Context: an optimization exercise on an open-source flow, tuned for small area, a short achievable clock period and few clock cycles per item. The choices shown serve that exercise and are no tape-out recipe.
Where RTL was checked, it was by simulation tests only, not by an equivalence proof against the original.
The series may have gaps, and a smaller design here may also do less where the tests do not look.
For runs 2 and 3, only the layout was checked, not whether the RTL still works.

run_1/route_heat.png
25 x 25 tiles, from dark purple (low) to yellow (high), scaled to the fullest tile. Values are wire area over tile area, all layers added.
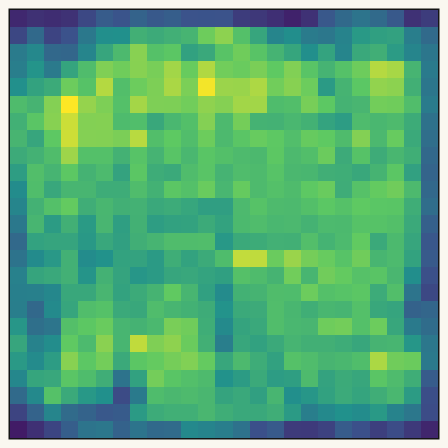
run_1/clock_wires.png
Scale: 1 px per um.
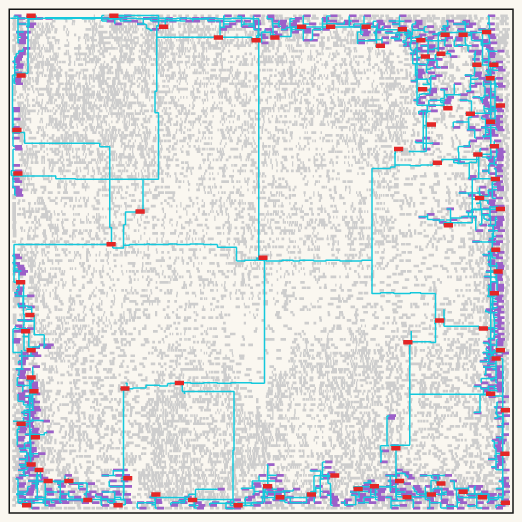
run_1/m2.png
Scale: 1 px per um.
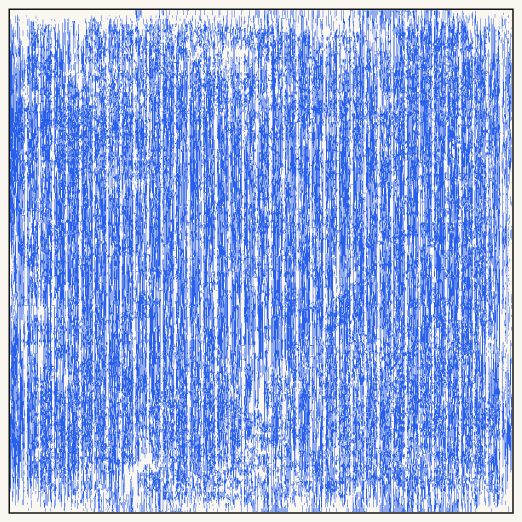
run_1/routed.png
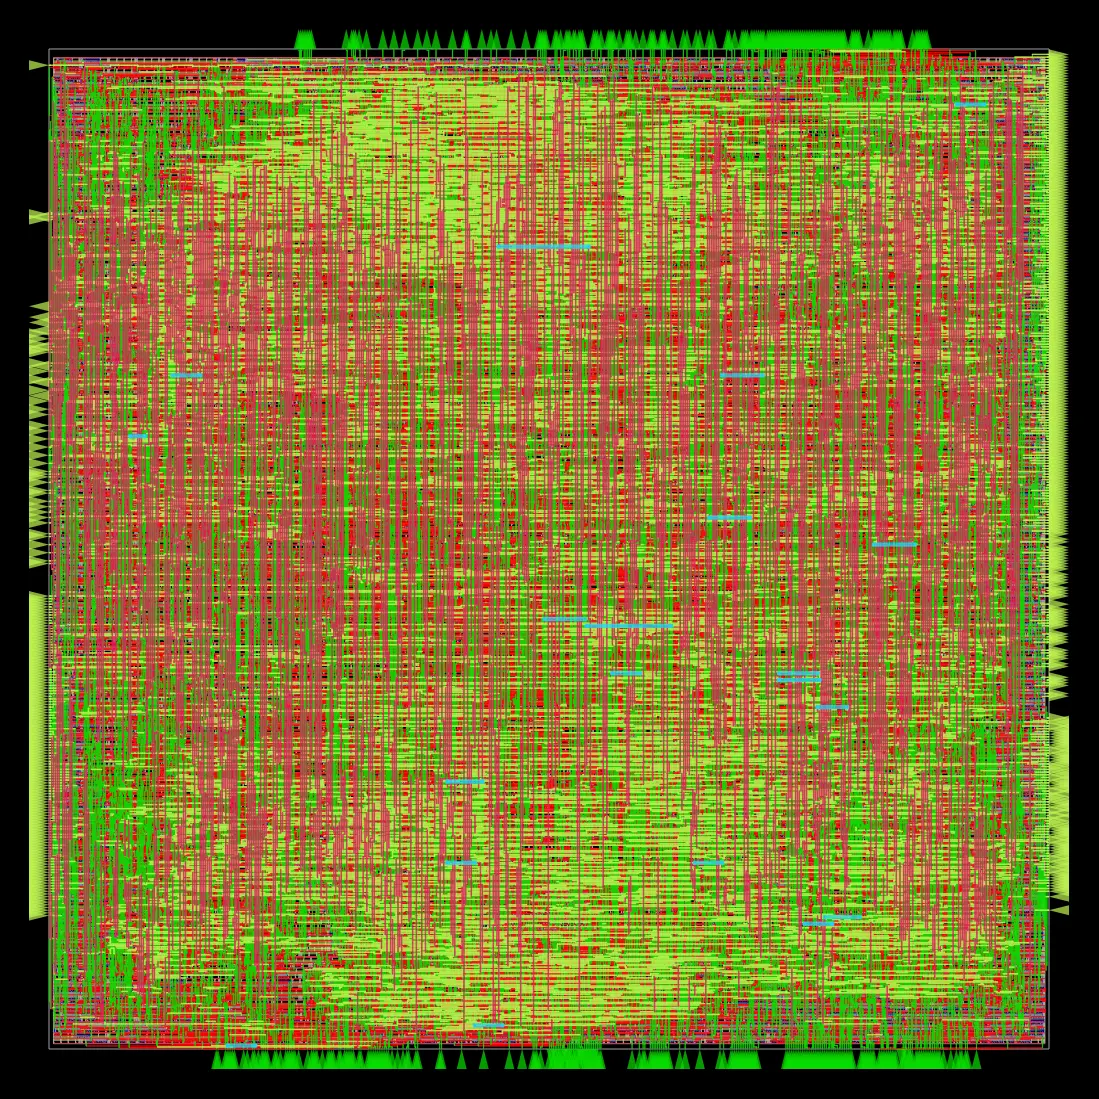
===== design/flow/run.sh =====
#!/bin/bash
# synth_recipe.tcl (not shown) runs the flow's synth.tcl, then flattens the netlist and writes it again
# the make line also repeats each setting of config.mk as NAME=value (left out here)
make -C /OpenROAD-flow-scripts/flow DESIGN_CONFIG=/design/flow/config.mk WORK_HOME=/design/flow/orfs CLKGATE_MAP_FILE= SYNTH_SCRIPT=/design/flow/synth_recipe.tcl finish

===== design/flow/config.mk =====
export PLATFORM = sky130hd
export DESIGN_NAME = bitonic_sorter_top
export DESIGN_NICKNAME = bitonic_sorter_top
export VERILOG_FILES = /design/flow/design.v
export SDC_FILE = /design/flow/constraint.sdc
export NUM_CORES = 4
export LEC_CHECK = 0
export CAP_MARGIN = 20
export CORE_MARGIN = 2
export CORE_UTILIZATION = 40
export SLEW_MARGIN = 20
export SYNTH_HIERARCHICAL = 1
export SYNTH_MINIMUM_KEEP_SIZE = 0

===== design/flow/constraint.sdc =====
create_clock -name core_clock -period 24.0 [get_ports {clk}]
set_input_delay 4.8000 -clock core_clock [delete_from_list [all_inputs] [get_ports {clk}]]
set_output_delay 4.8000 -clock core_clock [all_outputs]
set_load 0.01 [all_outputs]

===== design/flow/design.v =====
module th_dec (
	input  [3:0]  p,
	output [14:0] t
);
	genvar k;
	generate
		for (k = 0; k < 15; k = k + 1) begin : g
			assign t[k] = p > k;
		end
	endgenerate
endmodule
module th_enc #(
	parameter P = 0
) (
	input  [14:0] t,
	output [3:0]  p
);
	wire [14:0] u = P ? ~t : t;
	assign p[3] = u[7];
	assign p[2] = u[11] | (u[3] & ~u[7]);
	assign p[1] = u[13] | (u[9] & ~u[11]) | (u[5] & ~u[7]) | (u[1] & ~u[3]);
	assign p[0] = u[14] | (u[12] & ~u[13]) | (u[10] & ~u[11]) | (u[8] & ~u[9]) |
	              (u[6] & ~u[7]) | (u[4] & ~u[5]) | (u[2] & ~u[3]) | (u[0] & ~u[1]);
endmodule
module cmpt #(
	parameter P = 0
) (
	input  [14:0] x, y,
	output        s, sn
);
	wire [14:0] u = P ? ~x : x;
	wire [14:0] v = P ? ~y : y;
	assign s  = |(~u & v);
	assign sn = ~s;
endmodule
module maxmin #(
	parameter P  = 0,
	parameter Q0 = 1,
	parameter Q1 = 1
) (
	input  [14:0] a, b,
	output [14:0] hi, lo
);
	wire [14:0] u = P ? ~a : a;
	wire [14:0] v = P ? ~b : b;
	assign hi = Q0 ? ~(u | v) : (u | v);
	assign lo = Q1 ? ~(u & v) : (u & v);
endmodule
module sel #(
	parameter INV = 0
) (
	input        s, sn,
	input  [8:0] a, b,
	output [8:0] y
);
	wire [8:0] m = ({9{s}} | a) & ({9{sn}} | b);
	assign y = INV ? ~m : m;
endmodule
module bitonic_sorter_top (
	input              clk,
	input              rst,
	input              in_valid,
	input      [415:0] in_data,
	output             out_valid,
	output     [415:0] out_data
);
	localparam MW = 13;
	localparam TW = 24;   
	reg [1:0] vld;
	always @(posedge clk) begin
		if (rst) vld <= 2'd0;
		else     vld <= {vld[0:0], in_valid};
	end
	assign out_valid = vld[1];
	reg [415:0] r0;
	always @(posedge clk) r0 <= in_data;
	wire [32*TW-1:0] l0;
	assign l0[0*TW+15 +: 9] = r0[0*MW+4 +: 9];
	th_dec dec_l0_0 (.p(r0[0*MW +: 4]), .t(l0[0*TW +: 15]));
	assign l0[1*TW+15 +: 9] = r0[1*MW+4 +: 9];
	th_dec dec_l0_1 (.p(r0[1*MW +: 4]), .t(l0[1*TW +: 15]));
	assign l0[2*TW+15 +: 9] = r0[2*MW+4 +: 9];
	th_dec dec_l0_2 (.p(r0[2*MW +: 4]), .t(l0[2*TW +: 15]));
	assign l0[3*TW+15 +: 9] = r0[3*MW+4 +: 9];
	th_dec dec_l0_3 (.p(r0[3*MW +: 4]), .t(l0[3*TW +: 15]));
	assign l0[4*TW+15 +: 9] = r0[4*MW+4 +: 9];
	th_dec dec_l0_4 (.p(r0[4*MW +: 4]), .t(l0[4*TW +: 15]));
	assign l0[5*TW+15 +: 9] = r0[5*MW+4 +: 9];
	th_dec dec_l0_5 (.p(r0[5*MW +: 4]), .t(l0[5*TW +: 15]));
	assign l0[6*TW+15 +: 9] = r0[6*MW+4 +: 9];
	th_dec dec_l0_6 (.p(r0[6*MW +: 4]), .t(l0[6*TW +: 15]));
	assign l0[7*TW+15 +: 9] = r0[7*MW+4 +: 9];
	th_dec dec_l0_7 (.p(r0[7*MW +: 4]), .t(l0[7*TW +: 15]));
	assign l0[8*TW+15 +: 9] = r0[8*MW+4 +: 9];
	th_dec dec_l0_8 (.p(r0[8*MW +: 4]), .t(l0[8*TW +: 15]));
	assign l0[9*TW+15 +: 9] = r0[9*MW+4 +: 9];
	th_dec dec_l0_9 (.p(r0[9*MW +: 4]), .t(l0[9*TW +: 15]));
	assign l0[10*TW+15 +: 9] = r0[10*MW+4 +: 9];
	th_dec dec_l0_10 (.p(r0[10*MW +: 4]), .t(l0[10*TW +: 15]));
	assign l0[11*TW+15 +: 9] = r0[11*MW+4 +: 9];
	th_dec dec_l0_11 (.p(r0[11*MW +: 4]), .t(l0[11*TW +: 15]));
	assign l0[12*TW+15 +: 9] = r0[12*MW+4 +: 9];
	th_dec dec_l0_12 (.p(r0[12*MW +: 4]), .t(l0[12*TW +: 15]));
	assign l0[13*TW+15 +: 9] = r0[13*MW+4 +: 9];
	th_dec dec_l0_13 (.p(r0[13*MW +: 4]), .t(l0[13*TW +: 15]));
	assign l0[14*TW+15 +: 9] = r0[14*MW+4 +: 9];
	th_dec dec_l0_14 (.p(r0[14*MW +: 4]), .t(l0[14*TW +: 15]));
	assign l0[15*TW+15 +: 9] = r0[15*MW+4 +: 9];
	th_dec dec_l0_15 (.p(r0[15*MW +: 4]), .t(l0[15*TW +: 15]));
	assign l0[16*TW+15 +: 9] = r0[16*MW+4 +: 9];
	th_dec dec_l0_16 (.p(r0[16*MW +: 4]), .t(l0[16*TW +: 15]));
	assign l0[17*TW+15 +: 9] = r0[17*MW+4 +: 9];
	th_dec dec_l0_17 (.p(r0[17*MW +: 4]), .t(l0[17*TW +: 15]));
	assign l0[18*TW+15 +: 9] = r0[18*MW+4 +: 9];
	th_dec dec_l0_18 (.p(r0[18*MW +: 4]), .t(l0[18*TW +: 15]));
	assign l0[19*TW+15 +: 9] = r0[19*MW+4 +: 9];
	th_dec dec_l0_19 (.p(r0[19*MW +: 4]), .t(l0[19*TW +: 15]));
	assign l0[20*TW+15 +: 9] = r0[20*MW+4 +: 9];
	th_dec dec_l0_20 (.p(r0[20*MW +: 4]), .t(l0[20*TW +: 15]));
	assign l0[21*TW+15 +: 9] = r0[21*MW+4 +: 9];
	th_dec dec_l0_21 (.p(r0[21*MW +: 4]), .t(l0[21*TW +: 15]));
	assign l0[22*TW+15 +: 9] = r0[22*MW+4 +: 9];
	th_dec dec_l0_22 (.p(r0[22*MW +: 4]), .t(l0[22*TW +: 15]));
	assign l0[23*TW+15 +: 9] = r0[23*MW+4 +: 9];
	th_dec dec_l0_23 (.p(r0[23*MW +: 4]), .t(l0[23*TW +: 15]));
	assign l0[24*TW+15 +: 9] = r0[24*MW+4 +: 9];
	th_dec dec_l0_24 (.p(r0[24*MW +: 4]), .t(l0[24*TW +: 15]));
	assign l0[25*TW+15 +: 9] = r0[25*MW+4 +: 9];
	th_dec dec_l0_25 (.p(r0[25*MW +: 4]), .t(l0[25*TW +: 15]));
	assign l0[26*TW+15 +: 9] = r0[26*MW+4 +: 9];
	th_dec dec_l0_26 (.p(r0[26*MW +: 4]), .t(l0[26*TW +: 15]));
	assign l0[27*TW+15 +: 9] = r0[27*MW+4 +: 9];
	th_dec dec_l0_27 (.p(r0[27*MW +: 4]), .t(l0[27*TW +: 15]));
	assign l0[28*TW+15 +: 9] = r0[28*MW+4 +: 9];
	th_dec dec_l0_28 (.p(r0[28*MW +: 4]), .t(l0[28*TW +: 15]));
	assign l0[29*TW+15 +: 9] = r0[29*MW+4 +: 9];
	th_dec dec_l0_29 (.p(r0[29*MW +: 4]), .t(l0[29*TW +: 15]));
	assign l0[30*TW+15 +: 9] = r0[30*MW+4 +: 9];
	th_dec dec_l0_30 (.p(r0[30*MW +: 4]), .t(l0[30*TW +: 15]));
	assign l0[31*TW+15 +: 9] = r0[31*MW+4 +: 9];
	th_dec dec_l0_31 (.p(r0[31*MW +: 4]), .t(l0[31*TW +: 15]));
	wire [32*TW-1:0] l1;
	wire c1_0_s, c1_0_n;
	cmpt #(.P(0)) c1_0 (.x(l0[0*TW +: 15]), .y(l0[13*TW +: 15]), .s(c1_0_s), .sn(c1_0_n));
	maxmin #(.P(0), .Q0(1), .Q1(1)) c1_0_m (.a(l0[0*TW +: 15]), .b(l0[13*TW +: 15]), .hi(l1[0*TW +: 15]), .lo(l1[13*TW +: 15]));
	sel #(.INV(1)) c1_0_0 (.s(c1_0_s), .sn(c1_0_n), .a(l0[0*TW+15 +: 9]), .b(l0[13*TW+15 +: 9]), .y(l1[0*TW+15 +: 9]));
	sel #(.INV(1)) c1_0_1 (.s(c1_0_s), .sn(c1_0_n), .a(l0[13*TW+15 +: 9]), .b(l0[0*TW+15 +: 9]), .y(l1[13*TW+15 +: 9]));
	wire c1_1_s, c1_1_n;
	cmpt #(.P(0)) c1_1 (.x(l0[1*TW +: 15]), .y(l0[12*TW +: 15]), .s(c1_1_s), .sn(c1_1_n));
	maxmin #(.P(0), .Q0(1), .Q1(1)) c1_1_m (.a(l0[1*TW +: 15]), .b(l0[12*TW +: 15]), .hi(l1[1*TW +: 15]), .lo(l1[12*TW +: 15]));
	sel #(.INV(1)) c1_1_0 (.s(c1_1_s), .sn(c1_1_n), .a(l0[1*TW+15 +: 9]), .b(l0[12*TW+15 +: 9]), .y(l1[1*TW+15 +: 9]));
	sel #(.INV(1)) c1_1_1 (.s(c1_1_s), .sn(c1_1_n), .a(l0[12*TW+15 +: 9]), .b(l0[1*TW+15 +: 9]), .y(l1[12*TW+15 +: 9]));
	wire c1_2_s, c1_2_n;
	cmpt #(.P(0)) c1_2 (.x(l0[2*TW +: 15]), .y(l0[15*TW +: 15]), .s(c1_2_s), .sn(c1_2_n));
	maxmin #(.P(0), .Q0(1), .Q1(1)) c1_2_m (.a(l0[2*TW +: 15]), .b(l0[15*TW +: 15]), .hi(l1[2*TW +: 15]), .lo(l1[15*TW +: 15]));
	sel #(.INV(1)) c1_2_0 (.s(c1_2_s), .sn(c1_2_n), .a(l0[2*TW+15 +: 9]), .b(l0[15*TW+15 +: 9]), .y(l1[2*TW+15 +: 9]));
	sel #(.INV(1)) c1_2_1 (.s(c1_2_s), .sn(c1_2_n), .a(l0[15*TW+15 +: 9]), .b(l0[2*TW+15 +: 9]), .y(l1[15*TW+15 +: 9]));
	wire c1_3_s, c1_3_n;
	cmpt #(.P(0)) c1_3 (.x(l0[3*TW +: 15]), .y(l0[14*TW +: 15]), .s(c1_3_s), .sn(c1_3_n));
	maxmin #(.P(0), .Q0(1), .Q1(1)) c1_3_m (.a(l0[3*TW +: 15]), .b(l0[14*TW +: 15]), .hi(l1[3*TW +: 15]), .lo(l1[14*TW +: 15]));
	sel #(.INV(1)) c1_3_0 (.s(c1_3_s), .sn(c1_3_n), .a(l0[3*TW+15 +: 9]), .b(l0[14*TW+15 +: 9]), .y(l1[3*TW+15 +: 9]));
	sel #(.INV(1)) c1_3_1 (.s(c1_3_s), .sn(c1_3_n), .a(l0[14*TW+15 +: 9]), .b(l0[3*TW+15 +: 9]), .y(l1[14*TW+15 +: 9]));
	wire c1_4_s, c1_4_n;
	cmpt #(.P(0)) c1_4 (.x(l0[4*TW +: 15]), .y(l0[8*TW +: 15]), .s(c1_4_s), .sn(c1_4_n));
	maxmin #(.P(0), .Q0(1), .Q1(1)) c1_4_m (.a(l0[4*TW +: 15]), .b(l0[8*TW +: 15]), .hi(l1[4*TW +: 15]), .lo(l1[8*TW +: 15]));
	sel #(.INV(1)) c1_4_0 (.s(c1_4_s), .sn(c1_4_n), .a(l0[4*TW+15 +: 9]), .b(l0[8*TW+15 +: 9]), .y(l1[4*TW+15 +: 9]));
	sel #(.INV(1)) c1_4_1 (.s(c1_4_s), .sn(c1_4_n), .a(l0[8*TW+15 +: 9]), .b(l0[4*TW+15 +: 9]), .y(l1[8*TW+15 +: 9]));
	wire c1_5_s, c1_5_n;
	cmpt #(.P(0)) c1_5 (.x(l0[5*TW +: 15]), .y(l0[6*TW +: 15]), .s(c1_5_s), .sn(c1_5_n));
	maxmin #(.P(0), .Q0(1), .Q1(1)) c1_5_m (.a(l0[5*TW +: 15]), .b(l0[6*TW +: 15]), .hi(l1[5*TW +: 15]), .lo(l1[6*TW +: 15]));
	sel #(.INV(1)) c1_5_0 (.s(c1_5_s), .sn(c1_5_n), .a(l0[5*TW+15 +: 9]), .b(l0[6*TW+15 +: 9]), .y(l1[5*TW+15 +: 9]));
	sel #(.INV(1)) c1_5_1 (.s(c1_5_s), .sn(c1_5_n), .a(l0[6*TW+15 +: 9]), .b(l0[5*TW+15 +: 9]), .y(l1[6*TW+15 +: 9]));
	wire c1_7_s, c1_7_n;
	cmpt #(.P(0)) c1_7 (.x(l0[7*TW +: 15]), .y(l0[11*TW +: 15]), .s(c1_7_s), .sn(c1_7_n));
	maxmin #(.P(0), .Q0(1), .Q1(1)) c1_7_m (.a(l0[7*TW +: 15]), .b(l0[11*TW +: 15]), .hi(l1[7*TW +: 15]), .lo(l1[11*TW +: 15]));
	sel #(.INV(1)) c1_7_0 (.s(c1_7_s), .sn(c1_7_n), .a(l0[7*TW+15 +: 9]), .b(l0[11*TW+15 +: 9]), .y(l1[7*TW+15 +: 9]));
	sel #(.INV(1)) c1_7_1 (.s(c1_7_s), .sn(c1_7_n), .a(l0[11*TW+15 +: 9]), .b(l0[7*TW+15 +: 9]), .y(l1[11*TW+15 +: 9]));
	wire c1_9_s, c1_9_n;
	cmpt #(.P(0)) c1_9 (.x(l0[9*TW +: 15]), .y(l0[10*TW +: 15]), .s(c1_9_s), .sn(c1_9_n));
	maxmin #(.P(0), .Q0(1), .Q1(1)) c1_9_m (.a(l0[9*TW +: 15]), .b(l0[10*TW +: 15]), .hi(l1[9*TW +: 15]), .lo(l1[10*TW +: 15]));
	sel #(.INV(1)) c1_9_0 (.s(c1_9_s), .sn(c1_9_n), .a(l0[9*TW+15 +: 9]), .b(l0[10*TW+15 +: 9]), .y(l1[9*TW+15 +: 9]));
	sel #(.INV(1)) c1_9_1 (.s(c1_9_s), .sn(c1_9_n), .a(l0[10*TW+15 +: 9]), .b(l0[9*TW+15 +: 9]), .y(l1[10*TW+15 +: 9]));
	wire c1_16_s, c1_16_n;
	cmpt #(.P(0)) c1_16 (.x(l0[16*TW +: 15]), .y(l0[29*TW +: 15]), .s(c1_16_s), .sn(c1_16_n));
	maxmin #(.P(0), .Q0(1), .Q1(1)) c1_16_m (.a(l0[16*TW +: 15]), .b(l0[29*TW +: 15]), .hi(l1[16*TW +: 15]), .lo(l1[29*TW +: 15]));
	sel #(.INV(1)) c1_16_0 (.s(c1_16_s), .sn(c1_16_n), .a(l0[16*TW+15 +: 9]), .b(l0[29*TW+15 +: 9]), .y(l1[16*TW+15 +: 9]));
	sel #(.INV(1)) c1_16_1 (.s(c1_16_s), .sn(c1_16_n), .a(l0[29*TW+15 +: 9]), .b(l0[16*TW+15 +: 9]), .y(l1[29*TW+15 +: 9]));
	wire c1_17_s, c1_17_n;
	cmpt #(.P(0)) c1_17 (.x(l0[17*TW +: 15]), .y(l0[28*TW +: 15]), .s(c1_17_s), .sn(c1_17_n));
	maxmin #(.P(0), .Q0(1), .Q1(1)) c1_17_m (.a(l0[17*TW +: 15]), .b(l0[28*TW +: 15]), .hi(l1[17*TW +: 15]), .lo(l1[28*TW +: 15]));
	sel #(.INV(1)) c1_17_0 (.s(c1_17_s), .sn(c1_17_n), .a(l0[17*TW+15 +: 9]), .b(l0[28*TW+15 +: 9]), .y(l1[17*TW+15 +: 9]));
	sel #(.INV(1)) c1_17_1 (.s(c1_17_s), .sn(c1_17_n), .a(l0[28*TW+15 +: 9]), .b(l0[17*TW+15 +: 9]), .y(l1[28*TW+15 +: 9]));
	wire c1_18_s, c1_18_n;
	cmpt #(.P(0)) c1_18 (.x(l0[18*TW +: 15]), .y(l0[31*TW +: 15]), .s(c1_18_s), .sn(c1_18_n));
	maxmin #(.P(0), .Q0(1), .Q1(1)) c1_18_m (.a(l0[18*TW +: 15]), .b(l0[31*TW +: 15]), .hi(l1[18*TW +: 15]), .lo(l1[31*TW +: 15]));
	sel #(.INV(1)) c1_18_0 (.s(c1_18_s), .sn(c1_18_n), .a(l0[18*TW+15 +: 9]), .b(l0[31*TW+15 +: 9]), .y(l1[18*TW+15 +: 9]));
	sel #(.INV(1)) c1_18_1 (.s(c1_18_s), .sn(c1_18_n), .a(l0[31*TW+15 +: 9]), .b(l0[18*TW+15 +: 9]), .y(l1[31*TW+15 +: 9]));
	wire c1_19_s, c1_19_n;
	cmpt #(.P(0)) c1_19 (.x(l0[19*TW +: 15]), .y(l0[30*TW +: 15]), .s(c1_19_s), .sn(c1_19_n));
	maxmin #(.P(0), .Q0(1), .Q1(1)) c1_19_m (.a(l0[19*TW +: 15]), .b(l0[30*TW +: 15]), .hi(l1[19*TW +: 15]), .lo(l1[30*TW +: 15]));
	sel #(.INV(1)) c1_19_0 (.s(c1_19_s), .sn(c1_19_n), .a(l0[19*TW+15 +: 9]), .b(l0[30*TW+15 +: 9]), .y(l1[19*TW+15 +: 9]));
	sel #(.INV(1)) c1_19_1 (.s(c1_19_s), .sn(c1_19_n), .a(l0[30*TW+15 +: 9]), .b(l0[19*TW+15 +: 9]), .y(l1[30*TW+15 +: 9]));
	wire c1_20_s, c1_20_n;
	cmpt #(.P(0)) c1_20 (.x(l0[20*TW +: 15]), .y(l0[24*TW +: 15]), .s(c1_20_s), .sn(c1_20_n));
	maxmin #(.P(0), .Q0(1), .Q1(1)) c1_20_m (.a(l0[20*TW +: 15]), .b(l0[24*TW +: 15]), .hi(l1[20*TW +: 15]), .lo(l1[24*TW +: 15]));
	sel #(.INV(1)) c1_20_0 (.s(c1_20_s), .sn(c1_20_n), .a(l0[20*TW+15 +: 9]), .b(l0[24*TW+15 +: 9]), .y(l1[20*TW+15 +: 9]));
	sel #(.INV(1)) c1_20_1 (.s(c1_20_s), .sn(c1_20_n), .a(l0[24*TW+15 +: 9]), .b(l0[20*TW+15 +: 9]), .y(l1[24*TW+15 +: 9]));
	wire c1_21_s, c1_21_n;
	cmpt #(.P(0)) c1_21 (.x(l0[21*TW +: 15]), .y(l0[22*TW +: 15]), .s(c1_21_s), .sn(c1_21_n));
	maxmin #(.P(0), .Q0(1), .Q1(1)) c1_21_m (.a(l0[21*TW +: 15]), .b(l0[22*TW +: 15]), .hi(l1[21*TW +: 15]), .lo(l1[22*TW +: 15]));
	sel #(.INV(1)) c1_21_0 (.s(c1_21_s), .sn(c1_21_n), .a(l0[21*TW+15 +: 9]), .b(l0[22*TW+15 +: 9]), .y(l1[21*TW+15 +: 9]));
	sel #(.INV(1)) c1_21_1 (.s(c1_21_s), .sn(c1_21_n), .a(l0[22*TW+15 +: 9]), .b(l0[21*TW+15 +: 9]), .y(l1[22*TW+15 +: 9]));
	wire c1_23_s, c1_23_n;
	cmpt #(.P(0)) c1_23 (.x(l0[23*TW +: 15]), .y(l0[27*TW +: 15]), .s(c1_23_s), .sn(c1_23_n));
	maxmin #(.P(0), .Q0(1), .Q1(1)) c1_23_m (.a(l0[23*TW +: 15]), .b(l0[27*TW +: 15]), .hi(l1[23*TW +: 15]), .lo(l1[27*TW +: 15]));
	sel #(.INV(1)) c1_23_0 (.s(c1_23_s), .sn(c1_23_n), .a(l0[23*TW+15 +: 9]), .b(l0[27*TW+15 +: 9]), .y(l1[23*TW+15 +: 9]));
	sel #(.INV(1)) c1_23_1 (.s(c1_23_s), .sn(c1_23_n), .a(l0[27*TW+15 +: 9]), .b(l0[23*TW+15 +: 9]), .y(l1[27*TW+15 +: 9]));
	wire c1_25_s, c1_25_n;
	cmpt #(.P(0)) c1_25 (.x(l0[25*TW +: 15]), .y(l0[26*TW +: 15]), .s(c1_25_s), .sn(c1_25_n));
	maxmin #(.P(0), .Q0(1), .Q1(1)) c1_25_m (.a(l0[25*TW +: 15]), .b(l0[26*TW +: 15]), .hi(l1[25*TW +: 15]), .lo(l1[26*TW +: 15]));
	sel #(.INV(1)) c1_25_0 (.s(c1_25_s), .sn(c1_25_n), .a(l0[25*TW+15 +: 9]), .b(l0[26*TW+15 +: 9]), .y(l1[25*TW+15 +: 9]));
	sel #(.INV(1)) c1_25_1 (.s(c1_25_s), .sn(c1_25_n), .a(l0[26*TW+15 +: 9]), .b(l0[25*TW+15 +: 9]), .y(l1[26*TW+15 +: 9]));
	wire [32*TW-1:0] l2;
	wire c2_0_s, c2_0_n;
	cmpt #(.P(1)) c2_0 (.x(l1[0*TW +: 15]), .y(l1[5*TW +: 15]), .s(c2_0_s), .sn(c2_0_n));
	maxmin #(.P(1), .Q0(0), .Q1(0)) c2_0_m (.a(l1[0*TW +: 15]), .b(l1[5*TW +: 15]), .hi(l2[0*TW +: 15]), .lo(l2[5*TW +: 15]));
	sel #(.INV(1)) c2_0_0 (.s(c2_0_s), .sn(c2_0_n), .a(l1[0*TW+15 +: 9]), .b(l1[5*TW+15 +: 9]), .y(l2[0*TW+15 +: 9]));
	sel #(.INV(1)) c2_0_1 (.s(c2_0_s), .sn(c2_0_n), .a(l1[5*TW+15 +: 9]), .b(l1[0*TW+15 +: 9]), .y(l2[5*TW+15 +: 9]));
	wire c2_1_s, c2_1_n;
	cmpt #(.P(1)) c2_1 (.x(l1[1*TW +: 15]), .y(l1[7*TW +: 15]), .s(c2_1_s), .sn(c2_1_n));
	maxmin #(.P(1), .Q0(0), .Q1(0)) c2_1_m (.a(l1[1*TW +: 15]), .b(l1[7*TW +: 15]), .hi(l2[1*TW +: 15]), .lo(l2[7*TW +: 15]));
	sel #(.INV(1)) c2_1_0 (.s(c2_1_s), .sn(c2_1_n), .a(l1[1*TW+15 +: 9]), .b(l1[7*TW+15 +: 9]), .y(l2[1*TW+15 +: 9]));
	sel #(.INV(1)) c2_1_1 (.s(c2_1_s), .sn(c2_1_n), .a(l1[7*TW+15 +: 9]), .b(l1[1*TW+15 +: 9]), .y(l2[7*TW+15 +: 9]));
	wire c2_2_s, c2_2_n;
	cmpt #(.P(1)) c2_2 (.x(l1[2*TW +: 15]), .y(l1[9*TW +: 15]), .s(c2_2_s), .sn(c2_2_n));
	maxmin #(.P(1), .Q0(0), .Q1(0)) c2_2_m (.a(l1[2*TW +: 15]), .b(l1[9*TW +: 15]), .hi(l2[2*TW +: 15]), .lo(l2[9*TW +: 15]));
	sel #(.INV(1)) c2_2_0 (.s(c2_2_s), .sn(c2_2_n), .a(l1[2*TW+15 +: 9]), .b(l1[9*TW+15 +: 9]), .y(l2[2*TW+15 +: 9]));
	sel #(.INV(1)) c2_2_1 (.s(c2_2_s), .sn(c2_2_n), .a(l1[9*TW+15 +: 9]), .b(l1[2*TW+15 +: 9]), .y(l2[9*TW+15 +: 9]));
	wire c2_3_s, c2_3_n;
	cmpt #(.P(1)) c2_3 (.x(l1[3*TW +: 15]), .y(l1[4*TW +: 15]), .s(c2_3_s), .sn(c2_3_n));
	maxmin #(.P(1), .Q0(0), .Q1(0)) c2_3_m (.a(l1[3*TW +: 15]), .b(l1[4*TW +: 15]), .hi(l2[3*TW +: 15]), .lo(l2[4*TW +: 15]));
	sel #(.INV(1)) c2_3_0 (.s(c2_3_s), .sn(c2_3_n), .a(l1[3*TW+15 +: 9]), .b(l1[4*TW+15 +: 9]), .y(l2[3*TW+15 +: 9]));
	sel #(.INV(1)) c2_3_1 (.s(c2_3_s), .sn(c2_3_n), .a(l1[4*TW+15 +: 9]), .b(l1[3*TW+15 +: 9]), .y(l2[4*TW+15 +: 9]));
	wire c2_6_s, c2_6_n;
	cmpt #(.P(1)) c2_6 (.x(l1[6*TW +: 15]), .y(l1[13*TW +: 15]), .s(c2_6_s), .sn(c2_6_n));
	maxmin #(.P(1), .Q0(0), .Q1(0)) c2_6_m (.a(l1[6*TW +: 15]), .b(l1[13*TW +: 15]), .hi(l2[6*TW +: 15]), .lo(l2[13*TW +: 15]));
	sel #(.INV(1)) c2_6_0 (.s(c2_6_s), .sn(c2_6_n), .a(l1[6*TW+15 +: 9]), .b(l1[13*TW+15 +: 9]), .y(l2[6*TW+15 +: 9]));
	sel #(.INV(1)) c2_6_1 (.s(c2_6_s), .sn(c2_6_n), .a(l1[13*TW+15 +: 9]), .b(l1[6*TW+15 +: 9]), .y(l2[13*TW+15 +: 9]));
	wire c2_8_s, c2_8_n;
	cmpt #(.P(1)) c2_8 (.x(l1[8*TW +: 15]), .y(l1[14*TW +: 15]), .s(c2_8_s), .sn(c2_8_n));
	maxmin #(.P(1), .Q0(0), .Q1(0)) c2_8_m (.a(l1[8*TW +: 15]), .b(l1[14*TW +: 15]), .hi(l2[8*TW +: 15]), .lo(l2[14*TW +: 15]));
	sel #(.INV(1)) c2_8_0 (.s(c2_8_s), .sn(c2_8_n), .a(l1[8*TW+15 +: 9]), .b(l1[14*TW+15 +: 9]), .y(l2[8*TW+15 +: 9]));
	sel #(.INV(1)) c2_8_1 (.s(c2_8_s), .sn(c2_8_n), .a(l1[14*TW+15 +: 9]), .b(l1[8*TW+15 +: 9]), .y(l2[14*TW+15 +: 9]));
	wire c2_10_s, c2_10_n;
	cmpt #(.P(1)) c2_10 (.x(l1[10*TW +: 15]), .y(l1[15*TW +: 15]), .s(c2_10_s), .sn(c2_10_n));
	maxmin #(.P(1), .Q0(0), .Q1(0)) c2_10_m (.a(l1[10*TW +: 15]), .b(l1[15*TW +: 15]), .hi(l2[10*TW +: 15]), .lo(l2[15*TW +: 15]));
	sel #(.INV(1)) c2_10_0 (.s(c2_10_s), .sn(c2_10_n), .a(l1[10*TW+15 +: 9]), .b(l1[15*TW+15 +: 9]), .y(l2[10*TW+15 +: 9]));
	sel #(.INV(1)) c2_10_1 (.s(c2_10_s), .sn(c2_10_n), .a(l1[15*TW+15 +: 9]), .b(l1[10*TW+15 +: 9]), .y(l2[15*TW+15 +: 9]));
	wire c2_11_s, c2_11_n;
	cmpt #(.P(1)) c2_11 (.x(l1[11*TW +: 15]), .y(l1[12*TW +: 15]), .s(c2_11_s), .sn(c2_11_n));
	maxmin #(.P(1), .Q0(0), .Q1(0)) c2_11_m (.a(l1[11*TW +: 15]), .b(l1[12*TW +: 15]), .hi(l2[11*TW +: 15]), .lo(l2[12*TW +: 15]));
	sel #(.INV(1)) c2_11_0 (.s(c2_11_s), .sn(c2_11_n), .a(l1[11*TW+15 +: 9]), .b(l1[12*TW+15 +: 9]), .y(l2[11*TW+15 +: 9]));
	sel #(.INV(1)) c2_11_1 (.s(c2_11_s), .sn(c2_11_n), .a(l1[12*TW+15 +: 9]), .b(l1[11*TW+15 +: 9]), .y(l2[12*TW+15 +: 9]));
	wire c2_16_s, c2_16_n;
	cmpt #(.P(1)) c2_16 (.x(l1[16*TW +: 15]), .y(l1[21*TW +: 15]), .s(c2_16_s), .sn(c2_16_n));
	maxmin #(.P(1), .Q0(0), .Q1(0)) c2_16_m (.a(l1[16*TW +: 15]), .b(l1[21*TW +: 15]), .hi(l2[16*TW +: 15]), .lo(l2[21*TW +: 15]));
	sel #(.INV(1)) c2_16_0 (.s(c2_16_s), .sn(c2_16_n), .a(l1[16*TW+15 +: 9]), .b(l1[21*TW+15 +: 9]), .y(l2[16*TW+15 +: 9]));
	sel #(.INV(1)) c2_16_1 (.s(c2_16_s), .sn(c2_16_n), .a(l1[21*TW+15 +: 9]), .b(l1[16*TW+15 +: 9]), .y(l2[21*TW+15 +: 9]));
	wire c2_17_s, c2_17_n;
	cmpt #(.P(1)) c2_17 (.x(l1[17*TW +: 15]), .y(l1[23*TW +: 15]), .s(c2_17_s), .sn(c2_17_n));
	maxmin #(.P(1), .Q0(0), .Q1(0)) c2_17_m (.a(l1[17*TW +: 15]), .b(l1[23*TW +: 15]), .hi(l2[17*TW +: 15]), .lo(l2[23*TW +: 15]));
	sel #(.INV(1)) c2_17_0 (.s(c2_17_s), .sn(c2_17_n), .a(l1[17*TW+15 +: 9]), .b(l1[23*TW+15 +: 9]), .y(l2[17*TW+15 +: 9]));
	sel #(.INV(1)) c2_17_1 (.s(c2_17_s), .sn(c2_17_n), .a(l1[23*TW+15 +: 9]), .b(l1[17*TW+15 +: 9]), .y(l2[23*TW+15 +: 9]));
	wire c2_18_s, c2_18_n;
	cmpt #(.P(1)) c2_18 (.x(l1[18*TW +: 15]), .y(l1[25*TW +: 15]), .s(c2_18_s), .sn(c2_18_n));
	maxmin #(.P(1), .Q0(0), .Q1(0)) c2_18_m (.a(l1[18*TW +: 15]), .b(l1[25*TW +: 15]), .hi(l2[18*TW +: 15]), .lo(l2[25*TW +: 15]));
	sel #(.INV(1)) c2_18_0 (.s(c2_18_s), .sn(c2_18_n), .a(l1[18*TW+15 +: 9]), .b(l1[25*TW+15 +: 9]), .y(l2[18*TW+15 +: 9]));
	sel #(.INV(1)) c2_18_1 (.s(c2_18_s), .sn(c2_18_n), .a(l1[25*TW+15 +: 9]), .b(l1[18*TW+15 +: 9]), .y(l2[25*TW+15 +: 9]));
	wire c2_19_s, c2_19_n;
	cmpt #(.P(1)) c2_19 (.x(l1[19*TW +: 15]), .y(l1[20*TW +: 15]), .s(c2_19_s), .sn(c2_19_n));
	maxmin #(.P(1), .Q0(0), .Q1(0)) c2_19_m (.a(l1[19*TW +: 15]), .b(l1[20*TW +: 15]), .hi(l2[19*TW +: 15]), .lo(l2[20*TW +: 15]));
	sel #(.INV(1)) c2_19_0 (.s(c2_19_s), .sn(c2_19_n), .a(l1[19*TW+15 +: 9]), .b(l1[20*TW+15 +: 9]), .y(l2[19*TW+15 +: 9]));
	sel #(.INV(1)) c2_19_1 (.s(c2_19_s), .sn(c2_19_n), .a(l1[20*TW+15 +: 9]), .b(l1[19*TW+15 +: 9]), .y(l2[20*TW+15 +: 9]));
	wire c2_22_s, c2_22_n;
	cmpt #(.P(1)) c2_22 (.x(l1[22*TW +: 15]), .y(l1[29*TW +: 15]), .s(c2_22_s), .sn(c2_22_n));
	maxmin #(.P(1), .Q0(0), .Q1(0)) c2_22_m (.a(l1[22*TW +: 15]), .b(l1[29*TW +: 15]), .hi(l2[22*TW +: 15]), .lo(l2[29*TW +: 15]));
	sel #(.INV(1)) c2_22_0 (.s(c2_22_s), .sn(c2_22_n), .a(l1[22*TW+15 +: 9]), .b(l1[29*TW+15 +: 9]), .y(l2[22*TW+15 +: 9]));
	sel #(.INV(1)) c2_22_1 (.s(c2_22_s), .sn(c2_22_n), .a(l1[29*TW+15 +: 9]), .b(l1[22*TW+15 +: 9]), .y(l2[29*TW+15 +: 9]));
	wire c2_24_s, c2_24_n;
	cmpt #(.P(1)) c2_24 (.x(l1[24*TW +: 15]), .y(l1[30*TW +: 15]), .s(c2_24_s), .sn(c2_24_n));
	maxmin #(.P(1), .Q0(0), .Q1(0)) c2_24_m (.a(l1[24*TW +: 15]), .b(l1[30*TW +: 15]), .hi(l2[24*TW +: 15]), .lo(l2[30*TW +: 15]));
	sel #(.INV(1)) c2_24_0 (.s(c2_24_s), .sn(c2_24_n), .a(l1[24*TW+15 +: 9]), .b(l1[30*TW+15 +: 9]), .y(l2[24*TW+15 +: 9]));
	sel #(.INV(1)) c2_24_1 (.s(c2_24_s), .sn(c2_24_n), .a(l1[30*TW+15 +: 9]), .b(l1[24*TW+15 +: 9]), .y(l2[30*TW+15 +: 9]));
	wire c2_26_s, c2_26_n;
	cmpt #(.P(1)) c2_26 (.x(l1[26*TW +: 15]), .y(l1[31*TW +: 15]), .s(c2_26_s), .sn(c2_26_n));
	maxmin #(.P(1), .Q0(0), .Q1(0)) c2_26_m (.a(l1[26*TW +: 15]), .b(l1[31*TW +: 15]), .hi(l2[26*TW +: 15]), .lo(l2[31*TW +: 15]));
	sel #(.INV(1)) c2_26_0 (.s(c2_26_s), .sn(c2_26_n), .a(l1[26*TW+15 +: 9]), .b(l1[31*TW+15 +: 9]), .y(l2[26*TW+15 +: 9]));
	sel #(.INV(1)) c2_26_1 (.s(c2_26_s), .sn(c2_26_n), .a(l1[31*TW+15 +: 9]), .b(l1[26*TW+15 +: 9]), .y(l2[31*TW+15 +: 9]));
	wire c2_27_s, c2_27_n;
	cmpt #(.P(1)) c2_27 (.x(l1[27*TW +: 15]), .y(l1[28*TW +: 15]), .s(c2_27_s), .sn(c2_27_n));
	maxmin #(.P(1), .Q0(0), .Q1(0)) c2_27_m (.a(l1[27*TW +: 15]), .b(l1[28*TW +: 15]), .hi(l2[27*TW +: 15]), .lo(l2[28*TW +: 15]));
	sel #(.INV(1)) c2_27_0 (.s(c2_27_s), .sn(c2_27_n), .a(l1[27*TW+15 +: 9]), .b(l1[28*TW+15 +: 9]), .y(l2[27*TW+15 +: 9]));
	sel #(.INV(1)) c2_27_1 (.s(c2_27_s), .sn(c2_27_n), .a(l1[28*TW+15 +: 9]), .b(l1[27*TW+15 +: 9]), .y(l2[28*TW+15 +: 9]));
	wire [32*TW-1:0] l3;
	wire c3_0_s, c3_0_n;
	cmpt #(.P(0)) c3_0 (.x(l2[0*TW +: 15]), .y(l2[1*TW +: 15]), .s(c3_0_s), .sn(c3_0_n));
	maxmin #(.P(0), .Q0(1), .Q1(1)) c3_0_m (.a(l2[0*TW +: 15]), .b(l2[1*TW +: 15]), .hi(l3[0*TW +: 15]), .lo(l3[1*TW +: 15]));
	sel #(.INV(1)) c3_0_0 (.s(c3_0_s), .sn(c3_0_n), .a(l2[0*TW+15 +: 9]), .b(l2[1*TW+15 +: 9]), .y(l3[0*TW+15 +: 9]));
	sel #(.INV(1)) c3_0_1 (.s(c3_0_s), .sn(c3_0_n), .a(l2[1*TW+15 +: 9]), .b(l2[0*TW+15 +: 9]), .y(l3[1*TW+15 +: 9]));
	wire c3_2_s, c3_2_n;
	cmpt #(.P(0)) c3_2 (.x(l2[2*TW +: 15]), .y(l2[3*TW +: 15]), .s(c3_2_s), .sn(c3_2_n));
	maxmin #(.P(0), .Q0(1), .Q1(1)) c3_2_m (.a(l2[2*TW +: 15]), .b(l2[3*TW +: 15]), .hi(l3[2*TW +: 15]), .lo(l3[3*TW +: 15]));
	sel #(.INV(1)) c3_2_0 (.s(c3_2_s), .sn(c3_2_n), .a(l2[2*TW+15 +: 9]), .b(l2[3*TW+15 +: 9]), .y(l3[2*TW+15 +: 9]));
	sel #(.INV(1)) c3_2_1 (.s(c3_2_s), .sn(c3_2_n), .a(l2[3*TW+15 +: 9]), .b(l2[2*TW+15 +: 9]), .y(l3[3*TW+15 +: 9]));
	wire c3_4_s, c3_4_n;
	cmpt #(.P(0)) c3_4 (.x(l2[4*TW +: 15]), .y(l2[5*TW +: 15]), .s(c3_4_s), .sn(c3_4_n));
	maxmin #(.P(0), .Q0(1), .Q1(1)) c3_4_m (.a(l2[4*TW +: 15]), .b(l2[5*TW +: 15]), .hi(l3[4*TW +: 15]), .lo(l3[5*TW +: 15]));
	sel #(.INV(1)) c3_4_0 (.s(c3_4_s), .sn(c3_4_n), .a(l2[4*TW+15 +: 9]), .b(l2[5*TW+15 +: 9]), .y(l3[4*TW+15 +: 9]));
	sel #(.INV(1)) c3_4_1 (.s(c3_4_s), .sn(c3_4_n), .a(l2[5*TW+15 +: 9]), .b(l2[4*TW+15 +: 9]), .y(l3[5*TW+15 +: 9]));
	wire c3_6_s, c3_6_n;
	cmpt #(.P(0)) c3_6 (.x(l2[6*TW +: 15]), .y(l2[8*TW +: 15]), .s(c3_6_s), .sn(c3_6_n));
	maxmin #(.P(0), .Q0(1), .Q1(1)) c3_6_m (.a(l2[6*TW +: 15]), .b(l2[8*TW +: 15]), .hi(l3[6*TW +: 15]), .lo(l3[8*TW +: 15]));
	sel #(.INV(1)) c3_6_0 (.s(c3_6_s), .sn(c3_6_n), .a(l2[6*TW+15 +: 9]), .b(l2[8*TW+15 +: 9]), .y(l3[6*TW+15 +: 9]));
	sel #(.INV(1)) c3_6_1 (.s(c3_6_s), .sn(c3_6_n), .a(l2[8*TW+15 +: 9]), .b(l2[6*TW+15 +: 9]), .y(l3[8*TW+15 +: 9]));
	wire c3_7_s, c3_7_n;
	cmpt #(.P(0)) c3_7 (.x(l2[7*TW +: 15]), .y(l2[9*TW +: 15]), .s(c3_7_s), .sn(c3_7_n));
	maxmin #(.P(0), .Q0(1), .Q1(1)) c3_7_m (.a(l2[7*TW +: 15]), .b(l2[9*TW +: 15]), .hi(l3[7*TW +: 15]), .lo(l3[9*TW +: 15]));
	sel #(.INV(1)) c3_7_0 (.s(c3_7_s), .sn(c3_7_n), .a(l2[7*TW+15 +: 9]), .b(l2[9*TW+15 +: 9]), .y(l3[7*TW+15 +: 9]));
	sel #(.INV(1)) c3_7_1 (.s(c3_7_s), .sn(c3_7_n), .a(l2[9*TW+15 +: 9]), .b(l2[7*TW+15 +: 9]), .y(l3[9*TW+15 +: 9]));
	wire c3_10_s, c3_10_n;
	cmpt #(.P(0)) c3_10 (.x(l2[10*TW +: 15]), .y(l2[11*TW +: 15]), .s(c3_10_s), .sn(c3_10_n));
	maxmin #(.P(0), .Q0(1), .Q1(1)) c3_10_m (.a(l2[10*TW +: 15]), .b(l2[11*TW +: 15]), .hi(l3[10*TW +: 15]), .lo(l3[11*TW +: 15]));
	sel #(.INV(1)) c3_10_0 (.s(c3_10_s), .sn(c3_10_n), .a(l2[10*TW+15 +: 9]), .b(l2[11*TW+15 +: 9]), .y(l3[10*TW+15 +: 9]));
	sel #(.INV(1)) c3_10_1 (.s(c3_10_s), .sn(c3_10_n), .a(l2[11*TW+15 +: 9]), .b(l2[10*TW+15 +: 9]), .y(l3[11*TW+15 +: 9]));
	wire c3_12_s, c3_12_n;
	cmpt #(.P(0)) c3_12 (.x(l2[12*TW +: 15]), .y(l2[13*TW +: 15]), .s(c3_12_s), .sn(c3_12_n));
	maxmin #(.P(0), .Q0(1), .Q1(1)) c3_12_m (.a(l2[12*TW +: 15]), .b(l2[13*TW +: 15]), .hi(l3[12*TW +: 15]), .lo(l3[13*TW +: 15]));
	sel #(.INV(1)) c3_12_0 (.s(c3_12_s), .sn(c3_12_n), .a(l2[12*TW+15 +: 9]), .b(l2[13*TW+15 +: 9]), .y(l3[12*TW+15 +: 9]));
	sel #(.INV(1)) c3_12_1 (.s(c3_12_s), .sn(c3_12_n), .a(l2[13*TW+15 +: 9]), .b(l2[12*TW+15 +: 9]), .y(l3[13*TW+15 +: 9]));
	wire c3_14_s, c3_14_n;
	cmpt #(.P(0)) c3_14 (.x(l2[14*TW +: 15]), .y(l2[15*TW +: 15]), .s(c3_14_s), .sn(c3_14_n));
	maxmin #(.P(0), .Q0(1), .Q1(1)) c3_14_m (.a(l2[14*TW +: 15]), .b(l2[15*TW +: 15]), .hi(l3[14*TW +: 15]), .lo(l3[15*TW +: 15]));
	sel #(.INV(1)) c3_14_0 (.s(c3_14_s), .sn(c3_14_n), .a(l2[14*TW+15 +: 9]), .b(l2[15*TW+15 +: 9]), .y(l3[14*TW+15 +: 9]));
	sel #(.INV(1)) c3_14_1 (.s(c3_14_s), .sn(c3_14_n), .a(l2[15*TW+15 +: 9]), .b(l2[14*TW+15 +: 9]), .y(l3[15*TW+15 +: 9]));
	wire c3_16_s, c3_16_n;
	cmpt #(.P(0)) c3_16 (.x(l2[16*TW +: 15]), .y(l2[17*TW +: 15]), .s(c3_16_s), .sn(c3_16_n));
	maxmin #(.P(0), .Q0(1), .Q1(1)) c3_16_m (.a(l2[16*TW +: 15]), .b(l2[17*TW +: 15]), .hi(l3[16*TW +: 15]), .lo(l3[17*TW +: 15]));
	sel #(.INV(1)) c3_16_0 (.s(c3_16_s), .sn(c3_16_n), .a(l2[16*TW+15 +: 9]), .b(l2[17*TW+15 +: 9]), .y(l3[16*TW+15 +: 9]));
	sel #(.INV(1)) c3_16_1 (.s(c3_16_s), .sn(c3_16_n), .a(l2[17*TW+15 +: 9]), .b(l2[16*TW+15 +: 9]), .y(l3[17*TW+15 +: 9]));
	wire c3_18_s, c3_18_n;
	cmpt #(.P(0)) c3_18 (.x(l2[18*TW +: 15]), .y(l2[19*TW +: 15]), .s(c3_18_s), .sn(c3_18_n));
	maxmin #(.P(0), .Q0(1), .Q1(1)) c3_18_m (.a(l2[18*TW +: 15]), .b(l2[19*TW +: 15]), .hi(l3[18*TW +: 15]), .lo(l3[19*TW +: 15]));
	sel #(.INV(1)) c3_18_0 (.s(c3_18_s), .sn(c3_18_n), .a(l2[18*TW+15 +: 9]), .b(l2[19*TW+15 +: 9]), .y(l3[18*TW+15 +: 9]));
	sel #(.INV(1)) c3_18_1 (.s(c3_18_s), .sn(c3_18_n), .a(l2[19*TW+15 +: 9]), .b(l2[18*TW+15 +: 9]), .y(l3[19*TW+15 +: 9]));
	wire c3_20_s, c3_20_n;
	cmpt #(.P(0)) c3_20 (.x(l2[20*TW +: 15]), .y(l2[21*TW +: 15]), .s(c3_20_s), .sn(c3_20_n));
	maxmin #(.P(0), .Q0(1), .Q1(1)) c3_20_m (.a(l2[20*TW +: 15]), .b(l2[21*TW +: 15]), .hi(l3[20*TW +: 15]), .lo(l3[21*TW +: 15]));
	sel #(.INV(1)) c3_20_0 (.s(c3_20_s), .sn(c3_20_n), .a(l2[20*TW+15 +: 9]), .b(l2[21*TW+15 +: 9]), .y(l3[20*TW+15 +: 9]));
	sel #(.INV(1)) c3_20_1 (.s(c3_20_s), .sn(c3_20_n), .a(l2[21*TW+15 +: 9]), .b(l2[20*TW+15 +: 9]), .y(l3[21*TW+15 +: 9]));
	wire c3_22_s, c3_22_n;
	cmpt #(.P(0)) c3_22 (.x(l2[22*TW +: 15]), .y(l2[24*TW +: 15]), .s(c3_22_s), .sn(c3_22_n));
	maxmin #(.P(0), .Q0(1), .Q1(1)) c3_22_m (.a(l2[22*TW +: 15]), .b(l2[24*TW +: 15]), .hi(l3[22*TW +: 15]), .lo(l3[24*TW +: 15]));
	sel #(.INV(1)) c3_22_0 (.s(c3_22_s), .sn(c3_22_n), .a(l2[22*TW+15 +: 9]), .b(l2[24*TW+15 +: 9]), .y(l3[22*TW+15 +: 9]));
	sel #(.INV(1)) c3_22_1 (.s(c3_22_s), .sn(c3_22_n), .a(l2[24*TW+15 +: 9]), .b(l2[22*TW+15 +: 9]), .y(l3[24*TW+15 +: 9]));
	wire c3_23_s, c3_23_n;
	cmpt #(.P(0)) c3_23 (.x(l2[23*TW +: 15]), .y(l2[25*TW +: 15]), .s(c3_23_s), .sn(c3_23_n));
	maxmin #(.P(0), .Q0(1), .Q1(1)) c3_23_m (.a(l2[23*TW +: 15]), .b(l2[25*TW +: 15]), .hi(l3[23*TW +: 15]), .lo(l3[25*TW +: 15]));
	sel #(.INV(1)) c3_23_0 (.s(c3_23_s), .sn(c3_23_n), .a(l2[23*TW+15 +: 9]), .b(l2[25*TW+15 +: 9]), .y(l3[23*TW+15 +: 9]));
	sel #(.INV(1)) c3_23_1 (.s(c3_23_s), .sn(c3_23_n), .a(l2[25*TW+15 +: 9]), .b(l2[23*TW+15 +: 9]), .y(l3[25*TW+15 +: 9]));
	wire c3_26_s, c3_26_n;
	cmpt #(.P(0)) c3_26 (.x(l2[26*TW +: 15]), .y(l2[27*TW +: 15]), .s(c3_26_s), .sn(c3_26_n));
	maxmin #(.P(0), .Q0(1), .Q1(1)) c3_26_m (.a(l2[26*TW +: 15]), .b(l2[27*TW +: 15]), .hi(l3[26*TW +: 15]), .lo(l3[27*TW +: 15]));
	sel #(.INV(1)) c3_26_0 (.s(c3_26_s), .sn(c3_26_n), .a(l2[26*TW+15 +: 9]), .b(l2[27*TW+15 +: 9]), .y(l3[26*TW+15 +: 9]));
	sel #(.INV(1)) c3_26_1 (.s(c3_26_s), .sn(c3_26_n), .a(l2[27*TW+15 +: 9]), .b(l2[26*TW+15 +: 9]), .y(l3[27*TW+15 +: 9]));
	wire c3_28_s, c3_28_n;
	cmpt #(.P(0)) c3_28 (.x(l2[28*TW +: 15]), .y(l2[29*TW +: 15]), .s(c3_28_s), .sn(c3_28_n));
	maxmin #(.P(0), .Q0(1), .Q1(1)) c3_28_m (.a(l2[28*TW +: 15]), .b(l2[29*TW +: 15]), .hi(l3[28*TW +: 15]), .lo(l3[29*TW +: 15]));
	sel #(.INV(1)) c3_28_0 (.s(c3_28_s), .sn(c3_28_n), .a(l2[28*TW+15 +: 9]), .b(l2[29*TW+15 +: 9]), .y(l3[28*TW+15 +: 9]));
	sel #(.INV(1)) c3_28_1 (.s(c3_28_s), .sn(c3_28_n), .a(l2[29*TW+15 +: 9]), .b(l2[28*TW+15 +: 9]), .y(l3[29*TW+15 +: 9]));
	wire c3_30_s, c3_30_n;
	cmpt #(.P(0)) c3_30 (.x(l2[30*TW +: 15]), .y(l2[31*TW +: 15]), .s(c3_30_s), .sn(c3_30_n));
	maxmin #(.P(0), .Q0(1), .Q1(1)) c3_30_m (.a(l2[30*TW +: 15]), .b(l2[31*TW +: 15]), .hi(l3[30*TW +: 15]), .lo(l3[31*TW +: 15]));
	sel #(.INV(1)) c3_30_0 (.s(c3_30_s), .sn(c3_30_n), .a(l2[30*TW+15 +: 9]), .b(l2[31*TW+15 +: 9]), .y(l3[30*TW+15 +: 9]));
	sel #(.INV(1)) c3_30_1 (.s(c3_30_s), .sn(c3_30_n), .a(l2[31*TW+15 +: 9]), .b(l2[30*TW+15 +: 9]), .y(l3[31*TW+15 +: 9]));
	wire [32*TW-1:0] l4;
	wire c4_0_s, c4_0_n;
	cmpt #(.P(1)) c4_0 (.x(l3[0*TW +: 15]), .y(l3[2*TW +: 15]), .s(c4_0_s), .sn(c4_0_n));
	maxmin #(.P(1), .Q0(0), .Q1(0)) c4_0_m (.a(l3[0*TW +: 15]), .b(l3[2*TW +: 15]), .hi(l4[0*TW +: 15]), .lo(l4[2*TW +: 15]));
	sel #(.INV(1)) c4_0_0 (.s(c4_0_s), .sn(c4_0_n), .a(l3[0*TW+15 +: 9]), .b(l3[2*TW+15 +: 9]), .y(l4[0*TW+15 +: 9]));
	sel #(.INV(1)) c4_0_1 (.s(c4_0_s), .sn(c4_0_n), .a(l3[2*TW+15 +: 9]), .b(l3[0*TW+15 +: 9]), .y(l4[2*TW+15 +: 9]));
	wire c4_1_s, c4_1_n;
	cmpt #(.P(1)) c4_1 (.x(l3[1*TW +: 15]), .y(l3[3*TW +: 15]), .s(c4_1_s), .sn(c4_1_n));
	maxmin #(.P(1), .Q0(0), .Q1(0)) c4_1_m (.a(l3[1*TW +: 15]), .b(l3[3*TW +: 15]), .hi(l4[1*TW +: 15]), .lo(l4[3*TW +: 15]));
	sel #(.INV(1)) c4_1_0 (.s(c4_1_s), .sn(c4_1_n), .a(l3[1*TW+15 +: 9]), .b(l3[3*TW+15 +: 9]), .y(l4[1*TW+15 +: 9]));
	sel #(.INV(1)) c4_1_1 (.s(c4_1_s), .sn(c4_1_n), .a(l3[3*TW+15 +: 9]), .b(l3[1*TW+15 +: 9]), .y(l4[3*TW+15 +: 9]));
	wire c4_4_s, c4_4_n;
	cmpt #(.P(1)) c4_4 (.x(l3[4*TW +: 15]), .y(l3[10*TW +: 15]), .s(c4_4_s), .sn(c4_4_n));
	maxmin #(.P(1), .Q0(0), .Q1(0)) c4_4_m (.a(l3[4*TW +: 15]), .b(l3[10*TW +: 15]), .hi(l4[4*TW +: 15]), .lo(l4[10*TW +: 15]));
	sel #(.INV(1)) c4_4_0 (.s(c4_4_s), .sn(c4_4_n), .a(l3[4*TW+15 +: 9]), .b(l3[10*TW+15 +: 9]), .y(l4[4*TW+15 +: 9]));
	sel #(.INV(1)) c4_4_1 (.s(c4_4_s), .sn(c4_4_n), .a(l3[10*TW+15 +: 9]), .b(l3[4*TW+15 +: 9]), .y(l4[10*TW+15 +: 9]));
	wire c4_5_s, c4_5_n;
	cmpt #(.P(1)) c4_5 (.x(l3[5*TW +: 15]), .y(l3[11*TW +: 15]), .s(c4_5_s), .sn(c4_5_n));
	maxmin #(.P(1), .Q0(0), .Q1(0)) c4_5_m (.a(l3[5*TW +: 15]), .b(l3[11*TW +: 15]), .hi(l4[5*TW +: 15]), .lo(l4[11*TW +: 15]));
	sel #(.INV(1)) c4_5_0 (.s(c4_5_s), .sn(c4_5_n), .a(l3[5*TW+15 +: 9]), .b(l3[11*TW+15 +: 9]), .y(l4[5*TW+15 +: 9]));
	sel #(.INV(1)) c4_5_1 (.s(c4_5_s), .sn(c4_5_n), .a(l3[11*TW+15 +: 9]), .b(l3[5*TW+15 +: 9]), .y(l4[11*TW+15 +: 9]));
	wire c4_6_s, c4_6_n;
	cmpt #(.P(1)) c4_6 (.x(l3[6*TW +: 15]), .y(l3[7*TW +: 15]), .s(c4_6_s), .sn(c4_6_n));
	maxmin #(.P(1), .Q0(0), .Q1(0)) c4_6_m (.a(l3[6*TW +: 15]), .b(l3[7*TW +: 15]), .hi(l4[6*TW +: 15]), .lo(l4[7*TW +: 15]));
	sel #(.INV(1)) c4_6_0 (.s(c4_6_s), .sn(c4_6_n), .a(l3[6*TW+15 +: 9]), .b(l3[7*TW+15 +: 9]), .y(l4[6*TW+15 +: 9]));
	sel #(.INV(1)) c4_6_1 (.s(c4_6_s), .sn(c4_6_n), .a(l3[7*TW+15 +: 9]), .b(l3[6*TW+15 +: 9]), .y(l4[7*TW+15 +: 9]));
	wire c4_8_s, c4_8_n;
	cmpt #(.P(1)) c4_8 (.x(l3[8*TW +: 15]), .y(l3[9*TW +: 15]), .s(c4_8_s), .sn(c4_8_n));
	maxmin #(.P(1), .Q0(0), .Q1(0)) c4_8_m (.a(l3[8*TW +: 15]), .b(l3[9*TW +: 15]), .hi(l4[8*TW +: 15]), .lo(l4[9*TW +: 15]));
	sel #(.INV(1)) c4_8_0 (.s(c4_8_s), .sn(c4_8_n), .a(l3[8*TW+15 +: 9]), .b(l3[9*TW+15 +: 9]), .y(l4[8*TW+15 +: 9]));
	sel #(.INV(1)) c4_8_1 (.s(c4_8_s), .sn(c4_8_n), .a(l3[9*TW+15 +: 9]), .b(l3[8*TW+15 +: 9]), .y(l4[9*TW+15 +: 9]));
	wire c4_12_s, c4_12_n;
	cmpt #(.P(1)) c4_12 (.x(l3[12*TW +: 15]), .y(l3[14*TW +: 15]), .s(c4_12_s), .sn(c4_12_n));
	maxmin #(.P(1), .Q0(0), .Q1(0)) c4_12_m (.a(l3[12*TW +: 15]), .b(l3[14*TW +: 15]), .hi(l4[12*TW +: 15]), .lo(l4[14*TW +: 15]));
	sel #(.INV(1)) c4_12_0 (.s(c4_12_s), .sn(c4_12_n), .a(l3[12*TW+15 +: 9]), .b(l3[14*TW+15 +: 9]), .y(l4[12*TW+15 +: 9]));
	sel #(.INV(1)) c4_12_1 (.s(c4_12_s), .sn(c4_12_n), .a(l3[14*TW+15 +: 9]), .b(l3[12*TW+15 +: 9]), .y(l4[14*TW+15 +: 9]));
	wire c4_13_s, c4_13_n;
	cmpt #(.P(1)) c4_13 (.x(l3[13*TW +: 15]), .y(l3[15*TW +: 15]), .s(c4_13_s), .sn(c4_13_n));
	maxmin #(.P(1), .Q0(0), .Q1(0)) c4_13_m (.a(l3[13*TW +: 15]), .b(l3[15*TW +: 15]), .hi(l4[13*TW +: 15]), .lo(l4[15*TW +: 15]));
	sel #(.INV(1)) c4_13_0 (.s(c4_13_s), .sn(c4_13_n), .a(l3[13*TW+15 +: 9]), .b(l3[15*TW+15 +: 9]), .y(l4[13*TW+15 +: 9]));
	sel #(.INV(1)) c4_13_1 (.s(c4_13_s), .sn(c4_13_n), .a(l3[15*TW+15 +: 9]), .b(l3[13*TW+15 +: 9]), .y(l4[15*TW+15 +: 9]));
	wire c4_16_s, c4_16_n;
	cmpt #(.P(1)) c4_16 (.x(l3[16*TW +: 15]), .y(l3[18*TW +: 15]), .s(c4_16_s), .sn(c4_16_n));
	maxmin #(.P(1), .Q0(0), .Q1(0)) c4_16_m (.a(l3[16*TW +: 15]), .b(l3[18*TW +: 15]), .hi(l4[16*TW +: 15]), .lo(l4[18*TW +: 15]));
	sel #(.INV(1)) c4_16_0 (.s(c4_16_s), .sn(c4_16_n), .a(l3[16*TW+15 +: 9]), .b(l3[18*TW+15 +: 9]), .y(l4[16*TW+15 +: 9]));
	sel #(.INV(1)) c4_16_1 (.s(c4_16_s), .sn(c4_16_n), .a(l3[18*TW+15 +: 9]), .b(l3[16*TW+15 +: 9]), .y(l4[18*TW+15 +: 9]));
	wire c4_17_s, c4_17_n;
	cmpt #(.P(1)) c4_17 (.x(l3[17*TW +: 15]), .y(l3[19*TW +: 15]), .s(c4_17_s), .sn(c4_17_n));
	maxmin #(.P(1), .Q0(0), .Q1(0)) c4_17_m (.a(l3[17*TW +: 15]), .b(l3[19*TW +: 15]), .hi(l4[17*TW +: 15]), .lo(l4[19*TW +: 15]));
	sel #(.INV(1)) c4_17_0 (.s(c4_17_s), .sn(c4_17_n), .a(l3[17*TW+15 +: 9]), .b(l3[19*TW+15 +: 9]), .y(l4[17*TW+15 +: 9]));
	sel #(.INV(1)) c4_17_1 (.s(c4_17_s), .sn(c4_17_n), .a(l3[19*TW+15 +: 9]), .b(l3[17*TW+15 +: 9]), .y(l4[19*TW+15 +: 9]));
	wire c4_20_s, c4_20_n;
	cmpt #(.P(1)) c4_20 (.x(l3[20*TW +: 15]), .y(l3[26*TW +: 15]), .s(c4_20_s), .sn(c4_20_n));
	maxmin #(.P(1), .Q0(0), .Q1(0)) c4_20_m (.a(l3[20*TW +: 15]), .b(l3[26*TW +: 15]), .hi(l4[20*TW +: 15]), .lo(l4[26*TW +: 15]));
	sel #(.INV(1)) c4_20_0 (.s(c4_20_s), .sn(c4_20_n), .a(l3[20*TW+15 +: 9]), .b(l3[26*TW+15 +: 9]), .y(l4[20*TW+15 +: 9]));
	sel #(.INV(1)) c4_20_1 (.s(c4_20_s), .sn(c4_20_n), .a(l3[26*TW+15 +: 9]), .b(l3[20*TW+15 +: 9]), .y(l4[26*TW+15 +: 9]));
	wire c4_21_s, c4_21_n;
	cmpt #(.P(1)) c4_21 (.x(l3[21*TW +: 15]), .y(l3[27*TW +: 15]), .s(c4_21_s), .sn(c4_21_n));
	maxmin #(.P(1), .Q0(0), .Q1(0)) c4_21_m (.a(l3[21*TW +: 15]), .b(l3[27*TW +: 15]), .hi(l4[21*TW +: 15]), .lo(l4[27*TW +: 15]));
	sel #(.INV(1)) c4_21_0 (.s(c4_21_s), .sn(c4_21_n), .a(l3[21*TW+15 +: 9]), .b(l3[27*TW+15 +: 9]), .y(l4[21*TW+15 +: 9]));
	sel #(.INV(1)) c4_21_1 (.s(c4_21_s), .sn(c4_21_n), .a(l3[27*TW+15 +: 9]), .b(l3[21*TW+15 +: 9]), .y(l4[27*TW+15 +: 9]));
	wire c4_22_s, c4_22_n;
	cmpt #(.P(1)) c4_22 (.x(l3[22*TW +: 15]), .y(l3[23*TW +: 15]), .s(c4_22_s), .sn(c4_22_n));
	maxmin #(.P(1), .Q0(0), .Q1(0)) c4_22_m (.a(l3[22*TW +: 15]), .b(l3[23*TW +: 15]), .hi(l4[22*TW +: 15]), .lo(l4[23*TW +: 15]));
	sel #(.INV(1)) c4_22_0 (.s(c4_22_s), .sn(c4_22_n), .a(l3[22*TW+15 +: 9]), .b(l3[23*TW+15 +: 9]), .y(l4[22*TW+15 +: 9]));
	sel #(.INV(1)) c4_22_1 (.s(c4_22_s), .sn(c4_22_n), .a(l3[23*TW+15 +: 9]), .b(l3[22*TW+15 +: 9]), .y(l4[23*TW+15 +: 9]));
	wire c4_24_s, c4_24_n;
	cmpt #(.P(1)) c4_24 (.x(l3[24*TW +: 15]), .y(l3[25*TW +: 15]), .s(c4_24_s), .sn(c4_24_n));
	maxmin #(.P(1), .Q0(0), .Q1(0)) c4_24_m (.a(l3[24*TW +: 15]), .b(l3[25*TW +: 15]), .hi(l4[24*TW +: 15]), .lo(l4[25*TW +: 15]));
	sel #(.INV(1)) c4_24_0 (.s(c4_24_s), .sn(c4_24_n), .a(l3[24*TW+15 +: 9]), .b(l3[25*TW+15 +: 9]), .y(l4[24*TW+15 +: 9]));
	sel #(.INV(1)) c4_24_1 (.s(c4_24_s), .sn(c4_24_n), .a(l3[25*TW+15 +: 9]), .b(l3[24*TW+15 +: 9]), .y(l4[25*TW+15 +: 9]));
	wire c4_28_s, c4_28_n;
	cmpt #(.P(1)) c4_28 (.x(l3[28*TW +: 15]), .y(l3[30*TW +: 15]), .s(c4_28_s), .sn(c4_28_n));
	maxmin #(.P(1), .Q0(0), .Q1(0)) c4_28_m (.a(l3[28*TW +: 15]), .b(l3[30*TW +: 15]), .hi(l4[28*TW +: 15]), .lo(l4[30*TW +: 15]));
	sel #(.INV(1)) c4_28_0 (.s(c4_28_s), .sn(c4_28_n), .a(l3[28*TW+15 +: 9]), .b(l3[30*TW+15 +: 9]), .y(l4[28*TW+15 +: 9]));
	sel #(.INV(1)) c4_28_1 (.s(c4_28_s), .sn(c4_28_n), .a(l3[30*TW+15 +: 9]), .b(l3[28*TW+15 +: 9]), .y(l4[30*TW+15 +: 9]));
	wire c4_29_s, c4_29_n;
	cmpt #(.P(1)) c4_29 (.x(l3[29*TW +: 15]), .y(l3[31*TW +: 15]), .s(c4_29_s), .sn(c4_29_n));
	maxmin #(.P(1), .Q0(0), .Q1(0)) c4_29_m (.a(l3[29*TW +: 15]), .b(l3[31*TW +: 15]), .hi(l4[29*TW +: 15]), .lo(l4[31*TW +: 15]));
	sel #(.INV(1)) c4_29_0 (.s(c4_29_s), .sn(c4_29_n), .a(l3[29*TW+15 +: 9]), .b(l3[31*TW+15 +: 9]), .y(l4[29*TW+15 +: 9]));
	sel #(.INV(1)) c4_29_1 (.s(c4_29_s), .sn(c4_29_n), .a(l3[31*TW+15 +: 9]), .b(l3[29*TW+15 +: 9]), .y(l4[31*TW+15 +: 9]));
	wire [32*TW-1:0] l5;
	wire c5_1_s, c5_1_n;
	cmpt #(.P(0)) c5_1 (.x(l4[1*TW +: 15]), .y(l4[2*TW +: 15]), .s(c5_1_s), .sn(c5_1_n));
	maxmin #(.P(0), .Q0(1), .Q1(1)) c5_1_m (.a(l4[1*TW +: 15]), .b(l4[2*TW +: 15]), .hi(l5[1*TW +: 15]), .lo(l5[2*TW +: 15]));
	sel #(.INV(1)) c5_1_0 (.s(c5_1_s), .sn(c5_1_n), .a(l4[1*TW+15 +: 9]), .b(l4[2*TW+15 +: 9]), .y(l5[1*TW+15 +: 9]));
	sel #(.INV(1)) c5_1_1 (.s(c5_1_s), .sn(c5_1_n), .a(l4[2*TW+15 +: 9]), .b(l4[1*TW+15 +: 9]), .y(l5[2*TW+15 +: 9]));
	wire c5_3_s, c5_3_n;
	cmpt #(.P(0)) c5_3 (.x(l4[3*TW +: 15]), .y(l4[12*TW +: 15]), .s(c5_3_s), .sn(c5_3_n));
	maxmin #(.P(0), .Q0(1), .Q1(1)) c5_3_m (.a(l4[3*TW +: 15]), .b(l4[12*TW +: 15]), .hi(l5[3*TW +: 15]), .lo(l5[12*TW +: 15]));
	sel #(.INV(1)) c5_3_0 (.s(c5_3_s), .sn(c5_3_n), .a(l4[3*TW+15 +: 9]), .b(l4[12*TW+15 +: 9]), .y(l5[3*TW+15 +: 9]));
	sel #(.INV(1)) c5_3_1 (.s(c5_3_s), .sn(c5_3_n), .a(l4[12*TW+15 +: 9]), .b(l4[3*TW+15 +: 9]), .y(l5[12*TW+15 +: 9]));
	wire c5_4_s, c5_4_n;
	cmpt #(.P(0)) c5_4 (.x(l4[4*TW +: 15]), .y(l4[6*TW +: 15]), .s(c5_4_s), .sn(c5_4_n));
	maxmin #(.P(0), .Q0(1), .Q1(1)) c5_4_m (.a(l4[4*TW +: 15]), .b(l4[6*TW +: 15]), .hi(l5[4*TW +: 15]), .lo(l5[6*TW +: 15]));
	sel #(.INV(1)) c5_4_0 (.s(c5_4_s), .sn(c5_4_n), .a(l4[4*TW+15 +: 9]), .b(l4[6*TW+15 +: 9]), .y(l5[4*TW+15 +: 9]));
	sel #(.INV(1)) c5_4_1 (.s(c5_4_s), .sn(c5_4_n), .a(l4[6*TW+15 +: 9]), .b(l4[4*TW+15 +: 9]), .y(l5[6*TW+15 +: 9]));
	wire c5_5_s, c5_5_n;
	cmpt #(.P(0)) c5_5 (.x(l4[5*TW +: 15]), .y(l4[7*TW +: 15]), .s(c5_5_s), .sn(c5_5_n));
	maxmin #(.P(0), .Q0(1), .Q1(1)) c5_5_m (.a(l4[5*TW +: 15]), .b(l4[7*TW +: 15]), .hi(l5[5*TW +: 15]), .lo(l5[7*TW +: 15]));
	sel #(.INV(1)) c5_5_0 (.s(c5_5_s), .sn(c5_5_n), .a(l4[5*TW+15 +: 9]), .b(l4[7*TW+15 +: 9]), .y(l5[5*TW+15 +: 9]));
	sel #(.INV(1)) c5_5_1 (.s(c5_5_s), .sn(c5_5_n), .a(l4[7*TW+15 +: 9]), .b(l4[5*TW+15 +: 9]), .y(l5[7*TW+15 +: 9]));
	wire c5_8_s, c5_8_n;
	cmpt #(.P(0)) c5_8 (.x(l4[8*TW +: 15]), .y(l4[10*TW +: 15]), .s(c5_8_s), .sn(c5_8_n));
	maxmin #(.P(0), .Q0(1), .Q1(1)) c5_8_m (.a(l4[8*TW +: 15]), .b(l4[10*TW +: 15]), .hi(l5[8*TW +: 15]), .lo(l5[10*TW +: 15]));
	sel #(.INV(1)) c5_8_0 (.s(c5_8_s), .sn(c5_8_n), .a(l4[8*TW+15 +: 9]), .b(l4[10*TW+15 +: 9]), .y(l5[8*TW+15 +: 9]));
	sel #(.INV(1)) c5_8_1 (.s(c5_8_s), .sn(c5_8_n), .a(l4[10*TW+15 +: 9]), .b(l4[8*TW+15 +: 9]), .y(l5[10*TW+15 +: 9]));
	wire c5_9_s, c5_9_n;
	cmpt #(.P(0)) c5_9 (.x(l4[9*TW +: 15]), .y(l4[11*TW +: 15]), .s(c5_9_s), .sn(c5_9_n));
	maxmin #(.P(0), .Q0(1), .Q1(1)) c5_9_m (.a(l4[9*TW +: 15]), .b(l4[11*TW +: 15]), .hi(l5[9*TW +: 15]), .lo(l5[11*TW +: 15]));
	sel #(.INV(1)) c5_9_0 (.s(c5_9_s), .sn(c5_9_n), .a(l4[9*TW+15 +: 9]), .b(l4[11*TW+15 +: 9]), .y(l5[9*TW+15 +: 9]));
	sel #(.INV(1)) c5_9_1 (.s(c5_9_s), .sn(c5_9_n), .a(l4[11*TW+15 +: 9]), .b(l4[9*TW+15 +: 9]), .y(l5[11*TW+15 +: 9]));
	wire c5_13_s, c5_13_n;
	cmpt #(.P(0)) c5_13 (.x(l4[13*TW +: 15]), .y(l4[14*TW +: 15]), .s(c5_13_s), .sn(c5_13_n));
	maxmin #(.P(0), .Q0(1), .Q1(1)) c5_13_m (.a(l4[13*TW +: 15]), .b(l4[14*TW +: 15]), .hi(l5[13*TW +: 15]), .lo(l5[14*TW +: 15]));
	sel #(.INV(1)) c5_13_0 (.s(c5_13_s), .sn(c5_13_n), .a(l4[13*TW+15 +: 9]), .b(l4[14*TW+15 +: 9]), .y(l5[13*TW+15 +: 9]));
	sel #(.INV(1)) c5_13_1 (.s(c5_13_s), .sn(c5_13_n), .a(l4[14*TW+15 +: 9]), .b(l4[13*TW+15 +: 9]), .y(l5[14*TW+15 +: 9]));
	wire c5_17_s, c5_17_n;
	cmpt #(.P(0)) c5_17 (.x(l4[17*TW +: 15]), .y(l4[18*TW +: 15]), .s(c5_17_s), .sn(c5_17_n));
	maxmin #(.P(0), .Q0(1), .Q1(1)) c5_17_m (.a(l4[17*TW +: 15]), .b(l4[18*TW +: 15]), .hi(l5[17*TW +: 15]), .lo(l5[18*TW +: 15]));
	sel #(.INV(1)) c5_17_0 (.s(c5_17_s), .sn(c5_17_n), .a(l4[17*TW+15 +: 9]), .b(l4[18*TW+15 +: 9]), .y(l5[17*TW+15 +: 9]));
	sel #(.INV(1)) c5_17_1 (.s(c5_17_s), .sn(c5_17_n), .a(l4[18*TW+15 +: 9]), .b(l4[17*TW+15 +: 9]), .y(l5[18*TW+15 +: 9]));
	wire c5_19_s, c5_19_n;
	cmpt #(.P(0)) c5_19 (.x(l4[19*TW +: 15]), .y(l4[28*TW +: 15]), .s(c5_19_s), .sn(c5_19_n));
	maxmin #(.P(0), .Q0(1), .Q1(1)) c5_19_m (.a(l4[19*TW +: 15]), .b(l4[28*TW +: 15]), .hi(l5[19*TW +: 15]), .lo(l5[28*TW +: 15]));
	sel #(.INV(1)) c5_19_0 (.s(c5_19_s), .sn(c5_19_n), .a(l4[19*TW+15 +: 9]), .b(l4[28*TW+15 +: 9]), .y(l5[19*TW+15 +: 9]));
	sel #(.INV(1)) c5_19_1 (.s(c5_19_s), .sn(c5_19_n), .a(l4[28*TW+15 +: 9]), .b(l4[19*TW+15 +: 9]), .y(l5[28*TW+15 +: 9]));
	wire c5_20_s, c5_20_n;
	cmpt #(.P(0)) c5_20 (.x(l4[20*TW +: 15]), .y(l4[22*TW +: 15]), .s(c5_20_s), .sn(c5_20_n));
	maxmin #(.P(0), .Q0(1), .Q1(1)) c5_20_m (.a(l4[20*TW +: 15]), .b(l4[22*TW +: 15]), .hi(l5[20*TW +: 15]), .lo(l5[22*TW +: 15]));
	sel #(.INV(1)) c5_20_0 (.s(c5_20_s), .sn(c5_20_n), .a(l4[20*TW+15 +: 9]), .b(l4[22*TW+15 +: 9]), .y(l5[20*TW+15 +: 9]));
	sel #(.INV(1)) c5_20_1 (.s(c5_20_s), .sn(c5_20_n), .a(l4[22*TW+15 +: 9]), .b(l4[20*TW+15 +: 9]), .y(l5[22*TW+15 +: 9]));
	wire c5_21_s, c5_21_n;
	cmpt #(.P(0)) c5_21 (.x(l4[21*TW +: 15]), .y(l4[23*TW +: 15]), .s(c5_21_s), .sn(c5_21_n));
	maxmin #(.P(0), .Q0(1), .Q1(1)) c5_21_m (.a(l4[21*TW +: 15]), .b(l4[23*TW +: 15]), .hi(l5[21*TW +: 15]), .lo(l5[23*TW +: 15]));
	sel #(.INV(1)) c5_21_0 (.s(c5_21_s), .sn(c5_21_n), .a(l4[21*TW+15 +: 9]), .b(l4[23*TW+15 +: 9]), .y(l5[21*TW+15 +: 9]));
	sel #(.INV(1)) c5_21_1 (.s(c5_21_s), .sn(c5_21_n), .a(l4[23*TW+15 +: 9]), .b(l4[21*TW+15 +: 9]), .y(l5[23*TW+15 +: 9]));
	wire c5_24_s, c5_24_n;
	cmpt #(.P(0)) c5_24 (.x(l4[24*TW +: 15]), .y(l4[26*TW +: 15]), .s(c5_24_s), .sn(c5_24_n));
	maxmin #(.P(0), .Q0(1), .Q1(1)) c5_24_m (.a(l4[24*TW +: 15]), .b(l4[26*TW +: 15]), .hi(l5[24*TW +: 15]), .lo(l5[26*TW +: 15]));
	sel #(.INV(1)) c5_24_0 (.s(c5_24_s), .sn(c5_24_n), .a(l4[24*TW+15 +: 9]), .b(l4[26*TW+15 +: 9]), .y(l5[24*TW+15 +: 9]));
	sel #(.INV(1)) c5_24_1 (.s(c5_24_s), .sn(c5_24_n), .a(l4[26*TW+15 +: 9]), .b(l4[24*TW+15 +: 9]), .y(l5[26*TW+15 +: 9]));
	wire c5_25_s, c5_25_n;
	cmpt #(.P(0)) c5_25 (.x(l4[25*TW +: 15]), .y(l4[27*TW +: 15]), .s(c5_25_s), .sn(c5_25_n));
	maxmin #(.P(0), .Q0(1), .Q1(1)) c5_25_m (.a(l4[25*TW +: 15]), .b(l4[27*TW +: 15]), .hi(l5[25*TW +: 15]), .lo(l5[27*TW +: 15]));
	sel #(.INV(1)) c5_25_0 (.s(c5_25_s), .sn(c5_25_n), .a(l4[25*TW+15 +: 9]), .b(l4[27*TW+15 +: 9]), .y(l5[25*TW+15 +: 9]));
	sel #(.INV(1)) c5_25_1 (.s(c5_25_s), .sn(c5_25_n), .a(l4[27*TW+15 +: 9]), .b(l4[25*TW+15 +: 9]), .y(l5[27*TW+15 +: 9]));
	wire c5_29_s, c5_29_n;
	cmpt #(.P(0)) c5_29 (.x(l4[29*TW +: 15]), .y(l4[30*TW +: 15]), .s(c5_29_s), .sn(c5_29_n));
	maxmin #(.P(0), .Q0(1), .Q1(1)) c5_29_m (.a(l4[29*TW +: 15]), .b(l4[30*TW +: 15]), .hi(l5[29*TW +: 15]), .lo(l5[30*TW +: 15]));
	sel #(.INV(1)) c5_29_0 (.s(c5_29_s), .sn(c5_29_n), .a(l4[29*TW+15 +: 9]), .b(l4[30*TW+15 +: 9]), .y(l5[29*TW+15 +: 9]));
	sel #(.INV(1)) c5_29_1 (.s(c5_29_s), .sn(c5_29_n), .a(l4[30*TW+15 +: 9]), .b(l4[29*TW+15 +: 9]), .y(l5[30*TW+15 +: 9]));
	wire c5_0_s, c5_0_n;
	cmpt #(.P(0)) c5_0 (.x(l4[0*TW +: 15]), .y(l4[16*TW +: 15]), .s(c5_0_s), .sn(c5_0_n));
	maxmin #(.P(0), .Q0(1), .Q1(1)) c5_0_m (.a(l4[0*TW +: 15]), .b(l4[16*TW +: 15]), .hi(l5[0*TW +: 15]), .lo(l5[16*TW +: 15]));
	sel #(.INV(1)) c5_0_0 (.s(c5_0_s), .sn(c5_0_n), .a(l4[0*TW+15 +: 9]), .b(l4[16*TW+15 +: 9]), .y(l5[0*TW+15 +: 9]));
	sel #(.INV(1)) c5_0_1 (.s(c5_0_s), .sn(c5_0_n), .a(l4[16*TW+15 +: 9]), .b(l4[0*TW+15 +: 9]), .y(l5[16*TW+15 +: 9]));
	wire c5_15_s, c5_15_n;
	cmpt #(.P(0)) c5_15 (.x(l4[15*TW +: 15]), .y(l4[31*TW +: 15]), .s(c5_15_s), .sn(c5_15_n));
	maxmin #(.P(0), .Q0(0), .Q1(1)) c5_15_m (.a(l4[15*TW +: 15]), .b(l4[31*TW +: 15]), .hi(l5[15*TW +: 15]), .lo(l5[31*TW +: 15]));
	sel #(.INV(0)) c5_15_0 (.s(c5_15_s), .sn(c5_15_n), .a(l4[15*TW+15 +: 9]), .b(l4[31*TW+15 +: 9]), .y(l5[15*TW+15 +: 9]));
	sel #(.INV(1)) c5_15_1 (.s(c5_15_s), .sn(c5_15_n), .a(l4[31*TW+15 +: 9]), .b(l4[15*TW+15 +: 9]), .y(l5[31*TW+15 +: 9]));
	wire [32*TW-1:0] l6;
	wire c6_1_s, c6_1_n;
	cmpt #(.P(1)) c6_1 (.x(l5[1*TW +: 15]), .y(l5[4*TW +: 15]), .s(c6_1_s), .sn(c6_1_n));
	maxmin #(.P(1), .Q0(0), .Q1(0)) c6_1_m (.a(l5[1*TW +: 15]), .b(l5[4*TW +: 15]), .hi(l6[1*TW +: 15]), .lo(l6[4*TW +: 15]));
	sel #(.INV(1)) c6_1_0 (.s(c6_1_s), .sn(c6_1_n), .a(l5[1*TW+15 +: 9]), .b(l5[4*TW+15 +: 9]), .y(l6[1*TW+15 +: 9]));
	sel #(.INV(1)) c6_1_1 (.s(c6_1_s), .sn(c6_1_n), .a(l5[4*TW+15 +: 9]), .b(l5[1*TW+15 +: 9]), .y(l6[4*TW+15 +: 9]));
	wire c6_2_s, c6_2_n;
	cmpt #(.P(1)) c6_2 (.x(l5[2*TW +: 15]), .y(l5[6*TW +: 15]), .s(c6_2_s), .sn(c6_2_n));
	maxmin #(.P(1), .Q0(0), .Q1(1)) c6_2_m (.a(l5[2*TW +: 15]), .b(l5[6*TW +: 15]), .hi(l6[2*TW +: 15]), .lo(l6[6*TW +: 15]));
	sel #(.INV(1)) c6_2_0 (.s(c6_2_s), .sn(c6_2_n), .a(l5[2*TW+15 +: 9]), .b(l5[6*TW+15 +: 9]), .y(l6[2*TW+15 +: 9]));
	sel #(.INV(0)) c6_2_1 (.s(c6_2_s), .sn(c6_2_n), .a(l5[6*TW+15 +: 9]), .b(l5[2*TW+15 +: 9]), .y(l6[6*TW+15 +: 9]));
	wire c6_5_s, c6_5_n;
	cmpt #(.P(1)) c6_5 (.x(l5[5*TW +: 15]), .y(l5[8*TW +: 15]), .s(c6_5_s), .sn(c6_5_n));
	maxmin #(.P(1), .Q0(0), .Q1(0)) c6_5_m (.a(l5[5*TW +: 15]), .b(l5[8*TW +: 15]), .hi(l6[5*TW +: 15]), .lo(l6[8*TW +: 15]));
	sel #(.INV(1)) c6_5_0 (.s(c6_5_s), .sn(c6_5_n), .a(l5[5*TW+15 +: 9]), .b(l5[8*TW+15 +: 9]), .y(l6[5*TW+15 +: 9]));
	sel #(.INV(1)) c6_5_1 (.s(c6_5_s), .sn(c6_5_n), .a(l5[8*TW+15 +: 9]), .b(l5[5*TW+15 +: 9]), .y(l6[8*TW+15 +: 9]));
	wire c6_7_s, c6_7_n;
	cmpt #(.P(1)) c6_7 (.x(l5[7*TW +: 15]), .y(l5[10*TW +: 15]), .s(c6_7_s), .sn(c6_7_n));
	maxmin #(.P(1), .Q0(0), .Q1(0)) c6_7_m (.a(l5[7*TW +: 15]), .b(l5[10*TW +: 15]), .hi(l6[7*TW +: 15]), .lo(l6[10*TW +: 15]));
	sel #(.INV(1)) c6_7_0 (.s(c6_7_s), .sn(c6_7_n), .a(l5[7*TW+15 +: 9]), .b(l5[10*TW+15 +: 9]), .y(l6[7*TW+15 +: 9]));
	sel #(.INV(1)) c6_7_1 (.s(c6_7_s), .sn(c6_7_n), .a(l5[10*TW+15 +: 9]), .b(l5[7*TW+15 +: 9]), .y(l6[10*TW+15 +: 9]));
	wire c6_9_s, c6_9_n;
	cmpt #(.P(1)) c6_9 (.x(l5[9*TW +: 15]), .y(l5[13*TW +: 15]), .s(c6_9_s), .sn(c6_9_n));
	maxmin #(.P(1), .Q0(1), .Q1(0)) c6_9_m (.a(l5[9*TW +: 15]), .b(l5[13*TW +: 15]), .hi(l6[9*TW +: 15]), .lo(l6[13*TW +: 15]));
	sel #(.INV(0)) c6_9_0 (.s(c6_9_s), .sn(c6_9_n), .a(l5[9*TW+15 +: 9]), .b(l5[13*TW+15 +: 9]), .y(l6[9*TW+15 +: 9]));
	sel #(.INV(1)) c6_9_1 (.s(c6_9_s), .sn(c6_9_n), .a(l5[13*TW+15 +: 9]), .b(l5[9*TW+15 +: 9]), .y(l6[13*TW+15 +: 9]));
	wire c6_11_s, c6_11_n;
	cmpt #(.P(1)) c6_11 (.x(l5[11*TW +: 15]), .y(l5[14*TW +: 15]), .s(c6_11_s), .sn(c6_11_n));
	maxmin #(.P(1), .Q0(0), .Q1(0)) c6_11_m (.a(l5[11*TW +: 15]), .b(l5[14*TW +: 15]), .hi(l6[11*TW +: 15]), .lo(l6[14*TW +: 15]));
	sel #(.INV(1)) c6_11_0 (.s(c6_11_s), .sn(c6_11_n), .a(l5[11*TW+15 +: 9]), .b(l5[14*TW+15 +: 9]), .y(l6[11*TW+15 +: 9]));
	sel #(.INV(1)) c6_11_1 (.s(c6_11_s), .sn(c6_11_n), .a(l5[14*TW+15 +: 9]), .b(l5[11*TW+15 +: 9]), .y(l6[14*TW+15 +: 9]));
	wire c6_17_s, c6_17_n;
	cmpt #(.P(1)) c6_17 (.x(l5[17*TW +: 15]), .y(l5[20*TW +: 15]), .s(c6_17_s), .sn(c6_17_n));
	maxmin #(.P(1), .Q0(0), .Q1(0)) c6_17_m (.a(l5[17*TW +: 15]), .b(l5[20*TW +: 15]), .hi(l6[17*TW +: 15]), .lo(l6[20*TW +: 15]));
	sel #(.INV(1)) c6_17_0 (.s(c6_17_s), .sn(c6_17_n), .a(l5[17*TW+15 +: 9]), .b(l5[20*TW+15 +: 9]), .y(l6[17*TW+15 +: 9]));
	sel #(.INV(1)) c6_17_1 (.s(c6_17_s), .sn(c6_17_n), .a(l5[20*TW+15 +: 9]), .b(l5[17*TW+15 +: 9]), .y(l6[20*TW+15 +: 9]));
	wire c6_18_s, c6_18_n;
	cmpt #(.P(1)) c6_18 (.x(l5[18*TW +: 15]), .y(l5[22*TW +: 15]), .s(c6_18_s), .sn(c6_18_n));
	maxmin #(.P(1), .Q0(0), .Q1(1)) c6_18_m (.a(l5[18*TW +: 15]), .b(l5[22*TW +: 15]), .hi(l6[18*TW +: 15]), .lo(l6[22*TW +: 15]));
	sel #(.INV(1)) c6_18_0 (.s(c6_18_s), .sn(c6_18_n), .a(l5[18*TW+15 +: 9]), .b(l5[22*TW+15 +: 9]), .y(l6[18*TW+15 +: 9]));
	sel #(.INV(0)) c6_18_1 (.s(c6_18_s), .sn(c6_18_n), .a(l5[22*TW+15 +: 9]), .b(l5[18*TW+15 +: 9]), .y(l6[22*TW+15 +: 9]));
	wire c6_21_s, c6_21_n;
	cmpt #(.P(1)) c6_21 (.x(l5[21*TW +: 15]), .y(l5[24*TW +: 15]), .s(c6_21_s), .sn(c6_21_n));
	maxmin #(.P(1), .Q0(0), .Q1(0)) c6_21_m (.a(l5[21*TW +: 15]), .b(l5[24*TW +: 15]), .hi(l6[21*TW +: 15]), .lo(l6[24*TW +: 15]));
	sel #(.INV(1)) c6_21_0 (.s(c6_21_s), .sn(c6_21_n), .a(l5[21*TW+15 +: 9]), .b(l5[24*TW+15 +: 9]), .y(l6[21*TW+15 +: 9]));
	sel #(.INV(1)) c6_21_1 (.s(c6_21_s), .sn(c6_21_n), .a(l5[24*TW+15 +: 9]), .b(l5[21*TW+15 +: 9]), .y(l6[24*TW+15 +: 9]));
	wire c6_23_s, c6_23_n;
	cmpt #(.P(1)) c6_23 (.x(l5[23*TW +: 15]), .y(l5[26*TW +: 15]), .s(c6_23_s), .sn(c6_23_n));
	maxmin #(.P(1), .Q0(0), .Q1(0)) c6_23_m (.a(l5[23*TW +: 15]), .b(l5[26*TW +: 15]), .hi(l6[23*TW +: 15]), .lo(l6[26*TW +: 15]));
	sel #(.INV(1)) c6_23_0 (.s(c6_23_s), .sn(c6_23_n), .a(l5[23*TW+15 +: 9]), .b(l5[26*TW+15 +: 9]), .y(l6[23*TW+15 +: 9]));
	sel #(.INV(1)) c6_23_1 (.s(c6_23_s), .sn(c6_23_n), .a(l5[26*TW+15 +: 9]), .b(l5[23*TW+15 +: 9]), .y(l6[26*TW+15 +: 9]));
	wire c6_25_s, c6_25_n;
	cmpt #(.P(1)) c6_25 (.x(l5[25*TW +: 15]), .y(l5[29*TW +: 15]), .s(c6_25_s), .sn(c6_25_n));
	maxmin #(.P(1), .Q0(1), .Q1(0)) c6_25_m (.a(l5[25*TW +: 15]), .b(l5[29*TW +: 15]), .hi(l6[25*TW +: 15]), .lo(l6[29*TW +: 15]));
	sel #(.INV(0)) c6_25_0 (.s(c6_25_s), .sn(c6_25_n), .a(l5[25*TW+15 +: 9]), .b(l5[29*TW+15 +: 9]), .y(l6[25*TW+15 +: 9]));
	sel #(.INV(1)) c6_25_1 (.s(c6_25_s), .sn(c6_25_n), .a(l5[29*TW+15 +: 9]), .b(l5[25*TW+15 +: 9]), .y(l6[29*TW+15 +: 9]));
	wire c6_27_s, c6_27_n;
	cmpt #(.P(1)) c6_27 (.x(l5[27*TW +: 15]), .y(l5[30*TW +: 15]), .s(c6_27_s), .sn(c6_27_n));
	maxmin #(.P(1), .Q0(0), .Q1(0)) c6_27_m (.a(l5[27*TW +: 15]), .b(l5[30*TW +: 15]), .hi(l6[27*TW +: 15]), .lo(l6[30*TW +: 15]));
	sel #(.INV(1)) c6_27_0 (.s(c6_27_s), .sn(c6_27_n), .a(l5[27*TW+15 +: 9]), .b(l5[30*TW+15 +: 9]), .y(l6[27*TW+15 +: 9]));
	sel #(.INV(1)) c6_27_1 (.s(c6_27_s), .sn(c6_27_n), .a(l5[30*TW+15 +: 9]), .b(l5[27*TW+15 +: 9]), .y(l6[30*TW+15 +: 9]));
	assign l6[0*TW +: TW] = ~l5[0*TW +: TW];
	assign l6[3*TW +: TW] = l5[3*TW +: TW];
	assign l6[12*TW +: TW] = l5[12*TW +: TW];
	assign l6[15*TW +: TW] = l5[15*TW +: TW];
	assign l6[16*TW +: TW] = l5[16*TW +: TW];
	assign l6[19*TW +: TW] = l5[19*TW +: TW];
	assign l6[28*TW +: TW] = l5[28*TW +: TW];
	assign l6[31*TW +: TW] = l5[31*TW +: TW];
	wire [32*TW-1:0] l7;
	wire c7_2_s, c7_2_n;
	cmpt #(.P(0)) c7_2 (.x(l6[2*TW +: 15]), .y(l6[4*TW +: 15]), .s(c7_2_s), .sn(c7_2_n));
	maxmin #(.P(0), .Q0(1), .Q1(0)) c7_2_m (.a(l6[2*TW +: 15]), .b(l6[4*TW +: 15]), .hi(l7[2*TW +: 15]), .lo(l7[4*TW +: 15]));
	sel #(.INV(1)) c7_2_0 (.s(c7_2_s), .sn(c7_2_n), .a(l6[2*TW+15 +: 9]), .b(l6[4*TW+15 +: 9]), .y(l7[2*TW+15 +: 9]));
	sel #(.INV(0)) c7_2_1 (.s(c7_2_s), .sn(c7_2_n), .a(l6[4*TW+15 +: 9]), .b(l6[2*TW+15 +: 9]), .y(l7[4*TW+15 +: 9]));
	wire c7_3_s, c7_3_n;
	cmpt #(.P(1)) c7_3 (.x(l6[3*TW +: 15]), .y(l6[6*TW +: 15]), .s(c7_3_s), .sn(c7_3_n));
	maxmin #(.P(1), .Q0(0), .Q1(0)) c7_3_m (.a(l6[3*TW +: 15]), .b(l6[6*TW +: 15]), .hi(l7[3*TW +: 15]), .lo(l7[6*TW +: 15]));
	sel #(.INV(1)) c7_3_0 (.s(c7_3_s), .sn(c7_3_n), .a(l6[3*TW+15 +: 9]), .b(l6[6*TW+15 +: 9]), .y(l7[3*TW+15 +: 9]));
	sel #(.INV(1)) c7_3_1 (.s(c7_3_s), .sn(c7_3_n), .a(l6[6*TW+15 +: 9]), .b(l6[3*TW+15 +: 9]), .y(l7[6*TW+15 +: 9]));
	wire c7_9_s, c7_9_n;
	cmpt #(.P(1)) c7_9 (.x(l6[9*TW +: 15]), .y(l6[12*TW +: 15]), .s(c7_9_s), .sn(c7_9_n));
	maxmin #(.P(1), .Q0(0), .Q1(0)) c7_9_m (.a(l6[9*TW +: 15]), .b(l6[12*TW +: 15]), .hi(l7[9*TW +: 15]), .lo(l7[12*TW +: 15]));
	sel #(.INV(1)) c7_9_0 (.s(c7_9_s), .sn(c7_9_n), .a(l6[9*TW+15 +: 9]), .b(l6[12*TW+15 +: 9]), .y(l7[9*TW+15 +: 9]));
	sel #(.INV(1)) c7_9_1 (.s(c7_9_s), .sn(c7_9_n), .a(l6[12*TW+15 +: 9]), .b(l6[9*TW+15 +: 9]), .y(l7[12*TW+15 +: 9]));
	wire c7_11_s, c7_11_n;
	cmpt #(.P(0)) c7_11 (.x(l6[11*TW +: 15]), .y(l6[13*TW +: 15]), .s(c7_11_s), .sn(c7_11_n));
	maxmin #(.P(0), .Q0(0), .Q1(1)) c7_11_m (.a(l6[11*TW +: 15]), .b(l6[13*TW +: 15]), .hi(l7[11*TW +: 15]), .lo(l7[13*TW +: 15]));
	sel #(.INV(0)) c7_11_0 (.s(c7_11_s), .sn(c7_11_n), .a(l6[11*TW+15 +: 9]), .b(l6[13*TW+15 +: 9]), .y(l7[11*TW+15 +: 9]));
	sel #(.INV(1)) c7_11_1 (.s(c7_11_s), .sn(c7_11_n), .a(l6[13*TW+15 +: 9]), .b(l6[11*TW+15 +: 9]), .y(l7[13*TW+15 +: 9]));
	wire c7_18_s, c7_18_n;
	cmpt #(.P(0)) c7_18 (.x(l6[18*TW +: 15]), .y(l6[20*TW +: 15]), .s(c7_18_s), .sn(c7_18_n));
	maxmin #(.P(0), .Q0(1), .Q1(1)) c7_18_m (.a(l6[18*TW +: 15]), .b(l6[20*TW +: 15]), .hi(l7[18*TW +: 15]), .lo(l7[20*TW +: 15]));
	sel #(.INV(1)) c7_18_0 (.s(c7_18_s), .sn(c7_18_n), .a(l6[18*TW+15 +: 9]), .b(l6[20*TW+15 +: 9]), .y(l7[18*TW+15 +: 9]));
	sel #(.INV(1)) c7_18_1 (.s(c7_18_s), .sn(c7_18_n), .a(l6[20*TW+15 +: 9]), .b(l6[18*TW+15 +: 9]), .y(l7[20*TW+15 +: 9]));
	wire c7_19_s, c7_19_n;
	cmpt #(.P(1)) c7_19 (.x(l6[19*TW +: 15]), .y(l6[22*TW +: 15]), .s(c7_19_s), .sn(c7_19_n));
	maxmin #(.P(1), .Q0(0), .Q1(0)) c7_19_m (.a(l6[19*TW +: 15]), .b(l6[22*TW +: 15]), .hi(l7[19*TW +: 15]), .lo(l7[22*TW +: 15]));
	sel #(.INV(1)) c7_19_0 (.s(c7_19_s), .sn(c7_19_n), .a(l6[19*TW+15 +: 9]), .b(l6[22*TW+15 +: 9]), .y(l7[19*TW+15 +: 9]));
	sel #(.INV(1)) c7_19_1 (.s(c7_19_s), .sn(c7_19_n), .a(l6[22*TW+15 +: 9]), .b(l6[19*TW+15 +: 9]), .y(l7[22*TW+15 +: 9]));
	wire c7_25_s, c7_25_n;
	cmpt #(.P(1)) c7_25 (.x(l6[25*TW +: 15]), .y(l6[28*TW +: 15]), .s(c7_25_s), .sn(c7_25_n));
	maxmin #(.P(1), .Q0(0), .Q1(0)) c7_25_m (.a(l6[25*TW +: 15]), .b(l6[28*TW +: 15]), .hi(l7[25*TW +: 15]), .lo(l7[28*TW +: 15]));
	sel #(.INV(1)) c7_25_0 (.s(c7_25_s), .sn(c7_25_n), .a(l6[25*TW+15 +: 9]), .b(l6[28*TW+15 +: 9]), .y(l7[25*TW+15 +: 9]));
	sel #(.INV(1)) c7_25_1 (.s(c7_25_s), .sn(c7_25_n), .a(l6[28*TW+15 +: 9]), .b(l6[25*TW+15 +: 9]), .y(l7[28*TW+15 +: 9]));
	wire c7_27_s, c7_27_n;
	cmpt #(.P(0)) c7_27 (.x(l6[27*TW +: 15]), .y(l6[29*TW +: 15]), .s(c7_27_s), .sn(c7_27_n));
	maxmin #(.P(0), .Q0(0), .Q1(1)) c7_27_m (.a(l6[27*TW +: 15]), .b(l6[29*TW +: 15]), .hi(l7[27*TW +: 15]), .lo(l7[29*TW +: 15]));
	sel #(.INV(0)) c7_27_0 (.s(c7_27_s), .sn(c7_27_n), .a(l6[27*TW+15 +: 9]), .b(l6[29*TW+15 +: 9]), .y(l7[27*TW+15 +: 9]));
	sel #(.INV(1)) c7_27_1 (.s(c7_27_s), .sn(c7_27_n), .a(l6[29*TW+15 +: 9]), .b(l6[27*TW+15 +: 9]), .y(l7[29*TW+15 +: 9]));
	wire c7_14_s, c7_14_n;
	cmpt #(.P(0)) c7_14 (.x(l6[14*TW +: 15]), .y(l6[30*TW +: 15]), .s(c7_14_s), .sn(c7_14_n));
	maxmin #(.P(0), .Q0(0), .Q1(1)) c7_14_m (.a(l6[14*TW +: 15]), .b(l6[30*TW +: 15]), .hi(l7[14*TW +: 15]), .lo(l7[30*TW +: 15]));
	sel #(.INV(0)) c7_14_0 (.s(c7_14_s), .sn(c7_14_n), .a(l6[14*TW+15 +: 9]), .b(l6[30*TW+15 +: 9]), .y(l7[14*TW+15 +: 9]));
	sel #(.INV(1)) c7_14_1 (.s(c7_14_s), .sn(c7_14_n), .a(l6[30*TW+15 +: 9]), .b(l6[14*TW+15 +: 9]), .y(l7[30*TW+15 +: 9]));
	wire c7_1_s, c7_1_n;
	cmpt #(.P(0)) c7_1 (.x(l6[1*TW +: 15]), .y(l6[17*TW +: 15]), .s(c7_1_s), .sn(c7_1_n));
	maxmin #(.P(0), .Q0(1), .Q1(0)) c7_1_m (.a(l6[1*TW +: 15]), .b(l6[17*TW +: 15]), .hi(l7[1*TW +: 15]), .lo(l7[17*TW +: 15]));
	sel #(.INV(1)) c7_1_0 (.s(c7_1_s), .sn(c7_1_n), .a(l6[1*TW+15 +: 9]), .b(l6[17*TW+15 +: 9]), .y(l7[1*TW+15 +: 9]));
	sel #(.INV(0)) c7_1_1 (.s(c7_1_s), .sn(c7_1_n), .a(l6[17*TW+15 +: 9]), .b(l6[1*TW+15 +: 9]), .y(l7[17*TW+15 +: 9]));
	assign l7[0*TW +: TW] = l6[0*TW +: TW];
	assign l7[5*TW +: TW] = l6[5*TW +: TW];
	assign l7[7*TW +: TW] = l6[7*TW +: TW];
	assign l7[8*TW +: TW] = l6[8*TW +: TW];
	assign l7[10*TW +: TW] = l6[10*TW +: TW];
	assign l7[15*TW +: TW] = l6[15*TW +: TW];
	assign l7[16*TW +: TW] = l6[16*TW +: TW];
	assign l7[21*TW +: TW] = l6[21*TW +: TW];
	assign l7[23*TW +: TW] = l6[23*TW +: TW];
	assign l7[24*TW +: TW] = l6[24*TW +: TW];
	assign l7[26*TW +: TW] = l6[26*TW +: TW];
	assign l7[31*TW +: TW] = l6[31*TW +: TW];
	wire [32*TW-1:0] l8;
	wire c8_3_s, c8_3_n;
	cmpt #(.P(0)) c8_3 (.x(l7[3*TW +: 15]), .y(l7[5*TW +: 15]), .s(c8_3_s), .sn(c8_3_n));
	maxmin #(.P(0), .Q0(0), .Q1(1)) c8_3_m (.a(l7[3*TW +: 15]), .b(l7[5*TW +: 15]), .hi(l8[3*TW +: 15]), .lo(l8[5*TW +: 15]));
	sel #(.INV(0)) c8_3_0 (.s(c8_3_s), .sn(c8_3_n), .a(l7[3*TW+15 +: 9]), .b(l7[5*TW+15 +: 9]), .y(l8[3*TW+15 +: 9]));
	sel #(.INV(1)) c8_3_1 (.s(c8_3_s), .sn(c8_3_n), .a(l7[5*TW+15 +: 9]), .b(l7[3*TW+15 +: 9]), .y(l8[5*TW+15 +: 9]));
	wire c8_6_s, c8_6_n;
	cmpt #(.P(0)) c8_6 (.x(l7[6*TW +: 15]), .y(l7[8*TW +: 15]), .s(c8_6_s), .sn(c8_6_n));
	maxmin #(.P(0), .Q0(1), .Q1(1)) c8_6_m (.a(l7[6*TW +: 15]), .b(l7[8*TW +: 15]), .hi(l8[6*TW +: 15]), .lo(l8[8*TW +: 15]));
	sel #(.INV(1)) c8_6_0 (.s(c8_6_s), .sn(c8_6_n), .a(l7[6*TW+15 +: 9]), .b(l7[8*TW+15 +: 9]), .y(l8[6*TW+15 +: 9]));
	sel #(.INV(1)) c8_6_1 (.s(c8_6_s), .sn(c8_6_n), .a(l7[8*TW+15 +: 9]), .b(l7[6*TW+15 +: 9]), .y(l8[8*TW+15 +: 9]));
	wire c8_7_s, c8_7_n;
	cmpt #(.P(0)) c8_7 (.x(l7[7*TW +: 15]), .y(l7[9*TW +: 15]), .s(c8_7_s), .sn(c8_7_n));
	maxmin #(.P(0), .Q0(1), .Q1(1)) c8_7_m (.a(l7[7*TW +: 15]), .b(l7[9*TW +: 15]), .hi(l8[7*TW +: 15]), .lo(l8[9*TW +: 15]));
	sel #(.INV(1)) c8_7_0 (.s(c8_7_s), .sn(c8_7_n), .a(l7[7*TW+15 +: 9]), .b(l7[9*TW+15 +: 9]), .y(l8[7*TW+15 +: 9]));
	sel #(.INV(1)) c8_7_1 (.s(c8_7_s), .sn(c8_7_n), .a(l7[9*TW+15 +: 9]), .b(l7[7*TW+15 +: 9]), .y(l8[9*TW+15 +: 9]));
	wire c8_10_s, c8_10_n;
	cmpt #(.P(0)) c8_10 (.x(l7[10*TW +: 15]), .y(l7[12*TW +: 15]), .s(c8_10_s), .sn(c8_10_n));
	maxmin #(.P(0), .Q0(1), .Q1(0)) c8_10_m (.a(l7[10*TW +: 15]), .b(l7[12*TW +: 15]), .hi(l8[10*TW +: 15]), .lo(l8[12*TW +: 15]));
	sel #(.INV(1)) c8_10_0 (.s(c8_10_s), .sn(c8_10_n), .a(l7[10*TW+15 +: 9]), .b(l7[12*TW+15 +: 9]), .y(l8[10*TW+15 +: 9]));
	sel #(.INV(0)) c8_10_1 (.s(c8_10_s), .sn(c8_10_n), .a(l7[12*TW+15 +: 9]), .b(l7[10*TW+15 +: 9]), .y(l8[12*TW+15 +: 9]));
	wire c8_19_s, c8_19_n;
	cmpt #(.P(0)) c8_19 (.x(l7[19*TW +: 15]), .y(l7[21*TW +: 15]), .s(c8_19_s), .sn(c8_19_n));
	maxmin #(.P(0), .Q0(1), .Q1(1)) c8_19_m (.a(l7[19*TW +: 15]), .b(l7[21*TW +: 15]), .hi(l8[19*TW +: 15]), .lo(l8[21*TW +: 15]));
	sel #(.INV(1)) c8_19_0 (.s(c8_19_s), .sn(c8_19_n), .a(l7[19*TW+15 +: 9]), .b(l7[21*TW+15 +: 9]), .y(l8[19*TW+15 +: 9]));
	sel #(.INV(1)) c8_19_1 (.s(c8_19_s), .sn(c8_19_n), .a(l7[21*TW+15 +: 9]), .b(l7[19*TW+15 +: 9]), .y(l8[21*TW+15 +: 9]));
	wire c8_22_s, c8_22_n;
	cmpt #(.P(0)) c8_22 (.x(l7[22*TW +: 15]), .y(l7[24*TW +: 15]), .s(c8_22_s), .sn(c8_22_n));
	maxmin #(.P(0), .Q0(1), .Q1(1)) c8_22_m (.a(l7[22*TW +: 15]), .b(l7[24*TW +: 15]), .hi(l8[22*TW +: 15]), .lo(l8[24*TW +: 15]));
	sel #(.INV(1)) c8_22_0 (.s(c8_22_s), .sn(c8_22_n), .a(l7[22*TW+15 +: 9]), .b(l7[24*TW+15 +: 9]), .y(l8[22*TW+15 +: 9]));
	sel #(.INV(1)) c8_22_1 (.s(c8_22_s), .sn(c8_22_n), .a(l7[24*TW+15 +: 9]), .b(l7[22*TW+15 +: 9]), .y(l8[24*TW+15 +: 9]));
	wire c8_23_s, c8_23_n;
	cmpt #(.P(0)) c8_23 (.x(l7[23*TW +: 15]), .y(l7[25*TW +: 15]), .s(c8_23_s), .sn(c8_23_n));
	maxmin #(.P(0), .Q0(1), .Q1(1)) c8_23_m (.a(l7[23*TW +: 15]), .b(l7[25*TW +: 15]), .hi(l8[23*TW +: 15]), .lo(l8[25*TW +: 15]));
	sel #(.INV(1)) c8_23_0 (.s(c8_23_s), .sn(c8_23_n), .a(l7[23*TW+15 +: 9]), .b(l7[25*TW+15 +: 9]), .y(l8[23*TW+15 +: 9]));
	sel #(.INV(1)) c8_23_1 (.s(c8_23_s), .sn(c8_23_n), .a(l7[25*TW+15 +: 9]), .b(l7[23*TW+15 +: 9]), .y(l8[25*TW+15 +: 9]));
	wire c8_26_s, c8_26_n;
	cmpt #(.P(0)) c8_26 (.x(l7[26*TW +: 15]), .y(l7[28*TW +: 15]), .s(c8_26_s), .sn(c8_26_n));
	maxmin #(.P(0), .Q0(1), .Q1(0)) c8_26_m (.a(l7[26*TW +: 15]), .b(l7[28*TW +: 15]), .hi(l8[26*TW +: 15]), .lo(l8[28*TW +: 15]));
	sel #(.INV(1)) c8_26_0 (.s(c8_26_s), .sn(c8_26_n), .a(l7[26*TW+15 +: 9]), .b(l7[28*TW+15 +: 9]), .y(l8[26*TW+15 +: 9]));
	sel #(.INV(0)) c8_26_1 (.s(c8_26_s), .sn(c8_26_n), .a(l7[28*TW+15 +: 9]), .b(l7[26*TW+15 +: 9]), .y(l8[28*TW+15 +: 9]));
	wire c8_2_s, c8_2_n;
	cmpt #(.P(1)) c8_2 (.x(l7[2*TW +: 15]), .y(l7[18*TW +: 15]), .s(c8_2_s), .sn(c8_2_n));
	maxmin #(.P(1), .Q0(0), .Q1(0)) c8_2_m (.a(l7[2*TW +: 15]), .b(l7[18*TW +: 15]), .hi(l8[2*TW +: 15]), .lo(l8[18*TW +: 15]));
	sel #(.INV(1)) c8_2_0 (.s(c8_2_s), .sn(c8_2_n), .a(l7[2*TW+15 +: 9]), .b(l7[18*TW+15 +: 9]), .y(l8[2*TW+15 +: 9]));
	sel #(.INV(1)) c8_2_1 (.s(c8_2_s), .sn(c8_2_n), .a(l7[18*TW+15 +: 9]), .b(l7[2*TW+15 +: 9]), .y(l8[18*TW+15 +: 9]));
	wire c8_13_s, c8_13_n;
	cmpt #(.P(1)) c8_13 (.x(l7[13*TW +: 15]), .y(l7[29*TW +: 15]), .s(c8_13_s), .sn(c8_13_n));
	maxmin #(.P(1), .Q0(0), .Q1(0)) c8_13_m (.a(l7[13*TW +: 15]), .b(l7[29*TW +: 15]), .hi(l8[13*TW +: 15]), .lo(l8[29*TW +: 15]));
	sel #(.INV(1)) c8_13_0 (.s(c8_13_s), .sn(c8_13_n), .a(l7[13*TW+15 +: 9]), .b(l7[29*TW+15 +: 9]), .y(l8[13*TW+15 +: 9]));
	sel #(.INV(1)) c8_13_1 (.s(c8_13_s), .sn(c8_13_n), .a(l7[29*TW+15 +: 9]), .b(l7[13*TW+15 +: 9]), .y(l8[29*TW+15 +: 9]));
	assign l8[0*TW +: TW] = l7[0*TW +: TW];
	assign l8[1*TW +: TW] = l7[1*TW +: TW];
	assign l8[4*TW +: TW] = l7[4*TW +: TW];
	assign l8[11*TW +: TW] = l7[11*TW +: TW];
	assign l8[14*TW +: TW] = l7[14*TW +: TW];
	assign l8[15*TW +: TW] = l7[15*TW +: TW];
	assign l8[16*TW +: TW] = l7[16*TW +: TW];
	assign l8[17*TW +: TW] = l7[17*TW +: TW];
	assign l8[20*TW +: TW] = l7[20*TW +: TW];
	assign l8[27*TW +: TW] = l7[27*TW +: TW];
	assign l8[30*TW +: TW] = l7[30*TW +: TW];
	assign l8[31*TW +: TW] = l7[31*TW +: TW];
	wire [32*TW-1:0] l9;
	wire c9_3_s, c9_3_n;
	cmpt #(.P(0)) c9_3 (.x(l8[3*TW +: 15]), .y(l8[4*TW +: 15]), .s(c9_3_s), .sn(c9_3_n));
	maxmin #(.P(0), .Q0(1), .Q1(0)) c9_3_m (.a(l8[3*TW +: 15]), .b(l8[4*TW +: 15]), .hi(l9[3*TW +: 15]), .lo(l9[4*TW +: 15]));
	sel #(.INV(1)) c9_3_0 (.s(c9_3_s), .sn(c9_3_n), .a(l8[3*TW+15 +: 9]), .b(l8[4*TW+15 +: 9]), .y(l9[3*TW+15 +: 9]));
	sel #(.INV(0)) c9_3_1 (.s(c9_3_s), .sn(c9_3_n), .a(l8[4*TW+15 +: 9]), .b(l8[3*TW+15 +: 9]), .y(l9[4*TW+15 +: 9]));
	wire c9_5_s, c9_5_n;
	cmpt #(.P(1)) c9_5 (.x(l8[5*TW +: 15]), .y(l8[6*TW +: 15]), .s(c9_5_s), .sn(c9_5_n));
	maxmin #(.P(1), .Q0(0), .Q1(0)) c9_5_m (.a(l8[5*TW +: 15]), .b(l8[6*TW +: 15]), .hi(l9[5*TW +: 15]), .lo(l9[6*TW +: 15]));
	sel #(.INV(1)) c9_5_0 (.s(c9_5_s), .sn(c9_5_n), .a(l8[5*TW+15 +: 9]), .b(l8[6*TW+15 +: 9]), .y(l9[5*TW+15 +: 9]));
	sel #(.INV(1)) c9_5_1 (.s(c9_5_s), .sn(c9_5_n), .a(l8[6*TW+15 +: 9]), .b(l8[5*TW+15 +: 9]), .y(l9[6*TW+15 +: 9]));
	wire c9_7_s, c9_7_n;
	cmpt #(.P(1)) c9_7 (.x(l8[7*TW +: 15]), .y(l8[8*TW +: 15]), .s(c9_7_s), .sn(c9_7_n));
	maxmin #(.P(1), .Q0(0), .Q1(0)) c9_7_m (.a(l8[7*TW +: 15]), .b(l8[8*TW +: 15]), .hi(l9[7*TW +: 15]), .lo(l9[8*TW +: 15]));
	sel #(.INV(1)) c9_7_0 (.s(c9_7_s), .sn(c9_7_n), .a(l8[7*TW+15 +: 9]), .b(l8[8*TW+15 +: 9]), .y(l9[7*TW+15 +: 9]));
	sel #(.INV(1)) c9_7_1 (.s(c9_7_s), .sn(c9_7_n), .a(l8[8*TW+15 +: 9]), .b(l8[7*TW+15 +: 9]), .y(l9[8*TW+15 +: 9]));
	wire c9_9_s, c9_9_n;
	cmpt #(.P(1)) c9_9 (.x(l8[9*TW +: 15]), .y(l8[10*TW +: 15]), .s(c9_9_s), .sn(c9_9_n));
	maxmin #(.P(1), .Q0(0), .Q1(0)) c9_9_m (.a(l8[9*TW +: 15]), .b(l8[10*TW +: 15]), .hi(l9[9*TW +: 15]), .lo(l9[10*TW +: 15]));
	sel #(.INV(1)) c9_9_0 (.s(c9_9_s), .sn(c9_9_n), .a(l8[9*TW+15 +: 9]), .b(l8[10*TW+15 +: 9]), .y(l9[9*TW+15 +: 9]));
	sel #(.INV(1)) c9_9_1 (.s(c9_9_s), .sn(c9_9_n), .a(l8[10*TW+15 +: 9]), .b(l8[9*TW+15 +: 9]), .y(l9[10*TW+15 +: 9]));
	wire c9_11_s, c9_11_n;
	cmpt #(.P(0)) c9_11 (.x(l8[11*TW +: 15]), .y(l8[12*TW +: 15]), .s(c9_11_s), .sn(c9_11_n));
	maxmin #(.P(0), .Q0(1), .Q1(1)) c9_11_m (.a(l8[11*TW +: 15]), .b(l8[12*TW +: 15]), .hi(l9[11*TW +: 15]), .lo(l9[12*TW +: 15]));
	sel #(.INV(1)) c9_11_0 (.s(c9_11_s), .sn(c9_11_n), .a(l8[11*TW+15 +: 9]), .b(l8[12*TW+15 +: 9]), .y(l9[11*TW+15 +: 9]));
	sel #(.INV(1)) c9_11_1 (.s(c9_11_s), .sn(c9_11_n), .a(l8[12*TW+15 +: 9]), .b(l8[11*TW+15 +: 9]), .y(l9[12*TW+15 +: 9]));
	wire c9_19_s, c9_19_n;
	cmpt #(.P(1)) c9_19 (.x(l8[19*TW +: 15]), .y(l8[20*TW +: 15]), .s(c9_19_s), .sn(c9_19_n));
	maxmin #(.P(1), .Q0(1), .Q1(0)) c9_19_m (.a(l8[19*TW +: 15]), .b(l8[20*TW +: 15]), .hi(l9[19*TW +: 15]), .lo(l9[20*TW +: 15]));
	sel #(.INV(0)) c9_19_0 (.s(c9_19_s), .sn(c9_19_n), .a(l8[19*TW+15 +: 9]), .b(l8[20*TW+15 +: 9]), .y(l9[19*TW+15 +: 9]));
	sel #(.INV(1)) c9_19_1 (.s(c9_19_s), .sn(c9_19_n), .a(l8[20*TW+15 +: 9]), .b(l8[19*TW+15 +: 9]), .y(l9[20*TW+15 +: 9]));
	wire c9_21_s, c9_21_n;
	cmpt #(.P(1)) c9_21 (.x(l8[21*TW +: 15]), .y(l8[22*TW +: 15]), .s(c9_21_s), .sn(c9_21_n));
	maxmin #(.P(1), .Q0(0), .Q1(0)) c9_21_m (.a(l8[21*TW +: 15]), .b(l8[22*TW +: 15]), .hi(l9[21*TW +: 15]), .lo(l9[22*TW +: 15]));
	sel #(.INV(1)) c9_21_0 (.s(c9_21_s), .sn(c9_21_n), .a(l8[21*TW+15 +: 9]), .b(l8[22*TW+15 +: 9]), .y(l9[21*TW+15 +: 9]));
	sel #(.INV(1)) c9_21_1 (.s(c9_21_s), .sn(c9_21_n), .a(l8[22*TW+15 +: 9]), .b(l8[21*TW+15 +: 9]), .y(l9[22*TW+15 +: 9]));
	wire c9_23_s, c9_23_n;
	cmpt #(.P(1)) c9_23 (.x(l8[23*TW +: 15]), .y(l8[24*TW +: 15]), .s(c9_23_s), .sn(c9_23_n));
	maxmin #(.P(1), .Q0(0), .Q1(0)) c9_23_m (.a(l8[23*TW +: 15]), .b(l8[24*TW +: 15]), .hi(l9[23*TW +: 15]), .lo(l9[24*TW +: 15]));
	sel #(.INV(1)) c9_23_0 (.s(c9_23_s), .sn(c9_23_n), .a(l8[23*TW+15 +: 9]), .b(l8[24*TW+15 +: 9]), .y(l9[23*TW+15 +: 9]));
	sel #(.INV(1)) c9_23_1 (.s(c9_23_s), .sn(c9_23_n), .a(l8[24*TW+15 +: 9]), .b(l8[23*TW+15 +: 9]), .y(l9[24*TW+15 +: 9]));
	wire c9_25_s, c9_25_n;
	cmpt #(.P(1)) c9_25 (.x(l8[25*TW +: 15]), .y(l8[26*TW +: 15]), .s(c9_25_s), .sn(c9_25_n));
	maxmin #(.P(1), .Q0(0), .Q1(0)) c9_25_m (.a(l8[25*TW +: 15]), .b(l8[26*TW +: 15]), .hi(l9[25*TW +: 15]), .lo(l9[26*TW +: 15]));
	sel #(.INV(1)) c9_25_0 (.s(c9_25_s), .sn(c9_25_n), .a(l8[25*TW+15 +: 9]), .b(l8[26*TW+15 +: 9]), .y(l9[25*TW+15 +: 9]));
	sel #(.INV(1)) c9_25_1 (.s(c9_25_s), .sn(c9_25_n), .a(l8[26*TW+15 +: 9]), .b(l8[25*TW+15 +: 9]), .y(l9[26*TW+15 +: 9]));
	wire c9_27_s, c9_27_n;
	cmpt #(.P(0)) c9_27 (.x(l8[27*TW +: 15]), .y(l8[28*TW +: 15]), .s(c9_27_s), .sn(c9_27_n));
	maxmin #(.P(0), .Q0(1), .Q1(1)) c9_27_m (.a(l8[27*TW +: 15]), .b(l8[28*TW +: 15]), .hi(l9[27*TW +: 15]), .lo(l9[28*TW +: 15]));
	sel #(.INV(1)) c9_27_0 (.s(c9_27_s), .sn(c9_27_n), .a(l8[27*TW+15 +: 9]), .b(l8[28*TW+15 +: 9]), .y(l9[27*TW+15 +: 9]));
	sel #(.INV(1)) c9_27_1 (.s(c9_27_s), .sn(c9_27_n), .a(l8[28*TW+15 +: 9]), .b(l8[27*TW+15 +: 9]), .y(l9[28*TW+15 +: 9]));
	assign l9[0*TW +: TW] = l8[0*TW +: TW];
	assign l9[1*TW +: TW] = l8[1*TW +: TW];
	assign l9[2*TW +: TW] = l8[2*TW +: TW];
	assign l9[13*TW +: TW] = l8[13*TW +: TW];
	assign l9[14*TW +: TW] = l8[14*TW +: TW];
	assign l9[15*TW +: TW] = l8[15*TW +: TW];
	assign l9[16*TW +: TW] = l8[16*TW +: TW];
	assign l9[17*TW +: TW] = l8[17*TW +: TW];
	assign l9[18*TW +: TW] = l8[18*TW +: TW];
	assign l9[29*TW +: TW] = l8[29*TW +: TW];
	assign l9[30*TW +: TW] = l8[30*TW +: TW];
	assign l9[31*TW +: TW] = ~l8[31*TW +: TW];
	wire [32*TW-1:0] l10;
	wire c10_6_s, c10_6_n;
	cmpt #(.P(0)) c10_6 (.x(l9[6*TW +: 15]), .y(l9[7*TW +: 15]), .s(c10_6_s), .sn(c10_6_n));
	maxmin #(.P(0), .Q0(1), .Q1(1)) c10_6_m (.a(l9[6*TW +: 15]), .b(l9[7*TW +: 15]), .hi(l10[6*TW +: 15]), .lo(l10[7*TW +: 15]));
	sel #(.INV(1)) c10_6_0 (.s(c10_6_s), .sn(c10_6_n), .a(l9[6*TW+15 +: 9]), .b(l9[7*TW+15 +: 9]), .y(l10[6*TW+15 +: 9]));
	sel #(.INV(1)) c10_6_1 (.s(c10_6_s), .sn(c10_6_n), .a(l9[7*TW+15 +: 9]), .b(l9[6*TW+15 +: 9]), .y(l10[7*TW+15 +: 9]));
	wire c10_8_s, c10_8_n;
	cmpt #(.P(0)) c10_8 (.x(l9[8*TW +: 15]), .y(l9[9*TW +: 15]), .s(c10_8_s), .sn(c10_8_n));
	maxmin #(.P(0), .Q0(1), .Q1(1)) c10_8_m (.a(l9[8*TW +: 15]), .b(l9[9*TW +: 15]), .hi(l10[8*TW +: 15]), .lo(l10[9*TW +: 15]));
	sel #(.INV(1)) c10_8_0 (.s(c10_8_s), .sn(c10_8_n), .a(l9[8*TW+15 +: 9]), .b(l9[9*TW+15 +: 9]), .y(l10[8*TW+15 +: 9]));
	sel #(.INV(1)) c10_8_1 (.s(c10_8_s), .sn(c10_8_n), .a(l9[9*TW+15 +: 9]), .b(l9[8*TW+15 +: 9]), .y(l10[9*TW+15 +: 9]));
	wire c10_22_s, c10_22_n;
	cmpt #(.P(0)) c10_22 (.x(l9[22*TW +: 15]), .y(l9[23*TW +: 15]), .s(c10_22_s), .sn(c10_22_n));
	maxmin #(.P(0), .Q0(1), .Q1(1)) c10_22_m (.a(l9[22*TW +: 15]), .b(l9[23*TW +: 15]), .hi(l10[22*TW +: 15]), .lo(l10[23*TW +: 15]));
	sel #(.INV(1)) c10_22_0 (.s(c10_22_s), .sn(c10_22_n), .a(l9[22*TW+15 +: 9]), .b(l9[23*TW+15 +: 9]), .y(l10[22*TW+15 +: 9]));
	sel #(.INV(1)) c10_22_1 (.s(c10_22_s), .sn(c10_22_n), .a(l9[23*TW+15 +: 9]), .b(l9[22*TW+15 +: 9]), .y(l10[23*TW+15 +: 9]));
	wire c10_24_s, c10_24_n;
	cmpt #(.P(0)) c10_24 (.x(l9[24*TW +: 15]), .y(l9[25*TW +: 15]), .s(c10_24_s), .sn(c10_24_n));
	maxmin #(.P(0), .Q0(1), .Q1(1)) c10_24_m (.a(l9[24*TW +: 15]), .b(l9[25*TW +: 15]), .hi(l10[24*TW +: 15]), .lo(l10[25*TW +: 15]));
	sel #(.INV(1)) c10_24_0 (.s(c10_24_s), .sn(c10_24_n), .a(l9[24*TW+15 +: 9]), .b(l9[25*TW+15 +: 9]), .y(l10[24*TW+15 +: 9]));
	sel #(.INV(1)) c10_24_1 (.s(c10_24_s), .sn(c10_24_n), .a(l9[25*TW+15 +: 9]), .b(l9[24*TW+15 +: 9]), .y(l10[25*TW+15 +: 9]));
	wire c10_4_s, c10_4_n;
	cmpt #(.P(0)) c10_4 (.x(l9[4*TW +: 15]), .y(l9[20*TW +: 15]), .s(c10_4_s), .sn(c10_4_n));
	maxmin #(.P(0), .Q0(1), .Q1(0)) c10_4_m (.a(l9[4*TW +: 15]), .b(l9[20*TW +: 15]), .hi(l10[4*TW +: 15]), .lo(l10[20*TW +: 15]));
	sel #(.INV(1)) c10_4_0 (.s(c10_4_s), .sn(c10_4_n), .a(l9[4*TW+15 +: 9]), .b(l9[20*TW+15 +: 9]), .y(l10[4*TW+15 +: 9]));
	sel #(.INV(0)) c10_4_1 (.s(c10_4_s), .sn(c10_4_n), .a(l9[20*TW+15 +: 9]), .b(l9[4*TW+15 +: 9]), .y(l10[20*TW+15 +: 9]));
	wire c10_12_s, c10_12_n;
	cmpt #(.P(1)) c10_12 (.x(l9[12*TW +: 15]), .y(l9[28*TW +: 15]), .s(c10_12_s), .sn(c10_12_n));
	maxmin #(.P(1), .Q0(0), .Q1(0)) c10_12_m (.a(l9[12*TW +: 15]), .b(l9[28*TW +: 15]), .hi(l10[12*TW +: 15]), .lo(l10[28*TW +: 15]));
	sel #(.INV(1)) c10_12_0 (.s(c10_12_s), .sn(c10_12_n), .a(l9[12*TW+15 +: 9]), .b(l9[28*TW+15 +: 9]), .y(l10[12*TW+15 +: 9]));
	sel #(.INV(1)) c10_12_1 (.s(c10_12_s), .sn(c10_12_n), .a(l9[28*TW+15 +: 9]), .b(l9[12*TW+15 +: 9]), .y(l10[28*TW+15 +: 9]));
	wire c10_10_s, c10_10_n;
	cmpt #(.P(0)) c10_10 (.x(l9[10*TW +: 15]), .y(l9[26*TW +: 15]), .s(c10_10_s), .sn(c10_10_n));
	maxmin #(.P(0), .Q0(0), .Q1(1)) c10_10_m (.a(l9[10*TW +: 15]), .b(l9[26*TW +: 15]), .hi(l10[10*TW +: 15]), .lo(l10[26*TW +: 15]));
	sel #(.INV(0)) c10_10_0 (.s(c10_10_s), .sn(c10_10_n), .a(l9[10*TW+15 +: 9]), .b(l9[26*TW+15 +: 9]), .y(l10[10*TW+15 +: 9]));
	sel #(.INV(1)) c10_10_1 (.s(c10_10_s), .sn(c10_10_n), .a(l9[26*TW+15 +: 9]), .b(l9[10*TW+15 +: 9]), .y(l10[26*TW+15 +: 9]));
	wire c10_5_s, c10_5_n;
	cmpt #(.P(0)) c10_5 (.x(l9[5*TW +: 15]), .y(l9[21*TW +: 15]), .s(c10_5_s), .sn(c10_5_n));
	maxmin #(.P(0), .Q0(1), .Q1(0)) c10_5_m (.a(l9[5*TW +: 15]), .b(l9[21*TW +: 15]), .hi(l10[5*TW +: 15]), .lo(l10[21*TW +: 15]));
	sel #(.INV(1)) c10_5_0 (.s(c10_5_s), .sn(c10_5_n), .a(l9[5*TW+15 +: 9]), .b(l9[21*TW+15 +: 9]), .y(l10[5*TW+15 +: 9]));
	sel #(.INV(0)) c10_5_1 (.s(c10_5_s), .sn(c10_5_n), .a(l9[21*TW+15 +: 9]), .b(l9[5*TW+15 +: 9]), .y(l10[21*TW+15 +: 9]));
	wire c10_3_s, c10_3_n;
	cmpt #(.P(1)) c10_3 (.x(l9[3*TW +: 15]), .y(l9[19*TW +: 15]), .s(c10_3_s), .sn(c10_3_n));
	maxmin #(.P(1), .Q0(0), .Q1(0)) c10_3_m (.a(l9[3*TW +: 15]), .b(l9[19*TW +: 15]), .hi(l10[3*TW +: 15]), .lo(l10[19*TW +: 15]));
	sel #(.INV(1)) c10_3_0 (.s(c10_3_s), .sn(c10_3_n), .a(l9[3*TW+15 +: 9]), .b(l9[19*TW+15 +: 9]), .y(l10[3*TW+15 +: 9]));
	sel #(.INV(1)) c10_3_1 (.s(c10_3_s), .sn(c10_3_n), .a(l9[19*TW+15 +: 9]), .b(l9[3*TW+15 +: 9]), .y(l10[19*TW+15 +: 9]));
	wire c10_11_s, c10_11_n;
	cmpt #(.P(1)) c10_11 (.x(l9[11*TW +: 15]), .y(l9[27*TW +: 15]), .s(c10_11_s), .sn(c10_11_n));
	maxmin #(.P(1), .Q0(0), .Q1(1)) c10_11_m (.a(l9[11*TW +: 15]), .b(l9[27*TW +: 15]), .hi(l10[11*TW +: 15]), .lo(l10[27*TW +: 15]));
	sel #(.INV(1)) c10_11_0 (.s(c10_11_s), .sn(c10_11_n), .a(l9[11*TW+15 +: 9]), .b(l9[27*TW+15 +: 9]), .y(l10[11*TW+15 +: 9]));
	sel #(.INV(0)) c10_11_1 (.s(c10_11_s), .sn(c10_11_n), .a(l9[27*TW+15 +: 9]), .b(l9[11*TW+15 +: 9]), .y(l10[27*TW+15 +: 9]));
	assign l10[0*TW +: TW] = l9[0*TW +: TW];
	assign l10[1*TW +: TW] = l9[1*TW +: TW];
	assign l10[2*TW +: TW] = l9[2*TW +: TW];
	assign l10[13*TW +: TW] = l9[13*TW +: TW];
	assign l10[14*TW +: TW] = l9[14*TW +: TW];
	assign l10[15*TW +: TW] = l9[15*TW +: TW];
	assign l10[16*TW +: TW] = l9[16*TW +: TW];
	assign l10[17*TW +: TW] = l9[17*TW +: TW];
	assign l10[18*TW +: TW] = l9[18*TW +: TW];
	assign l10[29*TW +: TW] = l9[29*TW +: TW];
	assign l10[30*TW +: TW] = l9[30*TW +: TW];
	assign l10[31*TW +: TW] = l9[31*TW +: TW];
	wire [32*TW-1:0] l11;
	wire c11_8_s, c11_8_n;
	cmpt #(.P(1)) c11_8 (.x(l10[8*TW +: 15]), .y(l10[24*TW +: 15]), .s(c11_8_s), .sn(c11_8_n));
	maxmin #(.P(1), .Q0(0), .Q1(1)) c11_8_m (.a(l10[8*TW +: 15]), .b(l10[24*TW +: 15]), .hi(l11[8*TW +: 15]), .lo(l11[24*TW +: 15]));
	sel #(.INV(1)) c11_8_0 (.s(c11_8_s), .sn(c11_8_n), .a(l10[8*TW+15 +: 9]), .b(l10[24*TW+15 +: 9]), .y(l11[8*TW+15 +: 9]));
	sel #(.INV(0)) c11_8_1 (.s(c11_8_s), .sn(c11_8_n), .a(l10[24*TW+15 +: 9]), .b(l10[8*TW+15 +: 9]), .y(l11[24*TW+15 +: 9]));
	wire c11_12_s, c11_12_n;
	cmpt #(.P(0)) c11_12 (.x(l10[12*TW +: 15]), .y(l10[20*TW +: 15]), .s(c11_12_s), .sn(c11_12_n));
	maxmin #(.P(0), .Q0(1), .Q1(1)) c11_12_m (.a(l10[12*TW +: 15]), .b(l10[20*TW +: 15]), .hi(l11[12*TW +: 15]), .lo(l11[20*TW +: 15]));
	sel #(.INV(1)) c11_12_0 (.s(c11_12_s), .sn(c11_12_n), .a(l10[12*TW+15 +: 9]), .b(l10[20*TW+15 +: 9]), .y(l11[12*TW+15 +: 9]));
	sel #(.INV(1)) c11_12_1 (.s(c11_12_s), .sn(c11_12_n), .a(l10[20*TW+15 +: 9]), .b(l10[12*TW+15 +: 9]), .y(l11[20*TW+15 +: 9]));
	wire c11_10_s, c11_10_n;
	cmpt #(.P(0)) c11_10 (.x(l10[10*TW +: 15]), .y(l10[18*TW +: 15]), .s(c11_10_s), .sn(c11_10_n));
	maxmin #(.P(0), .Q0(1), .Q1(1)) c11_10_m (.a(l10[10*TW +: 15]), .b(l10[18*TW +: 15]), .hi(l11[10*TW +: 15]), .lo(l11[18*TW +: 15]));
	sel #(.INV(1)) c11_10_0 (.s(c11_10_s), .sn(c11_10_n), .a(l10[10*TW+15 +: 9]), .b(l10[18*TW+15 +: 9]), .y(l11[10*TW+15 +: 9]));
	sel #(.INV(1)) c11_10_1 (.s(c11_10_s), .sn(c11_10_n), .a(l10[18*TW+15 +: 9]), .b(l10[10*TW+15 +: 9]), .y(l11[18*TW+15 +: 9]));
	wire c11_6_s, c11_6_n;
	cmpt #(.P(1)) c11_6 (.x(l10[6*TW +: 15]), .y(l10[22*TW +: 15]), .s(c11_6_s), .sn(c11_6_n));
	maxmin #(.P(1), .Q0(1), .Q1(0)) c11_6_m (.a(l10[6*TW +: 15]), .b(l10[22*TW +: 15]), .hi(l11[6*TW +: 15]), .lo(l11[22*TW +: 15]));
	sel #(.INV(0)) c11_6_0 (.s(c11_6_s), .sn(c11_6_n), .a(l10[6*TW+15 +: 9]), .b(l10[22*TW+15 +: 9]), .y(l11[6*TW+15 +: 9]));
	sel #(.INV(1)) c11_6_1 (.s(c11_6_s), .sn(c11_6_n), .a(l10[22*TW+15 +: 9]), .b(l10[6*TW+15 +: 9]), .y(l11[22*TW+15 +: 9]));
	wire c11_9_s, c11_9_n;
	cmpt #(.P(1)) c11_9 (.x(l10[9*TW +: 15]), .y(l10[25*TW +: 15]), .s(c11_9_s), .sn(c11_9_n));
	maxmin #(.P(1), .Q0(0), .Q1(1)) c11_9_m (.a(l10[9*TW +: 15]), .b(l10[25*TW +: 15]), .hi(l11[9*TW +: 15]), .lo(l11[25*TW +: 15]));
	sel #(.INV(1)) c11_9_0 (.s(c11_9_s), .sn(c11_9_n), .a(l10[9*TW+15 +: 9]), .b(l10[25*TW+15 +: 9]), .y(l11[9*TW+15 +: 9]));
	sel #(.INV(0)) c11_9_1 (.s(c11_9_s), .sn(c11_9_n), .a(l10[25*TW+15 +: 9]), .b(l10[9*TW+15 +: 9]), .y(l11[25*TW+15 +: 9]));
	wire c11_13_s, c11_13_n;
	cmpt #(.P(0)) c11_13 (.x(l10[13*TW +: 15]), .y(l10[21*TW +: 15]), .s(c11_13_s), .sn(c11_13_n));
	maxmin #(.P(0), .Q0(1), .Q1(1)) c11_13_m (.a(l10[13*TW +: 15]), .b(l10[21*TW +: 15]), .hi(l11[13*TW +: 15]), .lo(l11[21*TW +: 15]));
	sel #(.INV(1)) c11_13_0 (.s(c11_13_s), .sn(c11_13_n), .a(l10[13*TW+15 +: 9]), .b(l10[21*TW+15 +: 9]), .y(l11[13*TW+15 +: 9]));
	sel #(.INV(1)) c11_13_1 (.s(c11_13_s), .sn(c11_13_n), .a(l10[21*TW+15 +: 9]), .b(l10[13*TW+15 +: 9]), .y(l11[21*TW+15 +: 9]));
	wire c11_11_s, c11_11_n;
	cmpt #(.P(0)) c11_11 (.x(l10[11*TW +: 15]), .y(l10[19*TW +: 15]), .s(c11_11_s), .sn(c11_11_n));
	maxmin #(.P(0), .Q0(1), .Q1(1)) c11_11_m (.a(l10[11*TW +: 15]), .b(l10[19*TW +: 15]), .hi(l11[11*TW +: 15]), .lo(l11[19*TW +: 15]));
	sel #(.INV(1)) c11_11_0 (.s(c11_11_s), .sn(c11_11_n), .a(l10[11*TW+15 +: 9]), .b(l10[19*TW+15 +: 9]), .y(l11[11*TW+15 +: 9]));
	sel #(.INV(1)) c11_11_1 (.s(c11_11_s), .sn(c11_11_n), .a(l10[19*TW+15 +: 9]), .b(l10[11*TW+15 +: 9]), .y(l11[19*TW+15 +: 9]));
	wire c11_7_s, c11_7_n;
	cmpt #(.P(1)) c11_7 (.x(l10[7*TW +: 15]), .y(l10[23*TW +: 15]), .s(c11_7_s), .sn(c11_7_n));
	maxmin #(.P(1), .Q0(1), .Q1(0)) c11_7_m (.a(l10[7*TW +: 15]), .b(l10[23*TW +: 15]), .hi(l11[7*TW +: 15]), .lo(l11[23*TW +: 15]));
	sel #(.INV(0)) c11_7_0 (.s(c11_7_s), .sn(c11_7_n), .a(l10[7*TW+15 +: 9]), .b(l10[23*TW+15 +: 9]), .y(l11[7*TW+15 +: 9]));
	sel #(.INV(1)) c11_7_1 (.s(c11_7_s), .sn(c11_7_n), .a(l10[23*TW+15 +: 9]), .b(l10[7*TW+15 +: 9]), .y(l11[23*TW+15 +: 9]));
	assign l11[0*TW +: TW] = l10[0*TW +: TW];
	assign l11[1*TW +: TW] = l10[1*TW +: TW];
	assign l11[2*TW +: TW] = l10[2*TW +: TW];
	assign l11[3*TW +: TW] = l10[3*TW +: TW];
	assign l11[4*TW +: TW] = l10[4*TW +: TW];
	assign l11[5*TW +: TW] = l10[5*TW +: TW];
	assign l11[14*TW +: TW] = l10[14*TW +: TW];
	assign l11[15*TW +: TW] = l10[15*TW +: TW];
	assign l11[16*TW +: TW] = ~l10[16*TW +: TW];
	assign l11[17*TW +: TW] = l10[17*TW +: TW];
	assign l11[26*TW +: TW] = l10[26*TW +: TW];
	assign l11[27*TW +: TW] = l10[27*TW +: TW];
	assign l11[28*TW +: TW] = l10[28*TW +: TW];
	assign l11[29*TW +: TW] = l10[29*TW +: TW];
	assign l11[30*TW +: TW] = l10[30*TW +: TW];
	assign l11[31*TW +: TW] = l10[31*TW +: TW];
	wire [32*TW-1:0] l12;
	wire c12_8_s, c12_8_n;
	cmpt #(.P(0)) c12_8 (.x(l11[8*TW +: 15]), .y(l11[16*TW +: 15]), .s(c12_8_s), .sn(c12_8_n));
	maxmin #(.P(0), .Q0(1), .Q1(1)) c12_8_m (.a(l11[8*TW +: 15]), .b(l11[16*TW +: 15]), .hi(l12[8*TW +: 15]), .lo(l12[16*TW +: 15]));
	sel #(.INV(1)) c12_8_0 (.s(c12_8_s), .sn(c12_8_n), .a(l11[8*TW+15 +: 9]), .b(l11[16*TW+15 +: 9]), .y(l12[8*TW+15 +: 9]));
	sel #(.INV(1)) c12_8_1 (.s(c12_8_s), .sn(c12_8_n), .a(l11[16*TW+15 +: 9]), .b(l11[8*TW+15 +: 9]), .y(l12[16*TW+15 +: 9]));
	wire c12_20_s, c12_20_n;
	cmpt #(.P(1)) c12_20 (.x(l11[20*TW +: 15]), .y(l11[24*TW +: 15]), .s(c12_20_s), .sn(c12_20_n));
	maxmin #(.P(1), .Q0(0), .Q1(0)) c12_20_m (.a(l11[20*TW +: 15]), .b(l11[24*TW +: 15]), .hi(l12[20*TW +: 15]), .lo(l12[24*TW +: 15]));
	sel #(.INV(1)) c12_20_0 (.s(c12_20_s), .sn(c12_20_n), .a(l11[20*TW+15 +: 9]), .b(l11[24*TW+15 +: 9]), .y(l12[20*TW+15 +: 9]));
	sel #(.INV(1)) c12_20_1 (.s(c12_20_s), .sn(c12_20_n), .a(l11[24*TW+15 +: 9]), .b(l11[20*TW+15 +: 9]), .y(l12[24*TW+15 +: 9]));
	wire c12_14_s, c12_14_n;
	cmpt #(.P(0)) c12_14 (.x(l11[14*TW +: 15]), .y(l11[22*TW +: 15]), .s(c12_14_s), .sn(c12_14_n));
	maxmin #(.P(0), .Q0(1), .Q1(1)) c12_14_m (.a(l11[14*TW +: 15]), .b(l11[22*TW +: 15]), .hi(l12[14*TW +: 15]), .lo(l12[22*TW +: 15]));
	sel #(.INV(1)) c12_14_0 (.s(c12_14_s), .sn(c12_14_n), .a(l11[14*TW+15 +: 9]), .b(l11[22*TW+15 +: 9]), .y(l12[14*TW+15 +: 9]));
	sel #(.INV(1)) c12_14_1 (.s(c12_14_s), .sn(c12_14_n), .a(l11[22*TW+15 +: 9]), .b(l11[14*TW+15 +: 9]), .y(l12[22*TW+15 +: 9]));
	wire c12_6_s, c12_6_n;
	cmpt #(.P(1)) c12_6 (.x(l11[6*TW +: 15]), .y(l11[10*TW +: 15]), .s(c12_6_s), .sn(c12_6_n));
	maxmin #(.P(1), .Q0(0), .Q1(0)) c12_6_m (.a(l11[6*TW +: 15]), .b(l11[10*TW +: 15]), .hi(l12[6*TW +: 15]), .lo(l12[10*TW +: 15]));
	sel #(.INV(1)) c12_6_0 (.s(c12_6_s), .sn(c12_6_n), .a(l11[6*TW+15 +: 9]), .b(l11[10*TW+15 +: 9]), .y(l12[6*TW+15 +: 9]));
	sel #(.INV(1)) c12_6_1 (.s(c12_6_s), .sn(c12_6_n), .a(l11[10*TW+15 +: 9]), .b(l11[6*TW+15 +: 9]), .y(l12[10*TW+15 +: 9]));
	wire c12_9_s, c12_9_n;
	cmpt #(.P(0)) c12_9 (.x(l11[9*TW +: 15]), .y(l11[17*TW +: 15]), .s(c12_9_s), .sn(c12_9_n));
	maxmin #(.P(0), .Q0(1), .Q1(1)) c12_9_m (.a(l11[9*TW +: 15]), .b(l11[17*TW +: 15]), .hi(l12[9*TW +: 15]), .lo(l12[17*TW +: 15]));
	sel #(.INV(1)) c12_9_0 (.s(c12_9_s), .sn(c12_9_n), .a(l11[9*TW+15 +: 9]), .b(l11[17*TW+15 +: 9]), .y(l12[9*TW+15 +: 9]));
	sel #(.INV(1)) c12_9_1 (.s(c12_9_s), .sn(c12_9_n), .a(l11[17*TW+15 +: 9]), .b(l11[9*TW+15 +: 9]), .y(l12[17*TW+15 +: 9]));
	wire c12_21_s, c12_21_n;
	cmpt #(.P(1)) c12_21 (.x(l11[21*TW +: 15]), .y(l11[25*TW +: 15]), .s(c12_21_s), .sn(c12_21_n));
	maxmin #(.P(1), .Q0(0), .Q1(0)) c12_21_m (.a(l11[21*TW +: 15]), .b(l11[25*TW +: 15]), .hi(l12[21*TW +: 15]), .lo(l12[25*TW +: 15]));
	sel #(.INV(1)) c12_21_0 (.s(c12_21_s), .sn(c12_21_n), .a(l11[21*TW+15 +: 9]), .b(l11[25*TW+15 +: 9]), .y(l12[21*TW+15 +: 9]));
	sel #(.INV(1)) c12_21_1 (.s(c12_21_s), .sn(c12_21_n), .a(l11[25*TW+15 +: 9]), .b(l11[21*TW+15 +: 9]), .y(l12[25*TW+15 +: 9]));
	wire c12_15_s, c12_15_n;
	cmpt #(.P(0)) c12_15 (.x(l11[15*TW +: 15]), .y(l11[23*TW +: 15]), .s(c12_15_s), .sn(c12_15_n));
	maxmin #(.P(0), .Q0(1), .Q1(1)) c12_15_m (.a(l11[15*TW +: 15]), .b(l11[23*TW +: 15]), .hi(l12[15*TW +: 15]), .lo(l12[23*TW +: 15]));
	sel #(.INV(1)) c12_15_0 (.s(c12_15_s), .sn(c12_15_n), .a(l11[15*TW+15 +: 9]), .b(l11[23*TW+15 +: 9]), .y(l12[15*TW+15 +: 9]));
	sel #(.INV(1)) c12_15_1 (.s(c12_15_s), .sn(c12_15_n), .a(l11[23*TW+15 +: 9]), .b(l11[15*TW+15 +: 9]), .y(l12[23*TW+15 +: 9]));
	wire c12_7_s, c12_7_n;
	cmpt #(.P(1)) c12_7 (.x(l11[7*TW +: 15]), .y(l11[11*TW +: 15]), .s(c12_7_s), .sn(c12_7_n));
	maxmin #(.P(1), .Q0(0), .Q1(0)) c12_7_m (.a(l11[7*TW +: 15]), .b(l11[11*TW +: 15]), .hi(l12[7*TW +: 15]), .lo(l12[11*TW +: 15]));
	sel #(.INV(1)) c12_7_0 (.s(c12_7_s), .sn(c12_7_n), .a(l11[7*TW+15 +: 9]), .b(l11[11*TW+15 +: 9]), .y(l12[7*TW+15 +: 9]));
	sel #(.INV(1)) c12_7_1 (.s(c12_7_s), .sn(c12_7_n), .a(l11[11*TW+15 +: 9]), .b(l11[7*TW+15 +: 9]), .y(l12[11*TW+15 +: 9]));
	assign l12[0*TW +: TW] = l11[0*TW +: TW];
	assign l12[1*TW +: TW] = l11[1*TW +: TW];
	assign l12[2*TW +: TW] = l11[2*TW +: TW];
	assign l12[3*TW +: TW] = l11[3*TW +: TW];
	assign l12[4*TW +: TW] = l11[4*TW +: TW];
	assign l12[5*TW +: TW] = l11[5*TW +: TW];
	assign l12[12*TW +: TW] = l11[12*TW +: TW];
	assign l12[13*TW +: TW] = l11[13*TW +: TW];
	assign l12[18*TW +: TW] = l11[18*TW +: TW];
	assign l12[19*TW +: TW] = l11[19*TW +: TW];
	assign l12[26*TW +: TW] = l11[26*TW +: TW];
	assign l12[27*TW +: TW] = l11[27*TW +: TW];
	assign l12[28*TW +: TW] = l11[28*TW +: TW];
	assign l12[29*TW +: TW] = l11[29*TW +: TW];
	assign l12[30*TW +: TW] = l11[30*TW +: TW];
	assign l12[31*TW +: TW] = l11[31*TW +: TW];
	wire [32*TW-1:0] l13;
	wire c13_4_s, c13_4_n;
	cmpt #(.P(1)) c13_4 (.x(l12[4*TW +: 15]), .y(l12[8*TW +: 15]), .s(c13_4_s), .sn(c13_4_n));
	maxmin #(.P(1), .Q0(0), .Q1(0)) c13_4_m (.a(l12[4*TW +: 15]), .b(l12[8*TW +: 15]), .hi(l13[4*TW +: 15]), .lo(l13[8*TW +: 15]));
	sel #(.INV(1)) c13_4_0 (.s(c13_4_s), .sn(c13_4_n), .a(l12[4*TW+15 +: 9]), .b(l12[8*TW+15 +: 9]), .y(l13[4*TW+15 +: 9]));
	sel #(.INV(1)) c13_4_1 (.s(c13_4_s), .sn(c13_4_n), .a(l12[8*TW+15 +: 9]), .b(l12[4*TW+15 +: 9]), .y(l13[8*TW+15 +: 9]));
	wire c13_12_s, c13_12_n;
	cmpt #(.P(1)) c13_12 (.x(l12[12*TW +: 15]), .y(l12[16*TW +: 15]), .s(c13_12_s), .sn(c13_12_n));
	maxmin #(.P(1), .Q0(0), .Q1(0)) c13_12_m (.a(l12[12*TW +: 15]), .b(l12[16*TW +: 15]), .hi(l13[12*TW +: 15]), .lo(l13[16*TW +: 15]));
	sel #(.INV(1)) c13_12_0 (.s(c13_12_s), .sn(c13_12_n), .a(l12[12*TW+15 +: 9]), .b(l12[16*TW+15 +: 9]), .y(l13[12*TW+15 +: 9]));
	sel #(.INV(1)) c13_12_1 (.s(c13_12_s), .sn(c13_12_n), .a(l12[16*TW+15 +: 9]), .b(l12[12*TW+15 +: 9]), .y(l13[16*TW+15 +: 9]));
	wire c13_14_s, c13_14_n;
	cmpt #(.P(1)) c13_14 (.x(l12[14*TW +: 15]), .y(l12[18*TW +: 15]), .s(c13_14_s), .sn(c13_14_n));
	maxmin #(.P(1), .Q0(0), .Q1(0)) c13_14_m (.a(l12[14*TW +: 15]), .b(l12[18*TW +: 15]), .hi(l13[14*TW +: 15]), .lo(l13[18*TW +: 15]));
	sel #(.INV(1)) c13_14_0 (.s(c13_14_s), .sn(c13_14_n), .a(l12[14*TW+15 +: 9]), .b(l12[18*TW+15 +: 9]), .y(l13[14*TW+15 +: 9]));
	sel #(.INV(1)) c13_14_1 (.s(c13_14_s), .sn(c13_14_n), .a(l12[18*TW+15 +: 9]), .b(l12[14*TW+15 +: 9]), .y(l13[18*TW+15 +: 9]));
	wire c13_22_s, c13_22_n;
	cmpt #(.P(1)) c13_22 (.x(l12[22*TW +: 15]), .y(l12[26*TW +: 15]), .s(c13_22_s), .sn(c13_22_n));
	maxmin #(.P(1), .Q0(0), .Q1(0)) c13_22_m (.a(l12[22*TW +: 15]), .b(l12[26*TW +: 15]), .hi(l13[22*TW +: 15]), .lo(l13[26*TW +: 15]));
	sel #(.INV(1)) c13_22_0 (.s(c13_22_s), .sn(c13_22_n), .a(l12[22*TW+15 +: 9]), .b(l12[26*TW+15 +: 9]), .y(l13[22*TW+15 +: 9]));
	sel #(.INV(1)) c13_22_1 (.s(c13_22_s), .sn(c13_22_n), .a(l12[26*TW+15 +: 9]), .b(l12[22*TW+15 +: 9]), .y(l13[26*TW+15 +: 9]));
	wire c13_5_s, c13_5_n;
	cmpt #(.P(1)) c13_5 (.x(l12[5*TW +: 15]), .y(l12[9*TW +: 15]), .s(c13_5_s), .sn(c13_5_n));
	maxmin #(.P(1), .Q0(0), .Q1(0)) c13_5_m (.a(l12[5*TW +: 15]), .b(l12[9*TW +: 15]), .hi(l13[5*TW +: 15]), .lo(l13[9*TW +: 15]));
	sel #(.INV(1)) c13_5_0 (.s(c13_5_s), .sn(c13_5_n), .a(l12[5*TW+15 +: 9]), .b(l12[9*TW+15 +: 9]), .y(l13[5*TW+15 +: 9]));
	sel #(.INV(1)) c13_5_1 (.s(c13_5_s), .sn(c13_5_n), .a(l12[9*TW+15 +: 9]), .b(l12[5*TW+15 +: 9]), .y(l13[9*TW+15 +: 9]));
	wire c13_13_s, c13_13_n;
	cmpt #(.P(1)) c13_13 (.x(l12[13*TW +: 15]), .y(l12[17*TW +: 15]), .s(c13_13_s), .sn(c13_13_n));
	maxmin #(.P(1), .Q0(0), .Q1(0)) c13_13_m (.a(l12[13*TW +: 15]), .b(l12[17*TW +: 15]), .hi(l13[13*TW +: 15]), .lo(l13[17*TW +: 15]));
	sel #(.INV(1)) c13_13_0 (.s(c13_13_s), .sn(c13_13_n), .a(l12[13*TW+15 +: 9]), .b(l12[17*TW+15 +: 9]), .y(l13[13*TW+15 +: 9]));
	sel #(.INV(1)) c13_13_1 (.s(c13_13_s), .sn(c13_13_n), .a(l12[17*TW+15 +: 9]), .b(l12[13*TW+15 +: 9]), .y(l13[17*TW+15 +: 9]));
	wire c13_15_s, c13_15_n;
	cmpt #(.P(1)) c13_15 (.x(l12[15*TW +: 15]), .y(l12[19*TW +: 15]), .s(c13_15_s), .sn(c13_15_n));
	maxmin #(.P(1), .Q0(0), .Q1(0)) c13_15_m (.a(l12[15*TW +: 15]), .b(l12[19*TW +: 15]), .hi(l13[15*TW +: 15]), .lo(l13[19*TW +: 15]));
	sel #(.INV(1)) c13_15_0 (.s(c13_15_s), .sn(c13_15_n), .a(l12[15*TW+15 +: 9]), .b(l12[19*TW+15 +: 9]), .y(l13[15*TW+15 +: 9]));
	sel #(.INV(1)) c13_15_1 (.s(c13_15_s), .sn(c13_15_n), .a(l12[19*TW+15 +: 9]), .b(l12[15*TW+15 +: 9]), .y(l13[19*TW+15 +: 9]));
	wire c13_23_s, c13_23_n;
	cmpt #(.P(1)) c13_23 (.x(l12[23*TW +: 15]), .y(l12[27*TW +: 15]), .s(c13_23_s), .sn(c13_23_n));
	maxmin #(.P(1), .Q0(0), .Q1(0)) c13_23_m (.a(l12[23*TW +: 15]), .b(l12[27*TW +: 15]), .hi(l13[23*TW +: 15]), .lo(l13[27*TW +: 15]));
	sel #(.INV(1)) c13_23_0 (.s(c13_23_s), .sn(c13_23_n), .a(l12[23*TW+15 +: 9]), .b(l12[27*TW+15 +: 9]), .y(l13[23*TW+15 +: 9]));
	sel #(.INV(1)) c13_23_1 (.s(c13_23_s), .sn(c13_23_n), .a(l12[27*TW+15 +: 9]), .b(l12[23*TW+15 +: 9]), .y(l13[27*TW+15 +: 9]));
	assign l13[0*TW +: TW] = l12[0*TW +: TW];
	assign l13[1*TW +: TW] = l12[1*TW +: TW];
	assign l13[2*TW +: TW] = l12[2*TW +: TW];
	assign l13[3*TW +: TW] = l12[3*TW +: TW];
	assign l13[6*TW +: TW] = l12[6*TW +: TW];
	assign l13[7*TW +: TW] = l12[7*TW +: TW];
	assign l13[10*TW +: TW] = l12[10*TW +: TW];
	assign l13[11*TW +: TW] = l12[11*TW +: TW];
	assign l13[20*TW +: TW] = l12[20*TW +: TW];
	assign l13[21*TW +: TW] = l12[21*TW +: TW];
	assign l13[24*TW +: TW] = l12[24*TW +: TW];
	assign l13[25*TW +: TW] = l12[25*TW +: TW];
	assign l13[28*TW +: TW] = l12[28*TW +: TW];
	assign l13[29*TW +: TW] = l12[29*TW +: TW];
	assign l13[30*TW +: TW] = l12[30*TW +: TW];
	assign l13[31*TW +: TW] = l12[31*TW +: TW];
	wire [32*TW-1:0] l14;
	wire c14_2_s, c14_2_n;
	cmpt #(.P(0)) c14_2 (.x(l13[2*TW +: 15]), .y(l13[4*TW +: 15]), .s(c14_2_s), .sn(c14_2_n));
	maxmin #(.P(0), .Q0(1), .Q1(1)) c14_2_m (.a(l13[2*TW +: 15]), .b(l13[4*TW +: 15]), .hi(l14[2*TW +: 15]), .lo(l14[4*TW +: 15]));
	sel #(.INV(1)) c14_2_0 (.s(c14_2_s), .sn(c14_2_n), .a(l13[2*TW+15 +: 9]), .b(l13[4*TW+15 +: 9]), .y(l14[2*TW+15 +: 9]));
	sel #(.INV(1)) c14_2_1 (.s(c14_2_s), .sn(c14_2_n), .a(l13[4*TW+15 +: 9]), .b(l13[2*TW+15 +: 9]), .y(l14[4*TW+15 +: 9]));
	wire c14_6_s, c14_6_n;
	cmpt #(.P(0)) c14_6 (.x(l13[6*TW +: 15]), .y(l13[8*TW +: 15]), .s(c14_6_s), .sn(c14_6_n));
	maxmin #(.P(0), .Q0(1), .Q1(1)) c14_6_m (.a(l13[6*TW +: 15]), .b(l13[8*TW +: 15]), .hi(l14[6*TW +: 15]), .lo(l14[8*TW +: 15]));
	sel #(.INV(1)) c14_6_0 (.s(c14_6_s), .sn(c14_6_n), .a(l13[6*TW+15 +: 9]), .b(l13[8*TW+15 +: 9]), .y(l14[6*TW+15 +: 9]));
	sel #(.INV(1)) c14_6_1 (.s(c14_6_s), .sn(c14_6_n), .a(l13[8*TW+15 +: 9]), .b(l13[6*TW+15 +: 9]), .y(l14[8*TW+15 +: 9]));
	wire c14_10_s, c14_10_n;
	cmpt #(.P(0)) c14_10 (.x(l13[10*TW +: 15]), .y(l13[12*TW +: 15]), .s(c14_10_s), .sn(c14_10_n));
	maxmin #(.P(0), .Q0(1), .Q1(1)) c14_10_m (.a(l13[10*TW +: 15]), .b(l13[12*TW +: 15]), .hi(l14[10*TW +: 15]), .lo(l14[12*TW +: 15]));
	sel #(.INV(1)) c14_10_0 (.s(c14_10_s), .sn(c14_10_n), .a(l13[10*TW+15 +: 9]), .b(l13[12*TW+15 +: 9]), .y(l14[10*TW+15 +: 9]));
	sel #(.INV(1)) c14_10_1 (.s(c14_10_s), .sn(c14_10_n), .a(l13[12*TW+15 +: 9]), .b(l13[10*TW+15 +: 9]), .y(l14[12*TW+15 +: 9]));
	wire c14_14_s, c14_14_n;
	cmpt #(.P(0)) c14_14 (.x(l13[14*TW +: 15]), .y(l13[16*TW +: 15]), .s(c14_14_s), .sn(c14_14_n));
	maxmin #(.P(0), .Q0(1), .Q1(1)) c14_14_m (.a(l13[14*TW +: 15]), .b(l13[16*TW +: 15]), .hi(l14[14*TW +: 15]), .lo(l14[16*TW +: 15]));
	sel #(.INV(1)) c14_14_0 (.s(c14_14_s), .sn(c14_14_n), .a(l13[14*TW+15 +: 9]), .b(l13[16*TW+15 +: 9]), .y(l14[14*TW+15 +: 9]));
	sel #(.INV(1)) c14_14_1 (.s(c14_14_s), .sn(c14_14_n), .a(l13[16*TW+15 +: 9]), .b(l13[14*TW+15 +: 9]), .y(l14[16*TW+15 +: 9]));
	wire c14_18_s, c14_18_n;
	cmpt #(.P(0)) c14_18 (.x(l13[18*TW +: 15]), .y(l13[20*TW +: 15]), .s(c14_18_s), .sn(c14_18_n));
	maxmin #(.P(0), .Q0(1), .Q1(1)) c14_18_m (.a(l13[18*TW +: 15]), .b(l13[20*TW +: 15]), .hi(l14[18*TW +: 15]), .lo(l14[20*TW +: 15]));
	sel #(.INV(1)) c14_18_0 (.s(c14_18_s), .sn(c14_18_n), .a(l13[18*TW+15 +: 9]), .b(l13[20*TW+15 +: 9]), .y(l14[18*TW+15 +: 9]));
	sel #(.INV(1)) c14_18_1 (.s(c14_18_s), .sn(c14_18_n), .a(l13[20*TW+15 +: 9]), .b(l13[18*TW+15 +: 9]), .y(l14[20*TW+15 +: 9]));
	wire c14_22_s, c14_22_n;
	cmpt #(.P(0)) c14_22 (.x(l13[22*TW +: 15]), .y(l13[24*TW +: 15]), .s(c14_22_s), .sn(c14_22_n));
	maxmin #(.P(0), .Q0(1), .Q1(1)) c14_22_m (.a(l13[22*TW +: 15]), .b(l13[24*TW +: 15]), .hi(l14[22*TW +: 15]), .lo(l14[24*TW +: 15]));
	sel #(.INV(1)) c14_22_0 (.s(c14_22_s), .sn(c14_22_n), .a(l13[22*TW+15 +: 9]), .b(l13[24*TW+15 +: 9]), .y(l14[22*TW+15 +: 9]));
	sel #(.INV(1)) c14_22_1 (.s(c14_22_s), .sn(c14_22_n), .a(l13[24*TW+15 +: 9]), .b(l13[22*TW+15 +: 9]), .y(l14[24*TW+15 +: 9]));
	wire c14_26_s, c14_26_n;
	cmpt #(.P(0)) c14_26 (.x(l13[26*TW +: 15]), .y(l13[28*TW +: 15]), .s(c14_26_s), .sn(c14_26_n));
	maxmin #(.P(0), .Q0(1), .Q1(1)) c14_26_m (.a(l13[26*TW +: 15]), .b(l13[28*TW +: 15]), .hi(l14[26*TW +: 15]), .lo(l14[28*TW +: 15]));
	sel #(.INV(1)) c14_26_0 (.s(c14_26_s), .sn(c14_26_n), .a(l13[26*TW+15 +: 9]), .b(l13[28*TW+15 +: 9]), .y(l14[26*TW+15 +: 9]));
	sel #(.INV(1)) c14_26_1 (.s(c14_26_s), .sn(c14_26_n), .a(l13[28*TW+15 +: 9]), .b(l13[26*TW+15 +: 9]), .y(l14[28*TW+15 +: 9]));
	wire c14_3_s, c14_3_n;
	cmpt #(.P(0)) c14_3 (.x(l13[3*TW +: 15]), .y(l13[5*TW +: 15]), .s(c14_3_s), .sn(c14_3_n));
	maxmin #(.P(0), .Q0(1), .Q1(1)) c14_3_m (.a(l13[3*TW +: 15]), .b(l13[5*TW +: 15]), .hi(l14[3*TW +: 15]), .lo(l14[5*TW +: 15]));
	sel #(.INV(1)) c14_3_0 (.s(c14_3_s), .sn(c14_3_n), .a(l13[3*TW+15 +: 9]), .b(l13[5*TW+15 +: 9]), .y(l14[3*TW+15 +: 9]));
	sel #(.INV(1)) c14_3_1 (.s(c14_3_s), .sn(c14_3_n), .a(l13[5*TW+15 +: 9]), .b(l13[3*TW+15 +: 9]), .y(l14[5*TW+15 +: 9]));
	wire c14_7_s, c14_7_n;
	cmpt #(.P(0)) c14_7 (.x(l13[7*TW +: 15]), .y(l13[9*TW +: 15]), .s(c14_7_s), .sn(c14_7_n));
	maxmin #(.P(0), .Q0(1), .Q1(1)) c14_7_m (.a(l13[7*TW +: 15]), .b(l13[9*TW +: 15]), .hi(l14[7*TW +: 15]), .lo(l14[9*TW +: 15]));
	sel #(.INV(1)) c14_7_0 (.s(c14_7_s), .sn(c14_7_n), .a(l13[7*TW+15 +: 9]), .b(l13[9*TW+15 +: 9]), .y(l14[7*TW+15 +: 9]));
	sel #(.INV(1)) c14_7_1 (.s(c14_7_s), .sn(c14_7_n), .a(l13[9*TW+15 +: 9]), .b(l13[7*TW+15 +: 9]), .y(l14[9*TW+15 +: 9]));
	wire c14_11_s, c14_11_n;
	cmpt #(.P(0)) c14_11 (.x(l13[11*TW +: 15]), .y(l13[13*TW +: 15]), .s(c14_11_s), .sn(c14_11_n));
	maxmin #(.P(0), .Q0(1), .Q1(1)) c14_11_m (.a(l13[11*TW +: 15]), .b(l13[13*TW +: 15]), .hi(l14[11*TW +: 15]), .lo(l14[13*TW +: 15]));
	sel #(.INV(1)) c14_11_0 (.s(c14_11_s), .sn(c14_11_n), .a(l13[11*TW+15 +: 9]), .b(l13[13*TW+15 +: 9]), .y(l14[11*TW+15 +: 9]));
	sel #(.INV(1)) c14_11_1 (.s(c14_11_s), .sn(c14_11_n), .a(l13[13*TW+15 +: 9]), .b(l13[11*TW+15 +: 9]), .y(l14[13*TW+15 +: 9]));
	wire c14_15_s, c14_15_n;
	cmpt #(.P(0)) c14_15 (.x(l13[15*TW +: 15]), .y(l13[17*TW +: 15]), .s(c14_15_s), .sn(c14_15_n));
	maxmin #(.P(0), .Q0(1), .Q1(1)) c14_15_m (.a(l13[15*TW +: 15]), .b(l13[17*TW +: 15]), .hi(l14[15*TW +: 15]), .lo(l14[17*TW +: 15]));
	sel #(.INV(1)) c14_15_0 (.s(c14_15_s), .sn(c14_15_n), .a(l13[15*TW+15 +: 9]), .b(l13[17*TW+15 +: 9]), .y(l14[15*TW+15 +: 9]));
	sel #(.INV(1)) c14_15_1 (.s(c14_15_s), .sn(c14_15_n), .a(l13[17*TW+15 +: 9]), .b(l13[15*TW+15 +: 9]), .y(l14[17*TW+15 +: 9]));
	wire c14_19_s, c14_19_n;
	cmpt #(.P(0)) c14_19 (.x(l13[19*TW +: 15]), .y(l13[21*TW +: 15]), .s(c14_19_s), .sn(c14_19_n));
	maxmin #(.P(0), .Q0(1), .Q1(1)) c14_19_m (.a(l13[19*TW +: 15]), .b(l13[21*TW +: 15]), .hi(l14[19*TW +: 15]), .lo(l14[21*TW +: 15]));
	sel #(.INV(1)) c14_19_0 (.s(c14_19_s), .sn(c14_19_n), .a(l13[19*TW+15 +: 9]), .b(l13[21*TW+15 +: 9]), .y(l14[19*TW+15 +: 9]));
	sel #(.INV(1)) c14_19_1 (.s(c14_19_s), .sn(c14_19_n), .a(l13[21*TW+15 +: 9]), .b(l13[19*TW+15 +: 9]), .y(l14[21*TW+15 +: 9]));
	wire c14_23_s, c14_23_n;
	cmpt #(.P(0)) c14_23 (.x(l13[23*TW +: 15]), .y(l13[25*TW +: 15]), .s(c14_23_s), .sn(c14_23_n));
	maxmin #(.P(0), .Q0(1), .Q1(1)) c14_23_m (.a(l13[23*TW +: 15]), .b(l13[25*TW +: 15]), .hi(l14[23*TW +: 15]), .lo(l14[25*TW +: 15]));
	sel #(.INV(1)) c14_23_0 (.s(c14_23_s), .sn(c14_23_n), .a(l13[23*TW+15 +: 9]), .b(l13[25*TW+15 +: 9]), .y(l14[23*TW+15 +: 9]));
	sel #(.INV(1)) c14_23_1 (.s(c14_23_s), .sn(c14_23_n), .a(l13[25*TW+15 +: 9]), .b(l13[23*TW+15 +: 9]), .y(l14[25*TW+15 +: 9]));
	wire c14_27_s, c14_27_n;
	cmpt #(.P(0)) c14_27 (.x(l13[27*TW +: 15]), .y(l13[29*TW +: 15]), .s(c14_27_s), .sn(c14_27_n));
	maxmin #(.P(0), .Q0(1), .Q1(1)) c14_27_m (.a(l13[27*TW +: 15]), .b(l13[29*TW +: 15]), .hi(l14[27*TW +: 15]), .lo(l14[29*TW +: 15]));
	sel #(.INV(1)) c14_27_0 (.s(c14_27_s), .sn(c14_27_n), .a(l13[27*TW+15 +: 9]), .b(l13[29*TW+15 +: 9]), .y(l14[27*TW+15 +: 9]));
	sel #(.INV(1)) c14_27_1 (.s(c14_27_s), .sn(c14_27_n), .a(l13[29*TW+15 +: 9]), .b(l13[27*TW+15 +: 9]), .y(l14[29*TW+15 +: 9]));
	assign l14[0*TW +: TW] = l13[0*TW +: TW];
	assign l14[1*TW +: TW] = l13[1*TW +: TW];
	assign l14[30*TW +: TW] = l13[30*TW +: TW];
	assign l14[31*TW +: TW] = l13[31*TW +: TW];
	wire [32*TW-1:0] l15;
	wire c15_1_s, c15_1_n;
	cmpt #(.P(1)) c15_1 (.x(l14[1*TW +: 15]), .y(l14[2*TW +: 15]), .s(c15_1_s), .sn(c15_1_n));
	maxmin #(.P(1), .Q0(0), .Q1(0)) c15_1_m (.a(l14[1*TW +: 15]), .b(l14[2*TW +: 15]), .hi(l15[1*TW +: 15]), .lo(l15[2*TW +: 15]));
	sel #(.INV(1)) c15_1_0 (.s(c15_1_s), .sn(c15_1_n), .a(l14[1*TW+15 +: 9]), .b(l14[2*TW+15 +: 9]), .y(l15[1*TW+15 +: 9]));
	sel #(.INV(1)) c15_1_1 (.s(c15_1_s), .sn(c15_1_n), .a(l14[2*TW+15 +: 9]), .b(l14[1*TW+15 +: 9]), .y(l15[2*TW+15 +: 9]));
	wire c15_3_s, c15_3_n;
	cmpt #(.P(1)) c15_3 (.x(l14[3*TW +: 15]), .y(l14[4*TW +: 15]), .s(c15_3_s), .sn(c15_3_n));
	maxmin #(.P(1), .Q0(0), .Q1(0)) c15_3_m (.a(l14[3*TW +: 15]), .b(l14[4*TW +: 15]), .hi(l15[3*TW +: 15]), .lo(l15[4*TW +: 15]));
	sel #(.INV(1)) c15_3_0 (.s(c15_3_s), .sn(c15_3_n), .a(l14[3*TW+15 +: 9]), .b(l14[4*TW+15 +: 9]), .y(l15[3*TW+15 +: 9]));
	sel #(.INV(1)) c15_3_1 (.s(c15_3_s), .sn(c15_3_n), .a(l14[4*TW+15 +: 9]), .b(l14[3*TW+15 +: 9]), .y(l15[4*TW+15 +: 9]));
	wire c15_5_s, c15_5_n;
	cmpt #(.P(1)) c15_5 (.x(l14[5*TW +: 15]), .y(l14[6*TW +: 15]), .s(c15_5_s), .sn(c15_5_n));
	maxmin #(.P(1), .Q0(0), .Q1(0)) c15_5_m (.a(l14[5*TW +: 15]), .b(l14[6*TW +: 15]), .hi(l15[5*TW +: 15]), .lo(l15[6*TW +: 15]));
	sel #(.INV(1)) c15_5_0 (.s(c15_5_s), .sn(c15_5_n), .a(l14[5*TW+15 +: 9]), .b(l14[6*TW+15 +: 9]), .y(l15[5*TW+15 +: 9]));
	sel #(.INV(1)) c15_5_1 (.s(c15_5_s), .sn(c15_5_n), .a(l14[6*TW+15 +: 9]), .b(l14[5*TW+15 +: 9]), .y(l15[6*TW+15 +: 9]));
	wire c15_7_s, c15_7_n;
	cmpt #(.P(1)) c15_7 (.x(l14[7*TW +: 15]), .y(l14[8*TW +: 15]), .s(c15_7_s), .sn(c15_7_n));
	maxmin #(.P(1), .Q0(0), .Q1(0)) c15_7_m (.a(l14[7*TW +: 15]), .b(l14[8*TW +: 15]), .hi(l15[7*TW +: 15]), .lo(l15[8*TW +: 15]));
	sel #(.INV(1)) c15_7_0 (.s(c15_7_s), .sn(c15_7_n), .a(l14[7*TW+15 +: 9]), .b(l14[8*TW+15 +: 9]), .y(l15[7*TW+15 +: 9]));
	sel #(.INV(1)) c15_7_1 (.s(c15_7_s), .sn(c15_7_n), .a(l14[8*TW+15 +: 9]), .b(l14[7*TW+15 +: 9]), .y(l15[8*TW+15 +: 9]));
	wire c15_9_s, c15_9_n;
	cmpt #(.P(1)) c15_9 (.x(l14[9*TW +: 15]), .y(l14[10*TW +: 15]), .s(c15_9_s), .sn(c15_9_n));
	maxmin #(.P(1), .Q0(0), .Q1(0)) c15_9_m (.a(l14[9*TW +: 15]), .b(l14[10*TW +: 15]), .hi(l15[9*TW +: 15]), .lo(l15[10*TW +: 15]));
	sel #(.INV(1)) c15_9_0 (.s(c15_9_s), .sn(c15_9_n), .a(l14[9*TW+15 +: 9]), .b(l14[10*TW+15 +: 9]), .y(l15[9*TW+15 +: 9]));
	sel #(.INV(1)) c15_9_1 (.s(c15_9_s), .sn(c15_9_n), .a(l14[10*TW+15 +: 9]), .b(l14[9*TW+15 +: 9]), .y(l15[10*TW+15 +: 9]));
	wire c15_11_s, c15_11_n;
	cmpt #(.P(1)) c15_11 (.x(l14[11*TW +: 15]), .y(l14[12*TW +: 15]), .s(c15_11_s), .sn(c15_11_n));
	maxmin #(.P(1), .Q0(0), .Q1(0)) c15_11_m (.a(l14[11*TW +: 15]), .b(l14[12*TW +: 15]), .hi(l15[11*TW +: 15]), .lo(l15[12*TW +: 15]));
	sel #(.INV(1)) c15_11_0 (.s(c15_11_s), .sn(c15_11_n), .a(l14[11*TW+15 +: 9]), .b(l14[12*TW+15 +: 9]), .y(l15[11*TW+15 +: 9]));
	sel #(.INV(1)) c15_11_1 (.s(c15_11_s), .sn(c15_11_n), .a(l14[12*TW+15 +: 9]), .b(l14[11*TW+15 +: 9]), .y(l15[12*TW+15 +: 9]));
	wire c15_13_s, c15_13_n;
	cmpt #(.P(1)) c15_13 (.x(l14[13*TW +: 15]), .y(l14[14*TW +: 15]), .s(c15_13_s), .sn(c15_13_n));
	maxmin #(.P(1), .Q0(0), .Q1(0)) c15_13_m (.a(l14[13*TW +: 15]), .b(l14[14*TW +: 15]), .hi(l15[13*TW +: 15]), .lo(l15[14*TW +: 15]));
	sel #(.INV(1)) c15_13_0 (.s(c15_13_s), .sn(c15_13_n), .a(l14[13*TW+15 +: 9]), .b(l14[14*TW+15 +: 9]), .y(l15[13*TW+15 +: 9]));
	sel #(.INV(1)) c15_13_1 (.s(c15_13_s), .sn(c15_13_n), .a(l14[14*TW+15 +: 9]), .b(l14[13*TW+15 +: 9]), .y(l15[14*TW+15 +: 9]));
	wire c15_15_s, c15_15_n;
	cmpt #(.P(1)) c15_15 (.x(l14[15*TW +: 15]), .y(l14[16*TW +: 15]), .s(c15_15_s), .sn(c15_15_n));
	maxmin #(.P(1), .Q0(0), .Q1(0)) c15_15_m (.a(l14[15*TW +: 15]), .b(l14[16*TW +: 15]), .hi(l15[15*TW +: 15]), .lo(l15[16*TW +: 15]));
	sel #(.INV(1)) c15_15_0 (.s(c15_15_s), .sn(c15_15_n), .a(l14[15*TW+15 +: 9]), .b(l14[16*TW+15 +: 9]), .y(l15[15*TW+15 +: 9]));
	sel #(.INV(1)) c15_15_1 (.s(c15_15_s), .sn(c15_15_n), .a(l14[16*TW+15 +: 9]), .b(l14[15*TW+15 +: 9]), .y(l15[16*TW+15 +: 9]));
	wire c15_17_s, c15_17_n;
	cmpt #(.P(1)) c15_17 (.x(l14[17*TW +: 15]), .y(l14[18*TW +: 15]), .s(c15_17_s), .sn(c15_17_n));
	maxmin #(.P(1), .Q0(0), .Q1(0)) c15_17_m (.a(l14[17*TW +: 15]), .b(l14[18*TW +: 15]), .hi(l15[17*TW +: 15]), .lo(l15[18*TW +: 15]));
	sel #(.INV(1)) c15_17_0 (.s(c15_17_s), .sn(c15_17_n), .a(l14[17*TW+15 +: 9]), .b(l14[18*TW+15 +: 9]), .y(l15[17*TW+15 +: 9]));
	sel #(.INV(1)) c15_17_1 (.s(c15_17_s), .sn(c15_17_n), .a(l14[18*TW+15 +: 9]), .b(l14[17*TW+15 +: 9]), .y(l15[18*TW+15 +: 9]));
	wire c15_19_s, c15_19_n;
	cmpt #(.P(1)) c15_19 (.x(l14[19*TW +: 15]), .y(l14[20*TW +: 15]), .s(c15_19_s), .sn(c15_19_n));
	maxmin #(.P(1), .Q0(0), .Q1(0)) c15_19_m (.a(l14[19*TW +: 15]), .b(l14[20*TW +: 15]), .hi(l15[19*TW +: 15]), .lo(l15[20*TW +: 15]));
	sel #(.INV(1)) c15_19_0 (.s(c15_19_s), .sn(c15_19_n), .a(l14[19*TW+15 +: 9]), .b(l14[20*TW+15 +: 9]), .y(l15[19*TW+15 +: 9]));
	sel #(.INV(1)) c15_19_1 (.s(c15_19_s), .sn(c15_19_n), .a(l14[20*TW+15 +: 9]), .b(l14[19*TW+15 +: 9]), .y(l15[20*TW+15 +: 9]));
	wire c15_21_s, c15_21_n;
	cmpt #(.P(1)) c15_21 (.x(l14[21*TW +: 15]), .y(l14[22*TW +: 15]), .s(c15_21_s), .sn(c15_21_n));
	maxmin #(.P(1), .Q0(0), .Q1(0)) c15_21_m (.a(l14[21*TW +: 15]), .b(l14[22*TW +: 15]), .hi(l15[21*TW +: 15]), .lo(l15[22*TW +: 15]));
	sel #(.INV(1)) c15_21_0 (.s(c15_21_s), .sn(c15_21_n), .a(l14[21*TW+15 +: 9]), .b(l14[22*TW+15 +: 9]), .y(l15[21*TW+15 +: 9]));
	sel #(.INV(1)) c15_21_1 (.s(c15_21_s), .sn(c15_21_n), .a(l14[22*TW+15 +: 9]), .b(l14[21*TW+15 +: 9]), .y(l15[22*TW+15 +: 9]));
	wire c15_23_s, c15_23_n;
	cmpt #(.P(1)) c15_23 (.x(l14[23*TW +: 15]), .y(l14[24*TW +: 15]), .s(c15_23_s), .sn(c15_23_n));
	maxmin #(.P(1), .Q0(0), .Q1(0)) c15_23_m (.a(l14[23*TW +: 15]), .b(l14[24*TW +: 15]), .hi(l15[23*TW +: 15]), .lo(l15[24*TW +: 15]));
	sel #(.INV(1)) c15_23_0 (.s(c15_23_s), .sn(c15_23_n), .a(l14[23*TW+15 +: 9]), .b(l14[24*TW+15 +: 9]), .y(l15[23*TW+15 +: 9]));
	sel #(.INV(1)) c15_23_1 (.s(c15_23_s), .sn(c15_23_n), .a(l14[24*TW+15 +: 9]), .b(l14[23*TW+15 +: 9]), .y(l15[24*TW+15 +: 9]));
	wire c15_25_s, c15_25_n;
	cmpt #(.P(1)) c15_25 (.x(l14[25*TW +: 15]), .y(l14[26*TW +: 15]), .s(c15_25_s), .sn(c15_25_n));
	maxmin #(.P(1), .Q0(0), .Q1(0)) c15_25_m (.a(l14[25*TW +: 15]), .b(l14[26*TW +: 15]), .hi(l15[25*TW +: 15]), .lo(l15[26*TW +: 15]));
	sel #(.INV(1)) c15_25_0 (.s(c15_25_s), .sn(c15_25_n), .a(l14[25*TW+15 +: 9]), .b(l14[26*TW+15 +: 9]), .y(l15[25*TW+15 +: 9]));
	sel #(.INV(1)) c15_25_1 (.s(c15_25_s), .sn(c15_25_n), .a(l14[26*TW+15 +: 9]), .b(l14[25*TW+15 +: 9]), .y(l15[26*TW+15 +: 9]));
	wire c15_27_s, c15_27_n;
	cmpt #(.P(1)) c15_27 (.x(l14[27*TW +: 15]), .y(l14[28*TW +: 15]), .s(c15_27_s), .sn(c15_27_n));
	maxmin #(.P(1), .Q0(0), .Q1(0)) c15_27_m (.a(l14[27*TW +: 15]), .b(l14[28*TW +: 15]), .hi(l15[27*TW +: 15]), .lo(l15[28*TW +: 15]));
	sel #(.INV(1)) c15_27_0 (.s(c15_27_s), .sn(c15_27_n), .a(l14[27*TW+15 +: 9]), .b(l14[28*TW+15 +: 9]), .y(l15[27*TW+15 +: 9]));
	sel #(.INV(1)) c15_27_1 (.s(c15_27_s), .sn(c15_27_n), .a(l14[28*TW+15 +: 9]), .b(l14[27*TW+15 +: 9]), .y(l15[28*TW+15 +: 9]));
	wire c15_29_s, c15_29_n;
	cmpt #(.P(1)) c15_29 (.x(l14[29*TW +: 15]), .y(l14[30*TW +: 15]), .s(c15_29_s), .sn(c15_29_n));
	maxmin #(.P(1), .Q0(0), .Q1(0)) c15_29_m (.a(l14[29*TW +: 15]), .b(l14[30*TW +: 15]), .hi(l15[29*TW +: 15]), .lo(l15[30*TW +: 15]));
	sel #(.INV(1)) c15_29_0 (.s(c15_29_s), .sn(c15_29_n), .a(l14[29*TW+15 +: 9]), .b(l14[30*TW+15 +: 9]), .y(l15[29*TW+15 +: 9]));
	sel #(.INV(1)) c15_29_1 (.s(c15_29_s), .sn(c15_29_n), .a(l14[30*TW+15 +: 9]), .b(l14[29*TW+15 +: 9]), .y(l15[30*TW+15 +: 9]));
	assign l15[0*TW +: TW] = l14[0*TW +: TW];
	assign l15[31*TW +: TW] = l14[31*TW +: TW];
	wire [415:0] b15;
	assign b15[0*MW+4 +: 9] = l15[0*TW+15 +: 9];
	th_enc #(.P(0)) enc_b15_0 (.t(l15[0*TW +: 15]), .p(b15[0*MW +: 4]));
	assign b15[1*MW+4 +: 9] = l15[1*TW+15 +: 9];
	th_enc #(.P(0)) enc_b15_1 (.t(l15[1*TW +: 15]), .p(b15[1*MW +: 4]));
	assign b15[2*MW+4 +: 9] = l15[2*TW+15 +: 9];
	th_enc #(.P(0)) enc_b15_2 (.t(l15[2*TW +: 15]), .p(b15[2*MW +: 4]));
	assign b15[3*MW+4 +: 9] = l15[3*TW+15 +: 9];
	th_enc #(.P(0)) enc_b15_3 (.t(l15[3*TW +: 15]), .p(b15[3*MW +: 4]));
	assign b15[4*MW+4 +: 9] = l15[4*TW+15 +: 9];
	th_enc #(.P(0)) enc_b15_4 (.t(l15[4*TW +: 15]), .p(b15[4*MW +: 4]));
	assign b15[5*MW+4 +: 9] = l15[5*TW+15 +: 9];
	th_enc #(.P(0)) enc_b15_5 (.t(l15[5*TW +: 15]), .p(b15[5*MW +: 4]));
	assign b15[6*MW+4 +: 9] = l15[6*TW+15 +: 9];
	th_enc #(.P(0)) enc_b15_6 (.t(l15[6*TW +: 15]), .p(b15[6*MW +: 4]));
	assign b15[7*MW+4 +: 9] = l15[7*TW+15 +: 9];
	th_enc #(.P(0)) enc_b15_7 (.t(l15[7*TW +: 15]), .p(b15[7*MW +: 4]));
	assign b15[8*MW+4 +: 9] = l15[8*TW+15 +: 9];
	th_enc #(.P(0)) enc_b15_8 (.t(l15[8*TW +: 15]), .p(b15[8*MW +: 4]));
	assign b15[9*MW+4 +: 9] = l15[9*TW+15 +: 9];
	th_enc #(.P(0)) enc_b15_9 (.t(l15[9*TW +: 15]), .p(b15[9*MW +: 4]));
	assign b15[10*MW+4 +: 9] = l15[10*TW+15 +: 9];
	th_enc #(.P(0)) enc_b15_10 (.t(l15[10*TW +: 15]), .p(b15[10*MW +: 4]));
	assign b15[11*MW+4 +: 9] = l15[11*TW+15 +: 9];
	th_enc #(.P(0)) enc_b15_11 (.t(l15[11*TW +: 15]), .p(b15[11*MW +: 4]));
	assign b15[12*MW+4 +: 9] = l15[12*TW+15 +: 9];
	th_enc #(.P(0)) enc_b15_12 (.t(l15[12*TW +: 15]), .p(b15[12*MW +: 4]));
	assign b15[13*MW+4 +: 9] = l15[13*TW+15 +: 9];
	th_enc #(.P(0)) enc_b15_13 (.t(l15[13*TW +: 15]), .p(b15[13*MW +: 4]));
	assign b15[14*MW+4 +: 9] = l15[14*TW+15 +: 9];
	th_enc #(.P(0)) enc_b15_14 (.t(l15[14*TW +: 15]), .p(b15[14*MW +: 4]));
	assign b15[15*MW+4 +: 9] = l15[15*TW+15 +: 9];
	th_enc #(.P(0)) enc_b15_15 (.t(l15[15*TW +: 15]), .p(b15[15*MW +: 4]));
	assign b15[16*MW+4 +: 9] = l15[16*TW+15 +: 9];
	th_enc #(.P(0)) enc_b15_16 (.t(l15[16*TW +: 15]), .p(b15[16*MW +: 4]));
	assign b15[17*MW+4 +: 9] = l15[17*TW+15 +: 9];
	th_enc #(.P(0)) enc_b15_17 (.t(l15[17*TW +: 15]), .p(b15[17*MW +: 4]));
	assign b15[18*MW+4 +: 9] = l15[18*TW+15 +: 9];
	th_enc #(.P(0)) enc_b15_18 (.t(l15[18*TW +: 15]), .p(b15[18*MW +: 4]));
	assign b15[19*MW+4 +: 9] = l15[19*TW+15 +: 9];
	th_enc #(.P(0)) enc_b15_19 (.t(l15[19*TW +: 15]), .p(b15[19*MW +: 4]));
	assign b15[20*MW+4 +: 9] = l15[20*TW+15 +: 9];
	th_enc #(.P(0)) enc_b15_20 (.t(l15[20*TW +: 15]), .p(b15[20*MW +: 4]));
	assign b15[21*MW+4 +: 9] = l15[21*TW+15 +: 9];
	th_enc #(.P(0)) enc_b15_21 (.t(l15[21*TW +: 15]), .p(b15[21*MW +: 4]));
	assign b15[22*MW+4 +: 9] = l15[22*TW+15 +: 9];
	th_enc #(.P(0)) enc_b15_22 (.t(l15[22*TW +: 15]), .p(b15[22*MW +: 4]));
	assign b15[23*MW+4 +: 9] = l15[23*TW+15 +: 9];
	th_enc #(.P(0)) enc_b15_23 (.t(l15[23*TW +: 15]), .p(b15[23*MW +: 4]));
	assign b15[24*MW+4 +: 9] = l15[24*TW+15 +: 9];
	th_enc #(.P(0)) enc_b15_24 (.t(l15[24*TW +: 15]), .p(b15[24*MW +: 4]));
	assign b15[25*MW+4 +: 9] = l15[25*TW+15 +: 9];
	th_enc #(.P(0)) enc_b15_25 (.t(l15[25*TW +: 15]), .p(b15[25*MW +: 4]));
	assign b15[26*MW+4 +: 9] = l15[26*TW+15 +: 9];
	th_enc #(.P(0)) enc_b15_26 (.t(l15[26*TW +: 15]), .p(b15[26*MW +: 4]));
	assign b15[27*MW+4 +: 9] = l15[27*TW+15 +: 9];
	th_enc #(.P(0)) enc_b15_27 (.t(l15[27*TW +: 15]), .p(b15[27*MW +: 4]));
	assign b15[28*MW+4 +: 9] = l15[28*TW+15 +: 9];
	th_enc #(.P(0)) enc_b15_28 (.t(l15[28*TW +: 15]), .p(b15[28*MW +: 4]));
	assign b15[29*MW+4 +: 9] = l15[29*TW+15 +: 9];
	th_enc #(.P(0)) enc_b15_29 (.t(l15[29*TW +: 15]), .p(b15[29*MW +: 4]));
	assign b15[30*MW+4 +: 9] = l15[30*TW+15 +: 9];
	th_enc #(.P(0)) enc_b15_30 (.t(l15[30*TW +: 15]), .p(b15[30*MW +: 4]));
	assign b15[31*MW+4 +: 9] = l15[31*TW+15 +: 9];
	th_enc #(.P(0)) enc_b15_31 (.t(l15[31*TW +: 15]), .p(b15[31*MW +: 4]));
	reg [415:0] r15;
	always @(posedge clk) r15 <= b15;
	assign out_data = r15;
endmodule

==> impl_metrics.env, run 1 <==
export IMPL_critPathKind="reg2reg"
export IMPL_drt_iter0_markers=24300
export IMPL_gp_congestion=1.23
export IMPL_dp_hpwl_mm=650
export IMPL_cts_made_buffers=86
export IMPL_pin_count=836
export IMPL_syn_nets=16700
export IMPL_arrival_ns=9.86
export IMPL_cts_max_level=3
export IMPL_whs_path_depth=1
export IMPL_r2r_start="r0[172]$_DFF_P_"
export IMPL_clock_sinks=834
export IMPL_cts_buffer_depth=3
export IMPL_critical_path_required_ns=24.74
export IMPL_crit_path_end_kind="register"
export IMPL_root_buffer="clkbuf_16"
export IMPL_rsz0062_at_grt="no"
export IMPL_clock_latency_ns=0.84
export IMPL_tritoncts="done"
export IMPL_hold_end="vld[1]$_SDFF_PP0_"
export IMPL_synthArstFlopShare_pct=0
export IMPL_check_faults="max-capacitance violations, max-slew violations"
export IMPL_fp_dieW_um=502
export IMPL_slew_limit_headroom_pct=-0.355
export IMPL_status="finished with violations"
export IMPL_fin_crit_sh_pct=38.0
export IMPL_placementRows=182
export IMPL_synth_edf_count=0
export IMPL_min_path_type="reg2reg"
export IMPL_grt_util_met3_pct=26.4
export IMPL_synth_top_area_cell="o22ai_1"
export IMPL_port_buffers=835
export IMPL_vias=133000
export IMPL_finClkSkew_ns=0.0635
export IMPL_start_util_pct=40.3
export IMPL_cap_violations=1
export IMPL_syn_instance_count=16200
export IMPL_grt_busiest_layer="met2"
export IMPL_grt_max_degree=19
export IMPL_grt_use_met1_pct=63.3
export IMPL_synthAdderAreaFrac_pct=0
export IMPL_setup_violations=0
export IMPL_yosysSeqAreaShare_pct=16.8
export IMPL_dr_pass1_iters=13
export IMPL_final_cells=19900
export IMPL_hold_buffers=0
export IMPL_grt_pass1_vias=113000
export IMPL_syn_avg_cell_area_um2=6.11
export IMPL_cp_max_fo=18
export IMPL_hold_path_startpoint="vld[0]$_SDFF_PP0_"
export IMPL_reg2regPathDepth=20
export IMPL_yosys_warnings=7
export IMPL_slew_viol_final=2
export IMPL_final_util_pct=44.4
export IMPL_dp_cells=19600
export IMPL_synth_simple_gate_area_share_pct=36.0
export IMPL_max_freq_mhz=110
export IMPL_grtUsageMet2_pct=78.5
export IMPL_synth_most_common_cell="o22ai_1"
Testbench counts for the RTL of run 1, summed over its fixed seeds: cycles 8,016, items 8,000.
Back to the opening pictures, route_heat.png:
mean over tiles: 0.57
fullest tile: 0.95
tiles over half the peak: 77%
DR WL/cell: 37.9 um
all-layer global routing usage: 57.1%

Back to the opening pictures, clock_wires.png:
[purple] flip-flops | count: 834
[red] clock-net drivers | count: 86
[cyan] clock wires | length: 11300 um
routed clock nets: 87
flops lie: widely spread

Back to the opening pictures, m2.png:
wire length on this layer: 284 mm
longest straight run: 168 um
share of all routed wire: 38%
nets with wire on the layer: 14697
main direction: vertical

Back to the opening pictures, routed.png:
met3 WL: 113 mm
WL met1: 259 mm

run 1: modules after synthesis (local to each module, per instance), a selection:
| module | times used | cells inside |
|---|---|---|
| bitonic_sorter_top | 1 | 908 |
| th_dec | 32 | 24 |
run 1: layout by cell type (no fill, tap or decap), types with 131 or more instances in the layout:
| master | netlist | layout |
|---|---|---|
| and4_1 | 185 | 183 |
| o22ai_1 | 3678 | 3651 |
| nand2b_1 | 900 | 900 |
| o22a_1 | 207 | 207 |
| nand2_1 | 2723 | 2723 |
| inv_1 | 2050 | 2050 |
| buf_4 | 55 | 131 |
| nor2_1 | 2738 | 2723 |
| dfxtp_1 | 834 | 834 |
| nand4_1 | 217 | 217 |
| nor3_2 | 185 | 179 |
| nor2b_1 | 315 | 315 |
| a221oi_1 | 185 | 182 |
| or2_1 | 165 | 165 |
| and2_1 | 180 | 180 |
| clkdlybuf4s50_1 | 0 | 835 |
| a21oi_1 | 281 | 281 |
| o2111ai_1 | 185 | 185 |
run 1: through the flow:
step	hold slack (ns)	setup WS [ns]
4_1_cts	0.450	16.41
3_5_place_dp	0.450	16.42
6_report	0.446	14.88
5_1_grt	0.459	15.29
3_3_place_gp	0.422	16.42
2_1_floorplan	0.414	18.87
run 1: layer usage:
layer,up-vias,wire (um)
met5,-,375
met4,40,98200
met3,3358,113000
met2,11700,284000
met1,60600,259000
li1,57400,-
run 1: layout make-up:
class,count,area (um2)
fill,26600,137000
clock buffer,120,2480
multi-input combinational,12500,67800
antenna,86,215
tap,3312,4140
timing repair buffer,989,9660
sequential,834,16700
inverter,2050,7690
clock inverter,38,618
run 1: worst max-delay path, cell delays in order (launching register included):
cell       delay, ns
dfxtp_1         0.56
nand2_1         0.15
inv_1           0.12
nor2_1          0.09
nor2_1          0.84
nor2_1          0.21
nand2b_1        0.14
o2111ai_1       0.18
nor3_2          1.04
nand4_1         1.06
o22ai_1         0.68
o22ai_1         0.22
o22ai_1         0.71
o22ai_1         0.27
o22ai_1         0.69
o22ai_1         0.31
o22ai_1         0.40
o22ai_1         0.37
o22ai_1         0.57
o22ai_1         0.20
o22ai_1         0.20
run 1: worst max path at each step:
stage                         start  slack (ns)  cells after the start               end
floorplan            r15[0]$_DFF_P_       18.87                      0       out_data[0]
global placement      r0[3]$_DFF_P_       16.42                     21  r15[362]$_DFF_P_
detailed placement    r0[3]$_DFF_P_       16.42                     21  r15[362]$_DFF_P_
CTS                   r0[2]$_DFF_P_       16.41                     21  r15[362]$_DFF_P_
global route        r0[172]$_DFF_P_       15.29                     20  r15[215]$_DFF_P_
finish              r0[172]$_DFF_P_       14.88                     20  r15[191]$_DFF_P_
run 1: cell families after synthesis:
family	Yosys count
compound gates	4760
buf+inv	2950
flops	834
simple gates	7704
run 1: flip-flops by register name, indices dropped and copies added (netlist names):
| register | count |
|---|---|
| r0 | 416 |
| r15 | 416 |
| vld | 2 |
run_1/port_trees.png
Scale: 1 px per um.
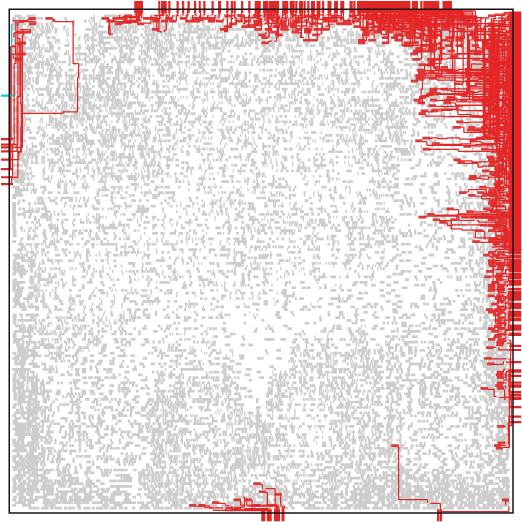

## Run 2: files that changed since run 1, shown whole
==> design/flow/design.v <==
module compare #(
	parameter dir       = 1,
	parameter PT_WIDTH  = 4,
	parameter IDX_WIDTH = 9
) (
	input      [PT_WIDTH+IDX_WIDTH-1:0] a, b,
	output reg [PT_WIDTH+IDX_WIDTH-1:0] s0, s1
);
	always @(*) begin
		if ((a[PT_WIDTH-1:0] > b[PT_WIDTH-1:0]) == dir) begin
			s0 = a;
			s1 = b;
		end
		else begin
			s0 = b;
			s1 = a;
		end
	end
endmodule
module bitonic_merge #(
	parameter WIDTH     = 4,
	parameter DIR       = 1,
	parameter PT_WIDTH  = 4,
	parameter IDX_WIDTH = 9
) (
	input  [WIDTH*(PT_WIDTH+IDX_WIDTH)-1:0] m,
	output [WIDTH*(PT_WIDTH+IDX_WIDTH)-1:0] q
);
	localparam MW = PT_WIDTH + IDX_WIDTH;
	localparam k  = WIDTH/2;
	wire [WIDTH*MW-1:0] cmp;
	genvar i;
	generate
		if (WIDTH == 1) begin : leaf
			assign q = m;
		end
		else begin : node
			for (i = 0; i < k; i = i + 1) begin : cmp_g
				compare #(
					.dir(DIR),
					.PT_WIDTH(PT_WIDTH),
					.IDX_WIDTH(IDX_WIDTH)
				) compare_i (
					.a(m[i*MW +: MW]),
					.b(m[(i+k)*MW +: MW]),
					.s0(cmp[i*MW +: MW]),
					.s1(cmp[(i+k)*MW +: MW])
				);
			end
			bitonic_merge #(
				.WIDTH(WIDTH/2),
				.DIR(DIR),
				.PT_WIDTH(PT_WIDTH),
				.IDX_WIDTH(IDX_WIDTH)
			) bitonic_merge_low (
				.m(cmp[0 +: k*MW]),
				.q(q[0 +: k*MW])
			);
			bitonic_merge #(
				.WIDTH(WIDTH/2),
				.DIR(DIR),
				.PT_WIDTH(PT_WIDTH),
				.IDX_WIDTH(IDX_WIDTH)
			) bitonic_merge_high (
				.m(cmp[k*MW +: k*MW]),
				.q(q[k*MW +: k*MW])
			);
		end
	endgenerate
endmodule
module bitonic_sort #(
	parameter WIDTH     = 4,
	parameter DIR       = 1,
	parameter PT_WIDTH  = 4,
	parameter IDX_WIDTH = 9
) (
	input  [WIDTH*(PT_WIDTH+IDX_WIDTH)-1:0] m,
	output [WIDTH*(PT_WIDTH+IDX_WIDTH)-1:0] q
);
	localparam MW = PT_WIDTH + IDX_WIDTH;
	localparam k  = WIDTH/2;
	wire [WIDTH*MW-1:0] sort;
	generate
		if (WIDTH == 1) begin : leaf
			assign q = m;
		end
		else begin : node
			bitonic_sort #(
				.WIDTH(WIDTH/2),
				.DIR(1),
				.PT_WIDTH(PT_WIDTH),
				.IDX_WIDTH(IDX_WIDTH)
			) bitonic_sort_low (
				.m(m[0 +: k*MW]),
				.q(sort[0 +: k*MW])
			);
			bitonic_sort #(
				.WIDTH(WIDTH/2),
				.DIR(0),
				.PT_WIDTH(PT_WIDTH),
				.IDX_WIDTH(IDX_WIDTH)
			) bitonic_sort_high (
				.m(m[k*MW +: k*MW]),
				.q(sort[k*MW +: k*MW])
			);
			bitonic_merge #(
				.WIDTH(WIDTH),
				.DIR(DIR),
				.PT_WIDTH(PT_WIDTH),
				.IDX_WIDTH(IDX_WIDTH)
			) bitonic_merge_i (
				.m(sort),
				.q(q)
			);
		end
	endgenerate
endmodule
module retiming_bitonic #(
	parameter W         = 16,
	parameter DIR       = 1,
	parameter delay     = 0,
	parameter PT_WIDTH  = 4,
	parameter IDX_WIDTH = 9) (
	input clk,
	input  [W*(PT_WIDTH+IDX_WIDTH)-1:0] m,
	output [W*(PT_WIDTH+IDX_WIDTH)-1:0] q);
localparam MW = PT_WIDTH + IDX_WIDTH;
wire [W*MW-1:0] qcomb;
generate
	if (delay == 0) begin : nodelay
		assign q = qcomb;
	end
	else begin : withdelay
		reg [W*MW-1:0] qdelay [1:delay];
		integer i;
		always @(posedge clk) begin
			qdelay[1] <= qcomb;
			for (i = 2; i <= delay; i = i + 1)
				qdelay[i] <= qdelay[i-1];
		end
		assign q = qdelay[delay];
	end
endgenerate
	bitonic_sort #(
		.WIDTH(W),
		.DIR(DIR),
		.PT_WIDTH(PT_WIDTH),
		.IDX_WIDTH(IDX_WIDTH)
	) sorter_inst (
		.m(m),
		.q(qcomb)
	);
endmodule
module bitonic_sorter_top (
	input              clk,
	input              rst,
	input              in_valid,
	input      [415:0] in_data,
	output reg         out_valid,
	output reg [415:0] out_data
);
	localparam CAND_NUM  = 32;
	localparam PT_WIDTH  = 4;
	localparam IDX_WIDTH = 9;    
	reg  [415:0] unsorted_muons;
	reg          unsorted_valid;
	wire [415:0] sorter_out;
	always @(posedge clk) begin
		unsorted_muons <= in_data;
		out_data       <= sorter_out;
	end
	always @(posedge clk) begin
		if (rst) begin
			unsorted_valid <= 1'b0;
			out_valid      <= 1'b0;
		end
		else begin
			unsorted_valid <= in_valid;
			out_valid      <= unsorted_valid;
		end
	end
	retiming_bitonic #(
		.W(CAND_NUM),
		.DIR(1),
		.delay(0),
		.PT_WIDTH(PT_WIDTH),
		.IDX_WIDTH(IDX_WIDTH)
	) dut_inst (
		.clk(clk),
		.m(unsorted_muons),
		.q(sorter_out)
	);
endmodule
==> design/flow/config.mk <==
export PLATFORM = sky130hd
export DESIGN_NAME = bitonic_sorter_top
export DESIGN_NICKNAME = bitonic_sorter_top
export VERILOG_FILES = /design/flow/design.v
export SDC_FILE = /design/flow/constraint.sdc
export NUM_CORES = 4
export LEC_CHECK = 0
export CAP_MARGIN = 20
export CORE_MARGIN = 2
export CORE_UTILIZATION = 40
export SLEW_MARGIN = 20
run_2/port_trees.png
Scale: 1 px per um.
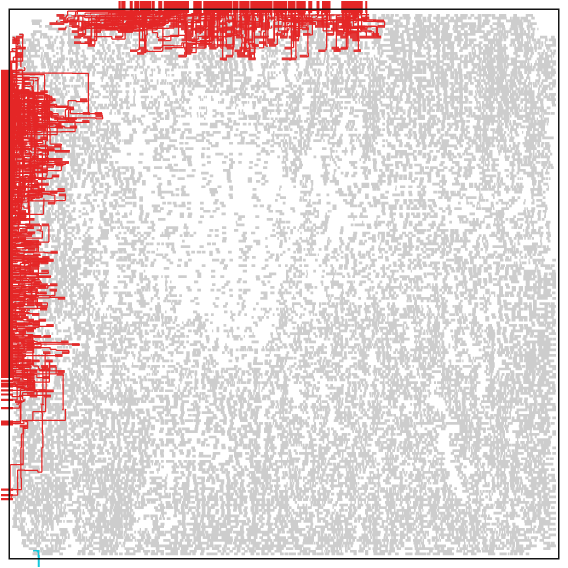
[cyan] in_valid | direction: input | end cells: 1 | buffers: 1 | wire: 12.8 um
[red] out_data | direction: output | end cells: 416 | buffers: 416 | wire: 21.3 mm

run_2/m2.png
Scale: 1 px per um.
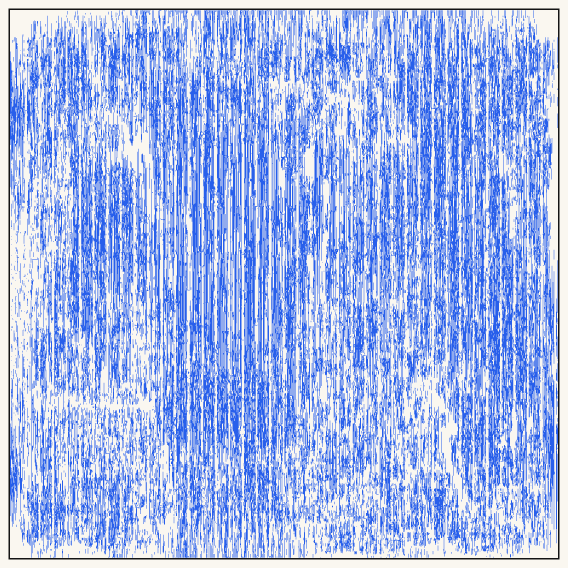
wire length on this layer: 268 mm
main direction: vertical
longest straight run: 196 um
nets with wire on the layer: 16328
via count: 127k
met2 Resource Use GR: 59.9%
routed wire length: 619 mm

==> impl_metrics.env, run 2 <==
export IMPL_status="finished clean"
export IMPL_syn_nets=15000
export IMPL_dr_pass1_iters=9
export IMPL_final_util_pct=55.2
export IMPL_arrival_ns=24.19
export IMPL_dp_hpwl_mm=529
export IMPL_syn_instance_count=13900
export IMPL_fp_dieW_um=548
export IMPL_whs_path_depth=1
export IMPL_pin_count=836
export IMPL_cts_made_buffers=93
export IMPL_crit_top_cell="buf_4"
export IMPL_synth_top_area_cell="mux2i_1"
export IMPL_slew_limit_headroom_pct=14.9
export IMPL_place_ws_ns=-1.63
export IMPL_hold_buffers=0
export IMPL_routedWlPerCell_um=29.6
export IMPL_cap_violations=0
export IMPL_synth_edf_count=0
export IMPL_port_buffers=835
export IMPL_clock_sinks=834
export IMPL_synth_most_common_cell="mux2i_1"
==> run 2: worst max-delay path by stage <==
stage	slack [ns]	from	end	depth (start not counted)
finish	0.56	unsorted_muons[300]$_DFF_P_	out_data[10]$_DFF_P_	121
floorplan	0.001	unsorted_muons[196]$_DFF_P_	out_data[30]$_DFF_P_	125
detailed placement	-1.63	unsorted_muons[92]$_DFF_P_	out_data[26]$_DFF_P_	108
CTS	0.002	unsorted_muons[145]$_DFF_P_	out_data[58]$_DFF_P_	114
global route	-0.43	unsorted_muons[300]$_DFF_P_	out_data[300]$_DFF_P_	117
global placement	-1.53	unsorted_muons[92]$_DFF_P_	out_data[58]$_DFF_P_	115
==> run 2: final cells by class <==
cell class / instances / area [um2]
multi-input combinational: 11600 / 104000
sequential: 834 / 16700
inverter: 799 / 3000
tap: 3919 / 4900
timing repair buffer: 3608 / 30700
fill: 27300 / 132000
antenna: 25 / 62.6
clock buffer: 127 / 2670
clock inverter: 37 / 459
==> run 2: logic make-up after synthesis <==
logic type / Yosys count / synth area share [%]
XOR/XNOR: 45 / 0.333
multiplexers: 4964 / 43.7
buffers and inverters: 1511 / 5.13
adder cells (fa/ha/maj): 682 / 7.16
AO/OA/AOI/OAI: 3184 / 18.9
AND/OR/NAND/NOR: 2672 / 10.6
flip-flops: 834 / 14.1
==> run 2: through the flow <==
step	cells	TNS, ns	area, um2
final	20900	0	162000
after global routing	20900	-108.11	162000
after CTS	20500	0	153000
after detailed placement	20300	-490.95	148000
after global placement	20300	-461.00	148000
after floorplan	13900	0	120000
==> run 2: timing repair <==
action                                 CTS  global route
setup endpoints to repair              416           416
buffers inserted                        65           329
endpoints found under the hold margin    0             0
pin swaps                               38           221
resized for setup                      298          1293
cloned                                   2            19
==> run 2: per-layer routing <==
layer  GRT usage (%)  wire, um  vias up
li1                -         -    58700
met1            52.3    273000    61900
met2            59.9    268000     4981
met3            4.46     42300      963
met4            18.5     36300        6
met5               0        51        -
==> run 2: critical path, delay by kind of cell, from the launching register on <==
kind	cells	cell delay, ns
adder cells (fa/ha/maj)	18	5.15
AND/OR/NAND/NOR	27	3.83
buffers and inverters	26	3.73
multiplexers	16	4.07
flip-flops	1	0.34
AO/OA/AOI/OAI	34	6.13
run_2/route_heat.png
27 x 27 tiles, from dark purple (low) to yellow (high), scaled to the fullest tile. Values are wire area over tile area, all layers added.
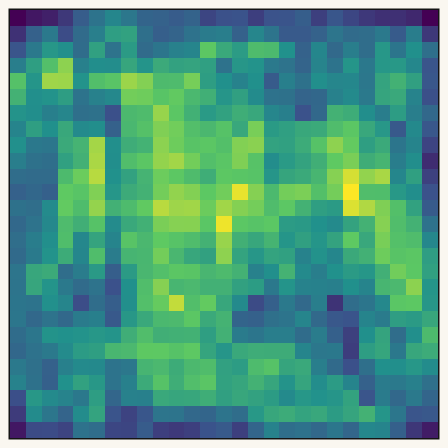

## Run 3: large edit since run 2, in outline
design/flow/design.v: 193 -> 343 lines; modules unchanged: 0
  compare: edited, 19 -> 10 lines
  bitonic_sorter_top: edited, 40 -> 333 lines
  removed: bitonic_merge, bitonic_sort, retiming_bitonic
==> module compare as of run 3 <==
module compare (
	input  [12:0] a, b,
	output [12:0] s0, s1
);
	wire [3:0] x = a[3:0], y = b[3:0];
	wire swap = (~x[3] & y[3]) | ((~x[3] | y[3]) & ((~x[2] & y[2]) |
	            ((~x[2] | y[2]) & ((~x[1] & y[1]) | ((~x[1] | y[1]) & ~x[0] & y[0])))));
	assign s0 = swap ? b : a;
	assign s1 = swap ? a : b;
endmodule
run_3/route_heat.png
24 x 24 tiles, from dark purple (low) to yellow (high), scaled to the fullest tile. Values are wire area over tile area, all layers added.
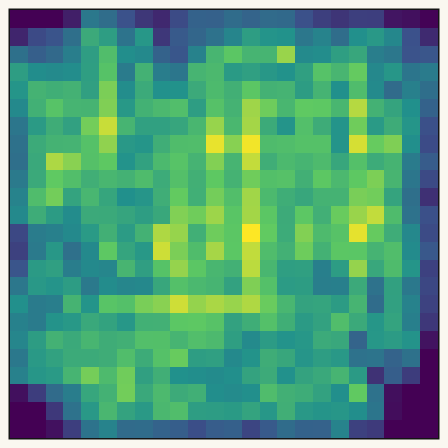
densest ninth of the die: center
nearly empty tiles: 3.0%
fullest tile: 0.62
tiles over half the peak: 66%
emptiest ninth of the die: south-east

run_3/port_trees.png
Scale: 1 px per um.
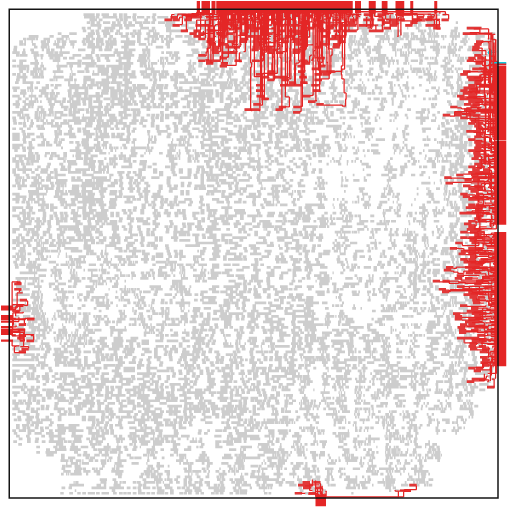
[red] out_data | direction: output | end cells: 416 | buffers: 416 | wire: 15000 um
[cyan] in_valid | direction: input | end cells: 1 | buffers: 1 | wire: 29.5 um
port buffer count: 835
I/O Pins: 836

==> impl_metrics.env, run 3 <==
export IMPL_cap_violations=0
export IMPL_yosysSeqAreaShare_pct=26.8
export IMPL_arrival_ns=11.05
export IMPL_slew_limit_headroom_pct=10.1
export IMPL_tns_ns=0
export IMPL_dpl_instance_area_um2=105000
export IMPL_place_ws_ns=12.74
export IMPL_cts_made_buffers=145
export IMPL_syn_nets=10800
export IMPL_drt_wl_total_mm=475
export IMPL_final_util_pct=47.3
export IMPL_synth_common_cells="2883 x mux2i_1, 1251 x dfxtp_1, 815 x mux2_2"
export IMPL_tritoncts="done"
export IMPL_max_freq_mhz=96.5
export IMPL_fin_ws_ns=13.64
export IMPL_dr_pass1_iters=6
export IMPL_synth_most_common_cell="mux2i_1"
export IMPL_synth_top_area_cell="mux2i_1"
export IMPL_cts_resized=0
export IMPL_syn_instance_count=10400
export IMPL_routedWlPerCell_um=33.4
export IMPL_hold_buffers=0
export IMPL_postCtsSetupBuffers=0
export IMPL_area_growth_syn_to_layout_pct=17.8
export IMPL_fp_dieW_um=487
export IMPL_vias=88400
export IMPL_grt_pass1_vias=80500
export IMPL_critPathKind="in2reg"
export IMPL_design_area_um2=110000
export IMPL_status="finished clean"
export IMPL_dp_hpwl_mm=409
export IMPL_clock_sinks=1251
run 3: cell types whose count changed after synthesis, sizes merged, moves of 174 or more:
| cell | previous run | this run |
|---|---|---|
| maj3 | 26 | 245 |
| ha | 656 | 0 |
| dfxtp | 834 | 1251 |
| inv | 798 | 302 |
| a21oi | 729 | 512 |
| mux2i | 3379 | 2883 |
| o31ai | 216 | 42 |
| mux2 | 1585 | 847 |
run 3: cell families (layout without fill, tap and decap cells):
family	count (synthesis)	count (layout)	synth area share [%]
mux	3730	3730	41.1
simple gates	2277	2277	11.1
compound gates	2062	2062	14.6
flops	1251	1251	26.8
buf+inv	846	1567	3.80
fa+ha+maj	245	245	2.64
other cells	0	17	0
run 3: area by class of cell:
class                   instances  area, um2
flip-flops and latches       1251      25000
multi-input cells            8314      65400
fillers                     22000     122000
clock inverters                81        990
diodes                         17       42.5
well taps                    3043       3810
inverters                     302       1130
clock buffers                 184       4010
repair buffers               1000       9600
run 3: through the flow:
step	instances	hold slack, ns
after detailed placement	13900	0.312
after floorplan	10400	0.310
after global placement	13900	0.314
after global routing	14200	0.332
after CTS	14200	0.325
final	14200	0.323
run 3: path summary, 6_finish.rpt:
check             startpoint         endpoint  slack (ns)  cells after the start
max             in_data[169]  r3[177]$_DFF_P_       13.64                     21
min           r9[12]$_DFF_P_  r15[12]$_DFF_P_        0.32                      0
max reg2reg  r3[250]$_DFF_P_  r9[300]$_DFF_P_       14.70                     23
min reg2reg   r9[12]$_DFF_P_  r15[12]$_DFF_P_        0.32                      0
run 3: critical path: stages:
cell             delay [ns]
clkdlybuf4s50_1        0.45
nor2b_1                0.16
nand2_1                0.06
nand2_1                0.05
o21ai_0                0.08
maj3_1                 0.23
nand2_1                0.10
a21oi_4                0.93
mux2i_1                0.26
nand2b_1               0.21
maj3_1                 0.33
maj3_1                 0.38
maj3_1                 0.37
buf_4                  0.28
mux2i_1                0.54
nand2b_1               0.11
maj3_1                 0.35
maj3_1                 0.36
maj3_1                 0.35
buf_4                  0.26
mux2_2                 0.34
run 3: metal layers:
metal | wire length (um) | up-vias | GRT usage (%)
met5 | 45 | - | 0
met4 | 32100 | 6 | 21.9
met3 | 37800 | 790 | 6.84
met2 | 204000 | 4419 | 58.5
met1 | 201000 | 43500 | 49.8
li1 | - | 39700 | -
run_3/m2.png
Scale: 1 px per um.
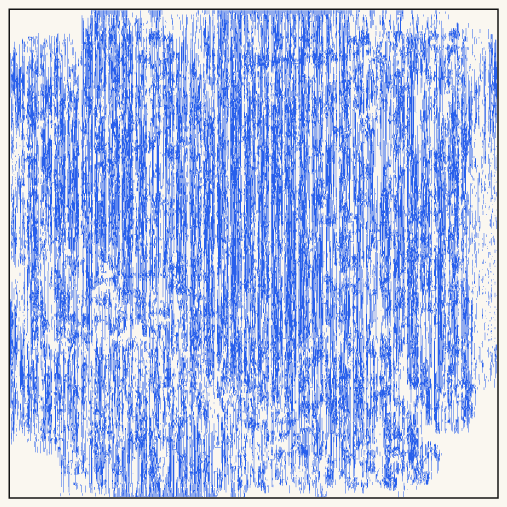

==> run 4: too many edits to list; what changed since run 3 <==
design/flow/design.v: 343 -> 1221 lines; modules unchanged: 0
  dec2: new, 10 lines
  enc2: new, 9 lines
  cx2: new, 21 lines
  cmpb: new, 12 lines
  selb: new, 10 lines
  sel: new, 10 lines
  bitonic_sorter_top: edited, 333 -> 1149 lines
  removed: compare
==> module sel as of run 4 <==
module sel #(
	parameter INV = 0
) (
	input        s, sn,
	input  [8:0] a, b,
	output [8:0] y
);
	wire [8:0] m = ({9{s}} | a) & ({9{sn}} | b);
	assign y = INV ? ~m : m;
endmodule
==> module dec2 as of run 4 <==
module dec2 #(
	parameter P = 0
) (
	input  [3:0] p,
	output [5:0] t
);
	wire [3:0] q = P ? ~p : p;
	wire [5:0] c = {q[3] & q[2], q[3], q[3] | q[2], q[1] & q[0], q[1], q[1] | q[0]};
	assign t = P ? ~c : c;
endmodule
==> module cmpb as of run 4 <==
module cmpb #(
	parameter P = 0
) (
	input  [3:0] x, y,
	output       s, sn
);
	wire [3:0] u = P ? y : x;
	wire [3:0] v = P ? x : y;
	assign s = (~u[3] & v[3]) | ((~u[3] | v[3]) & ((~u[2] & v[2]) |
	           ((~u[2] | v[2]) & ((~u[1] & v[1]) | ((~u[1] | v[1]) & ~u[0] & v[0])))));
	assign sn = ~s;
endmodule
==> module cx2 as of run 4 <==
module cx2 #(
	parameter P  = 0,
	parameter Q0 = 1,
	parameter Q1 = 1
) (
	input  [5:0] a, b,
	output [5:0] hi, lo,
	output       s, sn
);
	wire [5:0] u = P ? ~a : a;
	wire [5:0] v = P ? ~b : b;
	wire [2:0] ha = u[5:3], la = u[2:0], hb = v[5:3], lb = v[2:0];
	wire ga = |(ha & ~hb);    
	wire gb = |(hb & ~ha);    
	wire [5:0] mx = {ha | hb, (la & {3{~gb}}) | (lb & {3{~ga}})};
	wire [5:0] mn = {ha & hb, (la | {3{ga}}) & (lb | {3{gb}})};
	assign hi = Q0 ? ~mx : mx;
	assign lo = Q1 ? ~mn : mn;
	assign s  = gb | (~ga & |(lb & ~la));
	assign sn = ~s;
endmodule
==> module selb as of run 4 <==
module selb #(
	parameter INV = 0
) (
	input         s, sn,
	input  [12:0] a, b,
	output [12:0] y
);
	wire [12:0] m = ({13{s}} | a) & ({13{sn}} | b);
	assign y = INV ? ~m : m;
endmodule
==> module enc2 as of run 4 <==
module enc2 #(
	parameter P = 0
) (
	input  [5:0] t,
	output [3:0] p
);
	wire [5:0] u = P ? ~t : t;
	assign p = {u[4], u[5] | (u[3] & ~u[4]), u[1], u[2] | (u[0] & ~u[1])};
endmodule
==> design/flow/flow/run.sh (new file) <==
#!/bin/bash
# Own layout flow: the standard flow (standard.sh, unchanged synthesis and
# steps), except that the input and output ports are buffered with buf_2 cells
# instead of the default clkdlybuf4s50_1. make's full output goes to
# standard.log here; ORFS keeps each step's log under orfs/logs/.
set -euo pipefail
bash standard.sh "BUFFER_PORTS_ARGS=-buffer_cell sky130_fd_sc_hd__buf_2" finish > standard.log 2>&1
==> design/flow/standard.sh (new file) <==
#!/bin/bash
# synth_recipe.tcl (not shown) runs the flow's synth.tcl, then flattens the netlist and writes it again
# the make line also repeats each setting of config.mk as NAME=value (left out here)
make -C /OpenROAD-flow-scripts/flow DESIGN_CONFIG=/design/flow/config.mk WORK_HOME=/design/flow/orfs CLKGATE_MAP_FILE= SYNTH_SCRIPT=/design/flow/synth_recipe.tcl "${@:-finish}"
--- a/design/flow/config.mk
+++ b/design/flow/config.mk
@@ -8,4 +8,6 @@
 export CAP_MARGIN = 20
 export CORE_MARGIN = 2
-export CORE_UTILIZATION = 40
-export SLEW_MARGIN = 20
+export CORE_UTILIZATION = 70
+export SLEW_MARGIN = 50
+export SYNTH_HIERARCHICAL = 1
+export SYNTH_MINIMUM_KEEP_SIZE = 0
removed: design/flow/run.sh
run_4/m2.png
Scale: 1.5 px per um.
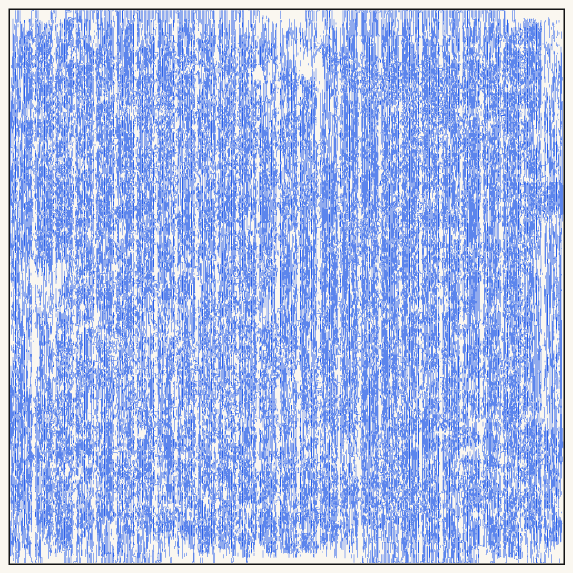
main direction: vertical
share of all routed wire: 37%
wire length on this layer: 172 mm
longest straight run: 166 um

==> impl_metrics.env, run 4 <==
export IMPL_hold_buffers=0
export IMPL_multi_input_area_um2=55700
export IMPL_grt_pass1_vias=96700
export IMPL_place_ws_ns=18.73
export IMPL_slew_viol_final=6
export IMPL_dr_pass1_iters=23
export IMPL_synth_top_area_cell="dfxtp_1"
export IMPL_status="finished with violations"
export IMPL_fp_dieW_um=369
export IMPL_syn_instance_count=11400
export IMPL_syn_nets=11800
export IMPL_yosysSeqAreaShare_pct=26.9
export IMPL_area_growth_syn_to_layout_pct=5.95
export IMPL_fin_ws_ns=17.18
export IMPL_tritoncts="done"
export IMPL_port_buffers=835
export IMPL_cts_made_buffers=115
export IMPL_start_util_pct=70.7
export IMPL_synth_most_common_cell="o22ai_1"
export IMPL_whs_ns=0.348
export IMPL_vias=112000
export IMPL_tns_ns=0
export IMPL_arrival_ns=7.51
export IMPL_clock_sinks=1251
export IMPL_cts_resized=0
export IMPL_clock_latency_ns=0.89
export IMPL_final_fill_count=9284
export IMPL_synth_common_cells="3554 x o22ai_1, 1251 x dfxtp_1, 1250 x inv_1"
export IMPL_cap_violations=2
export IMPL_postCtsSetupBuffers=0
export IMPL_reg2reg_slack_ns=17.18
export IMPL_register_area_um2=25000
export IMPL_dp_hpwl_mm=359
export IMPL_check_faults="max-capacitance violations, max-slew violations"
export IMPL_antenna_found_initial=48
export IMPL_critPathKind="reg2reg"
export IMPL_slew_limit_headroom_pct=-31.4
export IMPL_max_freq_mhz=147
export IMPL_pin_count=836
export IMPL_grt_max_degree=19
export IMPL_globalRouteTotalUtil_pct=64.1
export IMPL_yosys_top_cells_area="dfxtp_1 27%, o22ai_1 24%, o221a_4 5.1%"
export IMPL_routedWlPerCell_um=34.8
Testbench counts for the RTL of run 4, summed over its fixed seeds: cycles 8,024, items 8,000.
run_4/port_trees.png
Scale: 1 px per um.
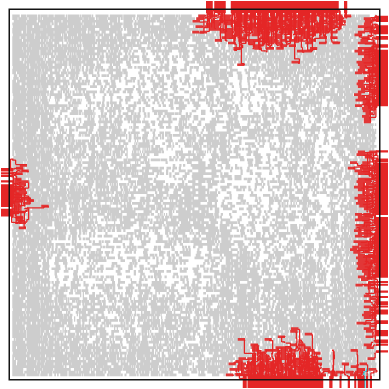
[red] out_data | direction: output | end cells: 416 | buffers: 416 | wire: 10500 um
[cyan] in_valid | direction: input | end cells: 1 | buffers: 1 | wire: 11.2 um

run 4: area by class of cell:
class | count | share of cell area [%]
antenna | 58 | 0.147
clock buffer | 152 | 3.29
clock inverter | 62 | 0.998
inverter | 1512 | 5.75
multi-input combinational | 7602 | 56.4
sequential | 1251 | 25.4
tap | 1755 | 2.22
timing repair buffer | 1052 | 5.86
run 4: through the flow:
| step | cells | utilization (%) | cell area [um2] |
|---|---|---|---|
| floorplan | 11400 | - | 93200 |
| CTS | 13300 | 73.9 | 97400 |
| global route | 13400 | 74.9 | 98700 |
| global placement | 13100 | 70.4 | 92700 |
| detailed placement | 13100 | 70.7 | 93100 |
| finish | 13400 | 74.9 | 98800 |
run 4: final timing paths:
check / start / end / cells after the start
worst min-delay path: r8[6]$_DFF_P_ / r15[6]$_DFF_P_ / 0
worst max register to register: r8[94]$_DFF_P_ / r15[199]$_DFF_P_ / 13
worst min register to register: r8[6]$_DFF_P_ / r15[6]$_DFF_P_ / 0
worst max-delay path: r8[94]$_DFF_P_ / r15[199]$_DFF_P_ / 13
run 4: cells by family (layout without fill, tap and decap cells):
family	count (synthesis)	in the layout	synth area share, %
AO/OA/AOI/OAI	5863	5863	49.4
buffers and inverters	2508	2778	14.7
AND/OR/NAND/NOR	1739	1739	9.05
flip-flops	1251	1251	26.9
other	0	58	0
run 4: worst max-delay path, cell delays in order, from the launching register on:
cell,delay [ns]
dfxtp_1,0.48
or2_1,0.38
nor2_1,0.37
nand2_1,0.27
a222oi_1,0.58
buf_1,0.20
buf_1,0.22
a2bb2oi_4,0.23
a222oi_1,0.42
o21a_1,0.58
o22ai_1,0.28
o22ai_1,1.49
o22ai_1,0.46
o22ai_2,0.68
run 4: per-layer routing:
| layer | GRT usage, % | routed length, um | vias up |
|---|---|---|---|
| met3 | 38.8 | 88000 | 4499 |
| met5 | 8.16 | 1550 | - |
| met2 | 86.2 | 172000 | 12100 |
| met1 | 66.9 | 142000 | 49900 |
| met4 | 62.5 | 64500 | 58 |
| li1 | - | - | 45100 |
run_4/route_heat.png
Scale: 1 px per um. 37 x 37 tiles, from dark purple (low) to yellow (high), scaled to the fullest tile. Values are wire area over tile area, all layers added.
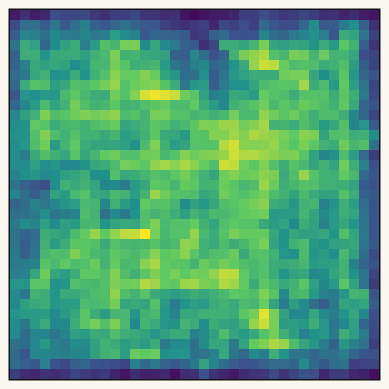

## Run 5: what changed since run 4
--- a/design/flow/config.mk
+++ b/design/flow/config.mk
@@ -6,7 +6,7 @@
 export NUM_CORES = 4
 export LEC_CHECK = 0
-export CAP_MARGIN = 20
+export CAP_MARGIN = 30
 export CORE_MARGIN = 2
-export CORE_UTILIZATION = 70
+export CORE_UTILIZATION = 62
 export SLEW_MARGIN = 50
 export SYNTH_HIERARCHICAL = 1
run_5/route_heat.png
Scale: 1 px per um. 39 x 39 tiles, from dark purple (low) to yellow (high), scaled to the fullest tile. Values are wire area over tile area, all layers added.
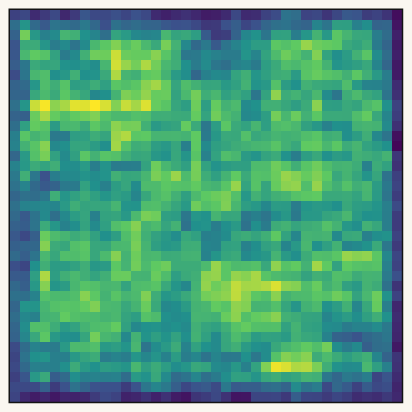
fullest tile: 1.1
nearly empty tiles: 0.10%
mean over tiles: 0.61
tiles over half the peak: 65%

==> impl_metrics.env, run 5 <==
export IMPL_status="finished clean"
export IMPL_final_cells=13700
export IMPL_cp_top_family="flip-flops"
export IMPL_fp_dieW_um=392
export IMPL_synth_most_common_cell="o22ai_1"
export IMPL_tritoncts="done"
export IMPL_dr_pass1_iters=17
export IMPL_yosys_top_cells_area="dfxtp_1 27%, o22ai_1 24%, o221a_4 5.1%"
export IMPL_synth_top_family_by_area="compound AO/OA/AOI/OAI gates"
export IMPL_vias=109000
export IMPL_grt_pass1_vias=95400
export IMPL_grt_max_degree=19
export IMPL_finalHoldViolations=0
export IMPL_hold_buffers=0
export IMPL_postCtsSetupBuffers=0
export IMPL_synth_common_cells="3554 x o22ai_1, 1251 x dfxtp_1, 1250 x inv_1"
export IMPL_slew_limit_headroom_pct=39.6
export IMPL_cts_buffer_depth=3
export IMPL_register_area_um2=25000
export IMPL_final_fill_count=11900
export IMPL_final_cell_mix="3494 x o22ai_1, 1251 x dfxtp_1, 1250 x inv_1, 841 x buf_2, 555 x nand2_1"
export IMPL_synth_xor_area_share_pct=0
export IMPL_cts_resized=0
export IMPL_max_freq_mhz=156
export IMPL_arrival_ns=1.60
export IMPL_routedWlPerCell_um=35.1
export IMPL_synth_compound_area_share_pct=49.4
export IMPL_grt_first_pass_wirelength_mm=656
export IMPL_multi_input_area_um2=55400
export IMPL_dp_hpwl_mm=389
export IMPL_syn_nets=11800
export IMPL_globalRouteTotalUtil_pct=58.4
export IMPL_port_buffers=835
export IMPL_path_cells="buf_2"
export IMPL_critPathKind="reg2out"
export IMPL_synth_area_mux_share_pct=0
export IMPL_cap_violations=0
export IMPL_clock_latency_ns=0.84
export IMPL_max_stage_delay_ns=0.56
export IMPL_synth_top_area_cell="dfxtp_1"
export IMPL_dp_cells=13400
export IMPL_synth_simple_gate_area_share_pct=9.05
export IMPL_start_util_pct=62.3
export IMPL_place_ws_ns=18.56
export IMPL_synthAdderAreaFrac_pct=0
export IMPL_fin_ws_ns=17.60
export IMPL_pin_count=836
export IMPL_antenna_found_initial=56
export IMPL_clock_sinks=1251
export IMPL_fin_crit_ns=6.40
export IMPL_cts_made_buffers=115
export IMPL_syn_instance_count=11400
export IMPL_tns_ns=0
export IMPL_yosysSeqAreaShare_pct=26.9
export IMPL_area_growth_syn_to_layout_pct=5.73
export IMPL_path_buf_inv=1
run_5/port_trees.png
Scale: 1 px per um.
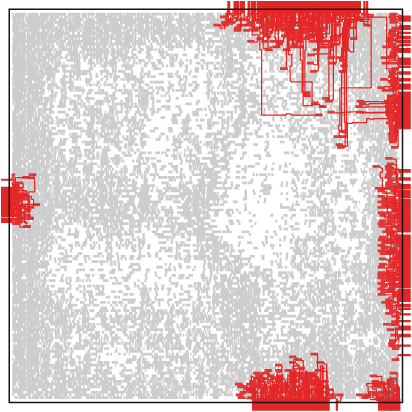
[red] out_data | direction: output | end cells: 416 | buffers: 416 | wire: 12000 um
[cyan] in_valid | direction: input | end cells: 1 | buffers: 1 | wire: 34.2 um

## run 5: path summary, 6_finish.rpt
path	start	end	slack [ns]	depth (start not counted)
min reg2reg	r8[410]$_DFF_P_	r15[410]$_DFF_P_	0.35	0
max	r15[205]$_DFF_P_	out_data[205]	17.60	1
max reg2reg	r0[120]$_DFF_P_	r8[34]$_DFF_P_	17.95	14
min	r8[410]$_DFF_P_	r15[410]$_DFF_P_	0.35	0
## run 5: metal layers
layer  up-vias  part of all wire [%]  wire length, um  GRT usage [%]
met1     49600                    32           152000           63.6
met2     10900                    38           185000           82.7
met5         -                  0.10              492          0.893
met4        36                    13            64800           58.9
li1      45000                     -                -              -
met3      3653                    16            78000           25.7
## run 5: layout make-up
class                      count  area share, %
tap                         2016           2.56
antenna                       43          0.109
multi-input combinational   7602           56.2
inverter                    1512           5.76
clock inverter                57          0.801
clock buffer                 158           3.30
timing repair buffer        1050           5.86
sequential                  1251           25.4
## run 5: cells by family after synthesis
| group | Yosys count |
|---|---|
| and+or+nand+nor | 1739 |
| buffers and inverters | 2508 |
| AOI/OAI and AO/OA | 5863 |
| DFF | 1251 |
## run 5: per-stage QoR
stage / area [um2] / utilization (%)
floorplan: 93200 / -
global placement: 93200 / 62.3
detailed placement: 93700 / 62.6
CTS: 97700 / 65.3
global route: 98500 / 65.8
finish: 98600 / 65.9
run_5/routed.png
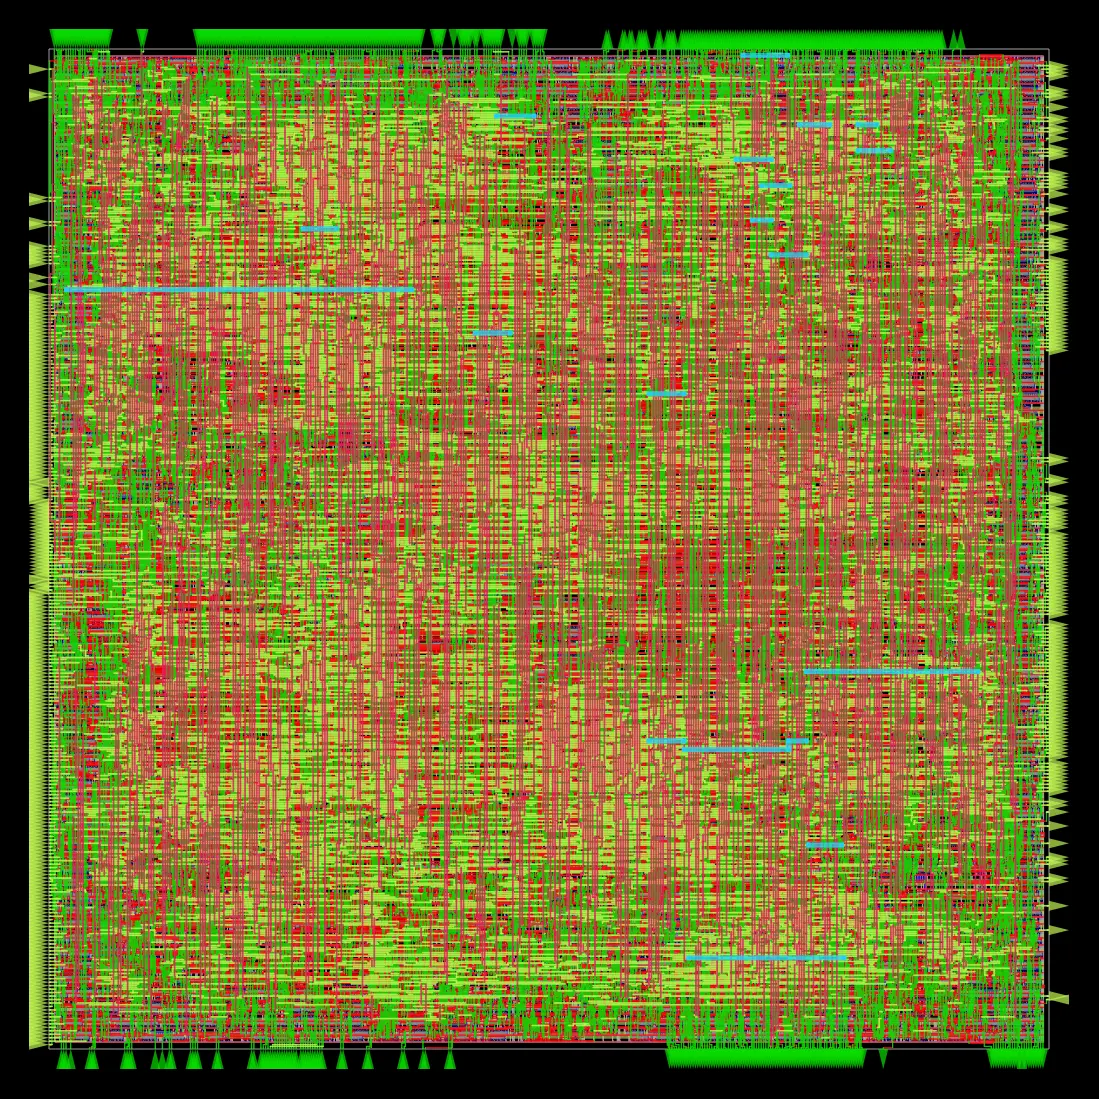

## Run 6: what changed since run 5
--- a/design/flow/config.mk
+++ b/design/flow/config.mk
@@ -8,5 +8,5 @@
 export CAP_MARGIN = 30
 export CORE_MARGIN = 2
-export CORE_UTILIZATION = 62
+export CORE_UTILIZATION = 66
 export SLEW_MARGIN = 50
 export SYNTH_HIERARCHICAL = 1
run_6/routed.png
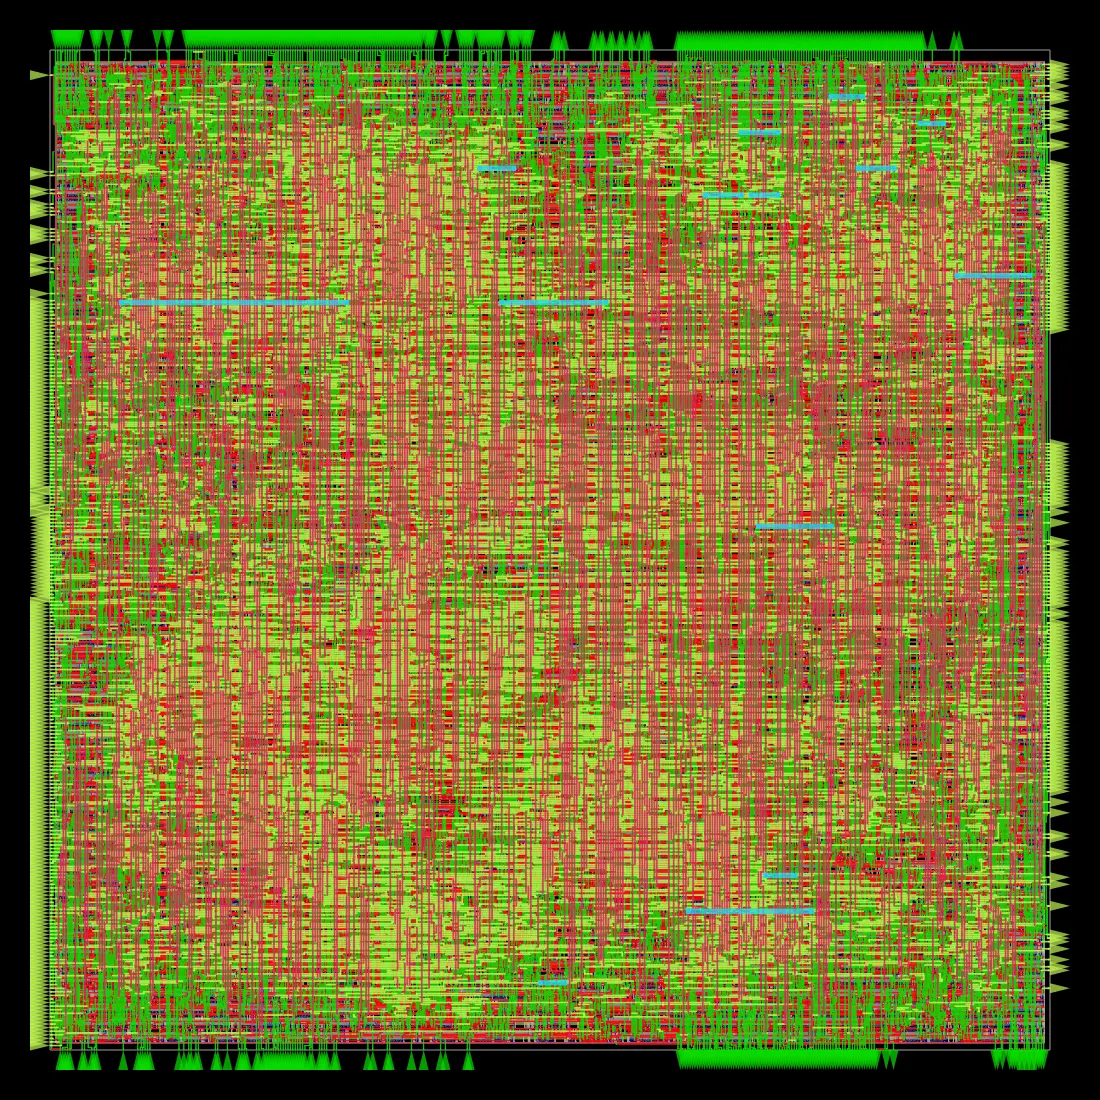
met3 WL: 81.8 mm
DR WL/cell: 34.8 um
routed wire length: 472 mm
all-layer global routing usage: 60.6%
WL met1: 147 mm

==> impl_metrics.env, run 6 <==
export IMPL_yosys_top_cells_area="dfxtp_1 27%, o22ai_1 24%, o221a_4 5.1%"
export IMPL_design_area_um2=98600
export IMPL_dp_cells=13200
export IMPL_vias=110000
export IMPL_cts_buffer_depth=3
export IMPL_tritoncts="done"
export IMPL_fp_dieW_um=380
export IMPL_tns_ns=0
export IMPL_synth_common_cells="3554 x o22ai_1, 1251 x dfxtp_1, 1250 x inv_1"
export IMPL_synth_top_area_cell="dfxtp_1"
export IMPL_grt_first_pass_wirelength_mm=650
export IMPL_cts_made_buffers=116
export IMPL_syn_nets=11800
export IMPL_final_fill_count=10600
export IMPL_antenna_found_initial=53
export IMPL_slew_viol_final=3
export IMPL_area_growth_syn_to_layout_pct=5.73
export IMPL_dpl_instance_area_um2=93300
export IMPL_synth_most_common_cell="o22ai_1"
export IMPL_postCtsSetupBuffers=0
export IMPL_final_cell_mix="3484 x o22ai_1, 1251 x dfxtp_1, 1250 x inv_1, 843 x buf_2, 555 x nand2_1"
export IMPL_check_faults="max-capacitance violations, max-slew violations"
export IMPL_status="finished with violations"
export IMPL_arrival_ns=1.57
export IMPL_dr_pass1_iters=29
export IMPL_dp_hpwl_mm=372
export IMPL_clock_latency_ns=0.82
export IMPL_final_cells=13500
export IMPL_hold_buffers=0
export IMPL_register_area_um2=25000
export IMPL_port_buffers=835
export IMPL_critPathKind="reg2out"
export IMPL_grt_max_degree=19
export IMPL_syn_instance_count=11400
export IMPL_fin_crit_ns=6.37
export IMPL_finalHoldViolations=0
export IMPL_cap_violations=1
export IMPL_path_cells="buf_2"
export IMPL_slew_limit_headroom_pct=-4.04
run_6/clock_wires.png
Scale: 1 px per um.
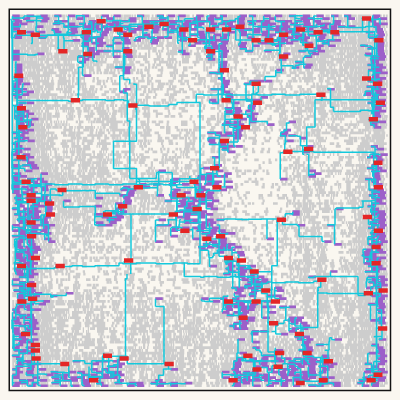
[red] clock-net drivers | count: 116
[cyan] clock wires | length: 14300 um
[purple] flip-flops | count: 1251
routed clock nets: 117

-- run 6: changes by cell type in the layout (fill, tap and decap cells not counted), moves of 3 or more --
| cell | change |
|---|---|
| o22ai_2 | +8 |
| buf_4 | -13 |
| o21a_1 | +17 |
| o22ai_1 | -10 |
| dlymetal6s2s_1 | -4 |
| clkbuf_8 | -4 |
| clkbuf_2 | +7 |
| a22oi_2 | +7 |
| clkbuf_1 | -3 |
| bufinv_16 | +5 |
| o21a_2 | -17 |
| a22oi_1 | -7 |
-- run 6: logic make-up after synthesis --
logic type / count (synthesis) / synth area share, %
and+or+nand+nor: 1739 / 9.05
AOI/OAI and AO/OA: 5863 / 49.4
DFF: 1251 / 26.9
buffers and inverters: 2508 / 14.7
-- run 6: cell type report --
| class | instances | share of cell area, % |
|---|---|---|
| Sequential cell | 1251 | 25.4 |
| Clock buffer | 154 | 3.30 |
| Inverter | 1512 | 5.76 |
| Antenna cell | 44 | 0.112 |
| Multi-Input combinational cell | 7602 | 56.3 |
| Clock inverter | 56 | 0.899 |
| Tap cell | 1876 | 2.38 |
| Timing Repair Buffer | 1046 | 5.81 |
-- run 6: path summary, 6_finish.rpt --
path              cells after the start         endpoint             start  slack (ns)
setup / recovery                      1    out_data[212]  r15[212]$_DFF_P_       17.63
hold / removal                        0   r15[7]$_DFF_P_     r8[7]$_DFF_P_        0.34
setup reg to reg                     15  r8[243]$_DFF_P_    r0[94]$_DFF_P_       18.00
hold reg to reg                       0   r15[7]$_DFF_P_     r8[7]$_DFF_P_        0.34
-- run 6: through the flow --
step,util (%),setup slack (ns)
floorplan,-,18.87
CTS,69.7,17.85
global placement,66.4,18.68
detailed placement,66.7,18.63
finish,70.5,17.63
global route,70.4,17.69
-- run 6: per-layer routing --
layer	up-vias	routed length (um)	track usage [%]
li1	45000	-	-
met1	49500	147000	65.9
met2	11600	177000	84.2
met3	4019	81800	28.6
met4	28	65200	61.0
met5	-	332	1.72

==> notes/layouts.md <==
Pictures saved along the way, in no particular order.

Wires after detailed routing.
panel A
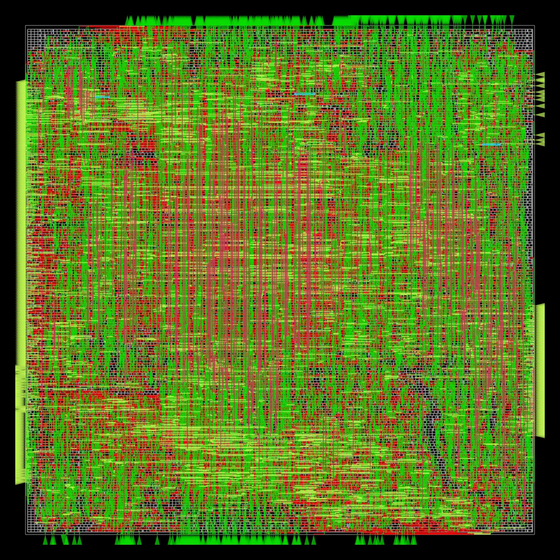
panel B
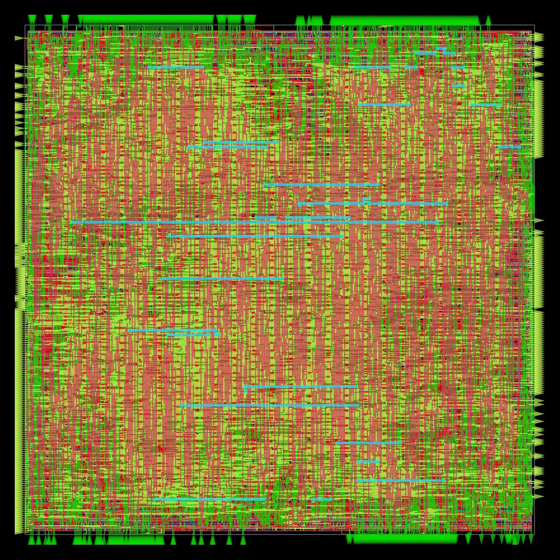
panel C
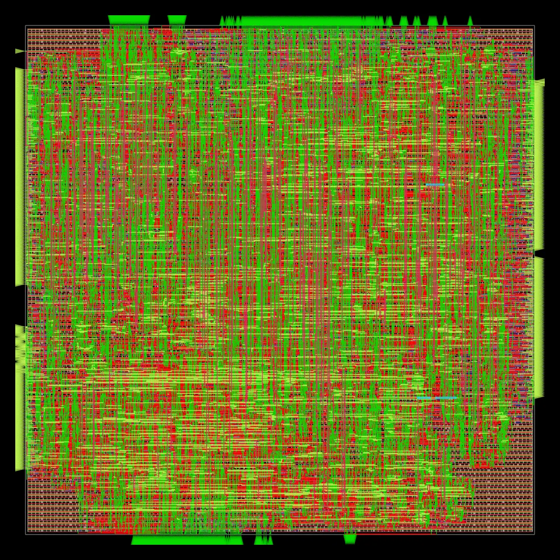
The one with the highest track usage is panel B.
panel B: run 4
panel C: run 3
panel A: run 2


## Gallery

Clock distribution.
Scale: 1 px per um.
Plate I
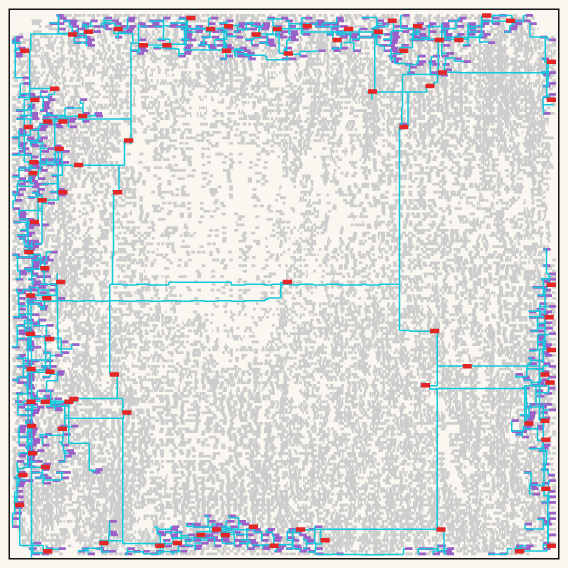
Plate II
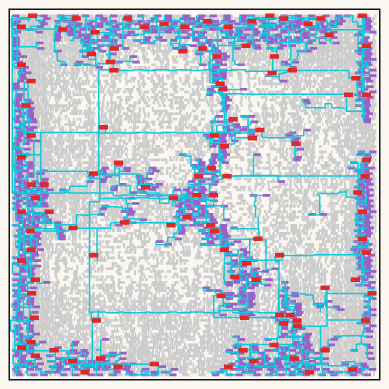
Plate III
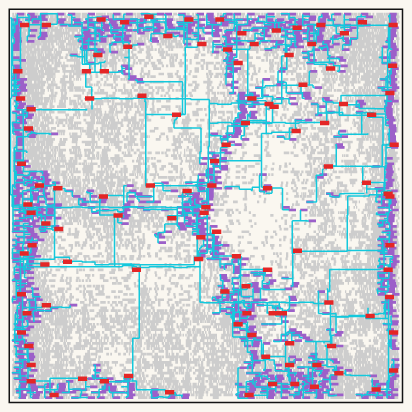
Plate IV
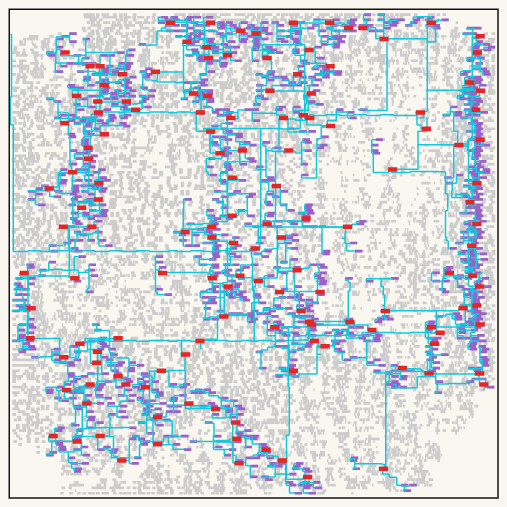
Of these, largest die: Plate I
Of these, fewest sequential cells: Plate I
Plate II comes from run 4.
Plate IV comes from run 3.
Plate III comes from run 5.
Plate I comes from run 2.

Key to Plate I:
[cyan] clock wires | length: 12100 um
[purple] flip-flops | count: 834
[red] clock-net drivers | count: 93
flops lie: widely spread

==> afterwards: timing with drivers on the ports <==
The results above use ideal ports. As a check the final layouts listed here were re-extracted and re-timed, cells and wires unchanged. Step 1, drivers: a clkbuf_16 drives clk and a buf_2 each remaining input, both assumed. Step 2, shift: input delay + t, output delay - t, t = (earliest + latest rising clock arrival at the registers) / 2. This alone moves slack from input paths to output paths. Slacks: no drivers / after step 1 / after step 2; pairs: no drivers / after step 1.
| run | t (ns) | setup slack, ns | worst setup path after step 2 | pins driven straight from the clock port |
|---|---|---|---|---|
| run 1 | 0.917 | 14.877 / 14.877 / 14.877 | register to register | 1 |
| run 2 | 0.939 | 0.558 / 0.558 / 0.558 | register to register | 1 |
| run 3 | 0.915 | 13.636 / 13.720 / 12.805 | input to register | 1 |
| run 4 | 0.945 | 17.176 / 17.176 / 17.176 | register to register | 1 |
| run 5 | 0.903 | 17.605 / 17.509 / 17.947 | register to register | 1 |
| run 6 | 0.884 | 17.625 / 17.531 / 18.003 | register to register | 1 |
For run 3, which loses most, drivers alone change the setup slack by +0.084 ns; drivers and shift together by -0.831 ns.
